From an optimization exercise on the open Yosys and OpenROAD flow, aimed at small area and a short achievable clock period; shortcuts taken in it are not production practice.
In this exercise RTL edits were held to simulation tests only and were not proved equivalent to the original.
The series may have gaps, and a smaller design here may also do less where the tests do not look.
In runs 5 and 6 the design's own scripts or RTL, not TritonCTS, make the clock network.
No driver is modelled on the clock port, so clock power and skew are understated where the tree is cut down; a real chip needs a root buffer or a tree.
No activity file was given, so power comes from the tool's default toggle rates.

==> design/flow/design.v <==
module FA (Sum, Cout, A, B, Cin);
   input A;
   input B;
   input Cin;   
   output Sum;
   output Cout;
	wire	w1;
	wire	w2;
	wire	w3;
	wire	w4;
	xor	x1(w1, A, B);
	xor	x2(Sum, w1, Cin);
	nand    n1(w2, A, B);
	nand    n2(w3, A, Cin);
	nand	n3(w4, B, Cin);
	nand	n4(Cout, w2, w3, w4);
endmodule  
module MFA (Sum, Cout, A, B, Sin, Cin);
   input A;
   input B;
   input Sin;
   input Cin;   
   output Sum;
   output Cout;
	wire    w0;
	wire	w1;
	wire	w2;
	wire	w3;
	wire	w4;
	and     a1(w0, A, B);
	xor	x1(w1, w0, Sin);
	xor	x2(Sum, w1, Cin);
	nand    n1(w2, w0, Sin);
	nand    n2(w3, w0, Cin);
	nand	n3(w4, Sin, Cin);
	nand	n4(Cout, w2, w3, w4);
endmodule  
module MHA (Sum, Cout, A, B, Sin);
   input A;
   input B;
   input Sin;
   output Sum;
   output Cout;
	wire	w1;
	and	a0(w1, A, B);
	xor	x1(Sum, w1, Sin);
	and	a1(Cout, w1, Sin);
endmodule  
module Binary_mul_16_1_uni (P, A, B, clk, rst_n, en);
    input unsigned [15:0] A;  
    input unsigned [15:0] B;  
    input clk, rst_n, en;
    output reg unsigned [31:0] P;  
    wire  wa10, wa20, wa30, wa40, wa50, wa60, wa70, wa80, wa90, wa100, wa110, wa120, wa130, wa140, wa150, wa160, wa170, wa180, wa190, wa200, wa210, wa220, wa230, wa240, wa250, wa260, wa270, wa280, wa290, wa300, wa310, product_comb_0;
    reg    wa10_p1,wa20_p1,wa30_p1,wa40_p1,wa50_p1,wa60_p1,wa70_p1,wa80_p1,wa90_p1,wa100_p1,wa110_p1,wa120_p1,wa130_p1,wa140_p1,wa150_p1,wa160_p1,wa170_p1,wa180_p1,wa190_p1,wa200_p1,wa210_p1,wa220_p1,wa230_p1,wa240_p1,wa250_p1,wa260_p1,wa270_p1,wa280_p1,wa290_p1,wa300_p1,wa310_p1;
    wire  wmhc001, wmhc101, wmhc201, wmhc301, wmhc401, wmhc501, wmhc601, wmhc701, wmhc801, wmhc901, wmhc1001, wmhc1101, wmhc1201, wmhc1301, wmhc1401, wmhc1501, wmhc1601, wmhc1701, wmhc1801, wmhc1901, wmhc2001, wmhc2101, wmhc2201, wmhc2301, wmhc2401, wmhc2501, wmhc2601, wmhc2701, wmhc2801, wmhc2901, wmhc3001;
    wire  wmhs101, wmhs201, wmhs301, wmhs401, wmhs501, wmhs601, wmhs701, wmhs801, wmhs901, wmhs1001, wmhs1101, wmhs1201, wmhs1301, wmhs1401, wmhs1501, wmhs1601, wmhs1701, wmhs1801, wmhs1901, wmhs2001, wmhs2101, wmhs2201, wmhs2301, wmhs2401, wmhs2501, wmhs2601, wmhs2701, wmhs2801, wmhs2901, wmhs3001, product_comb_1;
    reg   wmhs101_p2,wmhs201_p2,wmhs301_p2,wmhs401_p2,wmhs501_p2,wmhs601_p2,wmhs701_p2,wmhs801_p2,wmhs901_p2,wmhs1001_p2,wmhs1101_p2,wmhs1201_p2,wmhs1301_p2,wmhs1401_p2,wmhs1501_p2,wmhs1601_p2,wmhs1701_p2,wmhs1801_p2,wmhs1901_p2,wmhs2001_p2,wmhs2101_p2,wmhs2201_p2,wmhs2301_p2,wmhs2401_p2,wmhs2501_p2,wmhs2601_p2,wmhs2701_p2,wmhs2801_p2,wmhs2901_p2,wmhs3001_p2;
    reg   wmhc001_p2,wmhc101_p2,wmhc201_p2,wmhc301_p2,wmhc401_p2,wmhc501_p2,wmhc601_p2,wmhc701_p2,wmhc801_p2,wmhc901_p2,wmhc1001_p2,wmhc1101_p2,wmhc1201_p2,wmhc1301_p2,wmhc1401_p2,wmhc1501_p2,wmhc1601_p2,wmhc1701_p2,wmhc1801_p2,wmhc1901_p2,wmhc2001_p2,wmhc2101_p2,wmhc2201_p2,wmhc2301_p2,wmhc2401_p2,wmhc2501_p2,wmhc2601_p2,wmhc2701_p2,wmhc2801_p2,wmhc2901_p2,wmhc3001_p2;
    wire  wmfc002, wmfc102, wmfc202, wmfc302, wmfc402, wmfc502, wmfc602, wmfc702, wmfc802, wmfc902, wmfc1002, wmfc1102, wmfc1202, wmfc1302, wmfc1402, wmfc1502, wmfc1602, wmfc1702, wmfc1802, wmfc1902, wmfc2002, wmfc2102, wmfc2202, wmfc2302, wmfc2402, wmfc2502, wmfc2602, wmfc2702, wmfc2802, wmfc2902;
    wire  wmfs102, wmfs202, wmfs302, wmfs402, wmfs502, wmfs602, wmfs702, wmfs802, wmfs902, wmfs1002, wmfs1102, wmfs1202, wmfs1302, wmfs1402, wmfs1502, wmfs1602, wmfs1702, wmfs1802, wmfs1902, wmfs2002, wmfs2102, wmfs2202, wmfs2302, wmfs2402, wmfs2502, wmfs2602, wmfs2702, wmfs2802, wmfs2902, product_comb_2;
    reg   wmfs102_p3,wmfs202_p3,wmfs302_p3,wmfs402_p3,wmfs502_p3,wmfs602_p3,wmfs702_p3,wmfs802_p3,wmfs902_p3,wmfs1002_p3,wmfs1102_p3,wmfs1202_p3,wmfs1302_p3,wmfs1402_p3,wmfs1502_p3,wmfs1602_p3,wmfs1702_p3,wmfs1802_p3,wmfs1902_p3,wmfs2002_p3,wmfs2102_p3,wmfs2202_p3,wmfs2302_p3,wmfs2402_p3,wmfs2502_p3,wmfs2602_p3,wmfs2702_p3,wmfs2802_p3,wmfs2902_p3;
    reg   wmfc002_p3,wmfc102_p3,wmfc202_p3,wmfc302_p3,wmfc402_p3,wmfc502_p3,wmfc602_p3,wmfc702_p3,wmfc802_p3,wmfc902_p3,wmfc1002_p3,wmfc1102_p3,wmfc1202_p3,wmfc1302_p3,wmfc1402_p3,wmfc1502_p3,wmfc1602_p3,wmfc1702_p3,wmfc1802_p3,wmfc1902_p3,wmfc2002_p3,wmfc2102_p3,wmfc2202_p3,wmfc2302_p3,wmfc2402_p3,wmfc2502_p3,wmfc2602_p3,wmfc2702_p3,wmfc2802_p3,wmfc2902_p3;
    wire  wmfc003, wmfc103, wmfc203, wmfc303, wmfc403, wmfc503, wmfc603, wmfc703, wmfc803, wmfc903, wmfc1003, wmfc1103, wmfc1203, wmfc1303, wmfc1403, wmfc1503, wmfc1603, wmfc1703, wmfc1803, wmfc1903, wmfc2003, wmfc2103, wmfc2203, wmfc2303, wmfc2403, wmfc2503, wmfc2603, wmfc2703, wmfc2803;
    wire  wmfs103, wmfs203, wmfs303, wmfs403, wmfs503, wmfs603, wmfs703, wmfs803, wmfs903, wmfs1003, wmfs1103, wmfs1203, wmfs1303, wmfs1403, wmfs1503, wmfs1603, wmfs1703, wmfs1803, wmfs1903, wmfs2003, wmfs2103, wmfs2203, wmfs2303, wmfs2403, wmfs2503, wmfs2603, wmfs2703, wmfs2803, product_comb_3;
    reg   wmfs103_p4,wmfs203_p4,wmfs303_p4,wmfs403_p4,wmfs503_p4,wmfs603_p4,wmfs703_p4,wmfs803_p4,wmfs903_p4,wmfs1003_p4,wmfs1103_p4,wmfs1203_p4,wmfs1303_p4,wmfs1403_p4,wmfs1503_p4,wmfs1603_p4,wmfs1703_p4,wmfs1803_p4,wmfs1903_p4,wmfs2003_p4,wmfs2103_p4,wmfs2203_p4,wmfs2303_p4,wmfs2403_p4,wmfs2503_p4,wmfs2603_p4,wmfs2703_p4,wmfs2803_p4;
    reg   wmfc003_p4,wmfc103_p4,wmfc203_p4,wmfc303_p4,wmfc403_p4,wmfc503_p4,wmfc603_p4,wmfc703_p4,wmfc803_p4,wmfc903_p4,wmfc1003_p4,wmfc1103_p4,wmfc1203_p4,wmfc1303_p4,wmfc1403_p4,wmfc1503_p4,wmfc1603_p4,wmfc1703_p4,wmfc1803_p4,wmfc1903_p4,wmfc2003_p4,wmfc2103_p4,wmfc2203_p4,wmfc2303_p4,wmfc2403_p4,wmfc2503_p4,wmfc2603_p4,wmfc2703_p4,wmfc2803_p4;
    wire  wmfc004, wmfc104, wmfc204, wmfc304, wmfc404, wmfc504, wmfc604, wmfc704, wmfc804, wmfc904, wmfc1004, wmfc1104, wmfc1204, wmfc1304, wmfc1404, wmfc1504, wmfc1604, wmfc1704, wmfc1804, wmfc1904, wmfc2004, wmfc2104, wmfc2204, wmfc2304, wmfc2404, wmfc2504, wmfc2604, wmfc2704;
    wire  wmfs104, wmfs204, wmfs304, wmfs404, wmfs504, wmfs604, wmfs704, wmfs804, wmfs904, wmfs1004, wmfs1104, wmfs1204, wmfs1304, wmfs1404, wmfs1504, wmfs1604, wmfs1704, wmfs1804, wmfs1904, wmfs2004, wmfs2104, wmfs2204, wmfs2304, wmfs2404, wmfs2504, wmfs2604, wmfs2704, product_comb_4;
    reg   wmfs104_p5,wmfs204_p5,wmfs304_p5,wmfs404_p5,wmfs504_p5,wmfs604_p5,wmfs704_p5,wmfs804_p5,wmfs904_p5,wmfs1004_p5,wmfs1104_p5,wmfs1204_p5,wmfs1304_p5,wmfs1404_p5,wmfs1504_p5,wmfs1604_p5,wmfs1704_p5,wmfs1804_p5,wmfs1904_p5,wmfs2004_p5,wmfs2104_p5,wmfs2204_p5,wmfs2304_p5,wmfs2404_p5,wmfs2504_p5,wmfs2604_p5,wmfs2704_p5;
    reg   wmfc004_p5,wmfc104_p5,wmfc204_p5,wmfc304_p5,wmfc404_p5,wmfc504_p5,wmfc604_p5,wmfc704_p5,wmfc804_p5,wmfc904_p5,wmfc1004_p5,wmfc1104_p5,wmfc1204_p5,wmfc1304_p5,wmfc1404_p5,wmfc1504_p5,wmfc1604_p5,wmfc1704_p5,wmfc1804_p5,wmfc1904_p5,wmfc2004_p5,wmfc2104_p5,wmfc2204_p5,wmfc2304_p5,wmfc2404_p5,wmfc2504_p5,wmfc2604_p5,wmfc2704_p5;
    wire  wmfc005, wmfc105, wmfc205, wmfc305, wmfc405, wmfc505, wmfc605, wmfc705, wmfc805, wmfc905, wmfc1005, wmfc1105, wmfc1205, wmfc1305, wmfc1405, wmfc1505, wmfc1605, wmfc1705, wmfc1805, wmfc1905, wmfc2005, wmfc2105, wmfc2205, wmfc2305, wmfc2405, wmfc2505, wmfc2605;
    wire  wmfs105, wmfs205, wmfs305, wmfs405, wmfs505, wmfs605, wmfs705, wmfs805, wmfs905, wmfs1005, wmfs1105, wmfs1205, wmfs1305, wmfs1405, wmfs1505, wmfs1605, wmfs1705, wmfs1805, wmfs1905, wmfs2005, wmfs2105, wmfs2205, wmfs2305, wmfs2405, wmfs2505, wmfs2605, product_comb_5;
    reg   wmfs105_p6,wmfs205_p6,wmfs305_p6,wmfs405_p6,wmfs505_p6,wmfs605_p6,wmfs705_p6,wmfs805_p6,wmfs905_p6,wmfs1005_p6,wmfs1105_p6,wmfs1205_p6,wmfs1305_p6,wmfs1405_p6,wmfs1505_p6,wmfs1605_p6,wmfs1705_p6,wmfs1805_p6,wmfs1905_p6,wmfs2005_p6,wmfs2105_p6,wmfs2205_p6,wmfs2305_p6,wmfs2405_p6,wmfs2505_p6,wmfs2605_p6;
    reg   wmfc005_p6,wmfc105_p6,wmfc205_p6,wmfc305_p6,wmfc405_p6,wmfc505_p6,wmfc605_p6,wmfc705_p6,wmfc805_p6,wmfc905_p6,wmfc1005_p6,wmfc1105_p6,wmfc1205_p6,wmfc1305_p6,wmfc1405_p6,wmfc1505_p6,wmfc1605_p6,wmfc1705_p6,wmfc1805_p6,wmfc1905_p6,wmfc2005_p6,wmfc2105_p6,wmfc2205_p6,wmfc2305_p6,wmfc2405_p6,wmfc2505_p6,wmfc2605_p6;
    wire  wmfc006, wmfc106, wmfc206, wmfc306, wmfc406, wmfc506, wmfc606, wmfc706, wmfc806, wmfc906, wmfc1006, wmfc1106, wmfc1206, wmfc1306, wmfc1406, wmfc1506, wmfc1606, wmfc1706, wmfc1806, wmfc1906, wmfc2006, wmfc2106, wmfc2206, wmfc2306, wmfc2406, wmfc2506;
    wire  wmfs106, wmfs206, wmfs306, wmfs406, wmfs506, wmfs606, wmfs706, wmfs806, wmfs906, wmfs1006, wmfs1106, wmfs1206, wmfs1306, wmfs1406, wmfs1506, wmfs1606, wmfs1706, wmfs1806, wmfs1906, wmfs2006, wmfs2106, wmfs2206, wmfs2306, wmfs2406, wmfs2506, product_comb_6;
    reg   wmfs106_p7,wmfs206_p7,wmfs306_p7,wmfs406_p7,wmfs506_p7,wmfs606_p7,wmfs706_p7,wmfs806_p7,wmfs906_p7,wmfs1006_p7,wmfs1106_p7,wmfs1206_p7,wmfs1306_p7,wmfs1406_p7,wmfs1506_p7,wmfs1606_p7,wmfs1706_p7,wmfs1806_p7,wmfs1906_p7,wmfs2006_p7,wmfs2106_p7,wmfs2206_p7,wmfs2306_p7,wmfs2406_p7,wmfs2506_p7;
    reg   wmfc006_p7,wmfc106_p7,wmfc206_p7,wmfc306_p7,wmfc406_p7,wmfc506_p7,wmfc606_p7,wmfc706_p7,wmfc806_p7,wmfc906_p7,wmfc1006_p7,wmfc1106_p7,wmfc1206_p7,wmfc1306_p7,wmfc1406_p7,wmfc1506_p7,wmfc1606_p7,wmfc1706_p7,wmfc1806_p7,wmfc1906_p7,wmfc2006_p7,wmfc2106_p7,wmfc2206_p7,wmfc2306_p7,wmfc2406_p7,wmfc2506_p7;
    wire  wmfc007, wmfc107, wmfc207, wmfc307, wmfc407, wmfc507, wmfc607, wmfc707, wmfc807, wmfc907, wmfc1007, wmfc1107, wmfc1207, wmfc1307, wmfc1407, wmfc1507, wmfc1607, wmfc1707, wmfc1807, wmfc1907, wmfc2007, wmfc2107, wmfc2207, wmfc2307, wmfc2407;
    wire  wmfs107, wmfs207, wmfs307, wmfs407, wmfs507, wmfs607, wmfs707, wmfs807, wmfs907, wmfs1007, wmfs1107, wmfs1207, wmfs1307, wmfs1407, wmfs1507, wmfs1607, wmfs1707, wmfs1807, wmfs1907, wmfs2007, wmfs2107, wmfs2207, wmfs2307, wmfs2407, product_comb_7;
    reg   wmfs107_p8,wmfs207_p8,wmfs307_p8,wmfs407_p8,wmfs507_p8,wmfs607_p8,wmfs707_p8,wmfs807_p8,wmfs907_p8,wmfs1007_p8,wmfs1107_p8,wmfs1207_p8,wmfs1307_p8,wmfs1407_p8,wmfs1507_p8,wmfs1607_p8,wmfs1707_p8,wmfs1807_p8,wmfs1907_p8,wmfs2007_p8,wmfs2107_p8,wmfs2207_p8,wmfs2307_p8,wmfs2407_p8;
    reg   wmfc007_p8,wmfc107_p8,wmfc207_p8,wmfc307_p8,wmfc407_p8,wmfc507_p8,wmfc607_p8,wmfc707_p8,wmfc807_p8,wmfc907_p8,wmfc1007_p8,wmfc1107_p8,wmfc1207_p8,wmfc1307_p8,wmfc1407_p8,wmfc1507_p8,wmfc1607_p8,wmfc1707_p8,wmfc1807_p8,wmfc1907_p8,wmfc2007_p8,wmfc2107_p8,wmfc2207_p8,wmfc2307_p8,wmfc2407_p8;
    wire  wmfc008, wmfc108, wmfc208, wmfc308, wmfc408, wmfc508, wmfc608, wmfc708, wmfc808, wmfc908, wmfc1008, wmfc1108, wmfc1208, wmfc1308, wmfc1408, wmfc1508, wmfc1608, wmfc1708, wmfc1808, wmfc1908, wmfc2008, wmfc2108, wmfc2208, wmfc2308;
    wire  wmfs108, wmfs208, wmfs308, wmfs408, wmfs508, wmfs608, wmfs708, wmfs808, wmfs908, wmfs1008, wmfs1108, wmfs1208, wmfs1308, wmfs1408, wmfs1508, wmfs1608, wmfs1708, wmfs1808, wmfs1908, wmfs2008, wmfs2108, wmfs2208, wmfs2308, product_comb_8;
    reg   wmfs108_p9,wmfs208_p9,wmfs308_p9,wmfs408_p9,wmfs508_p9,wmfs608_p9,wmfs708_p9,wmfs808_p9,wmfs908_p9,wmfs1008_p9,wmfs1108_p9,wmfs1208_p9,wmfs1308_p9,wmfs1408_p9,wmfs1508_p9,wmfs1608_p9,wmfs1708_p9,wmfs1808_p9,wmfs1908_p9,wmfs2008_p9,wmfs2108_p9,wmfs2208_p9,wmfs2308_p9;
    reg   wmfc008_p9,wmfc108_p9,wmfc208_p9,wmfc308_p9,wmfc408_p9,wmfc508_p9,wmfc608_p9,wmfc708_p9,wmfc808_p9,wmfc908_p9,wmfc1008_p9,wmfc1108_p9,wmfc1208_p9,wmfc1308_p9,wmfc1408_p9,wmfc1508_p9,wmfc1608_p9,wmfc1708_p9,wmfc1808_p9,wmfc1908_p9,wmfc2008_p9,wmfc2108_p9,wmfc2208_p9,wmfc2308_p9;
    wire  wmfc009, wmfc109, wmfc209, wmfc309, wmfc409, wmfc509, wmfc609, wmfc709, wmfc809, wmfc909, wmfc1009, wmfc1109, wmfc1209, wmfc1309, wmfc1409, wmfc1509, wmfc1609, wmfc1709, wmfc1809, wmfc1909, wmfc2009, wmfc2109, wmfc2209;
    wire  wmfs109, wmfs209, wmfs309, wmfs409, wmfs509, wmfs609, wmfs709, wmfs809, wmfs909, wmfs1009, wmfs1109, wmfs1209, wmfs1309, wmfs1409, wmfs1509, wmfs1609, wmfs1709, wmfs1809, wmfs1909, wmfs2009, wmfs2109, wmfs2209, product_comb_9;
    reg   wmfs109_p10,wmfs209_p10,wmfs309_p10,wmfs409_p10,wmfs509_p10,wmfs609_p10,wmfs709_p10,wmfs809_p10,wmfs909_p10,wmfs1009_p10,wmfs1109_p10,wmfs1209_p10,wmfs1309_p10,wmfs1409_p10,wmfs1509_p10,wmfs1609_p10,wmfs1709_p10,wmfs1809_p10,wmfs1909_p10,wmfs2009_p10,wmfs2109_p10,wmfs2209_p10;
    reg   wmfc009_p10,wmfc109_p10,wmfc209_p10,wmfc309_p10,wmfc409_p10,wmfc509_p10,wmfc609_p10,wmfc709_p10,wmfc809_p10,wmfc909_p10,wmfc1009_p10,wmfc1109_p10,wmfc1209_p10,wmfc1309_p10,wmfc1409_p10,wmfc1509_p10,wmfc1609_p10,wmfc1709_p10,wmfc1809_p10,wmfc1909_p10,wmfc2009_p10,wmfc2109_p10,wmfc2209_p10;
    wire  wmfc010, wmfc110, wmfc210, wmfc310, wmfc410, wmfc510, wmfc610, wmfc710, wmfc810, wmfc910, wmfc1010, wmfc1110, wmfc1210, wmfc1310, wmfc1410, wmfc1510, wmfc1610, wmfc1710, wmfc1810, wmfc1910, wmfc2010, wmfc2110;
    wire  wmfs110, wmfs210, wmfs310, wmfs410, wmfs510, wmfs610, wmfs710, wmfs810, wmfs910, wmfs1010, wmfs1110, wmfs1210, wmfs1310, wmfs1410, wmfs1510, wmfs1610, wmfs1710, wmfs1810, wmfs1910, wmfs2010, wmfs2110, product_comb_10;
    reg   wmfs110_p11,wmfs210_p11,wmfs310_p11,wmfs410_p11,wmfs510_p11,wmfs610_p11,wmfs710_p11,wmfs810_p11,wmfs910_p11,wmfs1010_p11,wmfs1110_p11,wmfs1210_p11,wmfs1310_p11,wmfs1410_p11,wmfs1510_p11,wmfs1610_p11,wmfs1710_p11,wmfs1810_p11,wmfs1910_p11,wmfs2010_p11,wmfs2110_p11;
    reg   wmfc010_p11,wmfc110_p11,wmfc210_p11,wmfc310_p11,wmfc410_p11,wmfc510_p11,wmfc610_p11,wmfc710_p11,wmfc810_p11,wmfc910_p11,wmfc1010_p11,wmfc1110_p11,wmfc1210_p11,wmfc1310_p11,wmfc1410_p11,wmfc1510_p11,wmfc1610_p11,wmfc1710_p11,wmfc1810_p11,wmfc1910_p11,wmfc2010_p11,wmfc2110_p11;
    wire  wmfc011, wmfc111, wmfc211, wmfc311, wmfc411, wmfc511, wmfc611, wmfc711, wmfc811, wmfc911, wmfc1011, wmfc1111, wmfc1211, wmfc1311, wmfc1411, wmfc1511, wmfc1611, wmfc1711, wmfc1811, wmfc1911, wmfc2011;
    wire  wmfs111, wmfs211, wmfs311, wmfs411, wmfs511, wmfs611, wmfs711, wmfs811, wmfs911, wmfs1011, wmfs1111, wmfs1211, wmfs1311, wmfs1411, wmfs1511, wmfs1611, wmfs1711, wmfs1811, wmfs1911, wmfs2011, product_comb_11;
    reg   wmfs111_p12,wmfs211_p12,wmfs311_p12,wmfs411_p12,wmfs511_p12,wmfs611_p12,wmfs711_p12,wmfs811_p12,wmfs911_p12,wmfs1011_p12,wmfs1111_p12,wmfs1211_p12,wmfs1311_p12,wmfs1411_p12,wmfs1511_p12,wmfs1611_p12,wmfs1711_p12,wmfs1811_p12,wmfs1911_p12,wmfs2011_p12;
    reg   wmfc011_p12,wmfc111_p12,wmfc211_p12,wmfc311_p12,wmfc411_p12,wmfc511_p12,wmfc611_p12,wmfc711_p12,wmfc811_p12,wmfc911_p12,wmfc1011_p12,wmfc1111_p12,wmfc1211_p12,wmfc1311_p12,wmfc1411_p12,wmfc1511_p12,wmfc1611_p12,wmfc1711_p12,wmfc1811_p12,wmfc1911_p12,wmfc2011_p12;
    wire  wmfc012, wmfc112, wmfc212, wmfc312, wmfc412, wmfc512, wmfc612, wmfc712, wmfc812, wmfc912, wmfc1012, wmfc1112, wmfc1212, wmfc1312, wmfc1412, wmfc1512, wmfc1612, wmfc1712, wmfc1812, wmfc1912;
    wire  wmfs112, wmfs212, wmfs312, wmfs412, wmfs512, wmfs612, wmfs712, wmfs812, wmfs912, wmfs1012, wmfs1112, wmfs1212, wmfs1312, wmfs1412, wmfs1512, wmfs1612, wmfs1712, wmfs1812, wmfs1912, product_comb_12;
    reg   wmfs112_p13,wmfs212_p13,wmfs312_p13,wmfs412_p13,wmfs512_p13,wmfs612_p13,wmfs712_p13,wmfs812_p13,wmfs912_p13,wmfs1012_p13,wmfs1112_p13,wmfs1212_p13,wmfs1312_p13,wmfs1412_p13,wmfs1512_p13,wmfs1612_p13,wmfs1712_p13,wmfs1812_p13,wmfs1912_p13;
    reg   wmfc012_p13,wmfc112_p13,wmfc212_p13,wmfc312_p13,wmfc412_p13,wmfc512_p13,wmfc612_p13,wmfc712_p13,wmfc812_p13,wmfc912_p13,wmfc1012_p13,wmfc1112_p13,wmfc1212_p13,wmfc1312_p13,wmfc1412_p13,wmfc1512_p13,wmfc1612_p13,wmfc1712_p13,wmfc1812_p13,wmfc1912_p13;
    wire  wmfc013, wmfc113, wmfc213, wmfc313, wmfc413, wmfc513, wmfc613, wmfc713, wmfc813, wmfc913, wmfc1013, wmfc1113, wmfc1213, wmfc1313, wmfc1413, wmfc1513, wmfc1613, wmfc1713, wmfc1813;
    wire  wmfs113, wmfs213, wmfs313, wmfs413, wmfs513, wmfs613, wmfs713, wmfs813, wmfs913, wmfs1013, wmfs1113, wmfs1213, wmfs1313, wmfs1413, wmfs1513, wmfs1613, wmfs1713, wmfs1813, product_comb_13;
    reg   wmfs113_p14,wmfs213_p14,wmfs313_p14,wmfs413_p14,wmfs513_p14,wmfs613_p14,wmfs713_p14,wmfs813_p14,wmfs913_p14,wmfs1013_p14,wmfs1113_p14,wmfs1213_p14,wmfs1313_p14,wmfs1413_p14,wmfs1513_p14,wmfs1613_p14,wmfs1713_p14,wmfs1813_p14;
    reg   wmfc013_p14,wmfc113_p14,wmfc213_p14,wmfc313_p14,wmfc413_p14,wmfc513_p14,wmfc613_p14,wmfc713_p14,wmfc813_p14,wmfc913_p14,wmfc1013_p14,wmfc1113_p14,wmfc1213_p14,wmfc1313_p14,wmfc1413_p14,wmfc1513_p14,wmfc1613_p14,wmfc1713_p14,wmfc1813_p14;
    wire  wmfc014, wmfc114, wmfc214, wmfc314, wmfc414, wmfc514, wmfc614, wmfc714, wmfc814, wmfc914, wmfc1014, wmfc1114, wmfc1214, wmfc1314, wmfc1414, wmfc1514, wmfc1614, wmfc1714;
    wire  wmfs114, wmfs214, wmfs314, wmfs414, wmfs514, wmfs614, wmfs714, wmfs814, wmfs914, wmfs1014, wmfs1114, wmfs1214, wmfs1314, wmfs1414, wmfs1514, wmfs1614, wmfs1714, product_comb_14;
    reg   wmfs114_p15,wmfs214_p15,wmfs314_p15,wmfs414_p15,wmfs514_p15,wmfs614_p15,wmfs714_p15,wmfs814_p15,wmfs914_p15,wmfs1014_p15,wmfs1114_p15,wmfs1214_p15,wmfs1314_p15,wmfs1414_p15,wmfs1514_p15,wmfs1614_p15,wmfs1714_p15;
    reg   wmfc014_p15,wmfc114_p15,wmfc214_p15,wmfc314_p15,wmfc414_p15,wmfc514_p15,wmfc614_p15,wmfc714_p15,wmfc814_p15,wmfc914_p15,wmfc1014_p15,wmfc1114_p15,wmfc1214_p15,wmfc1314_p15,wmfc1414_p15,wmfc1514_p15,wmfc1614_p15,wmfc1714_p15;
    wire  wmfc015, wmfc115, wmfc215, wmfc315, wmfc415, wmfc515, wmfc615, wmfc715, wmfc815, wmfc915, wmfc1015, wmfc1115, wmfc1215, wmfc1315, wmfc1415, wmfc1515, wmfc1615;
    wire  wmfs115, wmfs215, wmfs315, wmfs415, wmfs515, wmfs615, wmfs715, wmfs815, wmfs915, wmfs1015, wmfs1115, wmfs1215, wmfs1315, wmfs1415, wmfs1515, wmfs1615, product_comb_15;
    reg   wmfs115_p16,wmfs215_p16,wmfs315_p16,wmfs415_p16,wmfs515_p16,wmfs615_p16,wmfs715_p16,wmfs815_p16,wmfs915_p16,wmfs1015_p16,wmfs1115_p16,wmfs1215_p16,wmfs1315_p16,wmfs1415_p16,wmfs1515_p16,wmfs1615_p16;
    reg   wmfc015_p16,wmfc115_p16,wmfc215_p16,wmfc315_p16,wmfc415_p16,wmfc515_p16,wmfc615_p16,wmfc715_p16,wmfc815_p16,wmfc915_p16,wmfc1015_p16,wmfc1115_p16,wmfc1215_p16,wmfc1315_p16,wmfc1415_p16,wmfc1515_p16,wmfc1615_p16;
    wire  wfac016, wfac116, wfac216, wfac316, wfac416, wfac516, wfac616, wfac716, wfac816, wfac916, wfac1016, wfac1116, wfac1216, wfac1316, wfac1416, wfac1516, product_comb_16, product_comb_17, product_comb_18, product_comb_19, product_comb_20, product_comb_21, product_comb_22, product_comb_23, product_comb_24, product_comb_25, product_comb_26, product_comb_27, product_comb_28, product_comb_29, product_comb_30, product_comb_31;
    and a00(product_comb_0, A[0], B[0]);
    and a10(wa10 ,A[1], B[0]);
    and a20(wa20 ,A[2], B[0]);
    and a30(wa30, A[3], B[0]);
    and a40(wa40, A[4], B[0]);
    and a50(wa50 ,A[5], B[0]);
    and a60(wa60, A[6], B[0]);
    and a70(wa70, A[7], B[0]);
    and a80(wa80, A[8], B[0]);
    and a90(wa90, A[9], B[0]);
    and a100(wa100, A[10], B[0]);
    and a110(wa110, A[11], B[0]);
    and a120(wa120, A[12], B[0]);
    and a130(wa130, A[13], B[0]);
    and a140(wa140, A[14], B[0]);
    and a150(wa150, A[15], B[0]);
    assign wa160 = 0;
    assign wa170 = 0;
    assign wa180 = 0;
    assign wa190 = 0;
    assign wa200 = 0;
    assign wa210 = 0;
    assign wa220 = 0;
    assign wa230 = 0;
    assign wa240 = 0;
    assign wa250 = 0;
    assign wa260 = 0;
    assign wa270 = 0;
    assign wa280 = 0;
    assign wa290 = 0;
    assign wa300 = 0;
    assign wa310 = 0;
    always @(posedge clk or negedge rst_n) begin
      if (!rst_n) begin
         P[0] <= 1'b0;
         wa10_p1 <= 1'b0;
         wa20_p1 <= 1'b0;
         wa30_p1 <= 1'b0;
         wa40_p1 <= 1'b0;
         wa50_p1 <= 1'b0;
         wa60_p1 <= 1'b0;
         wa70_p1 <= 1'b0;
         wa80_p1 <= 1'b0;
         wa90_p1 <= 1'b0;
         wa100_p1 <= 1'b0;
         wa110_p1 <= 1'b0;
         wa120_p1 <= 1'b0;
         wa130_p1 <= 1'b0;
         wa140_p1 <= 1'b0;
         wa150_p1 <= 1'b0;
         wa160_p1 <= 1'b0;
         wa170_p1 <= 1'b0;
         wa180_p1 <= 1'b0;
         wa190_p1 <= 1'b0;
         wa200_p1 <= 1'b0;
         wa210_p1 <= 1'b0;
         wa220_p1 <= 1'b0;
         wa230_p1 <= 1'b0;
         wa240_p1 <= 1'b0;
         wa250_p1 <= 1'b0;
         wa260_p1 <= 1'b0;
         wa270_p1 <= 1'b0;
         wa280_p1 <= 1'b0;
         wa290_p1 <= 1'b0;
         wa300_p1 <= 1'b0;
         wa310_p1 <= 1'b0;
      end else begin
         P[0] <= product_comb_0;
         wa10_p1 <= wa10;
         wa20_p1 <= wa20;
         wa30_p1 <= wa30;
         wa40_p1 <= wa40;
         wa50_p1 <= wa50;
         wa60_p1 <= wa60;
         wa70_p1 <= wa70;
         wa80_p1 <= wa80;
         wa90_p1 <= wa90;
         wa100_p1 <= wa100;
         wa110_p1 <= wa110;
         wa120_p1 <= wa120;
         wa130_p1 <= wa130;
         wa140_p1 <= wa140;
         wa150_p1 <= wa150;
         wa160_p1 <= wa160;
         wa170_p1 <= wa170;
         wa180_p1 <= wa180;
         wa190_p1 <= wa190;
         wa200_p1 <= wa200;
         wa210_p1 <= wa210;
         wa220_p1 <= wa220;
         wa230_p1 <= wa230;
         wa240_p1 <= wa240;
         wa250_p1 <= wa250;
         wa260_p1 <= wa260;
         wa270_p1 <= wa270;
         wa280_p1 <= wa280;
         wa290_p1 <= wa290;
         wa300_p1 <= wa300;
         wa310_p1 <= wa310;
      end
   end
    MHA     mha001(.Sum(product_comb_1), .Cout(wmhc001), .A(A[0]), .B(B[1]), .Sin(wa10_p1));
    MHA     mha101(.Sum(wmhs101), .Cout(wmhc101), .A(A[1]), .B(B[1]), .Sin(wa20_p1));
    MHA     mha201(.Sum(wmhs201), .Cout(wmhc201), .A(A[2]), .B(B[1]), .Sin(wa30_p1));
    MHA     mha301(.Sum(wmhs301), .Cout(wmhc301), .A(A[3]), .B(B[1]), .Sin(wa40_p1));
    MHA     mha401(.Sum(wmhs401), .Cout(wmhc401), .A(A[4]), .B(B[1]), .Sin(wa50_p1));
    MHA     mha501(.Sum(wmhs501), .Cout(wmhc501), .A(A[5]), .B(B[1]), .Sin(wa60_p1));
    MHA     mha601(.Sum(wmhs601), .Cout(wmhc601), .A(A[6]), .B(B[1]), .Sin(wa70_p1));
    MHA     mha701(.Sum(wmhs701), .Cout(wmhc701), .A(A[7]), .B(B[1]), .Sin(wa80_p1));
    MHA     mha801(.Sum(wmhs801), .Cout(wmhc801), .A(A[8]), .B(B[1]), .Sin(wa90_p1));
    MHA     mha901(.Sum(wmhs901), .Cout(wmhc901), .A(A[9]), .B(B[1]), .Sin(wa100_p1));
    MHA     mha1001(.Sum(wmhs1001), .Cout(wmhc1001), .A(A[10]), .B(B[1]), .Sin(wa110_p1));
    MHA     mha1101(.Sum(wmhs1101), .Cout(wmhc1101), .A(A[11]), .B(B[1]), .Sin(wa120_p1));
    MHA     mha1201(.Sum(wmhs1201), .Cout(wmhc1201), .A(A[12]), .B(B[1]), .Sin(wa130_p1));
    MHA     mha1301(.Sum(wmhs1301), .Cout(wmhc1301), .A(A[13]), .B(B[1]), .Sin(wa140_p1));
    MHA     mha1401(.Sum(wmhs1401), .Cout(wmhc1401), .A(A[14]), .B(B[1]), .Sin(wa150_p1));
    MHA     mha1501(.Sum(wmhs1501), .Cout(wmhc1501), .A(A[15]), .B(B[1]), .Sin(wa160_p1));
    MHA     mha1601(.Sum(wmhs1601), .Cout(wmhc1601), .A(1'b0), .B(B[1]), .Sin(wa170_p1));
    MHA     mha1701(.Sum(wmhs1701), .Cout(wmhc1701), .A(1'b0), .B(B[1]), .Sin(wa180_p1));
    MHA     mha1801(.Sum(wmhs1801), .Cout(wmhc1801), .A(1'b0), .B(B[1]), .Sin(wa190_p1));
    MHA     mha1901(.Sum(wmhs1901), .Cout(wmhc1901), .A(1'b0), .B(B[1]), .Sin(wa200_p1));
    MHA     mha2001(.Sum(wmhs2001), .Cout(wmhc2001), .A(1'b0), .B(B[1]), .Sin(wa210_p1));
    MHA     mha2101(.Sum(wmhs2101), .Cout(wmhc2101), .A(1'b0), .B(B[1]), .Sin(wa220_p1));
    MHA     mha2201(.Sum(wmhs2201), .Cout(wmhc2201), .A(1'b0), .B(B[1]), .Sin(wa230_p1));
    MHA     mha2301(.Sum(wmhs2301), .Cout(wmhc2301), .A(1'b0), .B(B[1]), .Sin(wa240_p1));
    MHA     mha2401(.Sum(wmhs2401), .Cout(wmhc2401), .A(1'b0), .B(B[1]), .Sin(wa250_p1));
    MHA     mha2501(.Sum(wmhs2501), .Cout(wmhc2501), .A(1'b0), .B(B[1]), .Sin(wa260_p1));
    MHA     mha2601(.Sum(wmhs2601), .Cout(wmhc2601), .A(1'b0), .B(B[1]), .Sin(wa270_p1));
    MHA     mha2701(.Sum(wmhs2701), .Cout(wmhc2701), .A(1'b0), .B(B[1]), .Sin(wa280_p1));
    MHA     mha2801(.Sum(wmhs2801), .Cout(wmhc2801), .A(1'b0), .B(B[1]), .Sin(wa290_p1));
    MHA     mha2901(.Sum(wmhs2901), .Cout(wmhc2901), .A(1'b0), .B(B[1]), .Sin(wa300_p1));
    MHA     mha3001(.Sum(wmhs3001), .Cout(wmhc3001), .A(1'b0), .B(B[1]), .Sin(wa310_p1));
    always @(posedge clk or negedge rst_n) begin
      if (!rst_n) begin
         P[1] <= 1'b0;
         wmhs101_p2 <= 1'b0;
         wmhs201_p2 <= 1'b0;
         wmhs301_p2 <= 1'b0;
         wmhs401_p2 <= 1'b0;
         wmhs501_p2 <= 1'b0;
         wmhs601_p2 <= 1'b0;
         wmhs701_p2 <= 1'b0;
         wmhs801_p2 <= 1'b0;
         wmhs901_p2 <= 1'b0;
         wmhs1001_p2 <= 1'b0;
         wmhs1101_p2 <= 1'b0;
         wmhs1201_p2 <= 1'b0;
         wmhs1301_p2 <= 1'b0;
         wmhs1401_p2 <= 1'b0;
         wmhs1501_p2 <= 1'b0;
         wmhs1601_p2 <= 1'b0;
         wmhs1701_p2 <= 1'b0;
         wmhs1801_p2 <= 1'b0;
         wmhs1901_p2 <= 1'b0;
         wmhs2001_p2 <= 1'b0;
         wmhs2101_p2 <= 1'b0;
         wmhs2201_p2 <= 1'b0;
         wmhs2301_p2 <= 1'b0;
         wmhs2401_p2 <= 1'b0;
         wmhs2501_p2 <= 1'b0;
         wmhs2601_p2 <= 1'b0;
         wmhs2701_p2 <= 1'b0;
         wmhs2801_p2 <= 1'b0;
         wmhs2901_p2 <= 1'b0;
         wmhs3001_p2 <= 1'b0;
         wmhc001_p2 <= 1'b0;
         wmhc101_p2 <= 1'b0;
         wmhc201_p2 <= 1'b0;
         wmhc301_p2 <= 1'b0;
         wmhc401_p2 <= 1'b0;
         wmhc501_p2 <= 1'b0;
         wmhc601_p2 <= 1'b0;
         wmhc701_p2 <= 1'b0;
         wmhc801_p2 <= 1'b0;
         wmhc901_p2 <= 1'b0;
         wmhc1001_p2 <= 1'b0;
         wmhc1101_p2 <= 1'b0;
         wmhc1201_p2 <= 1'b0;
         wmhc1301_p2 <= 1'b0;
         wmhc1401_p2 <= 1'b0;
         wmhc1501_p2 <= 1'b0;
         wmhc1601_p2 <= 1'b0;
         wmhc1701_p2 <= 1'b0;
         wmhc1801_p2 <= 1'b0;
         wmhc1901_p2 <= 1'b0;
         wmhc2001_p2 <= 1'b0;
         wmhc2101_p2 <= 1'b0;
         wmhc2201_p2 <= 1'b0;
         wmhc2301_p2 <= 1'b0;
         wmhc2401_p2 <= 1'b0;
         wmhc2501_p2 <= 1'b0;
         wmhc2601_p2 <= 1'b0;
         wmhc2701_p2 <= 1'b0;
         wmhc2801_p2 <= 1'b0;
         wmhc2901_p2 <= 1'b0;
         wmhc3001_p2 <= 1'b0;
      end else begin
         P[1] <= product_comb_1;
         wmhs101_p2 <= wmhs101;
         wmhs201_p2 <= wmhs201;
         wmhs301_p2 <= wmhs301;
         wmhs401_p2 <= wmhs401;
         wmhs501_p2 <= wmhs501;
         wmhs601_p2 <= wmhs601;
         wmhs701_p2 <= wmhs701;
         wmhs801_p2 <= wmhs801;
         wmhs901_p2 <= wmhs901;
         wmhs1001_p2 <= wmhs1001;
         wmhs1101_p2 <= wmhs1101;
         wmhs1201_p2 <= wmhs1201;
         wmhs1301_p2 <= wmhs1301;
         wmhs1401_p2 <= wmhs1401;
         wmhs1501_p2 <= wmhs1501;
         wmhs1601_p2 <= wmhs1601;
         wmhs1701_p2 <= wmhs1701;
         wmhs1801_p2 <= wmhs1801;
         wmhs1901_p2 <= wmhs1901;
         wmhs2001_p2 <= wmhs2001;
         wmhs2101_p2 <= wmhs2101;
         wmhs2201_p2 <= wmhs2201;
         wmhs2301_p2 <= wmhs2301;
         wmhs2401_p2 <= wmhs2401;
         wmhs2501_p2 <= wmhs2501;
         wmhs2601_p2 <= wmhs2601;
         wmhs2701_p2 <= wmhs2701;
         wmhs2801_p2 <= wmhs2801;
         wmhs2901_p2 <= wmhs2901;
         wmhs3001_p2 <= wmhs3001;
         wmhc001_p2 <= wmhc001;
         wmhc101_p2 <= wmhc101;
         wmhc201_p2 <= wmhc201;
         wmhc301_p2 <= wmhc301;
         wmhc401_p2 <= wmhc401;
         wmhc501_p2 <= wmhc501;
         wmhc601_p2 <= wmhc601;
         wmhc701_p2 <= wmhc701;
         wmhc801_p2 <= wmhc801;
         wmhc901_p2 <= wmhc901;
         wmhc1001_p2 <= wmhc1001;
         wmhc1101_p2 <= wmhc1101;
         wmhc1201_p2 <= wmhc1201;
         wmhc1301_p2 <= wmhc1301;
         wmhc1401_p2 <= wmhc1401;
         wmhc1501_p2 <= wmhc1501;
         wmhc1601_p2 <= wmhc1601;
         wmhc1701_p2 <= wmhc1701;
         wmhc1801_p2 <= wmhc1801;
         wmhc1901_p2 <= wmhc1901;
         wmhc2001_p2 <= wmhc2001;
         wmhc2101_p2 <= wmhc2101;
         wmhc2201_p2 <= wmhc2201;
         wmhc2301_p2 <= wmhc2301;
         wmhc2401_p2 <= wmhc2401;
         wmhc2501_p2 <= wmhc2501;
         wmhc2601_p2 <= wmhc2601;
         wmhc2701_p2 <= wmhc2701;
         wmhc2801_p2 <= wmhc2801;
         wmhc2901_p2 <= wmhc2901;
         wmhc3001_p2 <= wmhc3001;
      end
   end
    MFA     mfa002(.Sum(product_comb_2), .Cout(wmfc002), .A(A[0]), .B(B[2]), .Sin(wmhs101_p2), .Cin(wmhc001_p2));
    MFA     mfa102(.Sum(wmfs102), .Cout(wmfc102), .A(A[1]), .B(B[2]), .Sin(wmhs201_p2), .Cin(wmhc101_p2));
    MFA     mfa202(.Sum(wmfs202), .Cout(wmfc202), .A(A[2]), .B(B[2]), .Sin(wmhs301_p2), .Cin(wmhc201_p2));
    MFA     mfa302(.Sum(wmfs302), .Cout(wmfc302), .A(A[3]), .B(B[2]), .Sin(wmhs401_p2), .Cin(wmhc301_p2));
    MFA     mfa402(.Sum(wmfs402), .Cout(wmfc402), .A(A[4]), .B(B[2]), .Sin(wmhs501_p2), .Cin(wmhc401_p2));
    MFA     mfa502(.Sum(wmfs502), .Cout(wmfc502), .A(A[5]), .B(B[2]), .Sin(wmhs601_p2), .Cin(wmhc501_p2));
    MFA     mfa602(.Sum(wmfs602), .Cout(wmfc602), .A(A[6]), .B(B[2]), .Sin(wmhs701_p2), .Cin(wmhc601_p2));
    MFA     mfa702(.Sum(wmfs702), .Cout(wmfc702), .A(A[7]), .B(B[2]), .Sin(wmhs801_p2), .Cin(wmhc701_p2));
    MFA     mfa802(.Sum(wmfs802), .Cout(wmfc802), .A(A[8]), .B(B[2]), .Sin(wmhs901_p2), .Cin(wmhc801_p2));
    MFA     mfa902(.Sum(wmfs902), .Cout(wmfc902), .A(A[9]), .B(B[2]), .Sin(wmhs1001_p2), .Cin(wmhc901_p2));
    MFA     mfa1002(.Sum(wmfs1002), .Cout(wmfc1002), .A(A[10]), .B(B[2]), .Sin(wmhs1101_p2), .Cin(wmhc1001_p2));
    MFA     mfa1102(.Sum(wmfs1102), .Cout(wmfc1102), .A(A[11]), .B(B[2]), .Sin(wmhs1201_p2), .Cin(wmhc1101_p2));
    MFA     mfa1202(.Sum(wmfs1202), .Cout(wmfc1202), .A(A[12]), .B(B[2]), .Sin(wmhs1301_p2), .Cin(wmhc1201_p2));
    MFA     mfa1302(.Sum(wmfs1302), .Cout(wmfc1302), .A(A[13]), .B(B[2]), .Sin(wmhs1401_p2), .Cin(wmhc1301_p2));
    MFA     mfa1402(.Sum(wmfs1402), .Cout(wmfc1402), .A(A[14]), .B(B[2]), .Sin(wmhs1501_p2), .Cin(wmhc1401_p2));
    MFA     mfa1502(.Sum(wmfs1502), .Cout(wmfc1502), .A(A[15]), .B(B[2]), .Sin(wmhs1601_p2), .Cin(wmhc1501_p2));
    MFA     mfa1602(.Sum(wmfs1602), .Cout(wmfc1602), .A(1'b0), .B(B[2]), .Sin(wmhs1701_p2), .Cin(wmhc1601_p2));
    MFA     mfa1702(.Sum(wmfs1702), .Cout(wmfc1702), .A(1'b0), .B(B[2]), .Sin(wmhs1801_p2), .Cin(wmhc1701_p2));
    MFA     mfa1802(.Sum(wmfs1802), .Cout(wmfc1802), .A(1'b0), .B(B[2]), .Sin(wmhs1901_p2), .Cin(wmhc1801_p2));
    MFA     mfa1902(.Sum(wmfs1902), .Cout(wmfc1902), .A(1'b0), .B(B[2]), .Sin(wmhs2001_p2), .Cin(wmhc1901_p2));
    MFA     mfa2002(.Sum(wmfs2002), .Cout(wmfc2002), .A(1'b0), .B(B[2]), .Sin(wmhs2101_p2), .Cin(wmhc2001_p2));
    MFA     mfa2102(.Sum(wmfs2102), .Cout(wmfc2102), .A(1'b0), .B(B[2]), .Sin(wmhs2201_p2), .Cin(wmhc2101_p2));
    MFA     mfa2202(.Sum(wmfs2202), .Cout(wmfc2202), .A(1'b0), .B(B[2]), .Sin(wmhs2301_p2), .Cin(wmhc2201_p2));
    MFA     mfa2302(.Sum(wmfs2302), .Cout(wmfc2302), .A(1'b0), .B(B[2]), .Sin(wmhs2401_p2), .Cin(wmhc2301_p2));
    MFA     mfa2402(.Sum(wmfs2402), .Cout(wmfc2402), .A(1'b0), .B(B[2]), .Sin(wmhs2501_p2), .Cin(wmhc2401_p2));
    MFA     mfa2502(.Sum(wmfs2502), .Cout(wmfc2502), .A(1'b0), .B(B[2]), .Sin(wmhs2601_p2), .Cin(wmhc2501_p2));
    MFA     mfa2602(.Sum(wmfs2602), .Cout(wmfc2602), .A(1'b0), .B(B[2]), .Sin(wmhs2701_p2), .Cin(wmhc2601_p2));
    MFA     mfa2702(.Sum(wmfs2702), .Cout(wmfc2702), .A(1'b0), .B(B[2]), .Sin(wmhs2801_p2), .Cin(wmhc2701_p2));
    MFA     mfa2802(.Sum(wmfs2802), .Cout(wmfc2802), .A(1'b0), .B(B[2]), .Sin(wmhs2901_p2), .Cin(wmhc2801_p2));
    MFA     mfa2902(.Sum(wmfs2902), .Cout(wmfc2902), .A(1'b0), .B(B[2]), .Sin(wmhs3001_p2), .Cin(wmhc2901_p2));
    always @(posedge clk or negedge rst_n) begin
      if (!rst_n) begin
         P[2] <= 1'b0;
         wmfs102_p3 <= 1'b0;
         wmfs202_p3 <= 1'b0;
         wmfs302_p3 <= 1'b0;
         wmfs402_p3 <= 1'b0;
         wmfs502_p3 <= 1'b0;
         wmfs602_p3 <= 1'b0;
         wmfs702_p3 <= 1'b0;
         wmfs802_p3 <= 1'b0;
         wmfs902_p3 <= 1'b0;
         wmfs1002_p3 <= 1'b0;
         wmfs1102_p3 <= 1'b0;
         wmfs1202_p3 <= 1'b0;
         wmfs1302_p3 <= 1'b0;
         wmfs1402_p3 <= 1'b0;
         wmfs1502_p3 <= 1'b0;
         wmfs1602_p3 <= 1'b0;
         wmfs1702_p3 <= 1'b0;
         wmfs1802_p3 <= 1'b0;
         wmfs1902_p3 <= 1'b0;
         wmfs2002_p3 <= 1'b0;
         wmfs2102_p3 <= 1'b0;
         wmfs2202_p3 <= 1'b0;
         wmfs2302_p3 <= 1'b0;
         wmfs2402_p3 <= 1'b0;
         wmfs2502_p3 <= 1'b0;
         wmfs2602_p3 <= 1'b0;
         wmfs2702_p3 <= 1'b0;
         wmfs2802_p3 <= 1'b0;
         wmfs2902_p3 <= 1'b0;
         wmfc002_p3 <= 1'b0;
         wmfc102_p3 <= 1'b0;
         wmfc202_p3 <= 1'b0;
         wmfc302_p3 <= 1'b0;
         wmfc402_p3 <= 1'b0;
         wmfc502_p3 <= 1'b0;
         wmfc602_p3 <= 1'b0;
         wmfc702_p3 <= 1'b0;
         wmfc802_p3 <= 1'b0;
         wmfc902_p3 <= 1'b0;
         wmfc1002_p3 <= 1'b0;
         wmfc1102_p3 <= 1'b0;
         wmfc1202_p3 <= 1'b0;
         wmfc1302_p3 <= 1'b0;
         wmfc1402_p3 <= 1'b0;
         wmfc1502_p3 <= 1'b0;
         wmfc1602_p3 <= 1'b0;
         wmfc1702_p3 <= 1'b0;
         wmfc1802_p3 <= 1'b0;
         wmfc1902_p3 <= 1'b0;
         wmfc2002_p3 <= 1'b0;
         wmfc2102_p3 <= 1'b0;
         wmfc2202_p3 <= 1'b0;
         wmfc2302_p3 <= 1'b0;
         wmfc2402_p3 <= 1'b0;
         wmfc2502_p3 <= 1'b0;
         wmfc2602_p3 <= 1'b0;
         wmfc2702_p3 <= 1'b0;
         wmfc2802_p3 <= 1'b0;
         wmfc2902_p3 <= 1'b0;
      end else begin
         P[2] <= product_comb_2;
         wmfs102_p3 <= wmfs102;
         wmfs202_p3 <= wmfs202;
         wmfs302_p3 <= wmfs302;
         wmfs402_p3 <= wmfs402;
         wmfs502_p3 <= wmfs502;
         wmfs602_p3 <= wmfs602;
         wmfs702_p3 <= wmfs702;
         wmfs802_p3 <= wmfs802;
         wmfs902_p3 <= wmfs902;
         wmfs1002_p3 <= wmfs1002;
         wmfs1102_p3 <= wmfs1102;
         wmfs1202_p3 <= wmfs1202;
         wmfs1302_p3 <= wmfs1302;
         wmfs1402_p3 <= wmfs1402;
         wmfs1502_p3 <= wmfs1502;
         wmfs1602_p3 <= wmfs1602;
         wmfs1702_p3 <= wmfs1702;
         wmfs1802_p3 <= wmfs1802;
         wmfs1902_p3 <= wmfs1902;
         wmfs2002_p3 <= wmfs2002;
         wmfs2102_p3 <= wmfs2102;
         wmfs2202_p3 <= wmfs2202;
         wmfs2302_p3 <= wmfs2302;
         wmfs2402_p3 <= wmfs2402;
         wmfs2502_p3 <= wmfs2502;
         wmfs2602_p3 <= wmfs2602;
         wmfs2702_p3 <= wmfs2702;
         wmfs2802_p3 <= wmfs2802;
         wmfs2902_p3 <= wmfs2902;
         wmfc002_p3 <= wmfc002;
         wmfc102_p3 <= wmfc102;
         wmfc202_p3 <= wmfc202;
         wmfc302_p3 <= wmfc302;
         wmfc402_p3 <= wmfc402;
         wmfc502_p3 <= wmfc502;
         wmfc602_p3 <= wmfc602;
         wmfc702_p3 <= wmfc702;
         wmfc802_p3 <= wmfc802;
         wmfc902_p3 <= wmfc902;
         wmfc1002_p3 <= wmfc1002;
         wmfc1102_p3 <= wmfc1102;
         wmfc1202_p3 <= wmfc1202;
         wmfc1302_p3 <= wmfc1302;
         wmfc1402_p3 <= wmfc1402;
         wmfc1502_p3 <= wmfc1502;
         wmfc1602_p3 <= wmfc1602;
         wmfc1702_p3 <= wmfc1702;
         wmfc1802_p3 <= wmfc1802;
         wmfc1902_p3 <= wmfc1902;
         wmfc2002_p3 <= wmfc2002;
         wmfc2102_p3 <= wmfc2102;
         wmfc2202_p3 <= wmfc2202;
         wmfc2302_p3 <= wmfc2302;
         wmfc2402_p3 <= wmfc2402;
         wmfc2502_p3 <= wmfc2502;
         wmfc2602_p3 <= wmfc2602;
         wmfc2702_p3 <= wmfc2702;
         wmfc2802_p3 <= wmfc2802;
         wmfc2902_p3 <= wmfc2902;
      end
   end
    MFA     mfa003(.Sum(product_comb_3), .Cout(wmfc003), .A(A[0]), .B(B[3]), .Sin(wmfs102_p3), .Cin(wmfc002_p3));
    MFA     mfa103(.Sum(wmfs103), .Cout(wmfc103), .A(A[1]), .B(B[3]), .Sin(wmfs202_p3), .Cin(wmfc102_p3));
    MFA     mfa203(.Sum(wmfs203), .Cout(wmfc203), .A(A[2]), .B(B[3]), .Sin(wmfs302_p3), .Cin(wmfc202_p3));
    MFA     mfa303(.Sum(wmfs303), .Cout(wmfc303), .A(A[3]), .B(B[3]), .Sin(wmfs402_p3), .Cin(wmfc302_p3));
    MFA     mfa403(.Sum(wmfs403), .Cout(wmfc403), .A(A[4]), .B(B[3]), .Sin(wmfs502_p3), .Cin(wmfc402_p3));
    MFA     mfa503(.Sum(wmfs503), .Cout(wmfc503), .A(A[5]), .B(B[3]), .Sin(wmfs602_p3), .Cin(wmfc502_p3));
    MFA     mfa603(.Sum(wmfs603), .Cout(wmfc603), .A(A[6]), .B(B[3]), .Sin(wmfs702_p3), .Cin(wmfc602_p3));
    MFA     mfa703(.Sum(wmfs703), .Cout(wmfc703), .A(A[7]), .B(B[3]), .Sin(wmfs802_p3), .Cin(wmfc702_p3));
    MFA     mfa803(.Sum(wmfs803), .Cout(wmfc803), .A(A[8]), .B(B[3]), .Sin(wmfs902_p3), .Cin(wmfc802_p3));
    MFA     mfa903(.Sum(wmfs903), .Cout(wmfc903), .A(A[9]), .B(B[3]), .Sin(wmfs1002_p3), .Cin(wmfc902_p3));
    MFA     mfa1003(.Sum(wmfs1003), .Cout(wmfc1003), .A(A[10]), .B(B[3]), .Sin(wmfs1102_p3), .Cin(wmfc1002_p3));
    MFA     mfa1103(.Sum(wmfs1103), .Cout(wmfc1103), .A(A[11]), .B(B[3]), .Sin(wmfs1202_p3), .Cin(wmfc1102_p3));
    MFA     mfa1203(.Sum(wmfs1203), .Cout(wmfc1203), .A(A[12]), .B(B[3]), .Sin(wmfs1302_p3), .Cin(wmfc1202_p3));
    MFA     mfa1303(.Sum(wmfs1303), .Cout(wmfc1303), .A(A[13]), .B(B[3]), .Sin(wmfs1402_p3), .Cin(wmfc1302_p3));
    MFA     mfa1403(.Sum(wmfs1403), .Cout(wmfc1403), .A(A[14]), .B(B[3]), .Sin(wmfs1502_p3), .Cin(wmfc1402_p3));
    MFA     mfa1503(.Sum(wmfs1503), .Cout(wmfc1503), .A(A[15]), .B(B[3]), .Sin(wmfs1602_p3), .Cin(wmfc1502_p3));
    MFA     mfa1603(.Sum(wmfs1603), .Cout(wmfc1603), .A(1'b0), .B(B[3]), .Sin(wmfs1702_p3), .Cin(wmfc1602_p3));
    MFA     mfa1703(.Sum(wmfs1703), .Cout(wmfc1703), .A(1'b0), .B(B[3]), .Sin(wmfs1802_p3), .Cin(wmfc1702_p3));
    MFA     mfa1803(.Sum(wmfs1803), .Cout(wmfc1803), .A(1'b0), .B(B[3]), .Sin(wmfs1902_p3), .Cin(wmfc1802_p3));
    MFA     mfa1903(.Sum(wmfs1903), .Cout(wmfc1903), .A(1'b0), .B(B[3]), .Sin(wmfs2002_p3), .Cin(wmfc1902_p3));
    MFA     mfa2003(.Sum(wmfs2003), .Cout(wmfc2003), .A(1'b0), .B(B[3]), .Sin(wmfs2102_p3), .Cin(wmfc2002_p3));
    MFA     mfa2103(.Sum(wmfs2103), .Cout(wmfc2103), .A(1'b0), .B(B[3]), .Sin(wmfs2202_p3), .Cin(wmfc2102_p3));
    MFA     mfa2203(.Sum(wmfs2203), .Cout(wmfc2203), .A(1'b0), .B(B[3]), .Sin(wmfs2302_p3), .Cin(wmfc2202_p3));
    MFA     mfa2303(.Sum(wmfs2303), .Cout(wmfc2303), .A(1'b0), .B(B[3]), .Sin(wmfs2402_p3), .Cin(wmfc2302_p3));
    MFA     mfa2403(.Sum(wmfs2403), .Cout(wmfc2403), .A(1'b0), .B(B[3]), .Sin(wmfs2502_p3), .Cin(wmfc2402_p3));
    MFA     mfa2503(.Sum(wmfs2503), .Cout(wmfc2503), .A(1'b0), .B(B[3]), .Sin(wmfs2602_p3), .Cin(wmfc2502_p3));
    MFA     mfa2603(.Sum(wmfs2603), .Cout(wmfc2603), .A(1'b0), .B(B[3]), .Sin(wmfs2702_p3), .Cin(wmfc2602_p3));
    MFA     mfa2703(.Sum(wmfs2703), .Cout(wmfc2703), .A(1'b0), .B(B[3]), .Sin(wmfs2802_p3), .Cin(wmfc2702_p3));
    MFA     mfa2803(.Sum(wmfs2803), .Cout(wmfc2803), .A(1'b0), .B(B[3]), .Sin(wmfs2902_p3), .Cin(wmfc2802_p3));
    always @(posedge clk or negedge rst_n) begin
      if (!rst_n) begin
         P[3] <= 1'b0;
         wmfs103_p4 <= 1'b0;
         wmfs203_p4 <= 1'b0;
         wmfs303_p4 <= 1'b0;
         wmfs403_p4 <= 1'b0;
         wmfs503_p4 <= 1'b0;
         wmfs603_p4 <= 1'b0;
         wmfs703_p4 <= 1'b0;
         wmfs803_p4 <= 1'b0;
         wmfs903_p4 <= 1'b0;
         wmfs1003_p4 <= 1'b0;
         wmfs1103_p4 <= 1'b0;
         wmfs1203_p4 <= 1'b0;
         wmfs1303_p4 <= 1'b0;
         wmfs1403_p4 <= 1'b0;
         wmfs1503_p4 <= 1'b0;
         wmfs1603_p4 <= 1'b0;
         wmfs1703_p4 <= 1'b0;
         wmfs1803_p4 <= 1'b0;
         wmfs1903_p4 <= 1'b0;
         wmfs2003_p4 <= 1'b0;
         wmfs2103_p4 <= 1'b0;
         wmfs2203_p4 <= 1'b0;
         wmfs2303_p4 <= 1'b0;
         wmfs2403_p4 <= 1'b0;
         wmfs2503_p4 <= 1'b0;
         wmfs2603_p4 <= 1'b0;
         wmfs2703_p4 <= 1'b0;
         wmfs2803_p4 <= 1'b0;
         wmfc003_p4 <= 1'b0;
         wmfc103_p4 <= 1'b0;
         wmfc203_p4 <= 1'b0;
         wmfc303_p4 <= 1'b0;
         wmfc403_p4 <= 1'b0;
         wmfc503_p4 <= 1'b0;
         wmfc603_p4 <= 1'b0;
         wmfc703_p4 <= 1'b0;
         wmfc803_p4 <= 1'b0;
         wmfc903_p4 <= 1'b0;
         wmfc1003_p4 <= 1'b0;
         wmfc1103_p4 <= 1'b0;
         wmfc1203_p4 <= 1'b0;
         wmfc1303_p4 <= 1'b0;
         wmfc1403_p4 <= 1'b0;
         wmfc1503_p4 <= 1'b0;
         wmfc1603_p4 <= 1'b0;
         wmfc1703_p4 <= 1'b0;
         wmfc1803_p4 <= 1'b0;
         wmfc1903_p4 <= 1'b0;
         wmfc2003_p4 <= 1'b0;
         wmfc2103_p4 <= 1'b0;
         wmfc2203_p4 <= 1'b0;
         wmfc2303_p4 <= 1'b0;
         wmfc2403_p4 <= 1'b0;
         wmfc2503_p4 <= 1'b0;
         wmfc2603_p4 <= 1'b0;
         wmfc2703_p4 <= 1'b0;
         wmfc2803_p4 <= 1'b0;
      end else begin
         P[3] <= product_comb_3;
         wmfs103_p4 <= wmfs103;
         wmfs203_p4 <= wmfs203;
         wmfs303_p4 <= wmfs303;
         wmfs403_p4 <= wmfs403;
         wmfs503_p4 <= wmfs503;
         wmfs603_p4 <= wmfs603;
         wmfs703_p4 <= wmfs703;
         wmfs803_p4 <= wmfs803;
         wmfs903_p4 <= wmfs903;
         wmfs1003_p4 <= wmfs1003;
         wmfs1103_p4 <= wmfs1103;
         wmfs1203_p4 <= wmfs1203;
         wmfs1303_p4 <= wmfs1303;
         wmfs1403_p4 <= wmfs1403;
         wmfs1503_p4 <= wmfs1503;
         wmfs1603_p4 <= wmfs1603;
         wmfs1703_p4 <= wmfs1703;
         wmfs1803_p4 <= wmfs1803;
         wmfs1903_p4 <= wmfs1903;
         wmfs2003_p4 <= wmfs2003;
         wmfs2103_p4 <= wmfs2103;
         wmfs2203_p4 <= wmfs2203;
         wmfs2303_p4 <= wmfs2303;
         wmfs2403_p4 <= wmfs2403;
         wmfs2503_p4 <= wmfs2503;
         wmfs2603_p4 <= wmfs2603;
         wmfs2703_p4 <= wmfs2703;
         wmfs2803_p4 <= wmfs2803;
         wmfc003_p4 <= wmfc003;
         wmfc103_p4 <= wmfc103;
         wmfc203_p4 <= wmfc203;
         wmfc303_p4 <= wmfc303;
         wmfc403_p4 <= wmfc403;
         wmfc503_p4 <= wmfc503;
         wmfc603_p4 <= wmfc603;
         wmfc703_p4 <= wmfc703;
         wmfc803_p4 <= wmfc803;
         wmfc903_p4 <= wmfc903;
         wmfc1003_p4 <= wmfc1003;
         wmfc1103_p4 <= wmfc1103;
         wmfc1203_p4 <= wmfc1203;
         wmfc1303_p4 <= wmfc1303;
         wmfc1403_p4 <= wmfc1403;
         wmfc1503_p4 <= wmfc1503;
         wmfc1603_p4 <= wmfc1603;
         wmfc1703_p4 <= wmfc1703;
         wmfc1803_p4 <= wmfc1803;
         wmfc1903_p4 <= wmfc1903;
         wmfc2003_p4 <= wmfc2003;
         wmfc2103_p4 <= wmfc2103;
         wmfc2203_p4 <= wmfc2203;
         wmfc2303_p4 <= wmfc2303;
         wmfc2403_p4 <= wmfc2403;
         wmfc2503_p4 <= wmfc2503;
         wmfc2603_p4 <= wmfc2603;
         wmfc2703_p4 <= wmfc2703;
         wmfc2803_p4 <= wmfc2803;
      end
    end
    MFA     mfa004(.Sum(product_comb_4), .Cout(wmfc004), .A(A[0]), .B(B[4]), .Sin(wmfs103_p4), .Cin(wmfc003_p4));
    MFA     mfa104(.Sum(wmfs104), .Cout(wmfc104), .A(A[1]), .B(B[4]), .Sin(wmfs203_p4), .Cin(wmfc103_p4));
    MFA     mfa204(.Sum(wmfs204), .Cout(wmfc204), .A(A[2]), .B(B[4]), .Sin(wmfs303_p4), .Cin(wmfc203_p4));
    MFA     mfa304(.Sum(wmfs304), .Cout(wmfc304), .A(A[3]), .B(B[4]), .Sin(wmfs403_p4), .Cin(wmfc303_p4));
    MFA     mfa404(.Sum(wmfs404), .Cout(wmfc404), .A(A[4]), .B(B[4]), .Sin(wmfs503_p4), .Cin(wmfc403_p4));
    MFA     mfa504(.Sum(wmfs504), .Cout(wmfc504), .A(A[5]), .B(B[4]), .Sin(wmfs603_p4), .Cin(wmfc503_p4));
    MFA     mfa604(.Sum(wmfs604), .Cout(wmfc604), .A(A[6]), .B(B[4]), .Sin(wmfs703_p4), .Cin(wmfc603_p4));
    MFA     mfa704(.Sum(wmfs704), .Cout(wmfc704), .A(A[7]), .B(B[4]), .Sin(wmfs803_p4), .Cin(wmfc703_p4));
    MFA     mfa804(.Sum(wmfs804), .Cout(wmfc804), .A(A[8]), .B(B[4]), .Sin(wmfs903_p4), .Cin(wmfc803_p4));
    MFA     mfa904(.Sum(wmfs904), .Cout(wmfc904), .A(A[9]), .B(B[4]), .Sin(wmfs1003_p4), .Cin(wmfc903_p4));
    MFA     mfa1004(.Sum(wmfs1004), .Cout(wmfc1004), .A(A[10]), .B(B[4]), .Sin(wmfs1103_p4), .Cin(wmfc1003_p4));
    MFA     mfa1104(.Sum(wmfs1104), .Cout(wmfc1104), .A(A[11]), .B(B[4]), .Sin(wmfs1203_p4), .Cin(wmfc1103_p4));
    MFA     mfa1204(.Sum(wmfs1204), .Cout(wmfc1204), .A(A[12]), .B(B[4]), .Sin(wmfs1303_p4), .Cin(wmfc1203_p4));
    MFA     mfa1304(.Sum(wmfs1304), .Cout(wmfc1304), .A(A[13]), .B(B[4]), .Sin(wmfs1403_p4), .Cin(wmfc1303_p4));
    MFA     mfa1404(.Sum(wmfs1404), .Cout(wmfc1404), .A(A[14]), .B(B[4]), .Sin(wmfs1503_p4), .Cin(wmfc1403_p4));
    MFA     mfa1504(.Sum(wmfs1504), .Cout(wmfc1504), .A(A[15]), .B(B[4]), .Sin(wmfs1603_p4), .Cin(wmfc1503_p4));
    MFA     mfa1604(.Sum(wmfs1604), .Cout(wmfc1604), .A(1'b0), .B(B[4]), .Sin(wmfs1703_p4), .Cin(wmfc1603_p4));
    MFA     mfa1704(.Sum(wmfs1704), .Cout(wmfc1704), .A(1'b0), .B(B[4]), .Sin(wmfs1803_p4), .Cin(wmfc1703_p4));
    MFA     mfa1804(.Sum(wmfs1804), .Cout(wmfc1804), .A(1'b0), .B(B[4]), .Sin(wmfs1903_p4), .Cin(wmfc1803_p4));
    MFA     mfa1904(.Sum(wmfs1904), .Cout(wmfc1904), .A(1'b0), .B(B[4]), .Sin(wmfs2003_p4), .Cin(wmfc1903_p4));
    MFA     mfa2004(.Sum(wmfs2004), .Cout(wmfc2004), .A(1'b0), .B(B[4]), .Sin(wmfs2103_p4), .Cin(wmfc2003_p4));
    MFA     mfa2104(.Sum(wmfs2104), .Cout(wmfc2104), .A(1'b0), .B(B[4]), .Sin(wmfs2203_p4), .Cin(wmfc2103_p4));
    MFA     mfa2204(.Sum(wmfs2204), .Cout(wmfc2204), .A(1'b0), .B(B[4]), .Sin(wmfs2303_p4), .Cin(wmfc2203_p4));
    MFA     mfa2304(.Sum(wmfs2304), .Cout(wmfc2304), .A(1'b0), .B(B[4]), .Sin(wmfs2403_p4), .Cin(wmfc2303_p4));
    MFA     mfa2404(.Sum(wmfs2404), .Cout(wmfc2404), .A(1'b0), .B(B[4]), .Sin(wmfs2503_p4), .Cin(wmfc2403_p4));
    MFA     mfa2504(.Sum(wmfs2504), .Cout(wmfc2504), .A(1'b0), .B(B[4]), .Sin(wmfs2603_p4), .Cin(wmfc2503_p4));
    MFA     mfa2604(.Sum(wmfs2604), .Cout(wmfc2604), .A(1'b0), .B(B[4]), .Sin(wmfs2703_p4), .Cin(wmfc2603_p4));
    MFA     mfa2704(.Sum(wmfs2704), .Cout(wmfc2704), .A(1'b0), .B(B[4]), .Sin(wmfs2803_p4), .Cin(wmfc2703_p4));
    always @(posedge clk or negedge rst_n) begin
        if (!rst_n) begin
            P[4] <= 1'b0;
            wmfs104_p5 <= 1'b0;
            wmfs204_p5 <= 1'b0;
            wmfs304_p5 <= 1'b0;
            wmfs404_p5 <= 1'b0;
            wmfs504_p5 <= 1'b0;
            wmfs604_p5 <= 1'b0;
            wmfs704_p5 <= 1'b0;
            wmfs804_p5 <= 1'b0;
            wmfs904_p5 <= 1'b0;
            wmfs1004_p5 <= 1'b0;
            wmfs1104_p5 <= 1'b0;
            wmfs1204_p5 <= 1'b0;
            wmfs1304_p5 <= 1'b0;
            wmfs1404_p5 <= 1'b0;
            wmfs1504_p5 <= 1'b0;
            wmfs1604_p5 <= 1'b0;
            wmfs1704_p5 <= 1'b0;
            wmfs1804_p5 <= 1'b0;
            wmfs1904_p5 <= 1'b0;
            wmfs2004_p5 <= 1'b0;
            wmfs2104_p5 <= 1'b0;
            wmfs2204_p5 <= 1'b0;
            wmfs2304_p5 <= 1'b0;
            wmfs2404_p5 <= 1'b0;
            wmfs2504_p5 <= 1'b0;
            wmfs2604_p5 <= 1'b0;
            wmfs2704_p5 <= 1'b0;
            wmfc004_p5 <= 1'b0;
            wmfc104_p5 <= 1'b0;
            wmfc204_p5 <= 1'b0;
            wmfc304_p5 <= 1'b0;
            wmfc404_p5 <= 1'b0;
            wmfc504_p5 <= 1'b0;
            wmfc604_p5 <= 1'b0;
            wmfc704_p5 <= 1'b0;
            wmfc804_p5 <= 1'b0;
            wmfc904_p5 <= 1'b0;
            wmfc1004_p5 <= 1'b0;
            wmfc1104_p5 <= 1'b0;
            wmfc1204_p5 <= 1'b0;
            wmfc1304_p5 <= 1'b0;
            wmfc1404_p5 <= 1'b0;
            wmfc1504_p5 <= 1'b0;
            wmfc1604_p5 <= 1'b0;
            wmfc1704_p5 <= 1'b0;
            wmfc1804_p5 <= 1'b0;
            wmfc1904_p5 <= 1'b0;
            wmfc2004_p5 <= 1'b0;
            wmfc2104_p5 <= 1'b0;
            wmfc2204_p5 <= 1'b0;
            wmfc2304_p5 <= 1'b0;
            wmfc2404_p5 <= 1'b0;
            wmfc2504_p5 <= 1'b0;
            wmfc2604_p5 <= 1'b0;
            wmfc2704_p5 <= 1'b0;
        end else begin
            P[4] <= product_comb_4;
            wmfs104_p5 <= wmfs104;
            wmfs204_p5 <= wmfs204;
            wmfs304_p5 <= wmfs304;
            wmfs404_p5 <= wmfs404;
            wmfs504_p5 <= wmfs504;
            wmfs604_p5 <= wmfs604;
            wmfs704_p5 <= wmfs704;
            wmfs804_p5 <= wmfs804;
            wmfs904_p5 <= wmfs904;
            wmfs1004_p5 <= wmfs1004;
            wmfs1104_p5 <= wmfs1104;
            wmfs1204_p5 <= wmfs1204;
            wmfs1304_p5 <= wmfs1304;
            wmfs1404_p5 <= wmfs1404;
            wmfs1504_p5 <= wmfs1504;
            wmfs1604_p5 <= wmfs1604;
            wmfs1704_p5 <= wmfs1704;
            wmfs1804_p5 <= wmfs1804;
            wmfs1904_p5 <= wmfs1904;
            wmfs2004_p5 <= wmfs2004;
            wmfs2104_p5 <= wmfs2104;
            wmfs2204_p5 <= wmfs2204;
            wmfs2304_p5 <= wmfs2304;
            wmfs2404_p5 <= wmfs2404;
            wmfs2504_p5 <= wmfs2504;
            wmfs2604_p5 <= wmfs2604;
            wmfs2704_p5 <= wmfs2704;
            wmfc004_p5 <= wmfc004;
            wmfc104_p5 <= wmfc104;
            wmfc204_p5 <= wmfc204;
            wmfc304_p5 <= wmfc304;
            wmfc404_p5 <= wmfc404;
            wmfc504_p5 <= wmfc504;
            wmfc604_p5 <= wmfc604;
            wmfc704_p5 <= wmfc704;
            wmfc804_p5 <= wmfc804;
            wmfc904_p5 <= wmfc904;
            wmfc1004_p5 <= wmfc1004;
            wmfc1104_p5 <= wmfc1104;
            wmfc1204_p5 <= wmfc1204;
            wmfc1304_p5 <= wmfc1304;
            wmfc1404_p5 <= wmfc1404;
            wmfc1504_p5 <= wmfc1504;
            wmfc1604_p5 <= wmfc1604;
            wmfc1704_p5 <= wmfc1704;
            wmfc1804_p5 <= wmfc1804;
            wmfc1904_p5 <= wmfc1904;
            wmfc2004_p5 <= wmfc2004;
            wmfc2104_p5 <= wmfc2104;
            wmfc2204_p5 <= wmfc2204;
            wmfc2304_p5 <= wmfc2304;
            wmfc2404_p5 <= wmfc2404;
            wmfc2504_p5 <= wmfc2504;
            wmfc2604_p5 <= wmfc2604;
            wmfc2704_p5 <= wmfc2704;
        end
    end
    MFA     mfa005(.Sum(product_comb_5), .Cout(wmfc005), .A(A[0]), .B(B[5]), .Sin(wmfs104_p5), .Cin(wmfc004_p5));
    MFA     mfa105(.Sum(wmfs105), .Cout(wmfc105), .A(A[1]), .B(B[5]), .Sin(wmfs204_p5), .Cin(wmfc104_p5));
    MFA     mfa205(.Sum(wmfs205), .Cout(wmfc205), .A(A[2]), .B(B[5]), .Sin(wmfs304_p5), .Cin(wmfc204_p5));
    MFA     mfa305(.Sum(wmfs305), .Cout(wmfc305), .A(A[3]), .B(B[5]), .Sin(wmfs404_p5), .Cin(wmfc304_p5));
    MFA     mfa405(.Sum(wmfs405), .Cout(wmfc405), .A(A[4]), .B(B[5]), .Sin(wmfs504_p5), .Cin(wmfc404_p5));
    MFA     mfa505(.Sum(wmfs505), .Cout(wmfc505), .A(A[5]), .B(B[5]), .Sin(wmfs604_p5), .Cin(wmfc504_p5));
    MFA     mfa605(.Sum(wmfs605), .Cout(wmfc605), .A(A[6]), .B(B[5]), .Sin(wmfs704_p5), .Cin(wmfc604_p5));
    MFA     mfa705(.Sum(wmfs705), .Cout(wmfc705), .A(A[7]), .B(B[5]), .Sin(wmfs804_p5), .Cin(wmfc704_p5));
    MFA     mfa805(.Sum(wmfs805), .Cout(wmfc805), .A(A[8]), .B(B[5]), .Sin(wmfs904_p5), .Cin(wmfc804_p5));
    MFA     mfa905(.Sum(wmfs905), .Cout(wmfc905), .A(A[9]), .B(B[5]), .Sin(wmfs1004_p5), .Cin(wmfc904_p5));
    MFA     mfa1005(.Sum(wmfs1005), .Cout(wmfc1005), .A(A[10]), .B(B[5]), .Sin(wmfs1104_p5), .Cin(wmfc1004_p5));
    MFA     mfa1105(.Sum(wmfs1105), .Cout(wmfc1105), .A(A[11]), .B(B[5]), .Sin(wmfs1204_p5), .Cin(wmfc1104_p5));
    MFA     mfa1205(.Sum(wmfs1205), .Cout(wmfc1205), .A(A[12]), .B(B[5]), .Sin(wmfs1304_p5), .Cin(wmfc1204_p5));
    MFA     mfa1305(.Sum(wmfs1305), .Cout(wmfc1305), .A(A[13]), .B(B[5]), .Sin(wmfs1404_p5), .Cin(wmfc1304_p5));
    MFA     mfa1405(.Sum(wmfs1405), .Cout(wmfc1405), .A(A[14]), .B(B[5]), .Sin(wmfs1504_p5), .Cin(wmfc1404_p5));
    MFA     mfa1505(.Sum(wmfs1505), .Cout(wmfc1505), .A(A[15]), .B(B[5]), .Sin(wmfs1604_p5), .Cin(wmfc1504_p5));
    MFA     mfa1605(.Sum(wmfs1605), .Cout(wmfc1605), .A(1'b0), .B(B[5]), .Sin(wmfs1704_p5), .Cin(wmfc1604_p5));
    MFA     mfa1705(.Sum(wmfs1705), .Cout(wmfc1705), .A(1'b0), .B(B[5]), .Sin(wmfs1804_p5), .Cin(wmfc1704_p5));
    MFA     mfa1805(.Sum(wmfs1805), .Cout(wmfc1805), .A(1'b0), .B(B[5]), .Sin(wmfs1904_p5), .Cin(wmfc1804_p5));
    MFA     mfa1905(.Sum(wmfs1905), .Cout(wmfc1905), .A(1'b0), .B(B[5]), .Sin(wmfs2004_p5), .Cin(wmfc1904_p5));
    MFA     mfa2005(.Sum(wmfs2005), .Cout(wmfc2005), .A(1'b0), .B(B[5]), .Sin(wmfs2104_p5), .Cin(wmfc2004_p5));
    MFA     mfa2105(.Sum(wmfs2105), .Cout(wmfc2105), .A(1'b0), .B(B[5]), .Sin(wmfs2204_p5), .Cin(wmfc2104_p5));
    MFA     mfa2205(.Sum(wmfs2205), .Cout(wmfc2205), .A(1'b0), .B(B[5]), .Sin(wmfs2304_p5), .Cin(wmfc2204_p5));
    MFA     mfa2305(.Sum(wmfs2305), .Cout(wmfc2305), .A(1'b0), .B(B[5]), .Sin(wmfs2404_p5), .Cin(wmfc2304_p5));
    MFA     mfa2405(.Sum(wmfs2405), .Cout(wmfc2405), .A(1'b0), .B(B[5]), .Sin(wmfs2504_p5), .Cin(wmfc2404_p5));
    MFA     mfa2505(.Sum(wmfs2505), .Cout(wmfc2505), .A(1'b0), .B(B[5]), .Sin(wmfs2604_p5), .Cin(wmfc2504_p5));
    MFA     mfa2605(.Sum(wmfs2605), .Cout(wmfc2605), .A(1'b0), .B(B[5]), .Sin(wmfs2704_p5), .Cin(wmfc2604_p5));
    always @(posedge clk or negedge rst_n) begin
    if (!rst_n) begin
        P[5] <= 1'b0;
        wmfs105_p6 <= 1'b0;
        wmfs205_p6 <= 1'b0;
        wmfs305_p6 <= 1'b0;
        wmfs405_p6 <= 1'b0;
        wmfs505_p6 <= 1'b0;
        wmfs605_p6 <= 1'b0;
        wmfs705_p6 <= 1'b0;
        wmfs805_p6 <= 1'b0;
        wmfs905_p6 <= 1'b0;
        wmfs1005_p6 <= 1'b0;
        wmfs1105_p6 <= 1'b0;
        wmfs1205_p6 <= 1'b0;
        wmfs1305_p6 <= 1'b0;
        wmfs1405_p6 <= 1'b0;
        wmfs1505_p6 <= 1'b0;
        wmfs1605_p6 <= 1'b0;
        wmfs1705_p6 <= 1'b0;
        wmfs1805_p6 <= 1'b0;
        wmfs1905_p6 <= 1'b0;
        wmfs2005_p6 <= 1'b0;
        wmfs2105_p6 <= 1'b0;
        wmfs2205_p6 <= 1'b0;
        wmfs2305_p6 <= 1'b0;
        wmfs2405_p6 <= 1'b0;
        wmfs2505_p6 <= 1'b0;
        wmfs2605_p6 <= 1'b0;
        wmfc005_p6 <= 1'b0;
        wmfc105_p6 <= 1'b0;
        wmfc205_p6 <= 1'b0;
        wmfc305_p6 <= 1'b0;
        wmfc405_p6 <= 1'b0;
        wmfc505_p6 <= 1'b0;
        wmfc605_p6 <= 1'b0;
        wmfc705_p6 <= 1'b0;
        wmfc805_p6 <= 1'b0;
        wmfc905_p6 <= 1'b0;
        wmfc1005_p6 <= 1'b0;
        wmfc1105_p6 <= 1'b0;
        wmfc1205_p6 <= 1'b0;
        wmfc1305_p6 <= 1'b0;
        wmfc1405_p6 <= 1'b0;
        wmfc1505_p6 <= 1'b0;
        wmfc1605_p6 <= 1'b0;
        wmfc1705_p6 <= 1'b0;
        wmfc1805_p6 <= 1'b0;
        wmfc1905_p6 <= 1'b0;
        wmfc2005_p6 <= 1'b0;
        wmfc2105_p6 <= 1'b0;
        wmfc2205_p6 <= 1'b0;
        wmfc2305_p6 <= 1'b0;
        wmfc2405_p6 <= 1'b0;
        wmfc2505_p6 <= 1'b0;
        wmfc2605_p6 <= 1'b0;
    end else begin
        P[5] <= product_comb_5;
        wmfs105_p6 <= wmfs105;
        wmfs205_p6 <= wmfs205;
        wmfs305_p6 <= wmfs305;
        wmfs405_p6 <= wmfs405;
        wmfs505_p6 <= wmfs505;
        wmfs605_p6 <= wmfs605;
        wmfs705_p6 <= wmfs705;
        wmfs805_p6 <= wmfs805;
        wmfs905_p6 <= wmfs905;
        wmfs1005_p6 <= wmfs1005;
        wmfs1105_p6 <= wmfs1105;
        wmfs1205_p6 <= wmfs1205;
        wmfs1305_p6 <= wmfs1305;
        wmfs1405_p6 <= wmfs1405;
        wmfs1505_p6 <= wmfs1505;
        wmfs1605_p6 <= wmfs1605;
        wmfs1705_p6 <= wmfs1705;
        wmfs1805_p6 <= wmfs1805;
        wmfs1905_p6 <= wmfs1905;
        wmfs2005_p6 <= wmfs2005;
        wmfs2105_p6 <= wmfs2105;
        wmfs2205_p6 <= wmfs2205;
        wmfs2305_p6 <= wmfs2305;
        wmfs2405_p6 <= wmfs2405;
        wmfs2505_p6 <= wmfs2505;
        wmfs2605_p6 <= wmfs2605;
        wmfc005_p6 <= wmfc005;
        wmfc105_p6 <= wmfc105;
        wmfc205_p6 <= wmfc205;
        wmfc305_p6 <= wmfc305;
        wmfc405_p6 <= wmfc405;
        wmfc505_p6 <= wmfc505;
        wmfc605_p6 <= wmfc605;
        wmfc705_p6 <= wmfc705;
        wmfc805_p6 <= wmfc805;
        wmfc905_p6 <= wmfc905;
        wmfc1005_p6 <= wmfc1005;
        wmfc1105_p6 <= wmfc1105;
        wmfc1205_p6 <= wmfc1205;
        wmfc1305_p6 <= wmfc1305;
        wmfc1405_p6 <= wmfc1405;
        wmfc1505_p6 <= wmfc1505;
        wmfc1605_p6 <= wmfc1605;
        wmfc1705_p6 <= wmfc1705;
        wmfc1805_p6 <= wmfc1805;
        wmfc1905_p6 <= wmfc1905;
        wmfc2005_p6 <= wmfc2005;
        wmfc2105_p6 <= wmfc2105;
        wmfc2205_p6 <= wmfc2205;
        wmfc2305_p6 <= wmfc2305;
        wmfc2405_p6 <= wmfc2405;
        wmfc2505_p6 <= wmfc2505;
        wmfc2605_p6 <= wmfc2605;
    end
end
    MFA     mfa006(.Sum(product_comb_6), .Cout(wmfc006), .A(A[0]), .B(B[6]), .Sin(wmfs105_p6), .Cin(wmfc005_p6));
    MFA     mfa106(.Sum(wmfs106), .Cout(wmfc106), .A(A[1]), .B(B[6]), .Sin(wmfs205_p6), .Cin(wmfc105_p6));
    MFA     mfa206(.Sum(wmfs206), .Cout(wmfc206), .A(A[2]), .B(B[6]), .Sin(wmfs305_p6), .Cin(wmfc205_p6));
    MFA     mfa306(.Sum(wmfs306), .Cout(wmfc306), .A(A[3]), .B(B[6]), .Sin(wmfs405_p6), .Cin(wmfc305_p6));
    MFA     mfa406(.Sum(wmfs406), .Cout(wmfc406), .A(A[4]), .B(B[6]), .Sin(wmfs505_p6), .Cin(wmfc405_p6));
    MFA     mfa506(.Sum(wmfs506), .Cout(wmfc506), .A(A[5]), .B(B[6]), .Sin(wmfs605_p6), .Cin(wmfc505_p6));
    MFA     mfa606(.Sum(wmfs606), .Cout(wmfc606), .A(A[6]), .B(B[6]), .Sin(wmfs705_p6), .Cin(wmfc605_p6));
    MFA     mfa706(.Sum(wmfs706), .Cout(wmfc706), .A(A[7]), .B(B[6]), .Sin(wmfs805_p6), .Cin(wmfc705_p6));
    MFA     mfa806(.Sum(wmfs806), .Cout(wmfc806), .A(A[8]), .B(B[6]), .Sin(wmfs905_p6), .Cin(wmfc805_p6));
    MFA     mfa906(.Sum(wmfs906), .Cout(wmfc906), .A(A[9]), .B(B[6]), .Sin(wmfs1005_p6), .Cin(wmfc905_p6));
    MFA     mfa1006(.Sum(wmfs1006), .Cout(wmfc1006), .A(A[10]), .B(B[6]), .Sin(wmfs1105_p6), .Cin(wmfc1005_p6));
    MFA     mfa1106(.Sum(wmfs1106), .Cout(wmfc1106), .A(A[11]), .B(B[6]), .Sin(wmfs1205_p6), .Cin(wmfc1105_p6));
    MFA     mfa1206(.Sum(wmfs1206), .Cout(wmfc1206), .A(A[12]), .B(B[6]), .Sin(wmfs1305_p6), .Cin(wmfc1205_p6));
    MFA     mfa1306(.Sum(wmfs1306), .Cout(wmfc1306), .A(A[13]), .B(B[6]), .Sin(wmfs1405_p6), .Cin(wmfc1305_p6));
    MFA     mfa1406(.Sum(wmfs1406), .Cout(wmfc1406), .A(A[14]), .B(B[6]), .Sin(wmfs1505_p6), .Cin(wmfc1405_p6));
    MFA     mfa1506(.Sum(wmfs1506), .Cout(wmfc1506), .A(A[15]), .B(B[6]), .Sin(wmfs1605_p6), .Cin(wmfc1505_p6));
    MFA     mfa1606(.Sum(wmfs1606), .Cout(wmfc1606), .A(1'b0), .B(B[6]), .Sin(wmfs1705_p6), .Cin(wmfc1605_p6));
    MFA     mfa1706(.Sum(wmfs1706), .Cout(wmfc1706), .A(1'b0), .B(B[6]), .Sin(wmfs1805_p6), .Cin(wmfc1705_p6));
    MFA     mfa1806(.Sum(wmfs1806), .Cout(wmfc1806), .A(1'b0), .B(B[6]), .Sin(wmfs1905_p6), .Cin(wmfc1805_p6));
    MFA     mfa1906(.Sum(wmfs1906), .Cout(wmfc1906), .A(1'b0), .B(B[6]), .Sin(wmfs2005_p6), .Cin(wmfc1905_p6));
    MFA     mfa2006(.Sum(wmfs2006), .Cout(wmfc2006), .A(1'b0), .B(B[6]), .Sin(wmfs2105_p6), .Cin(wmfc2005_p6));
    MFA     mfa2106(.Sum(wmfs2106), .Cout(wmfc2106), .A(1'b0), .B(B[6]), .Sin(wmfs2205_p6), .Cin(wmfc2105_p6));
    MFA     mfa2206(.Sum(wmfs2206), .Cout(wmfc2206), .A(1'b0), .B(B[6]), .Sin(wmfs2305_p6), .Cin(wmfc2205_p6));
    MFA     mfa2306(.Sum(wmfs2306), .Cout(wmfc2306), .A(1'b0), .B(B[6]), .Sin(wmfs2405_p6), .Cin(wmfc2305_p6));
    MFA     mfa2406(.Sum(wmfs2406), .Cout(wmfc2406), .A(1'b0), .B(B[6]), .Sin(wmfs2505_p6), .Cin(wmfc2405_p6));
    MFA     mfa2506(.Sum(wmfs2506), .Cout(wmfc2506), .A(1'b0), .B(B[6]), .Sin(wmfs2605_p6), .Cin(wmfc2505_p6));
    always @(posedge clk or negedge rst_n) begin
    if (!rst_n) begin
        P[6] <= 1'b0;
        wmfs106_p7 <= 1'b0;
        wmfs206_p7 <= 1'b0;
        wmfs306_p7 <= 1'b0;
        wmfs406_p7 <= 1'b0;
        wmfs506_p7 <= 1'b0;
        wmfs606_p7 <= 1'b0;
        wmfs706_p7 <= 1'b0;
        wmfs806_p7 <= 1'b0;
        wmfs906_p7 <= 1'b0;
        wmfs1006_p7 <= 1'b0;
        wmfs1106_p7 <= 1'b0;
        wmfs1206_p7 <= 1'b0;
        wmfs1306_p7 <= 1'b0;
        wmfs1406_p7 <= 1'b0;
        wmfs1506_p7 <= 1'b0;
        wmfs1606_p7 <= 1'b0;
        wmfs1706_p7 <= 1'b0;
        wmfs1806_p7 <= 1'b0;
        wmfs1906_p7 <= 1'b0;
        wmfs2006_p7 <= 1'b0;
        wmfs2106_p7 <= 1'b0;
        wmfs2206_p7 <= 1'b0;
        wmfs2306_p7 <= 1'b0;
        wmfs2406_p7 <= 1'b0;
        wmfs2506_p7 <= 1'b0;
        wmfc006_p7 <= 1'b0;
        wmfc106_p7 <= 1'b0;
        wmfc206_p7 <= 1'b0;
        wmfc306_p7 <= 1'b0;
        wmfc406_p7 <= 1'b0;
        wmfc506_p7 <= 1'b0;
        wmfc606_p7 <= 1'b0;
        wmfc706_p7 <= 1'b0;
        wmfc806_p7 <= 1'b0;
        wmfc906_p7 <= 1'b0;
        wmfc1006_p7 <= 1'b0;
        wmfc1106_p7 <= 1'b0;
        wmfc1206_p7 <= 1'b0;
        wmfc1306_p7 <= 1'b0;
        wmfc1406_p7 <= 1'b0;
        wmfc1506_p7 <= 1'b0;
        wmfc1606_p7 <= 1'b0;
        wmfc1706_p7 <= 1'b0;
        wmfc1806_p7 <= 1'b0;
        wmfc1906_p7 <= 1'b0;
        wmfc2006_p7 <= 1'b0;
        wmfc2106_p7 <= 1'b0;
        wmfc2206_p7 <= 1'b0;
        wmfc2306_p7 <= 1'b0;
        wmfc2406_p7 <= 1'b0;
        wmfc2506_p7 <= 1'b0;
    end else begin
        P[6] <= product_comb_6;
        wmfs106_p7 <= wmfs106;
        wmfs206_p7 <= wmfs206;
        wmfs306_p7 <= wmfs306;
        wmfs406_p7 <= wmfs406;
        wmfs506_p7 <= wmfs506;
        wmfs606_p7 <= wmfs606;
        wmfs706_p7 <= wmfs706;
        wmfs806_p7 <= wmfs806;
        wmfs906_p7 <= wmfs906;
        wmfs1006_p7 <= wmfs1006;
        wmfs1106_p7 <= wmfs1106;
        wmfs1206_p7 <= wmfs1206;
        wmfs1306_p7 <= wmfs1306;
        wmfs1406_p7 <= wmfs1406;
        wmfs1506_p7 <= wmfs1506;
        wmfs1606_p7 <= wmfs1606;
        wmfs1706_p7 <= wmfs1706;
        wmfs1806_p7 <= wmfs1806;
        wmfs1906_p7 <= wmfs1906;
        wmfs2006_p7 <= wmfs2006;
        wmfs2106_p7 <= wmfs2106;
        wmfs2206_p7 <= wmfs2206;
        wmfs2306_p7 <= wmfs2306;
        wmfs2406_p7 <= wmfs2406;
        wmfs2506_p7 <= wmfs2506;
        wmfc006_p7 <= wmfc006;
        wmfc106_p7 <= wmfc106;
        wmfc206_p7 <= wmfc206;
        wmfc306_p7 <= wmfc306;
        wmfc406_p7 <= wmfc406;
        wmfc506_p7 <= wmfc506;
        wmfc606_p7 <= wmfc606;
        wmfc706_p7 <= wmfc706;
        wmfc806_p7 <= wmfc806;
        wmfc906_p7 <= wmfc906;
        wmfc1006_p7 <= wmfc1006;
        wmfc1106_p7 <= wmfc1106;
        wmfc1206_p7 <= wmfc1206;
        wmfc1306_p7 <= wmfc1306;
        wmfc1406_p7 <= wmfc1406;
        wmfc1506_p7 <= wmfc1506;
        wmfc1606_p7 <= wmfc1606;
        wmfc1706_p7 <= wmfc1706;
        wmfc1806_p7 <= wmfc1806;
        wmfc1906_p7 <= wmfc1906;
        wmfc2006_p7 <= wmfc2006;
        wmfc2106_p7 <= wmfc2106;
        wmfc2206_p7 <= wmfc2206;
        wmfc2306_p7 <= wmfc2306;
        wmfc2406_p7 <= wmfc2406;
        wmfc2506_p7 <= wmfc2506;
    end
end
    MFA     mfa007(.Sum(product_comb_7), .Cout(wmfc007), .A(A[0]), .B(B[7]), .Sin(wmfs106_p7), .Cin(wmfc006_p7));
    MFA     mfa107(.Sum(wmfs107), .Cout(wmfc107), .A(A[1]), .B(B[7]), .Sin(wmfs206_p7), .Cin(wmfc106_p7));
    MFA     mfa207(.Sum(wmfs207), .Cout(wmfc207), .A(A[2]), .B(B[7]), .Sin(wmfs306_p7), .Cin(wmfc206_p7));
    MFA     mfa307(.Sum(wmfs307), .Cout(wmfc307), .A(A[3]), .B(B[7]), .Sin(wmfs406_p7), .Cin(wmfc306_p7));
    MFA     mfa407(.Sum(wmfs407), .Cout(wmfc407), .A(A[4]), .B(B[7]), .Sin(wmfs506_p7), .Cin(wmfc406_p7));
    MFA     mfa507(.Sum(wmfs507), .Cout(wmfc507), .A(A[5]), .B(B[7]), .Sin(wmfs606_p7), .Cin(wmfc506_p7));
    MFA     mfa607(.Sum(wmfs607), .Cout(wmfc607), .A(A[6]), .B(B[7]), .Sin(wmfs706_p7), .Cin(wmfc606_p7));
    MFA     mfa707(.Sum(wmfs707), .Cout(wmfc707), .A(A[7]), .B(B[7]), .Sin(wmfs806_p7), .Cin(wmfc706_p7));
    MFA     mfa807(.Sum(wmfs807), .Cout(wmfc807), .A(A[8]), .B(B[7]), .Sin(wmfs906_p7), .Cin(wmfc806_p7));
    MFA     mfa907(.Sum(wmfs907), .Cout(wmfc907), .A(A[9]), .B(B[7]), .Sin(wmfs1006_p7), .Cin(wmfc906_p7));
    MFA     mfa1007(.Sum(wmfs1007), .Cout(wmfc1007), .A(A[10]), .B(B[7]), .Sin(wmfs1106_p7), .Cin(wmfc1006_p7));
    MFA     mfa1107(.Sum(wmfs1107), .Cout(wmfc1107), .A(A[11]), .B(B[7]), .Sin(wmfs1206_p7), .Cin(wmfc1106_p7));
    MFA     mfa1207(.Sum(wmfs1207), .Cout(wmfc1207), .A(A[12]), .B(B[7]), .Sin(wmfs1306_p7), .Cin(wmfc1206_p7));
    MFA     mfa1307(.Sum(wmfs1307), .Cout(wmfc1307), .A(A[13]), .B(B[7]), .Sin(wmfs1406_p7), .Cin(wmfc1306_p7));
    MFA     mfa1407(.Sum(wmfs1407), .Cout(wmfc1407), .A(A[14]), .B(B[7]), .Sin(wmfs1506_p7), .Cin(wmfc1406_p7));
    MFA     mfa1507(.Sum(wmfs1507), .Cout(wmfc1507), .A(A[15]), .B(B[7]), .Sin(wmfs1606_p7), .Cin(wmfc1506_p7));
    MFA     mfa1607(.Sum(wmfs1607), .Cout(wmfc1607), .A(1'b0), .B(B[7]), .Sin(wmfs1706_p7), .Cin(wmfc1606_p7));
    MFA     mfa1707(.Sum(wmfs1707), .Cout(wmfc1707), .A(1'b0), .B(B[7]), .Sin(wmfs1806_p7), .Cin(wmfc1706_p7));
    MFA     mfa1807(.Sum(wmfs1807), .Cout(wmfc1807), .A(1'b0), .B(B[7]), .Sin(wmfs1906_p7), .Cin(wmfc1806_p7));
    MFA     mfa1907(.Sum(wmfs1907), .Cout(wmfc1907), .A(1'b0), .B(B[7]), .Sin(wmfs2006_p7), .Cin(wmfc1906_p7));
    MFA     mfa2007(.Sum(wmfs2007), .Cout(wmfc2007), .A(1'b0), .B(B[7]), .Sin(wmfs2106_p7), .Cin(wmfc2006_p7));
    MFA     mfa2107(.Sum(wmfs2107), .Cout(wmfc2107), .A(1'b0), .B(B[7]), .Sin(wmfs2206_p7), .Cin(wmfc2106_p7));
    MFA     mfa2207(.Sum(wmfs2207), .Cout(wmfc2207), .A(1'b0), .B(B[7]), .Sin(wmfs2306_p7), .Cin(wmfc2206_p7));
    MFA     mfa2307(.Sum(wmfs2307), .Cout(wmfc2307), .A(1'b0), .B(B[7]), .Sin(wmfs2406_p7), .Cin(wmfc2306_p7));
    MFA     mfa2407(.Sum(wmfs2407), .Cout(wmfc2407), .A(1'b0), .B(B[7]), .Sin(wmfs2506_p7), .Cin(wmfc2406_p7));
    always @(posedge clk or negedge rst_n) begin
    if (!rst_n) begin
        P[7] <= 1'b0;
        wmfs107_p8 <= 1'b0;
        wmfs207_p8 <= 1'b0;
        wmfs307_p8 <= 1'b0;
        wmfs407_p8 <= 1'b0;
        wmfs507_p8 <= 1'b0;
        wmfs607_p8 <= 1'b0;
        wmfs707_p8 <= 1'b0;
        wmfs807_p8 <= 1'b0;
        wmfs907_p8 <= 1'b0;
        wmfs1007_p8 <= 1'b0;
        wmfs1107_p8 <= 1'b0;
        wmfs1207_p8 <= 1'b0;
        wmfs1307_p8 <= 1'b0;
        wmfs1407_p8 <= 1'b0;
        wmfs1507_p8 <= 1'b0;
        wmfs1607_p8 <= 1'b0;
        wmfs1707_p8 <= 1'b0;
        wmfs1807_p8 <= 1'b0;
        wmfs1907_p8 <= 1'b0;
        wmfs2007_p8 <= 1'b0;
        wmfs2107_p8 <= 1'b0;
        wmfs2207_p8 <= 1'b0;
        wmfs2307_p8 <= 1'b0;
        wmfs2407_p8 <= 1'b0;
        wmfc007_p8 <= 1'b0;
        wmfc107_p8 <= 1'b0;
        wmfc207_p8 <= 1'b0;
        wmfc307_p8 <= 1'b0;
        wmfc407_p8 <= 1'b0;
        wmfc507_p8 <= 1'b0;
        wmfc607_p8 <= 1'b0;
        wmfc707_p8 <= 1'b0;
        wmfc807_p8 <= 1'b0;
        wmfc907_p8 <= 1'b0;
        wmfc1007_p8 <= 1'b0;
        wmfc1107_p8 <= 1'b0;
        wmfc1207_p8 <= 1'b0;
        wmfc1307_p8 <= 1'b0;
        wmfc1407_p8 <= 1'b0;
        wmfc1507_p8 <= 1'b0;
        wmfc1607_p8 <= 1'b0;
        wmfc1707_p8 <= 1'b0;
        wmfc1807_p8 <= 1'b0;
        wmfc1907_p8 <= 1'b0;
        wmfc2007_p8 <= 1'b0;
        wmfc2107_p8 <= 1'b0;
        wmfc2207_p8 <= 1'b0;
        wmfc2307_p8 <= 1'b0;
        wmfc2407_p8 <= 1'b0;
    end else begin
        P[7] <= product_comb_7;
        wmfs107_p8 <= wmfs107;
        wmfs207_p8 <= wmfs207;
        wmfs307_p8 <= wmfs307;
        wmfs407_p8 <= wmfs407;
        wmfs507_p8 <= wmfs507;
        wmfs607_p8 <= wmfs607;
        wmfs707_p8 <= wmfs707;
        wmfs807_p8 <= wmfs807;
        wmfs907_p8 <= wmfs907;
        wmfs1007_p8 <= wmfs1007;
        wmfs1107_p8 <= wmfs1107;
        wmfs1207_p8 <= wmfs1207;
        wmfs1307_p8 <= wmfs1307;
        wmfs1407_p8 <= wmfs1407;
        wmfs1507_p8 <= wmfs1507;
        wmfs1607_p8 <= wmfs1607;
        wmfs1707_p8 <= wmfs1707;
        wmfs1807_p8 <= wmfs1807;
        wmfs1907_p8 <= wmfs1907;
        wmfs2007_p8 <= wmfs2007;
        wmfs2107_p8 <= wmfs2107;
        wmfs2207_p8 <= wmfs2207;
        wmfs2307_p8 <= wmfs2307;
        wmfs2407_p8 <= wmfs2407;
        wmfc007_p8 <= wmfc007;
        wmfc107_p8 <= wmfc107;
        wmfc207_p8 <= wmfc207;
        wmfc307_p8 <= wmfc307;
        wmfc407_p8 <= wmfc407;
        wmfc507_p8 <= wmfc507;
        wmfc607_p8 <= wmfc607;
        wmfc707_p8 <= wmfc707;
        wmfc807_p8 <= wmfc807;
        wmfc907_p8 <= wmfc907;
        wmfc1007_p8 <= wmfc1007;
        wmfc1107_p8 <= wmfc1107;
        wmfc1207_p8 <= wmfc1207;
        wmfc1307_p8 <= wmfc1307;
        wmfc1407_p8 <= wmfc1407;
        wmfc1507_p8 <= wmfc1507;
        wmfc1607_p8 <= wmfc1607;
        wmfc1707_p8 <= wmfc1707;
        wmfc1807_p8 <= wmfc1807;
        wmfc1907_p8 <= wmfc1907;
        wmfc2007_p8 <= wmfc2007;
        wmfc2107_p8 <= wmfc2107;
        wmfc2207_p8 <= wmfc2207;
        wmfc2307_p8 <= wmfc2307;
        wmfc2407_p8 <= wmfc2407;
    end
end
    MFA     mfa008(.Sum(product_comb_8), .Cout(wmfc008), .A(A[0]), .B(B[8]), .Sin(wmfs107_p8), .Cin(wmfc007_p8));
    MFA     mfa108(.Sum(wmfs108), .Cout(wmfc108), .A(A[1]), .B(B[8]), .Sin(wmfs207_p8), .Cin(wmfc107_p8));
    MFA     mfa208(.Sum(wmfs208), .Cout(wmfc208), .A(A[2]), .B(B[8]), .Sin(wmfs307_p8), .Cin(wmfc207_p8));
    MFA     mfa308(.Sum(wmfs308), .Cout(wmfc308), .A(A[3]), .B(B[8]), .Sin(wmfs407_p8), .Cin(wmfc307_p8));
    MFA     mfa408(.Sum(wmfs408), .Cout(wmfc408), .A(A[4]), .B(B[8]), .Sin(wmfs507_p8), .Cin(wmfc407_p8));
    MFA     mfa508(.Sum(wmfs508), .Cout(wmfc508), .A(A[5]), .B(B[8]), .Sin(wmfs607_p8), .Cin(wmfc507_p8));
    MFA     mfa608(.Sum(wmfs608), .Cout(wmfc608), .A(A[6]), .B(B[8]), .Sin(wmfs707_p8), .Cin(wmfc607_p8));
    MFA     mfa708(.Sum(wmfs708), .Cout(wmfc708), .A(A[7]), .B(B[8]), .Sin(wmfs807_p8), .Cin(wmfc707_p8));
    MFA     mfa808(.Sum(wmfs808), .Cout(wmfc808), .A(A[8]), .B(B[8]), .Sin(wmfs907_p8), .Cin(wmfc807_p8));
    MFA     mfa908(.Sum(wmfs908), .Cout(wmfc908), .A(A[9]), .B(B[8]), .Sin(wmfs1007_p8), .Cin(wmfc907_p8));
    MFA     mfa1008(.Sum(wmfs1008), .Cout(wmfc1008), .A(A[10]), .B(B[8]), .Sin(wmfs1107_p8), .Cin(wmfc1007_p8));
    MFA     mfa1108(.Sum(wmfs1108), .Cout(wmfc1108), .A(A[11]), .B(B[8]), .Sin(wmfs1207_p8), .Cin(wmfc1107_p8));
    MFA     mfa1208(.Sum(wmfs1208), .Cout(wmfc1208), .A(A[12]), .B(B[8]), .Sin(wmfs1307_p8), .Cin(wmfc1207_p8));
    MFA     mfa1308(.Sum(wmfs1308), .Cout(wmfc1308), .A(A[13]), .B(B[8]), .Sin(wmfs1407_p8), .Cin(wmfc1307_p8));
    MFA     mfa1408(.Sum(wmfs1408), .Cout(wmfc1408), .A(A[14]), .B(B[8]), .Sin(wmfs1507_p8), .Cin(wmfc1407_p8));
    MFA     mfa1508(.Sum(wmfs1508), .Cout(wmfc1508), .A(A[15]), .B(B[8]), .Sin(wmfs1607_p8), .Cin(wmfc1507_p8));
    MFA     mfa1608(.Sum(wmfs1608), .Cout(wmfc1608), .A(1'b0), .B(B[8]), .Sin(wmfs1707_p8), .Cin(wmfc1607_p8));
    MFA     mfa1708(.Sum(wmfs1708), .Cout(wmfc1708), .A(1'b0), .B(B[8]), .Sin(wmfs1807_p8), .Cin(wmfc1707_p8));
    MFA     mfa1808(.Sum(wmfs1808), .Cout(wmfc1808), .A(1'b0), .B(B[8]), .Sin(wmfs1907_p8), .Cin(wmfc1807_p8));
    MFA     mfa1908(.Sum(wmfs1908), .Cout(wmfc1908), .A(1'b0), .B(B[8]), .Sin(wmfs2007_p8), .Cin(wmfc1907_p8));
    MFA     mfa2008(.Sum(wmfs2008), .Cout(wmfc2008), .A(1'b0), .B(B[8]), .Sin(wmfs2107_p8), .Cin(wmfc2007_p8));
    MFA     mfa2108(.Sum(wmfs2108), .Cout(wmfc2108), .A(1'b0), .B(B[8]), .Sin(wmfs2207_p8), .Cin(wmfc2107_p8));
    MFA     mfa2208(.Sum(wmfs2208), .Cout(wmfc2208), .A(1'b0), .B(B[8]), .Sin(wmfs2307_p8), .Cin(wmfc2207_p8));
    MFA     mfa2308(.Sum(wmfs2308), .Cout(wmfc2308), .A(1'b0), .B(B[8]), .Sin(wmfs2407_p8), .Cin(wmfc2307_p8));
    always @(posedge clk or negedge rst_n) begin
    if (!rst_n) begin
        P[8] <= 1'b0;
        wmfs108_p9 <= 1'b0;
        wmfs208_p9 <= 1'b0;
        wmfs308_p9 <= 1'b0;
        wmfs408_p9 <= 1'b0;
        wmfs508_p9 <= 1'b0;
        wmfs608_p9 <= 1'b0;
        wmfs708_p9 <= 1'b0;
        wmfs808_p9 <= 1'b0;
        wmfs908_p9 <= 1'b0;
        wmfs1008_p9 <= 1'b0;
        wmfs1108_p9 <= 1'b0;
        wmfs1208_p9 <= 1'b0;
        wmfs1308_p9 <= 1'b0;
        wmfs1408_p9 <= 1'b0;
        wmfs1508_p9 <= 1'b0;
        wmfs1608_p9 <= 1'b0;
        wmfs1708_p9 <= 1'b0;
        wmfs1808_p9 <= 1'b0;
        wmfs1908_p9 <= 1'b0;
        wmfs2008_p9 <= 1'b0;
        wmfs2108_p9 <= 1'b0;
        wmfs2208_p9 <= 1'b0;
        wmfs2308_p9 <= 1'b0;
        wmfc008_p9 <= 1'b0;
        wmfc108_p9 <= 1'b0;
        wmfc208_p9 <= 1'b0;
        wmfc308_p9 <= 1'b0;
        wmfc408_p9 <= 1'b0;
        wmfc508_p9 <= 1'b0;
        wmfc608_p9 <= 1'b0;
        wmfc708_p9 <= 1'b0;
        wmfc808_p9 <= 1'b0;
        wmfc908_p9 <= 1'b0;
        wmfc1008_p9 <= 1'b0;
        wmfc1108_p9 <= 1'b0;
        wmfc1208_p9 <= 1'b0;
        wmfc1308_p9 <= 1'b0;
        wmfc1408_p9 <= 1'b0;
        wmfc1508_p9 <= 1'b0;
        wmfc1608_p9 <= 1'b0;
        wmfc1708_p9 <= 1'b0;
        wmfc1808_p9 <= 1'b0;
        wmfc1908_p9 <= 1'b0;
        wmfc2008_p9 <= 1'b0;
        wmfc2108_p9 <= 1'b0;
        wmfc2208_p9 <= 1'b0;
        wmfc2308_p9 <= 1'b0;
    end else begin
        P[8] <= product_comb_8;
        wmfs108_p9 <= wmfs108;
        wmfs208_p9 <= wmfs208;
        wmfs308_p9 <= wmfs308;
        wmfs408_p9 <= wmfs408;
        wmfs508_p9 <= wmfs508;
        wmfs608_p9 <= wmfs608;
        wmfs708_p9 <= wmfs708;
        wmfs808_p9 <= wmfs808;
        wmfs908_p9 <= wmfs908;
        wmfs1008_p9 <= wmfs1008;
        wmfs1108_p9 <= wmfs1108;
        wmfs1208_p9 <= wmfs1208;
        wmfs1308_p9 <= wmfs1308;
        wmfs1408_p9 <= wmfs1408;
        wmfs1508_p9 <= wmfs1508;
        wmfs1608_p9 <= wmfs1608;
        wmfs1708_p9 <= wmfs1708;
        wmfs1808_p9 <= wmfs1808;
        wmfs1908_p9 <= wmfs1908;
        wmfs2008_p9 <= wmfs2008;
        wmfs2108_p9 <= wmfs2108;
        wmfs2208_p9 <= wmfs2208;
        wmfs2308_p9 <= wmfs2308;
        wmfc008_p9 <= wmfc008;
        wmfc108_p9 <= wmfc108;
        wmfc208_p9 <= wmfc208;
        wmfc308_p9 <= wmfc308;
        wmfc408_p9 <= wmfc408;
        wmfc508_p9 <= wmfc508;
        wmfc608_p9 <= wmfc608;
        wmfc708_p9 <= wmfc708;
        wmfc808_p9 <= wmfc808;
        wmfc908_p9 <= wmfc908;
        wmfc1008_p9 <= wmfc1008;
        wmfc1108_p9 <= wmfc1108;
        wmfc1208_p9 <= wmfc1208;
        wmfc1308_p9 <= wmfc1308;
        wmfc1408_p9 <= wmfc1408;
        wmfc1508_p9 <= wmfc1508;
        wmfc1608_p9 <= wmfc1608;
        wmfc1708_p9 <= wmfc1708;
        wmfc1808_p9 <= wmfc1808;
        wmfc1908_p9 <= wmfc1908;
        wmfc2008_p9 <= wmfc2008;
        wmfc2108_p9 <= wmfc2108;
        wmfc2208_p9 <= wmfc2208;
        wmfc2308_p9 <= wmfc2308;
    end
end
    MFA     mfa009(.Sum(product_comb_9), .Cout(wmfc009), .A(A[0]), .B(B[9]), .Sin(wmfs108_p9), .Cin(wmfc008_p9));
    MFA     mfa109(.Sum(wmfs109), .Cout(wmfc109), .A(A[1]), .B(B[9]), .Sin(wmfs208_p9), .Cin(wmfc108_p9));
    MFA     mfa209(.Sum(wmfs209), .Cout(wmfc209), .A(A[2]), .B(B[9]), .Sin(wmfs308_p9), .Cin(wmfc208_p9));
    MFA     mfa309(.Sum(wmfs309), .Cout(wmfc309), .A(A[3]), .B(B[9]), .Sin(wmfs408_p9), .Cin(wmfc308_p9));
    MFA     mfa409(.Sum(wmfs409), .Cout(wmfc409), .A(A[4]), .B(B[9]), .Sin(wmfs508_p9), .Cin(wmfc408_p9));
    MFA     mfa509(.Sum(wmfs509), .Cout(wmfc509), .A(A[5]), .B(B[9]), .Sin(wmfs608_p9), .Cin(wmfc508_p9));
    MFA     mfa609(.Sum(wmfs609), .Cout(wmfc609), .A(A[6]), .B(B[9]), .Sin(wmfs708_p9), .Cin(wmfc608_p9));
    MFA     mfa709(.Sum(wmfs709), .Cout(wmfc709), .A(A[7]), .B(B[9]), .Sin(wmfs808_p9), .Cin(wmfc708_p9));
    MFA     mfa809(.Sum(wmfs809), .Cout(wmfc809), .A(A[8]), .B(B[9]), .Sin(wmfs908_p9), .Cin(wmfc808_p9));
    MFA     mfa909(.Sum(wmfs909), .Cout(wmfc909), .A(A[9]), .B(B[9]), .Sin(wmfs1008_p9), .Cin(wmfc908_p9));
    MFA     mfa1009(.Sum(wmfs1009), .Cout(wmfc1009), .A(A[10]), .B(B[9]), .Sin(wmfs1108_p9), .Cin(wmfc1008_p9));
    MFA     mfa1109(.Sum(wmfs1109), .Cout(wmfc1109), .A(A[11]), .B(B[9]), .Sin(wmfs1208_p9), .Cin(wmfc1108_p9));
    MFA     mfa1209(.Sum(wmfs1209), .Cout(wmfc1209), .A(A[12]), .B(B[9]), .Sin(wmfs1308_p9), .Cin(wmfc1208_p9));
    MFA     mfa1309(.Sum(wmfs1309), .Cout(wmfc1309), .A(A[13]), .B(B[9]), .Sin(wmfs1408_p9), .Cin(wmfc1308_p9));
    MFA     mfa1409(.Sum(wmfs1409), .Cout(wmfc1409), .A(A[14]), .B(B[9]), .Sin(wmfs1508_p9), .Cin(wmfc1408_p9));
    MFA     mfa1509(.Sum(wmfs1509), .Cout(wmfc1509), .A(A[15]), .B(B[9]), .Sin(wmfs1608_p9), .Cin(wmfc1508_p9));
    MFA     mfa1609(.Sum(wmfs1609), .Cout(wmfc1609), .A(1'b0), .B(B[9]), .Sin(wmfs1708_p9), .Cin(wmfc1608_p9));
    MFA     mfa1709(.Sum(wmfs1709), .Cout(wmfc1709), .A(1'b0), .B(B[9]), .Sin(wmfs1808_p9), .Cin(wmfc1708_p9));
    MFA     mfa1809(.Sum(wmfs1809), .Cout(wmfc1809), .A(1'b0), .B(B[9]), .Sin(wmfs1908_p9), .Cin(wmfc1808_p9));
    MFA     mfa1909(.Sum(wmfs1909), .Cout(wmfc1909), .A(1'b0), .B(B[9]), .Sin(wmfs2008_p9), .Cin(wmfc1908_p9));
    MFA     mfa2009(.Sum(wmfs2009), .Cout(wmfc2009), .A(1'b0), .B(B[9]), .Sin(wmfs2108_p9), .Cin(wmfc2008_p9));
    MFA     mfa2109(.Sum(wmfs2109), .Cout(wmfc2109), .A(1'b0), .B(B[9]), .Sin(wmfs2208_p9), .Cin(wmfc2108_p9));
    MFA     mfa2209(.Sum(wmfs2209), .Cout(wmfc2209), .A(1'b0), .B(B[9]), .Sin(wmfs2308_p9), .Cin(wmfc2208_p9));
    always @(posedge clk or negedge rst_n) begin
      if (!rst_n) begin
         P[9] <= 1'b0;
         wmfs109_p10 <= 1'b0;
         wmfs209_p10 <= 1'b0;
         wmfs309_p10 <= 1'b0;
         wmfs409_p10 <= 1'b0;
         wmfs509_p10 <= 1'b0;
         wmfs609_p10 <= 1'b0;
         wmfs709_p10 <= 1'b0;
         wmfs809_p10 <= 1'b0;
         wmfs909_p10 <= 1'b0;
         wmfs1009_p10 <= 1'b0;
         wmfs1109_p10 <= 1'b0;
         wmfs1209_p10 <= 1'b0;
         wmfs1309_p10 <= 1'b0;
         wmfs1409_p10 <= 1'b0;
         wmfs1509_p10 <= 1'b0;
         wmfs1609_p10 <= 1'b0;
         wmfs1709_p10 <= 1'b0;
         wmfs1809_p10 <= 1'b0;
         wmfs1909_p10 <= 1'b0;
         wmfs2009_p10 <= 1'b0;
         wmfs2109_p10 <= 1'b0;
         wmfs2209_p10 <= 1'b0;
         wmfc009_p10 <= 1'b0;
         wmfc109_p10 <= 1'b0;
         wmfc209_p10 <= 1'b0;
         wmfc309_p10 <= 1'b0;
         wmfc409_p10 <= 1'b0;
         wmfc509_p10 <= 1'b0;
         wmfc609_p10 <= 1'b0;
         wmfc709_p10 <= 1'b0;
         wmfc809_p10 <= 1'b0;
         wmfc909_p10 <= 1'b0;
         wmfc1009_p10 <= 1'b0;
         wmfc1109_p10 <= 1'b0;
         wmfc1209_p10 <= 1'b0;
         wmfc1309_p10 <= 1'b0;
         wmfc1409_p10 <= 1'b0;
         wmfc1509_p10 <= 1'b0;
         wmfc1609_p10 <= 1'b0;
         wmfc1709_p10 <= 1'b0;
         wmfc1809_p10 <= 1'b0;
         wmfc1909_p10 <= 1'b0;
         wmfc2009_p10 <= 1'b0;
         wmfc2109_p10 <= 1'b0;
         wmfc2209_p10 <= 1'b0;
      end else begin
         P[9] <= product_comb_9;
         wmfs109_p10 <= wmfs109;
         wmfs209_p10 <= wmfs209;
         wmfs309_p10 <= wmfs309;
         wmfs409_p10 <= wmfs409;
         wmfs509_p10 <= wmfs509;
         wmfs609_p10 <= wmfs609;
         wmfs709_p10 <= wmfs709;
         wmfs809_p10 <= wmfs809;
         wmfs909_p10 <= wmfs909;
         wmfs1009_p10 <= wmfs1009;
         wmfs1109_p10 <= wmfs1109;
         wmfs1209_p10 <= wmfs1209;
         wmfs1309_p10 <= wmfs1309;
         wmfs1409_p10 <= wmfs1409;
         wmfs1509_p10 <= wmfs1509;
         wmfs1609_p10 <= wmfs1609;
         wmfs1709_p10 <= wmfs1709;
         wmfs1809_p10 <= wmfs1809;
         wmfs1909_p10 <= wmfs1909;
         wmfs2009_p10 <= wmfs2009;
         wmfs2109_p10 <= wmfs2109;
         wmfs2209_p10 <= wmfs2209;
         wmfc009_p10 <= wmfc009;
         wmfc109_p10 <= wmfc109;
         wmfc209_p10 <= wmfc209;
         wmfc309_p10 <= wmfc309;
         wmfc409_p10 <= wmfc409;
         wmfc509_p10 <= wmfc509;
         wmfc609_p10 <= wmfc609;
         wmfc709_p10 <= wmfc709;
         wmfc809_p10 <= wmfc809;
         wmfc909_p10 <= wmfc909;
         wmfc1009_p10 <= wmfc1009;
         wmfc1109_p10 <= wmfc1109;
         wmfc1209_p10 <= wmfc1209;
         wmfc1309_p10 <= wmfc1309;
         wmfc1409_p10 <= wmfc1409;
         wmfc1509_p10 <= wmfc1509;
         wmfc1609_p10 <= wmfc1609;
         wmfc1709_p10 <= wmfc1709;
         wmfc1809_p10 <= wmfc1809;
         wmfc1909_p10 <= wmfc1909;
         wmfc2009_p10 <= wmfc2009;
         wmfc2109_p10 <= wmfc2109;
         wmfc2209_p10 <= wmfc2209;
      end
   end
    MFA     mfa010(.Sum(product_comb_10), .Cout(wmfc010), .A(A[0]), .B(B[10]), .Sin(wmfs109_p10), .Cin(wmfc009_p10));
    MFA     mfa110(.Sum(wmfs110), .Cout(wmfc110), .A(A[1]), .B(B[10]), .Sin(wmfs209_p10), .Cin(wmfc109_p10));
    MFA     mfa210(.Sum(wmfs210), .Cout(wmfc210), .A(A[2]), .B(B[10]), .Sin(wmfs309_p10), .Cin(wmfc209_p10));
    MFA     mfa310(.Sum(wmfs310), .Cout(wmfc310), .A(A[3]), .B(B[10]), .Sin(wmfs409_p10), .Cin(wmfc309_p10));
    MFA     mfa410(.Sum(wmfs410), .Cout(wmfc410), .A(A[4]), .B(B[10]), .Sin(wmfs509_p10), .Cin(wmfc409_p10));
    MFA     mfa510(.Sum(wmfs510), .Cout(wmfc510), .A(A[5]), .B(B[10]), .Sin(wmfs609_p10), .Cin(wmfc509_p10));
    MFA     mfa610(.Sum(wmfs610), .Cout(wmfc610), .A(A[6]), .B(B[10]), .Sin(wmfs709_p10), .Cin(wmfc609_p10));
    MFA     mfa710(.Sum(wmfs710), .Cout(wmfc710), .A(A[7]), .B(B[10]), .Sin(wmfs809_p10), .Cin(wmfc709_p10));
    MFA     mfa810(.Sum(wmfs810), .Cout(wmfc810), .A(A[8]), .B(B[10]), .Sin(wmfs909_p10), .Cin(wmfc809_p10));
    MFA     mfa910(.Sum(wmfs910), .Cout(wmfc910), .A(A[9]), .B(B[10]), .Sin(wmfs1009_p10), .Cin(wmfc909_p10));
    MFA     mfa1010(.Sum(wmfs1010), .Cout(wmfc1010), .A(A[10]), .B(B[10]), .Sin(wmfs1109_p10), .Cin(wmfc1009_p10));
    MFA     mfa1110(.Sum(wmfs1110), .Cout(wmfc1110), .A(A[11]), .B(B[10]), .Sin(wmfs1209_p10), .Cin(wmfc1109_p10));
    MFA     mfa1210(.Sum(wmfs1210), .Cout(wmfc1210), .A(A[12]), .B(B[10]), .Sin(wmfs1309_p10), .Cin(wmfc1209_p10));
    MFA     mfa1310(.Sum(wmfs1310), .Cout(wmfc1310), .A(A[13]), .B(B[10]), .Sin(wmfs1409_p10), .Cin(wmfc1309_p10));
    MFA     mfa1410(.Sum(wmfs1410), .Cout(wmfc1410), .A(A[14]), .B(B[10]), .Sin(wmfs1509_p10), .Cin(wmfc1409_p10));
    MFA     mfa1510(.Sum(wmfs1510), .Cout(wmfc1510), .A(A[15]), .B(B[10]), .Sin(wmfs1609_p10), .Cin(wmfc1509_p10));
    MFA     mfa1610(.Sum(wmfs1610), .Cout(wmfc1610), .A(1'b0), .B(B[10]), .Sin(wmfs1709_p10), .Cin(wmfc1609_p10));
    MFA     mfa1710(.Sum(wmfs1710), .Cout(wmfc1710), .A(1'b0), .B(B[10]), .Sin(wmfs1809_p10), .Cin(wmfc1709_p10));
    MFA     mfa1810(.Sum(wmfs1810), .Cout(wmfc1810), .A(1'b0), .B(B[10]), .Sin(wmfs1909_p10), .Cin(wmfc1809_p10));
    MFA     mfa1910(.Sum(wmfs1910), .Cout(wmfc1910), .A(1'b0), .B(B[10]), .Sin(wmfs2009_p10), .Cin(wmfc1909_p10));
    MFA     mfa2010(.Sum(wmfs2010), .Cout(wmfc2010), .A(1'b0), .B(B[10]), .Sin(wmfs2109_p10), .Cin(wmfc2009_p10));
    MFA     mfa2110(.Sum(wmfs2110), .Cout(wmfc2110), .A(1'b0), .B(B[10]), .Sin(wmfs2209_p10), .Cin(wmfc2109_p10));
    always @(posedge clk or negedge rst_n) begin
      if (!rst_n) begin
         P[10] <= 1'b0;
         wmfs110_p11 <= 1'b0;
         wmfs210_p11 <= 1'b0;
         wmfs310_p11 <= 1'b0;
         wmfs410_p11 <= 1'b0;
         wmfs510_p11 <= 1'b0;
         wmfs610_p11 <= 1'b0;
         wmfs710_p11 <= 1'b0;
         wmfs810_p11 <= 1'b0;
         wmfs910_p11 <= 1'b0;
         wmfs1010_p11 <= 1'b0;
         wmfs1110_p11 <= 1'b0;
         wmfs1210_p11 <= 1'b0;
         wmfs1310_p11 <= 1'b0;
         wmfs1410_p11 <= 1'b0;
         wmfs1510_p11 <= 1'b0;
         wmfs1610_p11 <= 1'b0;
         wmfs1710_p11 <= 1'b0;
         wmfs1810_p11 <= 1'b0;
         wmfs1910_p11 <= 1'b0;
         wmfs2010_p11 <= 1'b0;
         wmfs2110_p11 <= 1'b0;
         wmfc010_p11 <= 1'b0;
         wmfc110_p11 <= 1'b0;
         wmfc210_p11 <= 1'b0;
         wmfc310_p11 <= 1'b0;
         wmfc410_p11 <= 1'b0;
         wmfc510_p11 <= 1'b0;
         wmfc610_p11 <= 1'b0;
         wmfc710_p11 <= 1'b0;
         wmfc810_p11 <= 1'b0;
         wmfc910_p11 <= 1'b0;
         wmfc1010_p11 <= 1'b0;
         wmfc1110_p11 <= 1'b0;
         wmfc1210_p11 <= 1'b0;
         wmfc1310_p11 <= 1'b0;
         wmfc1410_p11 <= 1'b0;
         wmfc1510_p11 <= 1'b0;
         wmfc1610_p11 <= 1'b0;
         wmfc1710_p11 <= 1'b0;
         wmfc1810_p11 <= 1'b0;
         wmfc1910_p11 <= 1'b0;
         wmfc2010_p11 <= 1'b0;
         wmfc2110_p11 <= 1'b0;
      end else begin
         P[10] <= product_comb_10;
         wmfs110_p11 <= wmfs110;
         wmfs210_p11 <= wmfs210;
         wmfs310_p11 <= wmfs310;
         wmfs410_p11 <= wmfs410;
         wmfs510_p11 <= wmfs510;
         wmfs610_p11 <= wmfs610;
         wmfs710_p11 <= wmfs710;
         wmfs810_p11 <= wmfs810;
         wmfs910_p11 <= wmfs910;
         wmfs1010_p11 <= wmfs1010;
         wmfs1110_p11 <= wmfs1110;
         wmfs1210_p11 <= wmfs1210;
         wmfs1310_p11 <= wmfs1310;
         wmfs1410_p11 <= wmfs1410;
         wmfs1510_p11 <= wmfs1510;
         wmfs1610_p11 <= wmfs1610;
         wmfs1710_p11 <= wmfs1710;
         wmfs1810_p11 <= wmfs1810;
         wmfs1910_p11 <= wmfs1910;
         wmfs2010_p11 <= wmfs2010;
         wmfs2110_p11 <= wmfs2110;
         wmfc010_p11 <= wmfc010;
         wmfc110_p11 <= wmfc110;
         wmfc210_p11 <= wmfc210;
         wmfc310_p11 <= wmfc310;
         wmfc410_p11 <= wmfc410;
         wmfc510_p11 <= wmfc510;
         wmfc610_p11 <= wmfc610;
         wmfc710_p11 <= wmfc710;
         wmfc810_p11 <= wmfc810;
         wmfc910_p11 <= wmfc910;
         wmfc1010_p11 <= wmfc1010;
         wmfc1110_p11 <= wmfc1110;
         wmfc1210_p11 <= wmfc1210;
         wmfc1310_p11 <= wmfc1310;
         wmfc1410_p11 <= wmfc1410;
         wmfc1510_p11 <= wmfc1510;
         wmfc1610_p11 <= wmfc1610;
         wmfc1710_p11 <= wmfc1710;
         wmfc1810_p11 <= wmfc1810;
         wmfc1910_p11 <= wmfc1910;
         wmfc2010_p11 <= wmfc2010;
         wmfc2110_p11 <= wmfc2110;
      end
   end
    MFA 	  mfa011(.Sum(product_comb_11), .Cout(wmfc011), .A(A[0]), .B(B[11]), .Sin(wmfs110_p11), .Cin(wmfc010_p11));
	MFA 	  mfa111(.Sum(wmfs111), .Cout(wmfc111), .A(A[1]), .B(B[11]), .Sin(wmfs210_p11), .Cin(wmfc110_p11));
	MFA 	  mfa211(.Sum(wmfs211), .Cout(wmfc211), .A(A[2]), .B(B[11]), .Sin(wmfs310_p11), .Cin(wmfc210_p11));
    MFA 	  mfa311(.Sum(wmfs311), .Cout(wmfc311), .A(A[3]), .B(B[11]), .Sin(wmfs410_p11), .Cin(wmfc310_p11));
	MFA 	  mfa411(.Sum(wmfs411), .Cout(wmfc411), .A(A[4]), .B(B[11]), .Sin(wmfs510_p11), .Cin(wmfc410_p11));
    MFA 	  mfa511(.Sum(wmfs511), .Cout(wmfc511), .A(A[5]), .B(B[11]), .Sin(wmfs610_p11), .Cin(wmfc510_p11));
    MFA 	  mfa611(.Sum(wmfs611), .Cout(wmfc611), .A(A[6]), .B(B[11]), .Sin(wmfs710_p11), .Cin(wmfc610_p11));
    MFA 	  mfa711(.Sum(wmfs711), .Cout(wmfc711), .A(A[7]), .B(B[11]), .Sin(wmfs810_p11), .Cin(wmfc710_p11));
    MFA 	  mfa811(.Sum(wmfs811), .Cout(wmfc811), .A(A[8]), .B(B[11]), .Sin(wmfs910_p11), .Cin(wmfc810_p11));
    MFA 	  mfa911(.Sum(wmfs911), .Cout(wmfc911), .A(A[9]), .B(B[11]), .Sin(wmfs1010_p11), .Cin(wmfc910_p11));
    MFA 	  mfa1011(.Sum(wmfs1011), .Cout(wmfc1011), .A(A[10]), .B(B[11]), .Sin(wmfs1110_p11), .Cin(wmfc1010_p11));
    MFA 	  mfa1111(.Sum(wmfs1111), .Cout(wmfc1111), .A(A[11]), .B(B[11]), .Sin(wmfs1210_p11), .Cin(wmfc1110_p11));
    MFA 	  mfa1211(.Sum(wmfs1211), .Cout(wmfc1211), .A(A[12]), .B(B[11]), .Sin(wmfs1310_p11), .Cin(wmfc1210_p11));
    MFA 	  mfa1311(.Sum(wmfs1311), .Cout(wmfc1311), .A(A[13]), .B(B[11]), .Sin(wmfs1410_p11), .Cin(wmfc1310_p11));
    MFA 	  mfa1411(.Sum(wmfs1411), .Cout(wmfc1411), .A(A[14]), .B(B[11]), .Sin(wmfs1510_p11), .Cin(wmfc1410_p11));
    MFA 	  mfa1511(.Sum(wmfs1511), .Cout(wmfc1511), .A(A[15]), .B(B[11]), .Sin(wmfs1610_p11), .Cin(wmfc1510_p11));
    MFA 	  mfa1611(.Sum(wmfs1611), .Cout(wmfc1611), .A(1'b0), .B(B[11]), .Sin(wmfs1710_p11), .Cin(wmfc1610_p11));
    MFA 	  mfa1711(.Sum(wmfs1711), .Cout(wmfc1711), .A(1'b0), .B(B[11]), .Sin(wmfs1810_p11), .Cin(wmfc1710_p11));
    MFA 	  mfa1811(.Sum(wmfs1811), .Cout(wmfc1811), .A(1'b0), .B(B[11]), .Sin(wmfs1910_p11), .Cin(wmfc1810_p11));
    MFA 	  mfa1911(.Sum(wmfs1911), .Cout(wmfc1911), .A(1'b0), .B(B[11]), .Sin(wmfs2010_p11), .Cin(wmfc1910_p11));
    MFA 	  mfa2011(.Sum(wmfs2011), .Cout(wmfc2011), .A(1'b0), .B(B[11]), .Sin(wmfs2110_p11), .Cin(wmfc2010_p11));
    always @(posedge clk or negedge rst_n) begin
      if (!rst_n) begin
         P[11] <= 1'b0;
         wmfs111_p12 <= 1'b0;
         wmfs211_p12 <= 1'b0;
         wmfs311_p12 <= 1'b0;
         wmfs411_p12 <= 1'b0;
         wmfs511_p12 <= 1'b0;
         wmfs611_p12 <= 1'b0;
         wmfs711_p12 <= 1'b0;
         wmfs811_p12 <= 1'b0;
         wmfs911_p12 <= 1'b0;
         wmfs1011_p12 <= 1'b0;
         wmfs1111_p12 <= 1'b0;
         wmfs1211_p12 <= 1'b0;
         wmfs1311_p12 <= 1'b0;
         wmfs1411_p12 <= 1'b0;
         wmfs1511_p12 <= 1'b0;
         wmfs1611_p12 <= 1'b0;
         wmfs1711_p12 <= 1'b0;
         wmfs1811_p12 <= 1'b0;
         wmfs1911_p12 <= 1'b0;
         wmfs2011_p12 <= 1'b0;
         wmfc011_p12 <= 1'b0;
         wmfc111_p12 <= 1'b0;
         wmfc211_p12 <= 1'b0;
         wmfc311_p12 <= 1'b0;
         wmfc411_p12 <= 1'b0;
         wmfc511_p12 <= 1'b0;
         wmfc611_p12 <= 1'b0;
         wmfc711_p12 <= 1'b0;
         wmfc811_p12 <= 1'b0;
         wmfc911_p12 <= 1'b0;
         wmfc1011_p12 <= 1'b0;
         wmfc1111_p12 <= 1'b0;
         wmfc1211_p12 <= 1'b0;
         wmfc1311_p12 <= 1'b0;
         wmfc1411_p12 <= 1'b0;
         wmfc1511_p12 <= 1'b0;
         wmfc1611_p12 <= 1'b0;
         wmfc1711_p12 <= 1'b0;
         wmfc1811_p12 <= 1'b0;
         wmfc1911_p12 <= 1'b0;
         wmfc2011_p12 <= 1'b0;
      end else begin
         P[11] <= product_comb_11;
         wmfs111_p12 <= wmfs111;
         wmfs211_p12 <= wmfs211;
         wmfs311_p12 <= wmfs311;
         wmfs411_p12 <= wmfs411;
         wmfs511_p12 <= wmfs511;
         wmfs611_p12 <= wmfs611;
         wmfs711_p12 <= wmfs711;
         wmfs811_p12 <= wmfs811;
         wmfs911_p12 <= wmfs911;
         wmfs1011_p12 <= wmfs1011;
         wmfs1111_p12 <= wmfs1111;
         wmfs1211_p12 <= wmfs1211;
         wmfs1311_p12 <= wmfs1311;
         wmfs1411_p12 <= wmfs1411;
         wmfs1511_p12 <= wmfs1511;
         wmfs1611_p12 <= wmfs1611;
         wmfs1711_p12 <= wmfs1711;
         wmfs1811_p12 <= wmfs1811;
         wmfs1911_p12 <= wmfs1911;
         wmfs2011_p12 <= wmfs2011;
         wmfc011_p12 <= wmfc011;
         wmfc111_p12 <= wmfc111;
         wmfc211_p12 <= wmfc211;
         wmfc311_p12 <= wmfc311;
         wmfc411_p12 <= wmfc411;
         wmfc511_p12 <= wmfc511;
         wmfc611_p12 <= wmfc611;
         wmfc711_p12 <= wmfc711;
         wmfc811_p12 <= wmfc811;
         wmfc911_p12 <= wmfc911;
         wmfc1011_p12 <= wmfc1011;
         wmfc1111_p12 <= wmfc1111;
         wmfc1211_p12 <= wmfc1211;
         wmfc1311_p12 <= wmfc1311;
         wmfc1411_p12 <= wmfc1411;
         wmfc1511_p12 <= wmfc1511;
         wmfc1611_p12 <= wmfc1611;
         wmfc1711_p12 <= wmfc1711;
         wmfc1811_p12 <= wmfc1811;
         wmfc1911_p12 <= wmfc1911;
         wmfc2011_p12 <= wmfc2011;
      end
   end
    MFA 	  mfa012(.Sum(product_comb_12), .Cout(wmfc012), .A(A[0]), .B(B[12]), .Sin(wmfs111_p12), .Cin(wmfc011_p12));
	MFA 	  mfa112(.Sum(wmfs112), .Cout(wmfc112), .A(A[1]), .B(B[12]), .Sin(wmfs211_p12), .Cin(wmfc111_p12));
	MFA 	  mfa212(.Sum(wmfs212), .Cout(wmfc212), .A(A[2]), .B(B[12]), .Sin(wmfs311_p12), .Cin(wmfc211_p12));
    MFA 	  mfa312(.Sum(wmfs312), .Cout(wmfc312), .A(A[3]), .B(B[12]), .Sin(wmfs411_p12), .Cin(wmfc311_p12));
	MFA 	  mfa412(.Sum(wmfs412), .Cout(wmfc412), .A(A[4]), .B(B[12]), .Sin(wmfs511_p12), .Cin(wmfc411_p12));
    MFA 	  mfa512(.Sum(wmfs512), .Cout(wmfc512), .A(A[5]), .B(B[12]), .Sin(wmfs611_p12), .Cin(wmfc511_p12));
    MFA 	  mfa612(.Sum(wmfs612), .Cout(wmfc612), .A(A[6]), .B(B[12]), .Sin(wmfs711_p12), .Cin(wmfc611_p12));
    MFA 	  mfa712(.Sum(wmfs712), .Cout(wmfc712), .A(A[7]), .B(B[12]), .Sin(wmfs811_p12), .Cin(wmfc711_p12));
    MFA 	  mfa812(.Sum(wmfs812), .Cout(wmfc812), .A(A[8]), .B(B[12]), .Sin(wmfs911_p12), .Cin(wmfc811_p12));
    MFA 	  mfa912(.Sum(wmfs912), .Cout(wmfc912), .A(A[9]), .B(B[12]), .Sin(wmfs1011_p12), .Cin(wmfc911_p12));
    MFA 	  mfa1012(.Sum(wmfs1012), .Cout(wmfc1012), .A(A[10]), .B(B[12]), .Sin(wmfs1111_p12), .Cin(wmfc1011_p12));
    MFA 	  mfa1112(.Sum(wmfs1112), .Cout(wmfc1112), .A(A[11]), .B(B[12]), .Sin(wmfs1211_p12), .Cin(wmfc1111_p12));
    MFA 	  mfa1212(.Sum(wmfs1212), .Cout(wmfc1212), .A(A[12]), .B(B[12]), .Sin(wmfs1311_p12), .Cin(wmfc1211_p12));
    MFA 	  mfa1312(.Sum(wmfs1312), .Cout(wmfc1312), .A(A[13]), .B(B[12]), .Sin(wmfs1411_p12), .Cin(wmfc1311_p12));
    MFA 	  mfa1412(.Sum(wmfs1412), .Cout(wmfc1412), .A(A[14]), .B(B[12]), .Sin(wmfs1511_p12), .Cin(wmfc1411_p12));
    MFA 	  mfa1512(.Sum(wmfs1512), .Cout(wmfc1512), .A(A[15]), .B(B[12]), .Sin(wmfs1611_p12), .Cin(wmfc1511_p12));
    MFA 	  mfa1612(.Sum(wmfs1612), .Cout(wmfc1612), .A(1'b0), .B(B[12]), .Sin(wmfs1711_p12), .Cin(wmfc1611_p12));
    MFA 	  mfa1712(.Sum(wmfs1712), .Cout(wmfc1712), .A(1'b0), .B(B[12]), .Sin(wmfs1811_p12), .Cin(wmfc1711_p12));
    MFA 	  mfa1812(.Sum(wmfs1812), .Cout(wmfc1812), .A(1'b0), .B(B[12]), .Sin(wmfs1911_p12), .Cin(wmfc1811_p12));
    MFA 	  mfa1912(.Sum(wmfs1912), .Cout(wmfc1912), .A(1'b0), .B(B[12]), .Sin(wmfs2011_p12), .Cin(wmfc1911_p12));
    always @(posedge clk or negedge rst_n) begin
      if (!rst_n) begin
         P[12] <= 1'b0;
         wmfs112_p13 <= 1'b0;
         wmfs212_p13 <= 1'b0;
         wmfs312_p13 <= 1'b0;
         wmfs412_p13 <= 1'b0;
         wmfs512_p13 <= 1'b0;
         wmfs612_p13 <= 1'b0;
         wmfs712_p13 <= 1'b0;
         wmfs812_p13 <= 1'b0;
         wmfs912_p13 <= 1'b0;
         wmfs1012_p13 <= 1'b0;
         wmfs1112_p13 <= 1'b0;
         wmfs1212_p13 <= 1'b0;
         wmfs1312_p13 <= 1'b0;
         wmfs1412_p13 <= 1'b0;
         wmfs1512_p13 <= 1'b0;
         wmfs1612_p13 <= 1'b0;
         wmfs1712_p13 <= 1'b0;
         wmfs1812_p13 <= 1'b0;
         wmfs1912_p13 <= 1'b0;
         wmfc012_p13 <= 1'b0;
         wmfc112_p13 <= 1'b0;
         wmfc212_p13 <= 1'b0;
         wmfc312_p13 <= 1'b0;
         wmfc412_p13 <= 1'b0;
         wmfc512_p13 <= 1'b0;
         wmfc612_p13 <= 1'b0;
         wmfc712_p13 <= 1'b0;
         wmfc812_p13 <= 1'b0;
         wmfc912_p13 <= 1'b0;
         wmfc1012_p13 <= 1'b0;
         wmfc1112_p13 <= 1'b0;
         wmfc1212_p13 <= 1'b0;
         wmfc1312_p13 <= 1'b0;
         wmfc1412_p13 <= 1'b0;
         wmfc1512_p13 <= 1'b0;
         wmfc1612_p13 <= 1'b0;
         wmfc1712_p13 <= 1'b0;
         wmfc1812_p13 <= 1'b0;
         wmfc1912_p13 <= 1'b0;
      end else begin
         P[12] <= product_comb_12;
         wmfs112_p13 <= wmfs112;
         wmfs212_p13 <= wmfs212;
         wmfs312_p13 <= wmfs312;
         wmfs412_p13 <= wmfs412;
         wmfs512_p13 <= wmfs512;
         wmfs612_p13 <= wmfs612;
         wmfs712_p13 <= wmfs712;
         wmfs812_p13 <= wmfs812;
         wmfs912_p13 <= wmfs912;
         wmfs1012_p13 <= wmfs1012;
         wmfs1112_p13 <= wmfs1112;
         wmfs1212_p13 <= wmfs1212;
         wmfs1312_p13 <= wmfs1312;
         wmfs1412_p13 <= wmfs1412;
         wmfs1512_p13 <= wmfs1512;
         wmfs1612_p13 <= wmfs1612;
         wmfs1712_p13 <= wmfs1712;
         wmfs1812_p13 <= wmfs1812;
         wmfs1912_p13 <= wmfs1912;
         wmfc012_p13 <= wmfc012;
         wmfc112_p13 <= wmfc112;
         wmfc212_p13 <= wmfc212;
         wmfc312_p13 <= wmfc312;
         wmfc412_p13 <= wmfc412;
         wmfc512_p13 <= wmfc512;
         wmfc612_p13 <= wmfc612;
         wmfc712_p13 <= wmfc712;
         wmfc812_p13 <= wmfc812;
         wmfc912_p13 <= wmfc912;
         wmfc1012_p13 <= wmfc1012;
         wmfc1112_p13 <= wmfc1112;
         wmfc1212_p13 <= wmfc1212;
         wmfc1312_p13 <= wmfc1312;
         wmfc1412_p13 <= wmfc1412;
         wmfc1512_p13 <= wmfc1512;
         wmfc1612_p13 <= wmfc1612;
         wmfc1712_p13 <= wmfc1712;
         wmfc1812_p13 <= wmfc1812;
         wmfc1912_p13 <= wmfc1912;
      end
   end
    MFA 	  mfa013(.Sum(product_comb_13), .Cout(wmfc013), .A(A[0]), .B(B[13]), .Sin(wmfs112_p13), .Cin(wmfc012_p13));
	MFA 	  mfa113(.Sum(wmfs113), .Cout(wmfc113), .A(A[1]), .B(B[13]), .Sin(wmfs212_p13), .Cin(wmfc112_p13));
	MFA 	  mfa213(.Sum(wmfs213), .Cout(wmfc213), .A(A[2]), .B(B[13]), .Sin(wmfs312_p13), .Cin(wmfc212_p13));
    MFA 	  mfa313(.Sum(wmfs313), .Cout(wmfc313), .A(A[3]), .B(B[13]), .Sin(wmfs412_p13), .Cin(wmfc312_p13));
	MFA 	  mfa413(.Sum(wmfs413), .Cout(wmfc413), .A(A[4]), .B(B[13]), .Sin(wmfs512_p13), .Cin(wmfc412_p13));
    MFA 	  mfa513(.Sum(wmfs513), .Cout(wmfc513), .A(A[5]), .B(B[13]), .Sin(wmfs612_p13), .Cin(wmfc512_p13));
    MFA 	  mfa613(.Sum(wmfs613), .Cout(wmfc613), .A(A[6]), .B(B[13]), .Sin(wmfs712_p13), .Cin(wmfc612_p13));
    MFA 	  mfa713(.Sum(wmfs713), .Cout(wmfc713), .A(A[7]), .B(B[13]), .Sin(wmfs812_p13), .Cin(wmfc712_p13));
    MFA 	  mfa813(.Sum(wmfs813), .Cout(wmfc813), .A(A[8]), .B(B[13]), .Sin(wmfs912_p13), .Cin(wmfc812_p13));
    MFA 	  mfa913(.Sum(wmfs913), .Cout(wmfc913), .A(A[9]), .B(B[13]), .Sin(wmfs1012_p13), .Cin(wmfc912_p13));
    MFA 	  mfa1013(.Sum(wmfs1013), .Cout(wmfc1013), .A(A[10]), .B(B[13]), .Sin(wmfs1112_p13), .Cin(wmfc1012_p13));
    MFA 	  mfa1113(.Sum(wmfs1113), .Cout(wmfc1113), .A(A[11]), .B(B[13]), .Sin(wmfs1212_p13), .Cin(wmfc1112_p13));
    MFA 	  mfa1213(.Sum(wmfs1213), .Cout(wmfc1213), .A(A[12]), .B(B[13]), .Sin(wmfs1312_p13), .Cin(wmfc1212_p13));
    MFA 	  mfa1313(.Sum(wmfs1313), .Cout(wmfc1313), .A(A[13]), .B(B[13]), .Sin(wmfs1412_p13), .Cin(wmfc1312_p13));
    MFA 	  mfa1413(.Sum(wmfs1413), .Cout(wmfc1413), .A(A[14]), .B(B[13]), .Sin(wmfs1512_p13), .Cin(wmfc1412_p13));
    MFA 	  mfa1513(.Sum(wmfs1513), .Cout(wmfc1513), .A(A[15]), .B(B[13]), .Sin(wmfs1612_p13), .Cin(wmfc1512_p13));
    MFA 	  mfa1613(.Sum(wmfs1613), .Cout(wmfc1613), .A(1'b0), .B(B[13]), .Sin(wmfs1712_p13), .Cin(wmfc1612_p13));
    MFA 	  mfa1713(.Sum(wmfs1713), .Cout(wmfc1713), .A(1'b0), .B(B[13]), .Sin(wmfs1812_p13), .Cin(wmfc1712_p13));
    MFA 	  mfa1813(.Sum(wmfs1813), .Cout(wmfc1813), .A(1'b0), .B(B[13]), .Sin(wmfs1912_p13), .Cin(wmfc1812_p13));
    always @(posedge clk or negedge rst_n) begin
      if (!rst_n) begin
         P[13] <= 1'b0;
         wmfs113_p14 <= 1'b0;
         wmfs213_p14 <= 1'b0;
         wmfs313_p14 <= 1'b0;
         wmfs413_p14 <= 1'b0;
         wmfs513_p14 <= 1'b0;
         wmfs613_p14 <= 1'b0;
         wmfs713_p14 <= 1'b0;
         wmfs813_p14 <= 1'b0;
         wmfs913_p14 <= 1'b0;
         wmfs1013_p14 <= 1'b0;
         wmfs1113_p14 <= 1'b0;
         wmfs1213_p14 <= 1'b0;
         wmfs1313_p14 <= 1'b0;
         wmfs1413_p14 <= 1'b0;
         wmfs1513_p14 <= 1'b0;
         wmfs1613_p14 <= 1'b0;
         wmfs1713_p14 <= 1'b0;
         wmfs1813_p14 <= 1'b0;
         wmfc013_p14 <= 1'b0;
         wmfc113_p14 <= 1'b0;
         wmfc213_p14 <= 1'b0;
         wmfc313_p14 <= 1'b0;
         wmfc413_p14 <= 1'b0;
         wmfc513_p14 <= 1'b0;
         wmfc613_p14 <= 1'b0;
         wmfc713_p14 <= 1'b0;
         wmfc813_p14 <= 1'b0;
         wmfc913_p14 <= 1'b0;
         wmfc1013_p14 <= 1'b0;
         wmfc1113_p14 <= 1'b0;
         wmfc1213_p14 <= 1'b0;
         wmfc1313_p14 <= 1'b0;
         wmfc1413_p14 <= 1'b0;
         wmfc1513_p14 <= 1'b0;
         wmfc1613_p14 <= 1'b0;
         wmfc1713_p14 <= 1'b0;
         wmfc1813_p14 <= 1'b0;
      end else begin
         P[13] <= product_comb_13;
         wmfs113_p14 <= wmfs113;
         wmfs213_p14 <= wmfs213;
         wmfs313_p14 <= wmfs313;
         wmfs413_p14 <= wmfs413;
         wmfs513_p14 <= wmfs513;
         wmfs613_p14 <= wmfs613;
         wmfs713_p14 <= wmfs713;
         wmfs813_p14 <= wmfs813;
         wmfs913_p14 <= wmfs913;
         wmfs1013_p14 <= wmfs1013;
         wmfs1113_p14 <= wmfs1113;
         wmfs1213_p14 <= wmfs1213;
         wmfs1313_p14 <= wmfs1313;
         wmfs1413_p14 <= wmfs1413;
         wmfs1513_p14 <= wmfs1513;
         wmfs1613_p14 <= wmfs1613;
         wmfs1713_p14 <= wmfs1713;
         wmfs1813_p14 <= wmfs1813;
         wmfc013_p14 <= wmfc013;
         wmfc113_p14 <= wmfc113;
         wmfc213_p14 <= wmfc213;
         wmfc313_p14 <= wmfc313;
         wmfc413_p14 <= wmfc413;
         wmfc513_p14 <= wmfc513;
         wmfc613_p14 <= wmfc613;
         wmfc713_p14 <= wmfc713;
         wmfc813_p14 <= wmfc813;
         wmfc913_p14 <= wmfc913;
         wmfc1013_p14 <= wmfc1013;
         wmfc1113_p14 <= wmfc1113;
         wmfc1213_p14 <= wmfc1213;
         wmfc1313_p14 <= wmfc1313;
         wmfc1413_p14 <= wmfc1413;
         wmfc1513_p14 <= wmfc1513;
         wmfc1613_p14 <= wmfc1613;
         wmfc1713_p14 <= wmfc1713;
         wmfc1813_p14 <= wmfc1813;
      end
   end
    MFA 	  mfa014(.Sum(product_comb_14), .Cout(wmfc014), .A(A[0]), .B(B[14]), .Sin(wmfs113_p14), .Cin(wmfc013_p14));
	MFA 	  mfa114(.Sum(wmfs114), .Cout(wmfc114), .A(A[1]), .B(B[14]), .Sin(wmfs213_p14), .Cin(wmfc113_p14));
	MFA 	  mfa214(.Sum(wmfs214), .Cout(wmfc214), .A(A[2]), .B(B[14]), .Sin(wmfs313_p14), .Cin(wmfc213_p14));
    MFA 	  mfa314(.Sum(wmfs314), .Cout(wmfc314), .A(A[3]), .B(B[14]), .Sin(wmfs413_p14), .Cin(wmfc313_p14));
	MFA 	  mfa414(.Sum(wmfs414), .Cout(wmfc414), .A(A[4]), .B(B[14]), .Sin(wmfs513_p14), .Cin(wmfc413_p14));
    MFA 	  mfa514(.Sum(wmfs514), .Cout(wmfc514), .A(A[5]), .B(B[14]), .Sin(wmfs613_p14), .Cin(wmfc513_p14));
    MFA 	  mfa614(.Sum(wmfs614), .Cout(wmfc614), .A(A[6]), .B(B[14]), .Sin(wmfs713_p14), .Cin(wmfc613_p14));
    MFA 	  mfa714(.Sum(wmfs714), .Cout(wmfc714), .A(A[7]), .B(B[14]), .Sin(wmfs813_p14), .Cin(wmfc713_p14));
    MFA 	  mfa814(.Sum(wmfs814), .Cout(wmfc814), .A(A[8]), .B(B[14]), .Sin(wmfs913_p14), .Cin(wmfc813_p14));
    MFA 	  mfa914(.Sum(wmfs914), .Cout(wmfc914), .A(A[9]), .B(B[14]), .Sin(wmfs1013_p14), .Cin(wmfc913_p14));
    MFA 	  mfa1014(.Sum(wmfs1014), .Cout(wmfc1014), .A(A[10]), .B(B[14]), .Sin(wmfs1113_p14), .Cin(wmfc1013_p14));
    MFA 	  mfa1114(.Sum(wmfs1114), .Cout(wmfc1114), .A(A[11]), .B(B[14]), .Sin(wmfs1213_p14), .Cin(wmfc1113_p14));
    MFA 	  mfa1214(.Sum(wmfs1214), .Cout(wmfc1214), .A(A[12]), .B(B[14]), .Sin(wmfs1313_p14), .Cin(wmfc1213_p14));
    MFA 	  mfa1314(.Sum(wmfs1314), .Cout(wmfc1314), .A(A[13]), .B(B[14]), .Sin(wmfs1413_p14), .Cin(wmfc1313_p14));
    MFA 	  mfa1414(.Sum(wmfs1414), .Cout(wmfc1414), .A(A[14]), .B(B[14]), .Sin(wmfs1513_p14), .Cin(wmfc1413_p14));
    MFA 	  mfa1514(.Sum(wmfs1514), .Cout(wmfc1514), .A(A[15]), .B(B[14]), .Sin(wmfs1613_p14), .Cin(wmfc1513_p14));
    MFA 	  mfa1614(.Sum(wmfs1614), .Cout(wmfc1614), .A(1'b0), .B(B[14]), .Sin(wmfs1713_p14), .Cin(wmfc1613_p14));
    MFA 	  mfa1714(.Sum(wmfs1714), .Cout(wmfc1714), .A(1'b0), .B(B[14]), .Sin(wmfs1813_p14), .Cin(wmfc1713_p14));
    always @(posedge clk or negedge rst_n) begin
      if (!rst_n) begin
         P[14] <= 1'b0;
         wmfs114_p15 <= 1'b0;
         wmfs214_p15 <= 1'b0;
         wmfs314_p15 <= 1'b0;
         wmfs414_p15 <= 1'b0;
         wmfs514_p15 <= 1'b0;
         wmfs614_p15 <= 1'b0;
         wmfs714_p15 <= 1'b0;
         wmfs814_p15 <= 1'b0;
         wmfs914_p15 <= 1'b0;
         wmfs1014_p15 <= 1'b0;
         wmfs1114_p15 <= 1'b0;
         wmfs1214_p15 <= 1'b0;
         wmfs1314_p15 <= 1'b0;
         wmfs1414_p15 <= 1'b0;
         wmfs1514_p15 <= 1'b0;
         wmfs1614_p15 <= 1'b0;
         wmfs1714_p15 <= 1'b0;
         wmfc014_p15 <= 1'b0;
         wmfc114_p15 <= 1'b0;
         wmfc214_p15 <= 1'b0;
         wmfc314_p15 <= 1'b0;
         wmfc414_p15 <= 1'b0;
         wmfc514_p15 <= 1'b0;
         wmfc614_p15 <= 1'b0;
         wmfc714_p15 <= 1'b0;
         wmfc814_p15 <= 1'b0;
         wmfc914_p15 <= 1'b0;
         wmfc1014_p15 <= 1'b0;
         wmfc1114_p15 <= 1'b0;
         wmfc1214_p15 <= 1'b0;
         wmfc1314_p15 <= 1'b0;
         wmfc1414_p15 <= 1'b0;
         wmfc1514_p15 <= 1'b0;
         wmfc1614_p15 <= 1'b0;
         wmfc1714_p15 <= 1'b0;
      end else begin
         P[14] <= product_comb_14;
         wmfs114_p15 <= wmfs114;
         wmfs214_p15 <= wmfs214;
         wmfs314_p15 <= wmfs314;
         wmfs414_p15 <= wmfs414;
         wmfs514_p15 <= wmfs514;
         wmfs614_p15 <= wmfs614;
         wmfs714_p15 <= wmfs714;
         wmfs814_p15 <= wmfs814;
         wmfs914_p15 <= wmfs914;
         wmfs1014_p15 <= wmfs1014;
         wmfs1114_p15 <= wmfs1114;
         wmfs1214_p15 <= wmfs1214;
         wmfs1314_p15 <= wmfs1314;
         wmfs1414_p15 <= wmfs1414;
         wmfs1514_p15 <= wmfs1514;
         wmfs1614_p15 <= wmfs1614;
         wmfs1714_p15 <= wmfs1714;
         wmfc014_p15 <= wmfc014;
         wmfc114_p15 <= wmfc114;
         wmfc214_p15 <= wmfc214;
         wmfc314_p15 <= wmfc314;
         wmfc414_p15 <= wmfc414;
         wmfc514_p15 <= wmfc514;
         wmfc614_p15 <= wmfc614;
         wmfc714_p15 <= wmfc714;
         wmfc814_p15 <= wmfc814;
         wmfc914_p15 <= wmfc914;
         wmfc1014_p15 <= wmfc1014;
         wmfc1114_p15 <= wmfc1114;
         wmfc1214_p15 <= wmfc1214;
         wmfc1314_p15 <= wmfc1314;
         wmfc1414_p15 <= wmfc1414;
         wmfc1514_p15 <= wmfc1514;
         wmfc1614_p15 <= wmfc1614;
         wmfc1714_p15 <= wmfc1714;
      end
   end
    MFA 	  mfa015(.Sum(product_comb_15), .Cout(wmfc015), .A(A[0]), .B(B[15]), .Sin(wmfs114_p15), .Cin(wmfc014_p15));
	MFA 	  mfa115(.Sum(wmfs115), .Cout(wmfc115), .A(A[1]), .B(B[15]), .Sin(wmfs214_p15), .Cin(wmfc114_p15));
	MFA 	  mfa215(.Sum(wmfs215), .Cout(wmfc215), .A(A[2]), .B(B[15]), .Sin(wmfs314_p15), .Cin(wmfc214_p15));
    MFA 	  mfa315(.Sum(wmfs315), .Cout(wmfc315), .A(A[3]), .B(B[15]), .Sin(wmfs414_p15), .Cin(wmfc314_p15));
	MFA 	  mfa415(.Sum(wmfs415), .Cout(wmfc415), .A(A[4]), .B(B[15]), .Sin(wmfs514_p15), .Cin(wmfc414_p15));
    MFA 	  mfa515(.Sum(wmfs515), .Cout(wmfc515), .A(A[5]), .B(B[15]), .Sin(wmfs614_p15), .Cin(wmfc514_p15));
    MFA 	  mfa615(.Sum(wmfs615), .Cout(wmfc615), .A(A[6]), .B(B[15]), .Sin(wmfs714_p15), .Cin(wmfc614_p15));
    MFA 	  mfa715(.Sum(wmfs715), .Cout(wmfc715), .A(A[7]), .B(B[15]), .Sin(wmfs814_p15), .Cin(wmfc714_p15));
    MFA 	  mfa815(.Sum(wmfs815), .Cout(wmfc815), .A(A[8]), .B(B[15]), .Sin(wmfs914_p15), .Cin(wmfc814_p15));
    MFA 	  mfa915(.Sum(wmfs915), .Cout(wmfc915), .A(A[9]), .B(B[15]), .Sin(wmfs1014_p15), .Cin(wmfc914_p15));
    MFA 	  mfa1015(.Sum(wmfs1015), .Cout(wmfc1015), .A(A[10]), .B(B[15]), .Sin(wmfs1114_p15), .Cin(wmfc1014_p15));
    MFA 	  mfa1115(.Sum(wmfs1115), .Cout(wmfc1115), .A(A[11]), .B(B[15]), .Sin(wmfs1214_p15), .Cin(wmfc1114_p15));
    MFA 	  mfa1215(.Sum(wmfs1215), .Cout(wmfc1215), .A(A[12]), .B(B[15]), .Sin(wmfs1314_p15), .Cin(wmfc1214_p15));
    MFA 	  mfa1315(.Sum(wmfs1315), .Cout(wmfc1315), .A(A[13]), .B(B[15]), .Sin(wmfs1414_p15), .Cin(wmfc1314_p15));
    MFA 	  mfa1415(.Sum(wmfs1415), .Cout(wmfc1415), .A(A[14]), .B(B[15]), .Sin(wmfs1514_p15), .Cin(wmfc1414_p15));
    MFA 	  mfa1515(.Sum(wmfs1515), .Cout(wmfc1515), .A(A[15]), .B(B[15]), .Sin(wmfs1614_p15), .Cin(wmfc1514_p15));
    MFA 	  mfa1615(.Sum(wmfs1615), .Cout(wmfc1615), .A(1'b0), .B(B[15]), .Sin(wmfs1714_p15), .Cin(wmfc1614_p15));
    always @(posedge clk or negedge rst_n) begin
      if (!rst_n) begin
         P[15] <= 1'b0;
         wmfs115_p16 <= 1'b0;
         wmfs215_p16 <= 1'b0;
         wmfs315_p16 <= 1'b0;
         wmfs415_p16 <= 1'b0;
         wmfs515_p16 <= 1'b0;
         wmfs615_p16 <= 1'b0;
         wmfs715_p16 <= 1'b0;
         wmfs815_p16 <= 1'b0;
         wmfs915_p16 <= 1'b0;
         wmfs1015_p16 <= 1'b0;
         wmfs1115_p16 <= 1'b0;
         wmfs1215_p16 <= 1'b0;
         wmfs1315_p16 <= 1'b0;
         wmfs1415_p16 <= 1'b0;
         wmfs1515_p16 <= 1'b0;
         wmfs1615_p16 <= 1'b0;
         wmfc015_p16 <= 1'b0;
         wmfc115_p16 <= 1'b0;
         wmfc215_p16 <= 1'b0;
         wmfc315_p16 <= 1'b0;
         wmfc415_p16 <= 1'b0;
         wmfc515_p16 <= 1'b0;
         wmfc615_p16 <= 1'b0;
         wmfc715_p16 <= 1'b0;
         wmfc815_p16 <= 1'b0;
         wmfc915_p16 <= 1'b0;
         wmfc1015_p16 <= 1'b0;
         wmfc1115_p16 <= 1'b0;
         wmfc1215_p16 <= 1'b0;
         wmfc1315_p16 <= 1'b0;
         wmfc1415_p16 <= 1'b0;
         wmfc1515_p16 <= 1'b0;
         wmfc1615_p16 <= 1'b0;
      end else begin
         P[15] <= product_comb_15;
         wmfs115_p16 <= wmfs115;
         wmfs215_p16 <= wmfs215;
         wmfs315_p16 <= wmfs315;
         wmfs415_p16 <= wmfs415;
         wmfs515_p16 <= wmfs515;
         wmfs615_p16 <= wmfs615;
         wmfs715_p16 <= wmfs715;
         wmfs815_p16 <= wmfs815;
         wmfs915_p16 <= wmfs915;
         wmfs1015_p16 <= wmfs1015;
         wmfs1115_p16 <= wmfs1115;
         wmfs1215_p16 <= wmfs1215;
         wmfs1315_p16 <= wmfs1315;
         wmfs1415_p16 <= wmfs1415;
         wmfs1515_p16 <= wmfs1515;
         wmfs1615_p16 <= wmfs1615;
         wmfc015_p16 <= wmfc015;
         wmfc115_p16 <= wmfc115;
         wmfc215_p16 <= wmfc215;
         wmfc315_p16 <= wmfc315;
         wmfc415_p16 <= wmfc415;
         wmfc515_p16 <= wmfc515;
         wmfc615_p16 <= wmfc615;
         wmfc715_p16 <= wmfc715;
         wmfc815_p16 <= wmfc815;
         wmfc915_p16 <= wmfc915;
         wmfc1015_p16 <= wmfc1015;
         wmfc1115_p16 <= wmfc1115;
         wmfc1215_p16 <= wmfc1215;
         wmfc1315_p16 <= wmfc1315;
         wmfc1415_p16 <= wmfc1415;
         wmfc1515_p16 <= wmfc1515;
         wmfc1615_p16 <= wmfc1615;
      end
   end
    FA 	  fa016(.Sum(product_comb_16), .Cout(wfac016), .A(wmfc015_p16), .B(wmfs115_p16), .Cin(1'b0));
    FA 	  fa116(.Sum(product_comb_17), .Cout(wfac116), .A(wmfc115_p16), .B(wmfs215_p16), .Cin(wfac016));
    FA 	  fa216(.Sum(product_comb_18), .Cout(wfac216), .A(wmfc215_p16), .B(wmfs315_p16), .Cin(wfac116));
    FA 	  fa316(.Sum(product_comb_19), .Cout(wfac316), .A(wmfc315_p16), .B(wmfs415_p16), .Cin(wfac216));
    FA 	  fa416(.Sum(product_comb_20), .Cout(wfac416), .A(wmfc415_p16), .B(wmfs515_p16), .Cin(wfac316));
    FA 	  fa516(.Sum(product_comb_21), .Cout(wfac516), .A(wmfc515_p16), .B(wmfs615_p16), .Cin(wfac416));
    FA 	  fa616(.Sum(product_comb_22), .Cout(wfac616), .A(wmfc615_p16), .B(wmfs715_p16), .Cin(wfac516));
    FA 	  fa716(.Sum(product_comb_23), .Cout(wfac716), .A(wmfc715_p16), .B(wmfs815_p16), .Cin(wfac616));
    FA 	  fa816(.Sum(product_comb_24), .Cout(wfac816), .A(wmfc815_p16), .B(wmfs915_p16), .Cin(wfac716));
    FA 	  fa916(.Sum(product_comb_25), .Cout(wfac916), .A(wmfc915_p16), .B(wmfs1015_p16), .Cin(wfac816));
    FA 	  fa1016(.Sum(product_comb_26), .Cout(wfac1016), .A(wmfc1015_p16), .B(wmfs1115_p16), .Cin(wfac916));
    FA 	  fa1116(.Sum(product_comb_27), .Cout(wfac1116), .A(wmfc1115_p16), .B(wmfs1215_p16), .Cin(wfac1016));
    FA 	  fa1216(.Sum(product_comb_28), .Cout(wfac1216), .A(wmfc1215_p16), .B(wmfs1315_p16), .Cin(wfac1116));
    FA 	  fa1316(.Sum(product_comb_29), .Cout(wfac1316), .A(wmfc1315_p16), .B(wmfs1415_p16), .Cin(wfac1216));
    FA 	  fa1416(.Sum(product_comb_30), .Cout(wfac1416), .A(wmfc1415_p16), .B(wmfs1515_p16), .Cin(wfac1316));
    FA 	  fa1516(.Sum(product_comb_31), .Cout(wfac1516), .A(wmfc1515_p16), .B(wmfs1615_p16), .Cin(wfac1416));
    always @(posedge clk or negedge rst_n) begin
      if (!rst_n) begin
         P[16] <= 1'b0;
         P[17] <= 1'b0;
         P[18] <= 1'b0;
         P[19] <= 1'b0;
         P[20] <= 1'b0;
         P[21] <= 1'b0;
         P[22] <= 1'b0;
         P[23] <= 1'b0;
         P[24] <= 1'b0;
         P[25] <= 1'b0;
         P[26] <= 1'b0;
         P[27] <= 1'b0;
         P[28] <= 1'b0;
         P[29] <= 1'b0;
         P[30] <= 1'b0;
         P[31] <= 1'b0;
      end else begin
         P[16] <= product_comb_16;
         P[17] <= product_comb_17;
         P[18] <= product_comb_18;
         P[19] <= product_comb_19;
         P[20] <= product_comb_20;
         P[21] <= product_comb_21;
         P[22] <= product_comb_22;
         P[23] <= product_comb_23;
         P[24] <= product_comb_24;
         P[25] <= product_comb_25;
         P[26] <= product_comb_26;
         P[27] <= product_comb_27;
         P[28] <= product_comb_28;
         P[29] <= product_comb_29;
         P[30] <= product_comb_30;
         P[31] <= product_comb_31;
      end
   end
endmodule
==> design/flow/run.sh <==
#!/bin/bash
# synth_recipe.tcl (not shown) runs the flow's synth.tcl, then flattens the netlist and writes it again
# the make line also repeats each setting of config.mk as NAME=value (left out here)
make -C /OpenROAD-flow-scripts/flow DESIGN_CONFIG=/design/flow/config.mk WORK_HOME=/design/flow/orfs CLKGATE_MAP_FILE= SYNTH_SCRIPT=/design/flow/synth_recipe.tcl finish
==> design/flow/config.mk <==
export PLATFORM = sky130hd
export DESIGN_NAME = Binary_mul_16_1_uni
export DESIGN_NICKNAME = Binary_mul_16_1_uni
export VERILOG_FILES = /design/flow/design.v
export SDC_FILE = /design/flow/constraint.sdc
export NUM_CORES = 4
export LEC_CHECK = 0
export CAP_MARGIN = 20
export CORE_MARGIN = 2
export CORE_UTILIZATION = 40
export SLEW_MARGIN = 20
==> design/flow/constraint.sdc <==
create_clock -name core_clock -period 10.0 [get_ports {clk}]
set_input_delay 2.0000 -clock core_clock [delete_from_list [all_inputs] [get_ports {clk}]]
set_output_delay 2.0000 -clock core_clock [all_outputs]
set_load 0.01 [all_outputs]
Run 1, cell outlines without signal wires:
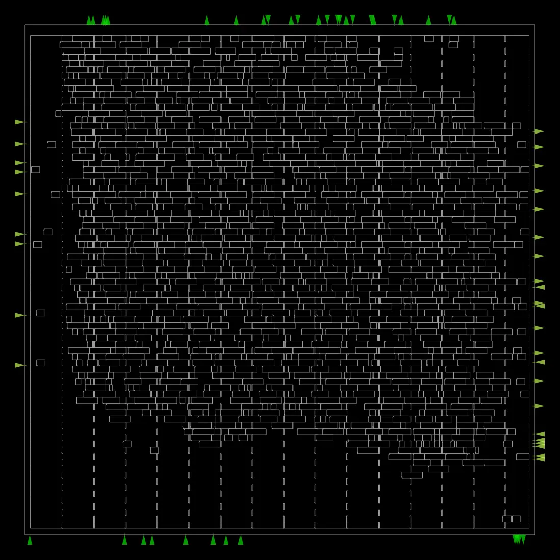
Tapcells: 607
Seq Cell Count: 497
Layout Cells excl Fill: 1,761
# rows: 79
utilization after layout: 46.7%

Run 1, signal wires on met4:
Scale: 1.5 px per µm. Supply wires on this layer in gray. Cells faint in the background.
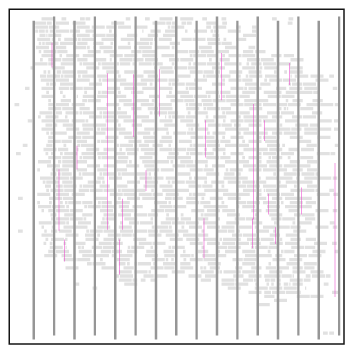
longest straight run: 104 µm
share of all routed wire: 2.7%
Vias: 7,679
drt total wl: 24,500 µm

==> results.txt, run 1 <==
reg2reg path depth 17; fraction of layout cells with a size suffix above 1 6.67%; Top delay family on crit path adder cells; worst reg-to-reg setup slack 2.86 ns; area of the multi-input gates 6290 µm²; crit path to P[30]$_DFF_PN0_; Die Y 222 µm; clock-pin slew on the worst setup and hold paths 0.06 ns; Num CTS Buffers 51; slew margin rel. 37.0%; CTS tree yes; Max-Cap Viols 0; Synth Area in Simple Gates 8.41%; Skew-Pair Late Insertion Delay 0.57 ns; WP data arrival 7.64 ns; worst hold slack 0.469 ns; syn avg cell area 18.5 µm²; layout net count 1,395; Synth Flop Type dfrtp_1; final slew viol count 0; IO Count 67; multiplexer area fraction after synthesis 0%; switching part of the total 25.1%; synth cell count leaders dfrtp_1 (497), and2_1 (256), fa_1 (224); minimum clock period 7.14 ns; Met1 Routed Length 10,100 µm; WHS Path Cells 1; sequential share of cell area 57.0%; largest net degree at the start of global routing 180; Tcrit/Tclk final 71.4%; Port-buffer cells 65; fraction of registers with async set/reset 100%; worst path bufs/invs 2; Cell Int Power 4.23 mW; IR drop worst, VDD 0.123 mV; H-tree depth 2; met2 WL 12,800 µm; #MultiIn Comb 496; Flop pwr share 53.7%; synth top area cells dfrtp_1 (65%), fa_1 (24%), and2_1 (8.4%), ha_1 (1.1%), buf_6 (1.0%); P_clk 1.82 mW; largest family of logic cells by synthesized area adder cells; Critical Path Slowest Stage Cell fa_1; min-delay src wmfc015_p16$_DFF_PN0_; share of the synthesized area in the top cell type 65.3%; met3 usage 2.42%; bufs w/o clock 69; Fmax 140 MHz; clock buf count 82; Worst Hold End P[16]$_DFF_PN0_; DR pass1 iterations 4; met3 wire length 938 µm; pre-CTS setup slack 2.74 ns; Comb pwr share 14.2%; GRT overflow 0; setup ws final 2.86 ns; Routed wire per std cell 13.9 µm; Post-synth EDFFs 0; Logic power comb 0.801 mW; Core Box Area 46,800 µm²; number of synthesis warnings 1; Max-area cell class registers; fillers 3,968; Top pwr grp sequential cells; slowest stage delay, CP 0.47 ns; worst r2r src wmfs115_p16$_DFF_PN0_; most common cell in the synthesized netlist dfrtp_1; Non-clk invs 5; Post-Syn Instances 1,030; Worst EP required 10.50 ns; clock root buffer clkbuf_16; critical path endpoint category register; DRC Markers 0; Pwr Total 5.65 mW; Worst Setup SP wmfs115_p16$_DFF_PN0_; sequential cell area fraction in the yosys report 65.3%; first-pass GRT wire length 45,100 µm; seq pwr 3.03 mW; setup_tns 0 ns; commonest cells after routing, fill and taps aside dfrtp_1 (497), and2_1 (256), fa_1 (224); cell taking the most area after synthesis dfrtp_1; Final Hold Vio Count 0; initial DRC count 372; busiest metal layer after global routing met2; GPL Wtd Cong 0.675; Clock Power Share 32.2%; die footprint 49,400 µm²; GRT met2 Usage 19.5%; Post-Syn Nets 1,305; most used cell, CP fa_1; Synth Area in Compound Gates 0%; clk tree area frac 7.49%; run status complete, no violations; clock sink count 497; crit path kind register to register; GR Util All Layers 11.2%; max reg flops 32; number of cells on the critical path 17; Final setup violation count 0; FF/Latch Area 12,400 µm²; Cell variety after synth 7; Layout area overhead 14.6%; CTS Buffer Depth 3; crit-path max FO 1; RSZ-0062 raised after global routing false; clk_skew 0.00988 ns; Final ANT Viol Nets 0; Area after DPL 20,200 µm²; HPWL after detailed placement 16,700 µm; diode count 0; placed insts 1,674; top layer in use met4; type of origin of the critical path register; Hold Path Class register to register; Reg-to-Reg End P[30]$_DFF_PN0_; Leak Pwr 10.1 nW; Worst-Margin Slew 0.945 ns; switching power 1.42 mW; vias in the first global route 9,393; CTS Hold Bufs 0; post-CTS setup buffers 0; Mapped Area 19,000 µm²; post-CTS sizing 0; multi-input combinational area share 28.8%; most common cell after layout, fill and taps aside dfrtp_1; crit path cell chain ha_1 -> fa_1 -> fa_1 -> fa_1 -> fa_1 -> fa_1 -> fa_1 -> fa_1 -> fa_1 -> fa_1 -> fa_1 -> fa_1 -> fa_1 -> fa_1 -> inv_1 -> fa_1 -> inv_1; post-synthesis xor/xnor area fraction 0%; register bit count reported by yosys 497
Run 1, routed clock nets over the placement:
Scale: 2 px per µm.
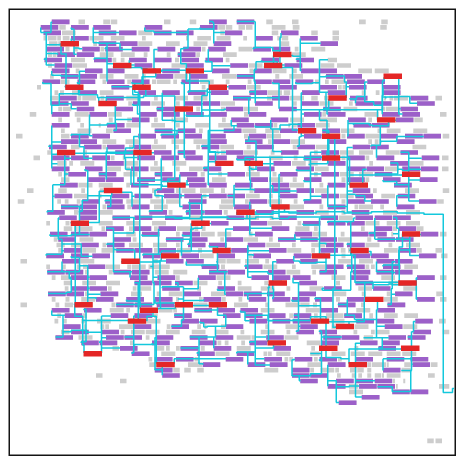
legend:
  cyan:
    item: clock wires
    length: 5,650 µm
  purple:
    item: flip-flops
    count: 497
  red:
    item: clock-net drivers
    count: 51
routed clock nets: 52

Run 1, selected gate families:
Scale: 1.5 px per µm.
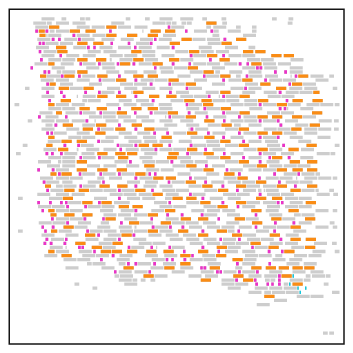

==> run 2: a larger rewrite; changed files in full <==
removed: design/flow/run.sh
==> design/flow/design.v <==
module Binary_mul_16_1_uni (P, A, B, clk, rst_n, en);
    input unsigned [15:0] A;
    input unsigned [15:0] B;
    input clk, rst_n, en;
    output reg unsigned [31:0] P;
    reg  [2:0]  c;       
    reg         last;    
    reg  [15:0] ar;      
    reg  [1:0]  bd;      
    reg  [15:0] h;       
    wire [2:0]  cn = c + 3'd1;
    wire [16:0] pp0 = {1'b0, ar & {16{bd[0]}}};
    wire [16:0] pp1 = {ar & {16{bd[1]}}, 1'b0};
    wire [16:0] hx  = {1'b0, h};
    wire [16:0] s   = hx ^ pp0 ^ pp1;
    wire [16:0] cy  = (hx & pp0) | (hx & pp1) | (pp0 & pp1);
    wire [17:0] x = {1'b0, s};
    wire [17:0] y = {cy, 1'b0};
    wire [17:0] g0 = x & y, p0 = x ^ y;
    wire [17:0] g1 = g0 | (p0 & {g0[16:0], 1'b0}),  q1 = p0 & {p0[16:0], 1'b0};
    wire [17:0] g2 = g1 | (q1 & {g1[15:0], 2'b0}),  q2 = q1 & {q1[15:0], 2'b0};
    wire [17:0] g3 = g2 | (q2 & {g2[13:0], 4'b0}),  q3 = q2 & {q2[13:0], 4'b0};
    wire [17:0] g4 = g3 | (q3 & {g3[9:0], 8'b0}),   q4 = q3 & {q3[9:0], 8'b0};
    wire [17:0] g5 = g4 | (q4 & {g4[1:0], 16'b0});
    wire [17:0] t  = p0 ^ {g5[16:0], 1'b0};
    always @(posedge clk or negedge rst_n) begin
        if (!rst_n) begin
            c    <= 3'd0;
            last <= 1'b0;
        end else begin
            c    <= cn;
            last <= (cn == 3'd7);
        end
    end
    always @(posedge clk) begin
        ar <= A;
        bd <= B[2*cn +: 2];
        h  <= last ? 16'd0 : t[17:2];
        P[2*c +: 2] <= t[1:0];
        if (last)
            P[31:16] <= t[17:2];
    end
endmodule
==> design/flow/flow/run.sh <==
#!/bin/bash
bash standard.sh > standard.log 2>&1
==> design/flow/standard.sh <==
#!/bin/bash
# synth_recipe.tcl (not shown) runs the flow's synth.tcl, then flattens the netlist and writes it again
# the make line also repeats each setting of config.mk as NAME=value (left out here)
make -C /OpenROAD-flow-scripts/flow DESIGN_CONFIG=/design/flow/config.mk WORK_HOME=/design/flow/orfs CLKGATE_MAP_FILE= SYNTH_SCRIPT=/design/flow/synth_recipe.tcl "${@:-finish}"
Run 2, selected gate families:
Scale: 4 px per µm.
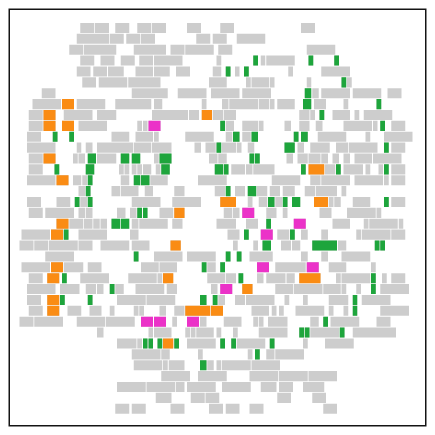
legend:
  magenta:
    family: xor and xnor cells
    cells: 10
    most_used: xnor2_1
  green:
    family: nand cells
    cells: 88
    most_used: nand2_1
  orange:
    family: non-inverting ao/oa cells
    cells: 24
    most_used: a22o_1

Run 2, signal wires on met4:
Scale: 4 px per µm. Supply wires on this layer in gray. Cells faint in the background.
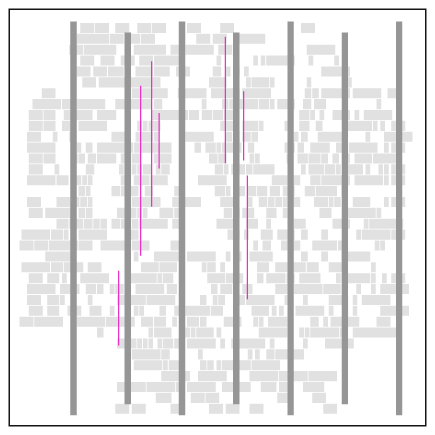
drt total wl: 8780 µm
Vias: 3,161

==> run 2 against run 1 <==
Effect of this change: still clean; non-clock buffer count fell by 3; global-route usage rose by 6.1 points; clock-buffer cell count fell by 69; synthesized cell count fell by 58%; combinational power fell by 41%; first-iteration DRC count fell by 80%; sequential share of layout area fell by 28 points; hold slack improved by 0.0077 ns; critical endpoint is now P[27]$_DFF_P_; largest power group is now combinational cells.
==> results.txt, run 2 <==
die footprint 10,800 µm²; Post-Syn Instances 428; crit path cell chain nand2_1 -> fa_1 -> inv_1 -> ha_1 -> fa_1 -> a21o_1 -> a31o_4 -> and3b_1 -> nor3_1 -> o31ai_1; Synth Area in Simple Gates 17.5%; multiplexer area fraction after synthesis 4.84%; Reg-to-Reg End P[27]$_DFF_P_; WP data arrival 3.62 ns; worst path bufs/invs 1; sequential share of cell area 29.0%; IO Count 67; number of cells on the critical path 10; run status complete, no violations; seq pwr 0.398 mW; P_clk 0.244 mW; #MultiIn Comb 288; # rows 36; Fmax 294 MHz; Worst-Margin Slew 0.722 ns; Routed wire per std cell 14.0 µm; register bit count reported by yosys 70; HPWL after detailed placement 6520 µm; Tcrit/Tclk final 34.0%; Leak Pwr 2.21 nW; Final Hold Vio Count 0; largest family of logic cells by synthesized area simple AND/OR/NAND/NOR gates; Synth Flop Type dfxtp_1; CTS tree yes; Post-Syn Nets 502; Core Box Area 9730 µm²; switching part of the total 33.4%; Non-clk invs 54; Critical Path Slowest Stage Cell dfxtp_1; setup ws final 6.60 ns; slowest stage delay, CP 0.77 ns; clock sink count 70; CTS Buffer Depth 2; crit-path max FO 16; synth top area cells dfxtp_1 (33%), fa_1 (8.0%), ha_1 (7.2%), nand2_1 (6.0%), inv_1 (5.1%); Flop pwr share 35.8%; area of the multi-input gates 2230 µm²; clock buf count 13; Cell Int Power 0.742 mW; Skew-Pair Late Insertion Delay 0.37 ns; slew margin rel. 51.8%; GPL Wtd Cong 0.842; Die Y 104 µm; FF/Latch Area 1420 µm²; Met1 Routed Length 3950 µm; Post-synth EDFFs 0; clock root buffer clkbuf_8; Top delay family on crit path adder cells; initial DRC count 74; Port-buffer cells 65; largest net degree at the start of global routing 40; post-CTS sizing 0; Clock Power Share 21.9%; met3 usage 6.29%; Max-area cell class multi-input combinational cells; Hold Path Class register to register; final slew viol count 0; busiest metal layer after global routing met2; cell taking the most area after synthesis dfxtp_1; clk_skew 0.0110 ns; GRT met2 Usage 28.6%; Final setup violation count 0; crit path kind register to register; post-CTS setup buffers 0; type of origin of the critical path register; most used cell, CP fa_1; min-delay src P[27]$_DFF_P_; max reg flops 32; DRC Markers 0; Max-Cap Viols 0; post-synthesis xor/xnor area fraction 2.20%; met2 WL 4170 µm; Pwr Total 1.11 mW; H-tree depth 3; reg2reg path depth 10; share of the synthesized area in the top cell type 33.2%; clock-pin slew on the worst setup and hold paths 0.08 ns; utilization after layout 50.3%; pre-CTS setup slack 6.56 ns; Final ANT Viol Nets 0; WHS Path Cells 2; clk tree area frac 4.32%; switching power 0.371 mW; commonest cells after routing, fill and taps aside dfxtp_1 (66), clkdlybuf4s50_1 (65), nand2_1 (64); Logic power comb 0.472 mW; Tapcells 133; first-pass GRT wire length 15,000 µm; bufs w/o clock 66; IR drop worst, VDD 0.161 mV; Cell variety after synth 69; synth cell count leaders dfxtp_1 (66), nand2_1 (64), inv_1 (54); multi-input combinational area share 45.7%; Worst Hold End P[27]$_DFF_P_; worst hold slack 0.477 ns; Top pwr grp combinational cells; Synth Area in Compound Gates 16.3%; CTS Hold Bufs 0; GRT overflow 0; Top reg by flops P; placed insts 611; met3 wire length 457 µm; diode count 0; fillers 961; syn avg cell area 9.30 µm²; setup_tns 0 ns; worst r2r src bd[0]$_DFF_P_; worst reg-to-reg setup slack 6.60 ns; vias in the first global route 3,234; fraction of registers with async set/reset 5.71%; DR pass1 iterations 4
Run 2, cell outlines without signal wires:
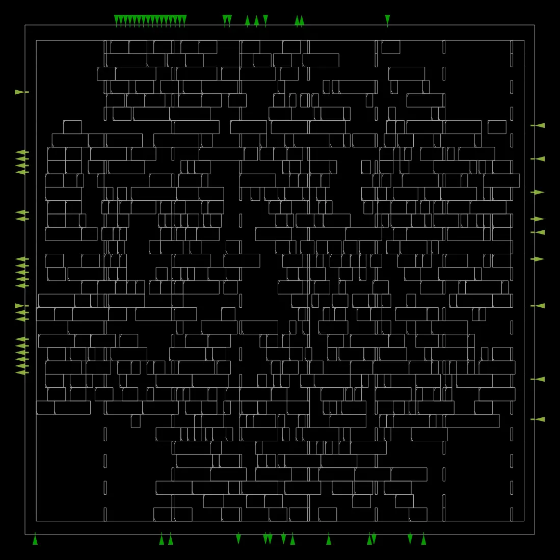
Seq Cell Count: 70
Layout Cells excl Fill: 627

==> inputs of run 3 (changes only) <==
==> design/flow/run.sh (new file) <==
#!/bin/bash
# synth_recipe.tcl (not shown) runs the flow's synth.tcl, then flattens the netlist and writes it again
# the make line also repeats each setting of config.mk as NAME=value (left out here)
make -C /OpenROAD-flow-scripts/flow DESIGN_CONFIG=/design/flow/config.mk WORK_HOME=/design/flow/orfs CLKGATE_MAP_FILE= SYNTH_SCRIPT=/design/flow/synth_recipe.tcl finish
removed: design/flow/flow/run.sh
removed: design/flow/standard.sh
Run 3, routed clock nets over the placement:
Scale: 6 px per µm.
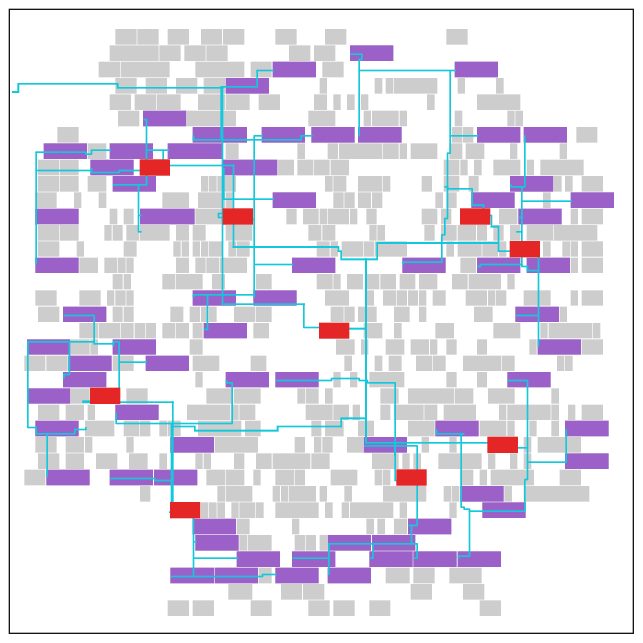
legend:
  cyan:
    item: clock wires
    length: 1,020 µm
  purple:
    item: flip-flops
    count: 70
  red:
    item: clock-net drivers
    count: 9
flops lie: widely spread

Run 3, register map, names as in the netlist:
Scale: 4 px per µm. Other sequential cells in the stronger gray, the rest of the logic in the fainter gray.
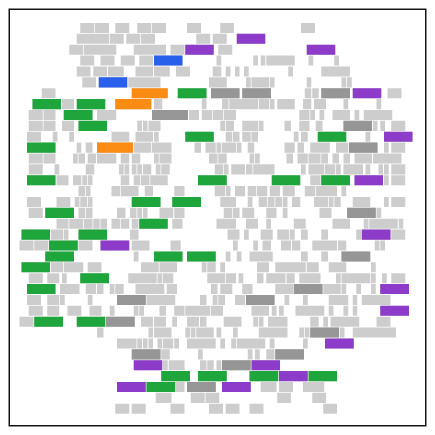
legend:
  purple:
    netlist_name: `ar`
    flops: 16
    where: widely spread
  blue:
    netlist_name: `bd`
    flops: 2
  green:
    netlist_name: `P`
    flops: 32
  orange:
    netlist_name: `c`
    flops: 3
not colored: 17

==> run 3 against run 2 <==
Effect of this change: largest power group unchanged; largest cell class unchanged; critical endpoint unchanged; maximum frequency unchanged; sequential share of layout area unchanged; combinational power about the same; clock-buffer cell count unchanged; critical path type unchanged; final area unchanged; clock skew unchanged; non-clock buffer count unchanged.
==> results.txt, run 3 <==
Non-clk invs 54; Critical Path Slowest Stage Cell dfxtp_1; Flop pwr share 35.8%; max reg flops 32; initial antenna violation count 0; sequential share of cell area 29.0%; Skew-Pair Late Insertion Delay 0.37 ns; Port-buffer cells 65; bufs w/o clock 66; IR drop worst, VDD 0.161 mV; most used cell, CP fa_1; crit path kind register to register; Worst-Margin Slew 0.722 ns; GPL Wtd Cong 0.842; syn avg cell area 9.30 µm²; top layer in use met4; type of origin of the critical path register; Max-Cap Viols 0; final slew viol count 0; critical path endpoint category register; GRT met2 Usage 28.6%; CTS tree yes; Starting Density 40.9%; Post-Syn Nets 502; largest family of logic cells by synthesized area simple AND/OR/NAND/NOR gates; setup ws final 6.60 ns; Comb pwr share 42.4%; Worst Setup SP bd[0]$_DFF_P_; Mapped Area 3980 µm²; largest net degree at the start of global routing 40; post-CTS setup buffers 0; # rows 36; placed insts 611; worst hold slack 0.477 ns; Reg-to-Reg End P[27]$_DFF_P_; die footprint 10,800 µm²; share of the synthesized area in the top cell type 33.2%; layout net count 563; fraction of registers with async set/reset 5.71%; Synth Flop Type dfxtp_1; P_clk 0.244 mW; drt total wl 8780 µm; CTS Hold Bufs 0; die width 104 µm; number of cells on the critical path 10; vias in the first global route 3,234; reg2reg path depth 10; FF/Latch Area 1420 µm²; area of the multi-input gates 2230 µm²; GRT overflow 0; #MultiIn Comb 288; fraction of layout cells with a size suffix above 1 8.30%; worst r2r src bd[0]$_DFF_P_; Logic power comb 0.472 mW; slew margin rel. 51.8%; met1 usage 20.8%; seq pwr 0.398 mW; HPWL after detailed placement 6520 µm; post-route cell area 4890 µm²; IO Count 67; H-tree depth 3; first-pass GRT wire length 15,000 µm; clk_skew 0.0110 ns; Vias 3,161; Top reg by flops P; DR vias/cell 5.04; slowest stage delay, CP 0.77 ns; utilization after layout 50.3%; Post-synth EDFFs 0; Tcrit/Tclk final 34.0%; met2 WL 4170 µm; most common cell in the synthesized netlist dfxtp_1; WHS Path Cells 2; Post-Syn Instances 428; switching power 0.371 mW; minimum clock period 3.40 ns; Tapcells 133; Layout Cells excl Fill 627; pre-CTS setup slack 6.56 ns; crit-path max FO 16; clock root buffer clkbuf_8; commonest cells after routing, fill and taps aside dfxtp_1 (66), clkdlybuf4s50_1 (65), nand2_1 (64); diode count 0; Area after DPL 4680 µm²; Final Hold Vio Count 0; multiplexer area fraction after synthesis 4.84%; run status complete, no violations; Synth Area in Compound Gates 16.3%; GR Util All Layers 17.3%; number of synthesis warnings 1; Core Box Area 9730 µm²; post-CTS sizing 0; clk tree area frac 4.32%; initial DRC count 74; Fmax 294 MHz; biggest regs P x32, ar x16, h x16; Synth Area in Simple Gates 17.5%; Final setup violation count 0; Hold Path Class register to register; synth top area cells dfxtp_1 (33%), fa_1 (8.0%), ha_1 (7.2%), nand2_1 (6.0%), inv_1 (5.1%); setup_tns 0 ns; Met1 Routed Length 3950 µm; RSZ-0062 raised after global routing false; clock buf count 13; Die Y 104 µm; worst path bufs/invs 1; cell taking the most area after synthesis dfxtp_1; Seq Cell Count 70; worst reg-to-reg setup slack 6.60 ns; Data buffer area share 13.4%; Layout area overhead 22.9%; min-delay src P[27]$_DFF_P_; Max-area cell class multi-input combinational cells; Cell Int Power 0.742 mW; Cell variety after synth 69; sequential cell area fraction in the yosys report 35.7%; multi-input combinational area share 45.7%; Clock Power Share 21.9%; clock-pin slew on the worst setup and hold paths 0.08 ns; DR pass1 iterations 4; crit path cell chain nand2_1 -> fa_1 -> inv_1 -> ha_1 -> fa_1 -> a21o_1 -> a31o_4 -> and3b_1 -> nor3_1 -> o31ai_1; WP data arrival 3.62 ns; Top pwr grp combinational cells; Top delay family on crit path adder cells; fillers 961; post-synthesis xor/xnor area fraction 2.20%; busiest metal layer after global routing met2; met3 usage 6.29%; crit path to P[27]$_DFF_P_; Worst EP required 10.23 ns; synth cell count leaders dfxtp_1 (66), nand2_1 (64), inv_1 (54); DRC Markers 0; adder-cell share of the synthesized area 15.3%; switching part of the total 33.4%; Final ANT Viol Nets 0; Worst Hold End P[27]$_DFF_P_; clock sink count 70; met3 wire length 457 µm; Routed wire per std cell 14.0 µm; Pwr Total 1.11 mW; Num CTS Buffers 9; PwrDens 228 nW/µm²; register bit count reported by yosys 70; CTS Buffer Depth 2; most common cell after layout, fill and taps aside dfxtp_1; Leak Pwr 2.21 nW
--- run 4 (changed files replaced; the others as in run 3) ---
removed: design/flow/run.sh
==> design/flow/design.v <==
module Binary_mul_16_1_uni (P, A, B, clk, rst_n, en);
    input unsigned [15:0] A;
    input unsigned [15:0] B;
    input clk, rst_n, en;
    output reg unsigned [31:0] P;
    reg  [2:0]  c;       
    reg         first;   
    reg  [15:0] ar;      
    reg  [1:0]  bd;      
    reg  [15:0] h;       
    wire [2:0]  cn = c + 3'd1;
    wire [16:0] pp0 = {1'b0, ar & {16{bd[0]}}};
    wire [16:0] pp1 = {ar & {16{bd[1]}}, 1'b0};
    wire [16:0] hx  = {1'b0, h & {16{~first}}};
    wire [16:0] s   = hx ^ pp0 ^ pp1;
    wire [16:0] cy  = (hx & pp0) | (hx & pp1) | (pp0 & pp1);
    wire [17:0] x = {1'b0, s};
    wire [17:0] y = {cy, 1'b0};
    wire [17:0] g0 = x & y, p0 = x ^ y;
    wire gg0 = g0[1] | (p0[1] & g0[0]);
    wire gg1 = g0[2] | (p0[2] & g0[1]);
    wire pg1 = p0[2] & p0[1];
    wire gg2 = g0[3] | (p0[3] & g0[2]);
    wire pg2 = p0[3] & p0[2];
    wire gg3 = g0[4] | (p0[4] & g0[3]);
    wire pg3 = p0[4] & p0[3];
    wire gg4 = g0[5] | (p0[5] & g0[4]);
    wire pg4 = p0[5] & p0[4];
    wire gg5 = g0[6] | (p0[6] & g0[5]);
    wire pg5 = p0[6] & p0[5];
    wire gg6 = g0[7] | (p0[7] & g0[6]);
    wire pg6 = p0[7] & p0[6];
    wire gg7 = g0[8] | (p0[8] & g0[7]);
    wire pg7 = p0[8] & p0[7];
    wire gg8 = g0[9] | (p0[9] & g0[8]);
    wire pg8 = p0[9] & p0[8];
    wire gg9 = g0[10] | (p0[10] & g0[9]);
    wire pg9 = p0[10] & p0[9];
    wire gg10 = g0[11] | (p0[11] & g0[10]);
    wire pg10 = p0[11] & p0[10];
    wire gg11 = g0[12] | (p0[12] & g0[11]);
    wire pg11 = p0[12] & p0[11];
    wire gg12 = g0[13] | (p0[13] & g0[12]);
    wire pg12 = p0[13] & p0[12];
    wire gg13 = g0[14] | (p0[14] & g0[13]);
    wire pg13 = p0[14] & p0[13];
    wire gg14 = g0[15] | (p0[15] & g0[14]);
    wire pg14 = p0[15] & p0[14];
    wire gg15 = g0[16] | (p0[16] & g0[15]);
    wire pg15 = p0[16] & p0[15];
    wire gg16 = g0[17] | (p0[17] & g0[16]);
    wire pg16 = p0[17] & p0[16];
    wire gg17 = gg1 | (pg1 & g0[0]);
    wire gg18 = gg2 | (pg2 & gg0);
    wire gg19 = gg3 | (pg3 & gg1);
    wire pg19 = pg3 & pg1;
    wire gg20 = gg4 | (pg4 & gg2);
    wire pg20 = pg4 & pg2;
    wire gg21 = gg5 | (pg5 & gg3);
    wire pg21 = pg5 & pg3;
    wire gg22 = gg6 | (pg6 & gg4);
    wire pg22 = pg6 & pg4;
    wire gg23 = gg7 | (pg7 & gg5);
    wire pg23 = pg7 & pg5;
    wire gg24 = gg8 | (pg8 & gg6);
    wire pg24 = pg8 & pg6;
    wire gg25 = gg9 | (pg9 & gg7);
    wire pg25 = pg9 & pg7;
    wire gg26 = gg10 | (pg10 & gg8);
    wire pg26 = pg10 & pg8;
    wire gg27 = gg11 | (pg11 & gg9);
    wire pg27 = pg11 & pg9;
    wire gg28 = gg12 | (pg12 & gg10);
    wire pg28 = pg12 & pg10;
    wire gg29 = gg13 | (pg13 & gg11);
    wire pg29 = pg13 & pg11;
    wire gg30 = gg14 | (pg14 & gg12);
    wire pg30 = pg14 & pg12;
    wire gg31 = gg15 | (pg15 & gg13);
    wire pg31 = pg15 & pg13;
    wire gg32 = gg16 | (pg16 & gg14);
    wire pg32 = pg16 & pg14;
    wire gg33 = gg19 | (pg19 & g0[0]);
    wire gg34 = gg20 | (pg20 & gg0);
    wire gg35 = gg21 | (pg21 & gg17);
    wire gg36 = gg22 | (pg22 & gg18);
    wire gg37 = gg23 | (pg23 & gg19);
    wire pg37 = pg23 & pg19;
    wire gg38 = gg24 | (pg24 & gg20);
    wire pg38 = pg24 & pg20;
    wire gg39 = gg25 | (pg25 & gg21);
    wire pg39 = pg25 & pg21;
    wire gg40 = gg26 | (pg26 & gg22);
    wire pg40 = pg26 & pg22;
    wire gg41 = gg27 | (pg27 & gg23);
    wire pg41 = pg27 & pg23;
    wire gg42 = gg28 | (pg28 & gg24);
    wire pg42 = pg28 & pg24;
    wire gg43 = gg29 | (pg29 & gg25);
    wire pg43 = pg29 & pg25;
    wire gg44 = gg30 | (pg30 & gg26);
    wire pg44 = pg30 & pg26;
    wire gg45 = gg31 | (pg31 & gg27);
    wire pg45 = pg31 & pg27;
    wire gg46 = gg32 | (pg32 & gg28);
    wire pg46 = pg32 & pg28;
    wire gg47 = gg37 | (pg37 & g0[0]);
    wire gg48 = gg38 | (pg38 & gg0);
    wire gg49 = gg39 | (pg39 & gg17);
    wire gg50 = gg40 | (pg40 & gg18);
    wire gg51 = gg41 | (pg41 & gg33);
    wire gg52 = gg42 | (pg42 & gg34);
    wire gg53 = gg43 | (pg43 & gg35);
    wire gg54 = gg44 | (pg44 & gg36);
    wire gg55 = gg45 | (pg45 & gg37);
    wire pg55 = pg45 & pg37;
    wire gg56 = gg46 | (pg46 & gg38);
    wire pg56 = pg46 & pg38;
    wire gg57 = gg55 | (pg55 & g0[0]);
    wire gg58 = gg56 | (pg56 & gg0);
    wire [17:0] gc = {gg57, gg54, gg53, gg52, gg51, gg50, gg49, gg48, gg47, gg36, gg35, gg34, gg33, gg18, gg17, gg0, g0[0], 1'b0};
    wire [17:0] t  = p0 ^ gc;
    always @(posedge clk or negedge rst_n) begin
        if (!rst_n) begin
            c    <= 3'd0;
        end else begin
            c    <= cn;
        end
    end
    always @(posedge clk) begin
        first <= (cn == 3'd0);
        ar <= A;
        bd <= B[2*cn +: 2];
        h  <= t[17:2];
        P[2*c +: 2] <= t[1:0];
        if (first)
            P[31:16] <= h;
    end
endmodule
==> design/flow/flow/run.sh <==
#!/bin/bash
# The standard layout, with two changes to how it is made:
# - ports are buffered with the smallest buffer (buf_1) rather than the
#   delay-cell buffer the resizer picks by default;
# - the timing repair aims below the clock period (setup margin), so the
#   resizer also fixes the slowest paths of the design.
# The clock period, constraints and synthesis are the standard flow's own.
set -uo pipefail
bash standard.sh \
  BUFFER_PORTS_ARGS="-buffer_cell sky130_fd_sc_hd__buf_1" \
  SETUP_SLACK_MARGIN=7.0 \
  finish > standard_flow.log 2>&1
==> design/flow/standard.sh <==
#!/bin/bash
# synth_recipe.tcl (not shown) runs the flow's synth.tcl, then flattens the netlist and writes it again
# the make line also repeats each setting of config.mk as NAME=value (left out here)
make -C /OpenROAD-flow-scripts/flow DESIGN_CONFIG=/design/flow/config.mk WORK_HOME=/design/flow/orfs CLKGATE_MAP_FILE= SYNTH_SCRIPT=/design/flow/synth_recipe.tcl "${@:-finish}"
Run 4, selected gate families:
Scale: 4 px per µm.
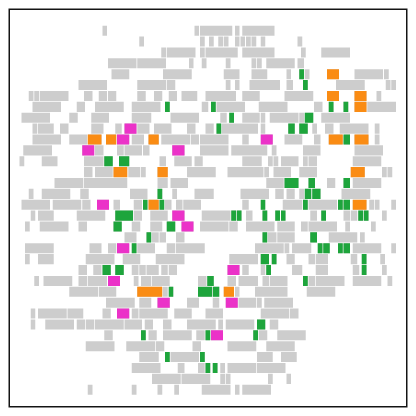
legend:
  green:
    family: nand cells
    cells: 65
    most_used: nand2_1
  magenta:
    family: xor and xnor cells
    cells: 15
    most_used: xor2_1
  orange:
    family: non-inverting ao/oa cells
    cells: 16
multi-input combinational area share: 50.5%
Layout Cells excl Fill: 532

Run 4, drive-strength map:
Scale: 6 px per µm.
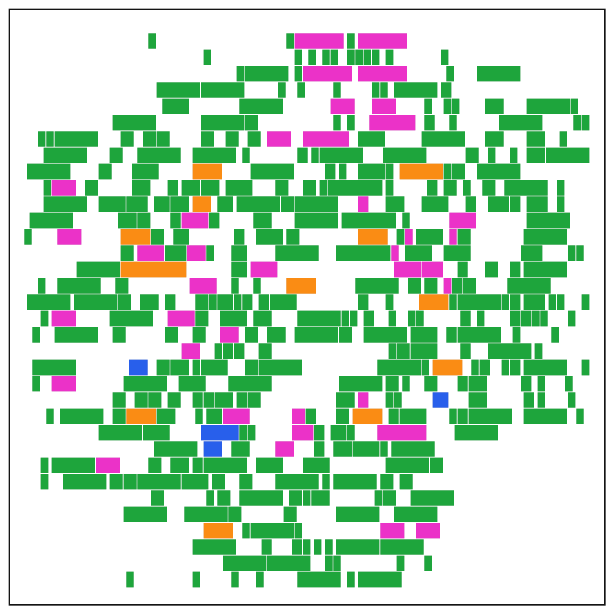
legend:
  green:
    size: x1 and smaller
    cells: 370
  magenta:
    size: x2
    cells: 38
  orange:
    size: x6 and larger
    cells: 12
  blue:
    size: x3 and x4
    cells: 4

Run 4, routed clock nets over the placement:
Scale: 6 px per µm.
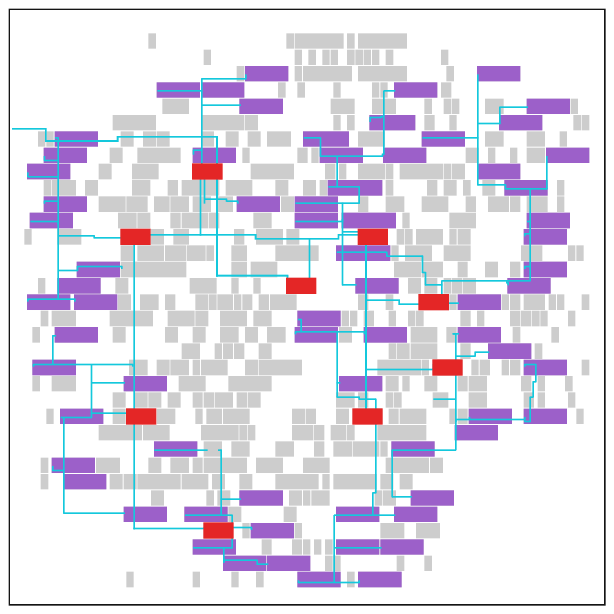
legend:
  red:
    item: clock-net drivers
    count: 9
  cyan:
    item: clock wires
    length: 902 µm
  purple:
    item: flip-flops
    count: 70
flops lie: widely spread
P_clk: 0.227 mW
Skew-Pair Late Insertion Delay: 0.35 ns
Clock Power Share: 24.6%
clk_skew: 0.0125 ns

==> run 4 against run 3 <==
Effect of this change: sequential cell count did not move; combinational power fell by 36%; non-clock buffer count did not move; final area fell by 15%; critical path depth fell by 9; register-to-register slack improved by 0.55 ns; synthesized cell count fell by 18%; largest cell class unchanged; routed wire length fell by 20%; clock skew rose by 0.0014 ns; utilization fell by 2.5 points.
==> results.txt, run 4 <==
number of synthesis warnings 1; clock buf count 9; crit-path max FO 2; placed insts 516; PwrDens 221 nW/µm²; setup_tns 0 ns; Logic power comb 0.300 mW; Max-Cap Viols 0; GRT met2 Usage 25.1%; bufs w/o clock 66; Final setup violation count 0; die footprint 9800 µm²; setup ws final 7.12 ns; Worst Setup SP P[25]$_DFF_P_; IO Count 67; Post-Syn Nets 427; number of cells on the critical path 1; minimum clock period 2.88 ns; #MultiIn Comb 259; reg2reg path depth 11; Met1 Routed Length 3320 µm; initial antenna violation count 0; synth top area cells dfxtp_1 (37%), fa_1 (8.9%), ha_1 (8.0%), and2_1 (5.2%), nand2_1 (4.2%); Cell variety after synth 48; seq pwr 0.395 mW; post-synthesis xor/xnor area fraction 3.64%; WHS Path Cells 2; FF/Latch Area 1420 µm²; Starting Density 41.4%; busiest metal layer after global routing met2; met3 usage 4.04%; fraction of registers with async set/reset 4.29%; clock sink count 70; Cell Int Power 0.607 mW; clk tree area frac 4.74%; Post-Syn Instances 353; vias in the first global route 2,657; Tapcells 108; multiplexer area fraction after synthesis 5.61%; crit path to P[25]; commonest cells after routing, fill and taps aside dfxtp_1 (65), buf_1 (65), nand2_1 (40); Flop pwr share 42.9%; Port-buffer cells 65; worst path bufs/invs 1; IR drop worst, VDD 0.0915 mV; worst hold slack 0.446 ns; Final Hold Vio Count 0; diode count 0; area of the multi-input gates 2100 µm²; slowest stage delay, CP 0.37 ns; Non-clk invs 13; Synth Area in Simple Gates 20.0%; utilization after layout 47.8%; Worst Hold End P[20]$_DFF_P_; max reg flops 32; H-tree depth 3; adder-cell share of the synthesized area 16.8%; die width 99.0 µm; type of origin of the critical path register; GPL Wtd Cong 0.843; DR pass1 iterations 4; share of the synthesized area in the top cell type 37.1%; Worst-Margin Slew 0.667 ns; Vias 2,585; most common cell in the synthesized netlist dfxtp_1; first-pass GRT wire length 12,000 µm; GR Util All Layers 15.3%; Core Box Area 8720 µm²; post-route cell area 4170 µm²; Seq Cell Count 70; run status complete, no violations; biggest regs P x32, ar x16, h x16; switching part of the total 34.1%; Pwr Total 0.922 mW; slew margin rel. 55.5%; Num CTS Buffers 9; Final ANT Viol Nets 0; Top pwr grp sequential cells; Reg-to-Reg End h[15]$_DFF_P_; layout net count 493; DRC Markers 0; largest net degree at the start of global routing 41; CTS Hold Bufs 0; CTS tree yes; syn avg cell area 10.2 µm²; pre-CTS setup slack 6.96 ns; Layout area overhead 15.4%; Mapped Area 3610 µm²; Fmax 347 MHz; worst r2r src first$_DFF_P_; Leak Pwr 1.77 nW; crit path kind register to primary output; sequential share of cell area 34.1%; Comb pwr share 32.5%; post-CTS sizing 3; drt total wl 7030 µm; sequential cell area fraction in the yosys report 39.2%; cell taking the most area after synthesis dfxtp_1; post-CTS setup buffers 0; RSZ-0062 raised after global routing false; register bit count reported by yosys 70; largest family of logic cells by synthesized area simple AND/OR/NAND/NOR gates; DR vias/cell 4.86; met1 usage 19.4%; Top delay family on crit path flip-flops; Critical Path Slowest Stage Cell dfxtp_1; GRT overflow 0; Post-synth EDFFs 0; Routed wire per std cell 13.2 µm; met2 WL 3310 µm; Area after DPL 3950 µm²; Die Y 99.0 µm; Max-area cell class multi-input combinational cells; synth cell count leaders dfxtp_1 (67), nand2_1 (40), and2_1 (30); Synth Flop Type dfxtp_1; critical path endpoint category primary output; met3 wire length 289 µm; CTS Buffer Depth 2; fraction of layout cells with a size suffix above 1 12.7%; Top reg by flops P; Worst EP required 8.00 ns; fillers 872; clock root buffer clkbuf_8; initial DRC count 54; HPWL after detailed placement 5240 µm; final slew viol count 0; top layer in use met4; Hold Path Class register to register; clock-pin slew on the worst setup and hold paths 0.08 ns; WP data arrival 0.88 ns; switching power 0.315 mW; # rows 34; Synth Area in Compound Gates 12.1%; worst reg-to-reg setup slack 7.15 ns; Data buffer area share 6.34%
Run 4, register map, names as in the netlist:
Scale: 4 px per µm. Other sequential cells in the stronger gray, the rest of the logic in the fainter gray.
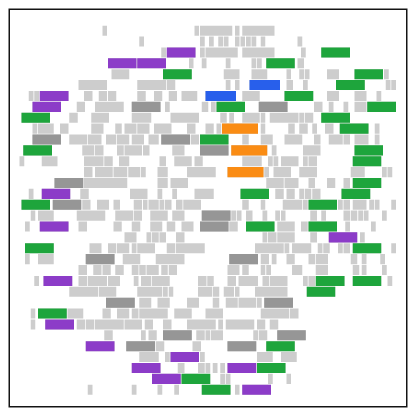

==> inputs of run 5 (changes only) <==
--- a/design/flow/design.v
+++ b/design/flow/design.v
@@ -134,5 +134,5 @@
         h  <= t[17:2];
         P[2*c +: 2] <= t[1:0];
-        if (first)
+        if (c == 3'd0)
             P[31:16] <= h;
     end
==> design/flow/flow/run.sh (replaced) <==
#!/bin/bash
# The standard layout (the standard flow's synthesis, constraints and clock period), with
# these changes to how it is made:
# - ports are buffered with the smallest buffer (buf_1) rather than the
#   delay-cell buffer the resizer picks by default;
# - the timing repair aims below the clock period (setup margin), so the
#   resizer also fixes the slowest paths of the design;
# - after clock tree synthesis, post_cts.tcl replaces the clock tree with a
#   flat, balanced one: four clkbuf_16 fed from the clock port, each driving
#   one cluster of flip-flops (flat_cts.tcl), then repairs timing again.
# Make's output goes to standard_flow.log; each tool's own log is kept by
# ORFS under orfs/logs/.
set -uo pipefail
here=$(pwd)
bash standard.sh \
  BUFFER_PORTS_ARGS="-buffer_cell sky130_fd_sc_hd__buf_1" \
  SETUP_SLACK_MARGIN=7.0 \
  POST_CTS_TCL="$here/flow/post_cts.tcl" \
  FLAT_CTS_TCL="$here/flow/flat_cts.tcl" \
  finish > standard_flow.log 2>&1
==> design/flow/flow/flat_cts.tcl (new file) <==
# Replace the clock tree with one level of NBUF clock buffers fed straight
# from the clock port, each driving one cluster of flip-flops.
proc flat_clock_tree { nbuf master_name } {
  set block [ord::get_db_block]
  set db [ord::get_db]
  set master [$db findMaster $master_name]
  set clk_port_net [$block findNet clk]
  # 1. dissolve the existing clock buffers: move their sinks to the port net
  set changed 1
  while { $changed } {
    set changed 0
    foreach it [$clk_port_net getITerms] {
      set inst [$it getInst]
      set m [[$inst getMaster] getName]
      if { [string match "*clkbuf*" $m] || [string match "*clkinv*" $m] } {
        set onet "NULL"
        foreach oit [$inst getITerms] {
          if { [$oit getIoType] == "OUTPUT" && [$oit getNet] != "NULL" } { set onet [$oit getNet] }
        }
        if { $onet != "NULL" } {
          foreach sit [$onet getITerms] {
            if { [$sit getInst] != $inst } {
              $sit disconnect
              $sit connect $clk_port_net
            }
          }
        }
        foreach sit [$inst getITerms] { $sit disconnect }
        odb::dbInst_destroy $inst
        if { $onet != "NULL" } { odb::dbNet_destroy $onet }
        set changed 1
        break
      }
    }
  }
  # 2. collect sinks with locations
  set sinks {}
  foreach it [$clk_port_net getITerms] {
    set inst [$it getInst]
    set loc [$inst getLocation]
    lappend sinks [list $it [lindex $loc 0] [lindex $loc 1]]
  }
  set n [llength $sinks]
  puts "flat_clock_tree: $n sinks, $nbuf buffers"
  # 3. k-means on locations
  set cents {}
  set sorted [lsort -real -index 1 $sinks]
  for {set k 0} {$k < $nbuf} {incr k} {
    set s [lindex $sorted [expr {int(($k + 0.5) * $n / $nbuf)}]]
    lappend cents [list [lindex $s 1] [lindex $s 2]]
  }
  for {set iter 0} {$iter < 30} {incr iter} {
    set assign {}
    foreach s $sinks {
      set best 0; set bd 1e18
      for {set k 0} {$k < $nbuf} {incr k} {
        set c [lindex $cents $k]
        set d [expr {abs([lindex $s 1]-[lindex $c 0]) + abs([lindex $s 2]-[lindex $c 1])}]
        if { $d < $bd } { set bd $d; set best $k }
      }
      lappend assign $best
    }
    set new {}
    for {set k 0} {$k < $nbuf} {incr k} {
      set sx 0; set sy 0; set cnt 0
      foreach s $sinks a $assign {
        if { $a == $k } { set sx [expr {$sx + [lindex $s 1]}]; set sy [expr {$sy + [lindex $s 2]}]; incr cnt }
      }
      if { $cnt > 0 } { lappend new [list [expr {$sx / $cnt}] [expr {$sy / $cnt}]] } else { lappend new [lindex $cents $k] }
    }
    set cents $new
  }
  # 4. create the buffers
  for {set k 0} {$k < $nbuf} {incr k} {
    set inst [odb::dbInst_create $block $master "clkflat_$k"]
    set net [odb::dbNet_create $block "clkflat_net_$k"]
    $net setSigType CLOCK
    [$inst findITerm A] connect $clk_port_net
    [$inst findITerm X] connect $net
    set c [lindex $cents $k]
    $inst setLocation [expr {int([lindex $c 0])}] [expr {int([lindex $c 1])}]
    $inst setPlacementStatus PLACED
    foreach s $sinks a $assign {
      if { $a == $k } {
        set it [lindex $s 0]
        $it disconnect
        $it connect $net
      }
    }
  }
}
==> design/flow/flow/post_cts.tcl (new file) <==
# Replace the clock tree that clock_tree_synthesis built with a flat one:
# four clkbuf_16 fed from the clock port, each driving one cluster of
# flip-flops. Then legalize and repair timing again with the new clock.
source $::env(FLAT_CTS_TCL)
flat_clock_tree 4 sky130_fd_sc_hd__clkbuf_16
detailed_placement
estimate_parasitics -placement
repair_timing_helper
detailed_placement
check_placement -verbose
Run 5, register map, names as in the netlist:
Scale: 4 px per µm. Other sequential cells in the stronger gray, the rest of the logic in the fainter gray.
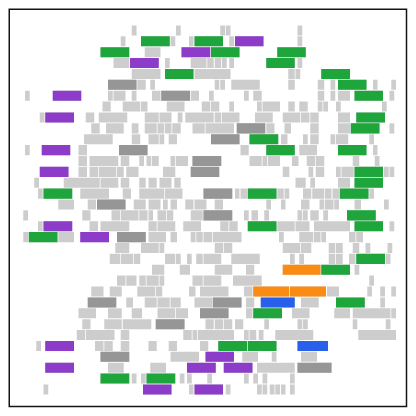
FF/Latch Area: 1430 µm²
sequential share of cell area: 35.1%
seq pwr: 0.395 mW
utilization after layout: 46.6%

Run 5, selected gate families:
Scale: 4 px per µm.
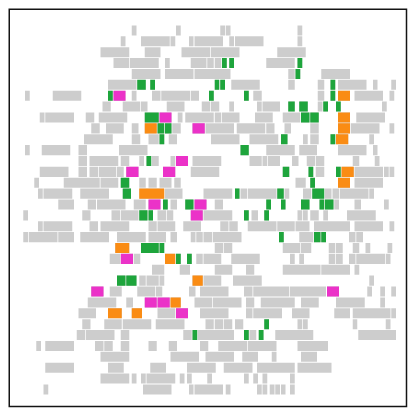
legend:
  green:
    family: nand cells
    cells: 60
    most_used: nand2_1
  orange:
    family: non-inverting ao/oa cells
    cells: 14
    most_used: a22o_1
  magenta:
    family: xor and xnor cells
    cells: 15
    most_used: xor2_1
multi-input combinational area share: 51.8%
Layout Cells excl Fill: 521
most common cell after layout, fill and taps aside: buf_1

Run 5, routed clock nets over the placement:
Scale: 6 px per µm.
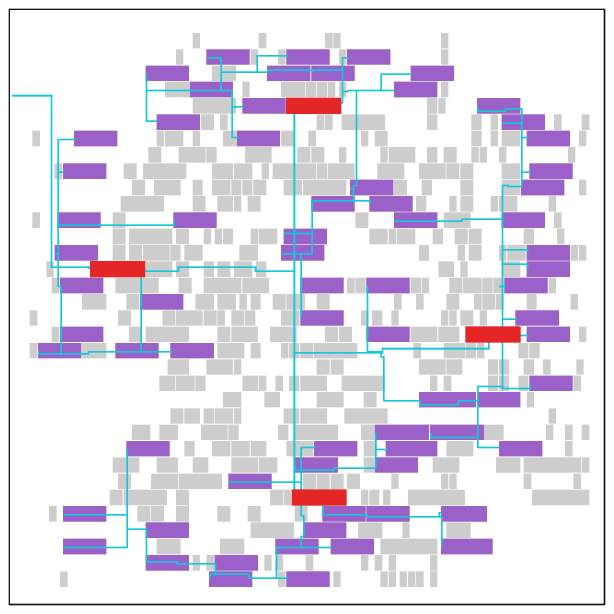
legend:
  red:
    item: clock-net drivers
    count: 4
  cyan:
    item: clock wires
    length: 781 µm
  purple:
    item: flip-flops
    count: 70
routed clock nets: 5
flops lie: widely spread

==> run 5 against run 4 <==
Effect of this change: hold slack better by 0.0018 ns; area after synthesis down 0.14%; synthesized cell count decreased by 0.28%; combinational power fell by 1%; clock skew up 0.011 ns; sequential share of layout area increased by 1.1 points; critical path depth grew 9; maximum frequency increased by 0.54%; routed wire length up 1.9%; die area is 0.13% lower; largest power group unchanged.
==> results.txt, run 5 <==
fraction of registers with async set/reset 4.29%; Comb pwr share 35.5%; synth cell count leaders dfxtp_1 (67), nand2_1 (37), and2_1 (29); DR pass1 iterations 4; worst r2r src first$_DFF_P_; Post-Syn Instances 352; worst path bufs/invs 1; vias in the first global route 2,570; IO Count 67; clock sink count 70; Skew-Pair Late Insertion Delay 0.15 ns; Core Box Area 8720 µm²; GPL Wtd Cong 0.839; Tapcells 108; HPWL after detailed placement 5510 µm; IR drop worst, VDD 0.124 mV; Post-Syn Nets 426; syn avg cell area 10.2 µm²; Die Y 98.9 µm; first-pass GRT wire length 11,800 µm; Top reg by flops P; cell taking the most area after synthesis dfxtp_1; Final ANT Viol Nets 0; WHS Path Cells 2; Layout area overhead 12.7%; crit path cell chain nand2b_1 -> fa_1 -> inv_1 -> ha_1 -> fa_1 -> a21o_2 -> nand3_2 -> a31o_4 -> o21ai_2 -> a221o_1; minimum clock period 2.86 ns; clk_skew 0.0239 ns; Synth Area in Compound Gates 12.1%; PwrDens 205 nW/µm²; Non-clk invs 12; # rows 34; post-synthesis xor/xnor area fraction 3.64%; area of the multi-input gates 2100 µm²; GR Util All Layers 14.9%; setup ws final 7.14 ns; Critical Path Slowest Stage Cell fa_1; Reg-to-Reg End h[15]$_DFF_P_; Top delay family on crit path adder cells; synth top area cells dfxtp_1 (37%), fa_1 (8.9%), ha_1 (8.0%), and2_1 (5.0%), nand2_1 (3.9%); Worst EP required 10.04 ns; Flop pwr share 47.5%; clock-pin slew on the worst setup and hold paths 0.08 ns; adder-cell share of the synthesized area 16.9%; drt total wl 7170 µm; Hold Path Class register to register; setup_tns 0 ns; Port-buffer cells 65; Synth Area in Simple Gates 19.5%; most used cell, CP fa_1; worst reg-to-reg setup slack 7.14 ns; final slew viol count 0; max reg flops 32; Worst-Margin Slew 0.455 ns; GRT met2 Usage 24.9%; diode count 0; Post-synth EDFFs 0; Logic power comb 0.296 mW; DRC Markers 0; switching power 0.272 mW; fillers 850; crit path to h[15]$_DFF_P_; pre-CTS setup slack 6.90 ns; crit path kind register to register; Routed wire per std cell 13.8 µm; Clock Power Share 17.0%; min-delay src h[9]$_DFF_P_; run status complete, no violations; register bit count reported by yosys 70; type of origin of the critical path register; switching part of the total 32.6%; crit-path max FO 16; Synth Flop Type dfxtp_1; Final setup violation count 0; share of the synthesized area in the top cell type 37.2%; Area after DPL 3950 µm²; Met1 Routed Length 3400 µm; critical path endpoint category register; busiest metal layer after global routing met2; biggest regs P x32, ar x16, h x16; number of synthesis warnings 1; DR vias/cell 4.96; WP data arrival 2.90 ns; die width 98.9 µm; reg2reg path depth 10; worst hold slack 0.448 ns; Leak Pwr 1.74 nW; Cell variety after synth 51; initial DRC count 71; Pwr Total 0.832 mW; Vias 2,585; Final Hold Vio Count 0; GRT overflow 0; met1 usage 19.5%; die footprint 9790 µm²; #MultiIn Comb 261; RSZ-0062 raised after global routing false; fraction of layout cells with a size suffix above 1 7.75%; Starting Density 41.3%; initial antenna violation count 0; sequential cell area fraction in the yosys report 39.3%; Cell Int Power 0.561 mW; top layer in use met4; met3 usage 2.77%; Worst Setup SP first$_DFF_P_
Run 5, drive-strength map:
Scale: 6 px per µm.
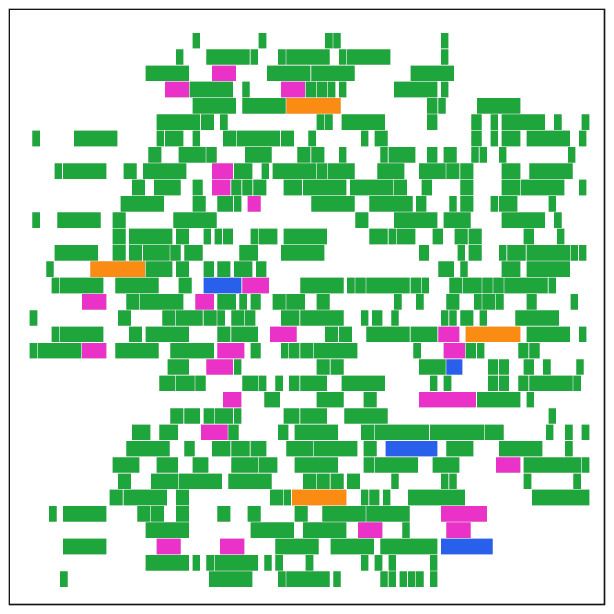

==> inputs of run 6 (changes only) <==
--- a/design/flow/flow/run.sh
+++ b/design/flow/flow/run.sh
@@ -5,5 +5,6 @@
 #   delay-cell buffer the resizer picks by default;
 # - the timing repair aims below the clock period (setup margin), so the
-#   resizer also fixes the slowest paths of the design;
+#   resizer also fixes the slowest paths of the design; it only resizes
+#   and swaps pins (no new buffers) and works on the worst path only;
 # - after clock tree synthesis, post_cts.tcl replaces the clock tree with a
 #   flat, balanced one: four clkbuf_16 fed from the clock port, each driving
@@ -15,5 +16,7 @@
 bash standard.sh \
   BUFFER_PORTS_ARGS="-buffer_cell sky130_fd_sc_hd__buf_1" \
-  SETUP_SLACK_MARGIN=7.0 \
+  SETUP_SLACK_MARGIN=7.2 \
+  SETUP_MOVE_SEQUENCE=unbuffer,sizeup,swap \
+  TNS_END_PERCENT=0 \
   POST_CTS_TCL="$here/flow/post_cts.tcl" \
   FLAT_CTS_TCL="$here/flow/flat_cts.tcl" \
Run 6, drive-strength map:
Scale: 6 px per µm.
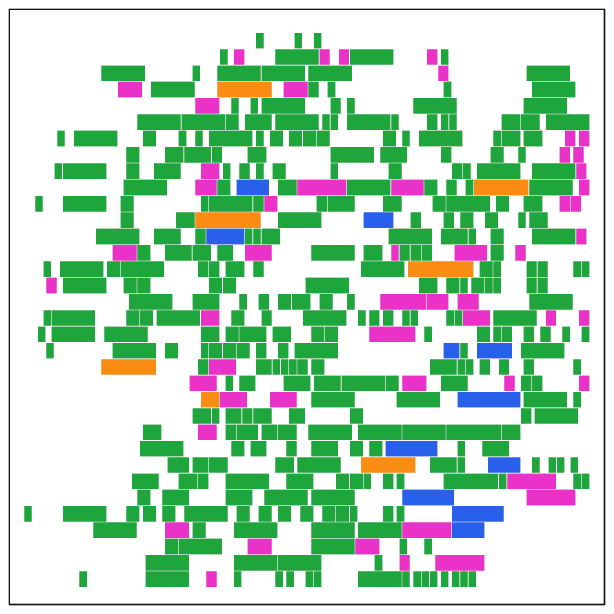
post-route cell area: 4200 µm²
Layout area overhead: 16.5%
setup ws final: 7.24 ns

Run 6, selected gate families:
Scale: 4 px per µm.
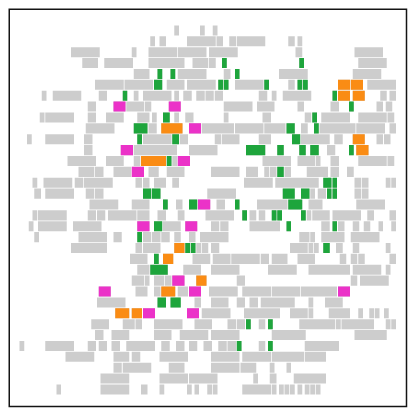
legend:
  magenta:
    family: xor and xnor cells
    cells: 15
    most_used: xor2_1
  green:
    family: nand cells
    cells: 60
    most_used: nand2_1
  orange:
    family: non-inverting ao/oa cells
    cells: 14
    most_used: a22o_1
multi-input combinational area share: 50.9%
most common cell after layout, fill and taps aside: dfxtp_1
Layout Cells excl Fill: 524

Run 6, register map, names as in the netlist:
Scale: 4 px per µm. Other sequential cells in the stronger gray, the rest of the logic in the fainter gray.
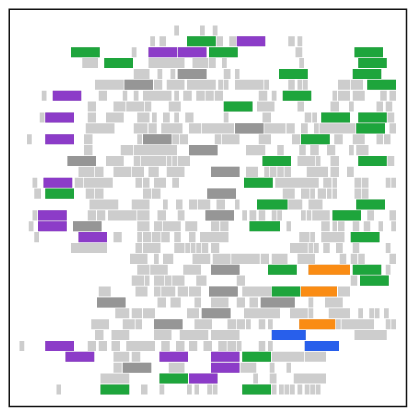
legend:
  orange:
    netlist_name: `c`
    flops: 3
  purple:
    netlist_name: `ar`
    flops: 16
  blue:
    netlist_name: `bd`
    flops: 2
  green:
    netlist_name: `P`
    flops: 32
    where: widely spread

==> run 6 against run 5 <==
Effect of this change: global-route usage rose by 0.80 points; critical endpoint is now bd[1]$_DFF_P_; final area increased by 3.4%; largest cell class unchanged; clock skew is essentially flat; register-to-register slack gained 0.11 ns; first-iteration DRC count up 13%; routed wire length rose by 2.1%; still clean on timing, DRC and antenna.
==> results.txt, run 6 <==
FF/Latch Area 1430 µm²; setup_tns 0 ns; Post-synth EDFFs 0; WP data arrival 2.81 ns; Clock Power Share 22.6%; Area after DPL 3940 µm²; Pwr Total 0.915 mW; multiplexer area fraction after synthesis 6.04%; number of synthesis warnings 1; met3 wire length 287 µm; clk_skew 0.0237 ns; IR drop worst, VDD 0.0963 mV; Worst-Margin Slew 0.448 ns; P_clk 0.207 mW; syn avg cell area 10.2 µm²; Seq Cell Count 70; Port-buffer cells 65; Critical Path Slowest Stage Cell mux4_2; Non-clk invs 12; diode count 0; top layer in use met4; switching power 0.285 mW; Logic power comb 0.311 mW; Post-Syn Instances 352; Die Y 98.9 µm; drt total wl 7320 µm; Routed wire per std cell 14.0 µm; HPWL after detailed placement 5550 µm; slew margin rel. 70.0%; crit path kind input pin to register; first-pass GRT wire length 12,400 µm; minimum clock period 2.76 ns; post-synthesis xor/xnor area fraction 3.64%; Synth Area in Compound Gates 12.1%; number of cells on the critical path 3; worst hold slack 0.461 ns; register bit count reported by yosys 70; sequential share of cell area 34.1%; sequential cell area fraction in the yosys report 39.3%; max reg flops 32; clock sink count 70; worst path bufs/invs 1; share of the synthesized area in the top cell type 37.2%; layout net count 489; # rows 34; Top pwr grp sequential cells; GRT overflow 0; met1 usage 20.3%; crit path cell chain buf_1 -> mux4_2 -> mux2_4; vias in the first global route 2,696; GR Util All Layers 15.7%; Tapcells 108; Starting Density 41.3%; switching part of the total 31.1%; crit-path max FO 1; pre-CTS setup slack 6.90 ns; Post-Syn Nets 426; Final ANT Viol Nets 0; Cell variety after synth 51; Cell Int Power 0.630 mW; Flop pwr share 43.4%; Top delay family on crit path multiplexers; Hold Path Class register to register; type of origin of the critical path input pin; Core Box Area 8720 µm²; Max-area cell class multi-input combinational cells; reg2reg path depth 10; Mapped Area 3610 µm²; #MultiIn Comb 261; DR pass1 iterations 4; fraction of layout cells with a size suffix above 1 17.1%; Worst EP required 10.05 ns; Synth Flop Type dfxtp_1; Synth Area in Simple Gates 19.5%; Leak Pwr 1.81 nW; met3 usage 3.19%; die footprint 9790 µm²; placed insts 517; RSZ-0062 raised after global routing true; Worst Setup SP B[5]; IO Count 67; most common cell in the synthesized netlist dfxtp_1; Reg-to-Reg End h[15]$_DFF_P_; Comb pwr share 34.0%; fillers 856; largest family of logic cells by synthesized area simple AND/OR/NAND/NOR gates; GRT met2 Usage 26.8%; cell taking the most area after synthesis dfxtp_1; GPL Wtd Cong 0.839; synth top area cells dfxtp_1 (37%), fa_1 (8.9%), ha_1 (8.0%), and2_1 (5.0%), nand2_1 (3.9%); clock-pin slew on the worst setup and hold paths 0.10 ns; initial DRC count 80; min-delay src P[21]$_DFF_P_; Final setup violation count 0; Top reg by flops P; Met1 Routed Length 3460 µm; synth cell count leaders dfxtp_1 (67), nand2_1 (37), and2_1 (29); seq pwr 0.397 mW; Fmax 362 MHz; adder-cell share of the synthesized area 16.9%; biggest regs P x32, ar x16, h x16; initial antenna violation count 0; Vias 2,633; worst reg-to-reg setup slack 7.25 ns; final slew viol count 0; Max-Cap Viols 0; crit path to bd[1]$_DFF_P_; Skew-Pair Late Insertion Delay 0.16 ns; largest net degree at the start of global routing 29; DR vias/cell 5.02; WHS Path Cells 2; commonest cells after routing, fill and taps aside dfxtp_1 (62), buf_1 (43), nand2_1 (37); Final Hold Vio Count 0; DRC Markers 0; PwrDens 218 nW/µm²; area of the multi-input gates 2140 µm²; critical path endpoint category register; fraction of registers with async set/reset 4.29%; die width 98.9 µm; worst r2r src first$_DFF_P_; utilization after layout 48.2%; slowest stage delay, CP 0.46 ns; Tcrit/Tclk final 27.6%; busiest metal layer after global routing met2; met2 WL 3500 µm; run status complete, no violations; Worst Hold End P[21]$_DFF_P_

==> static timing again, ports no longer ideal <==
In the flow no input, the clock included, has a driving cell. The finished layouts below were timed again as built, in two steps. Step 1 (the two cells are an assumption about what drives the block):
set clk [get_ports {clk}]
set_driving_cell -lib_cell sky130_fd_sc_hd__clkbuf_16 $clk
set_driving_cell -lib_cell sky130_fd_sc_hd__buf_2 [delete_from_list [all_inputs] $clk]
Step 2, shift: input delay + t, output delay - t, t = (earliest + latest rising clock arrival at the registers) / 2. This alone moves slack from input paths to output paths. a / b / c = ideal ports / drivers / drivers and shift; a / b = the first two.
| run | shift t [ns] | setup slack, ns | latest minus earliest clock arrival (ns) | pins driven straight from the clock port |
|---|---|---|---|---|
| run 1 | 0.614 | 2.861 / 2.861 / 2.861 | 0.014 / 0.014 | 1 |
| run 2 | 0.392 | 6.603 / 6.603 / 6.603 | 0.011 / 0.011 | 1 |
| run 3 | 0.392 | 6.603 / 6.603 / 6.603 | 0.011 / 0.011 | 1 |
| run 4 | 0.375 | 7.122 / 7.093 / 7.079 | 0.015 / 0.014 | 1 |
| run 5 | 0.215 | 7.137 / 7.137 / 7.027 | 0.024 / 0.024 | 4 |
| run 6 | 0.228 | 7.240 / 7.254 / 7.067 | 0.024 / 0.024 | 4 |
After both steps every run listed still meets setup and hold. For run 6, which loses most, drivers alone change the setup slack by +0.014 ns; drivers and shift together by -0.173 ns.
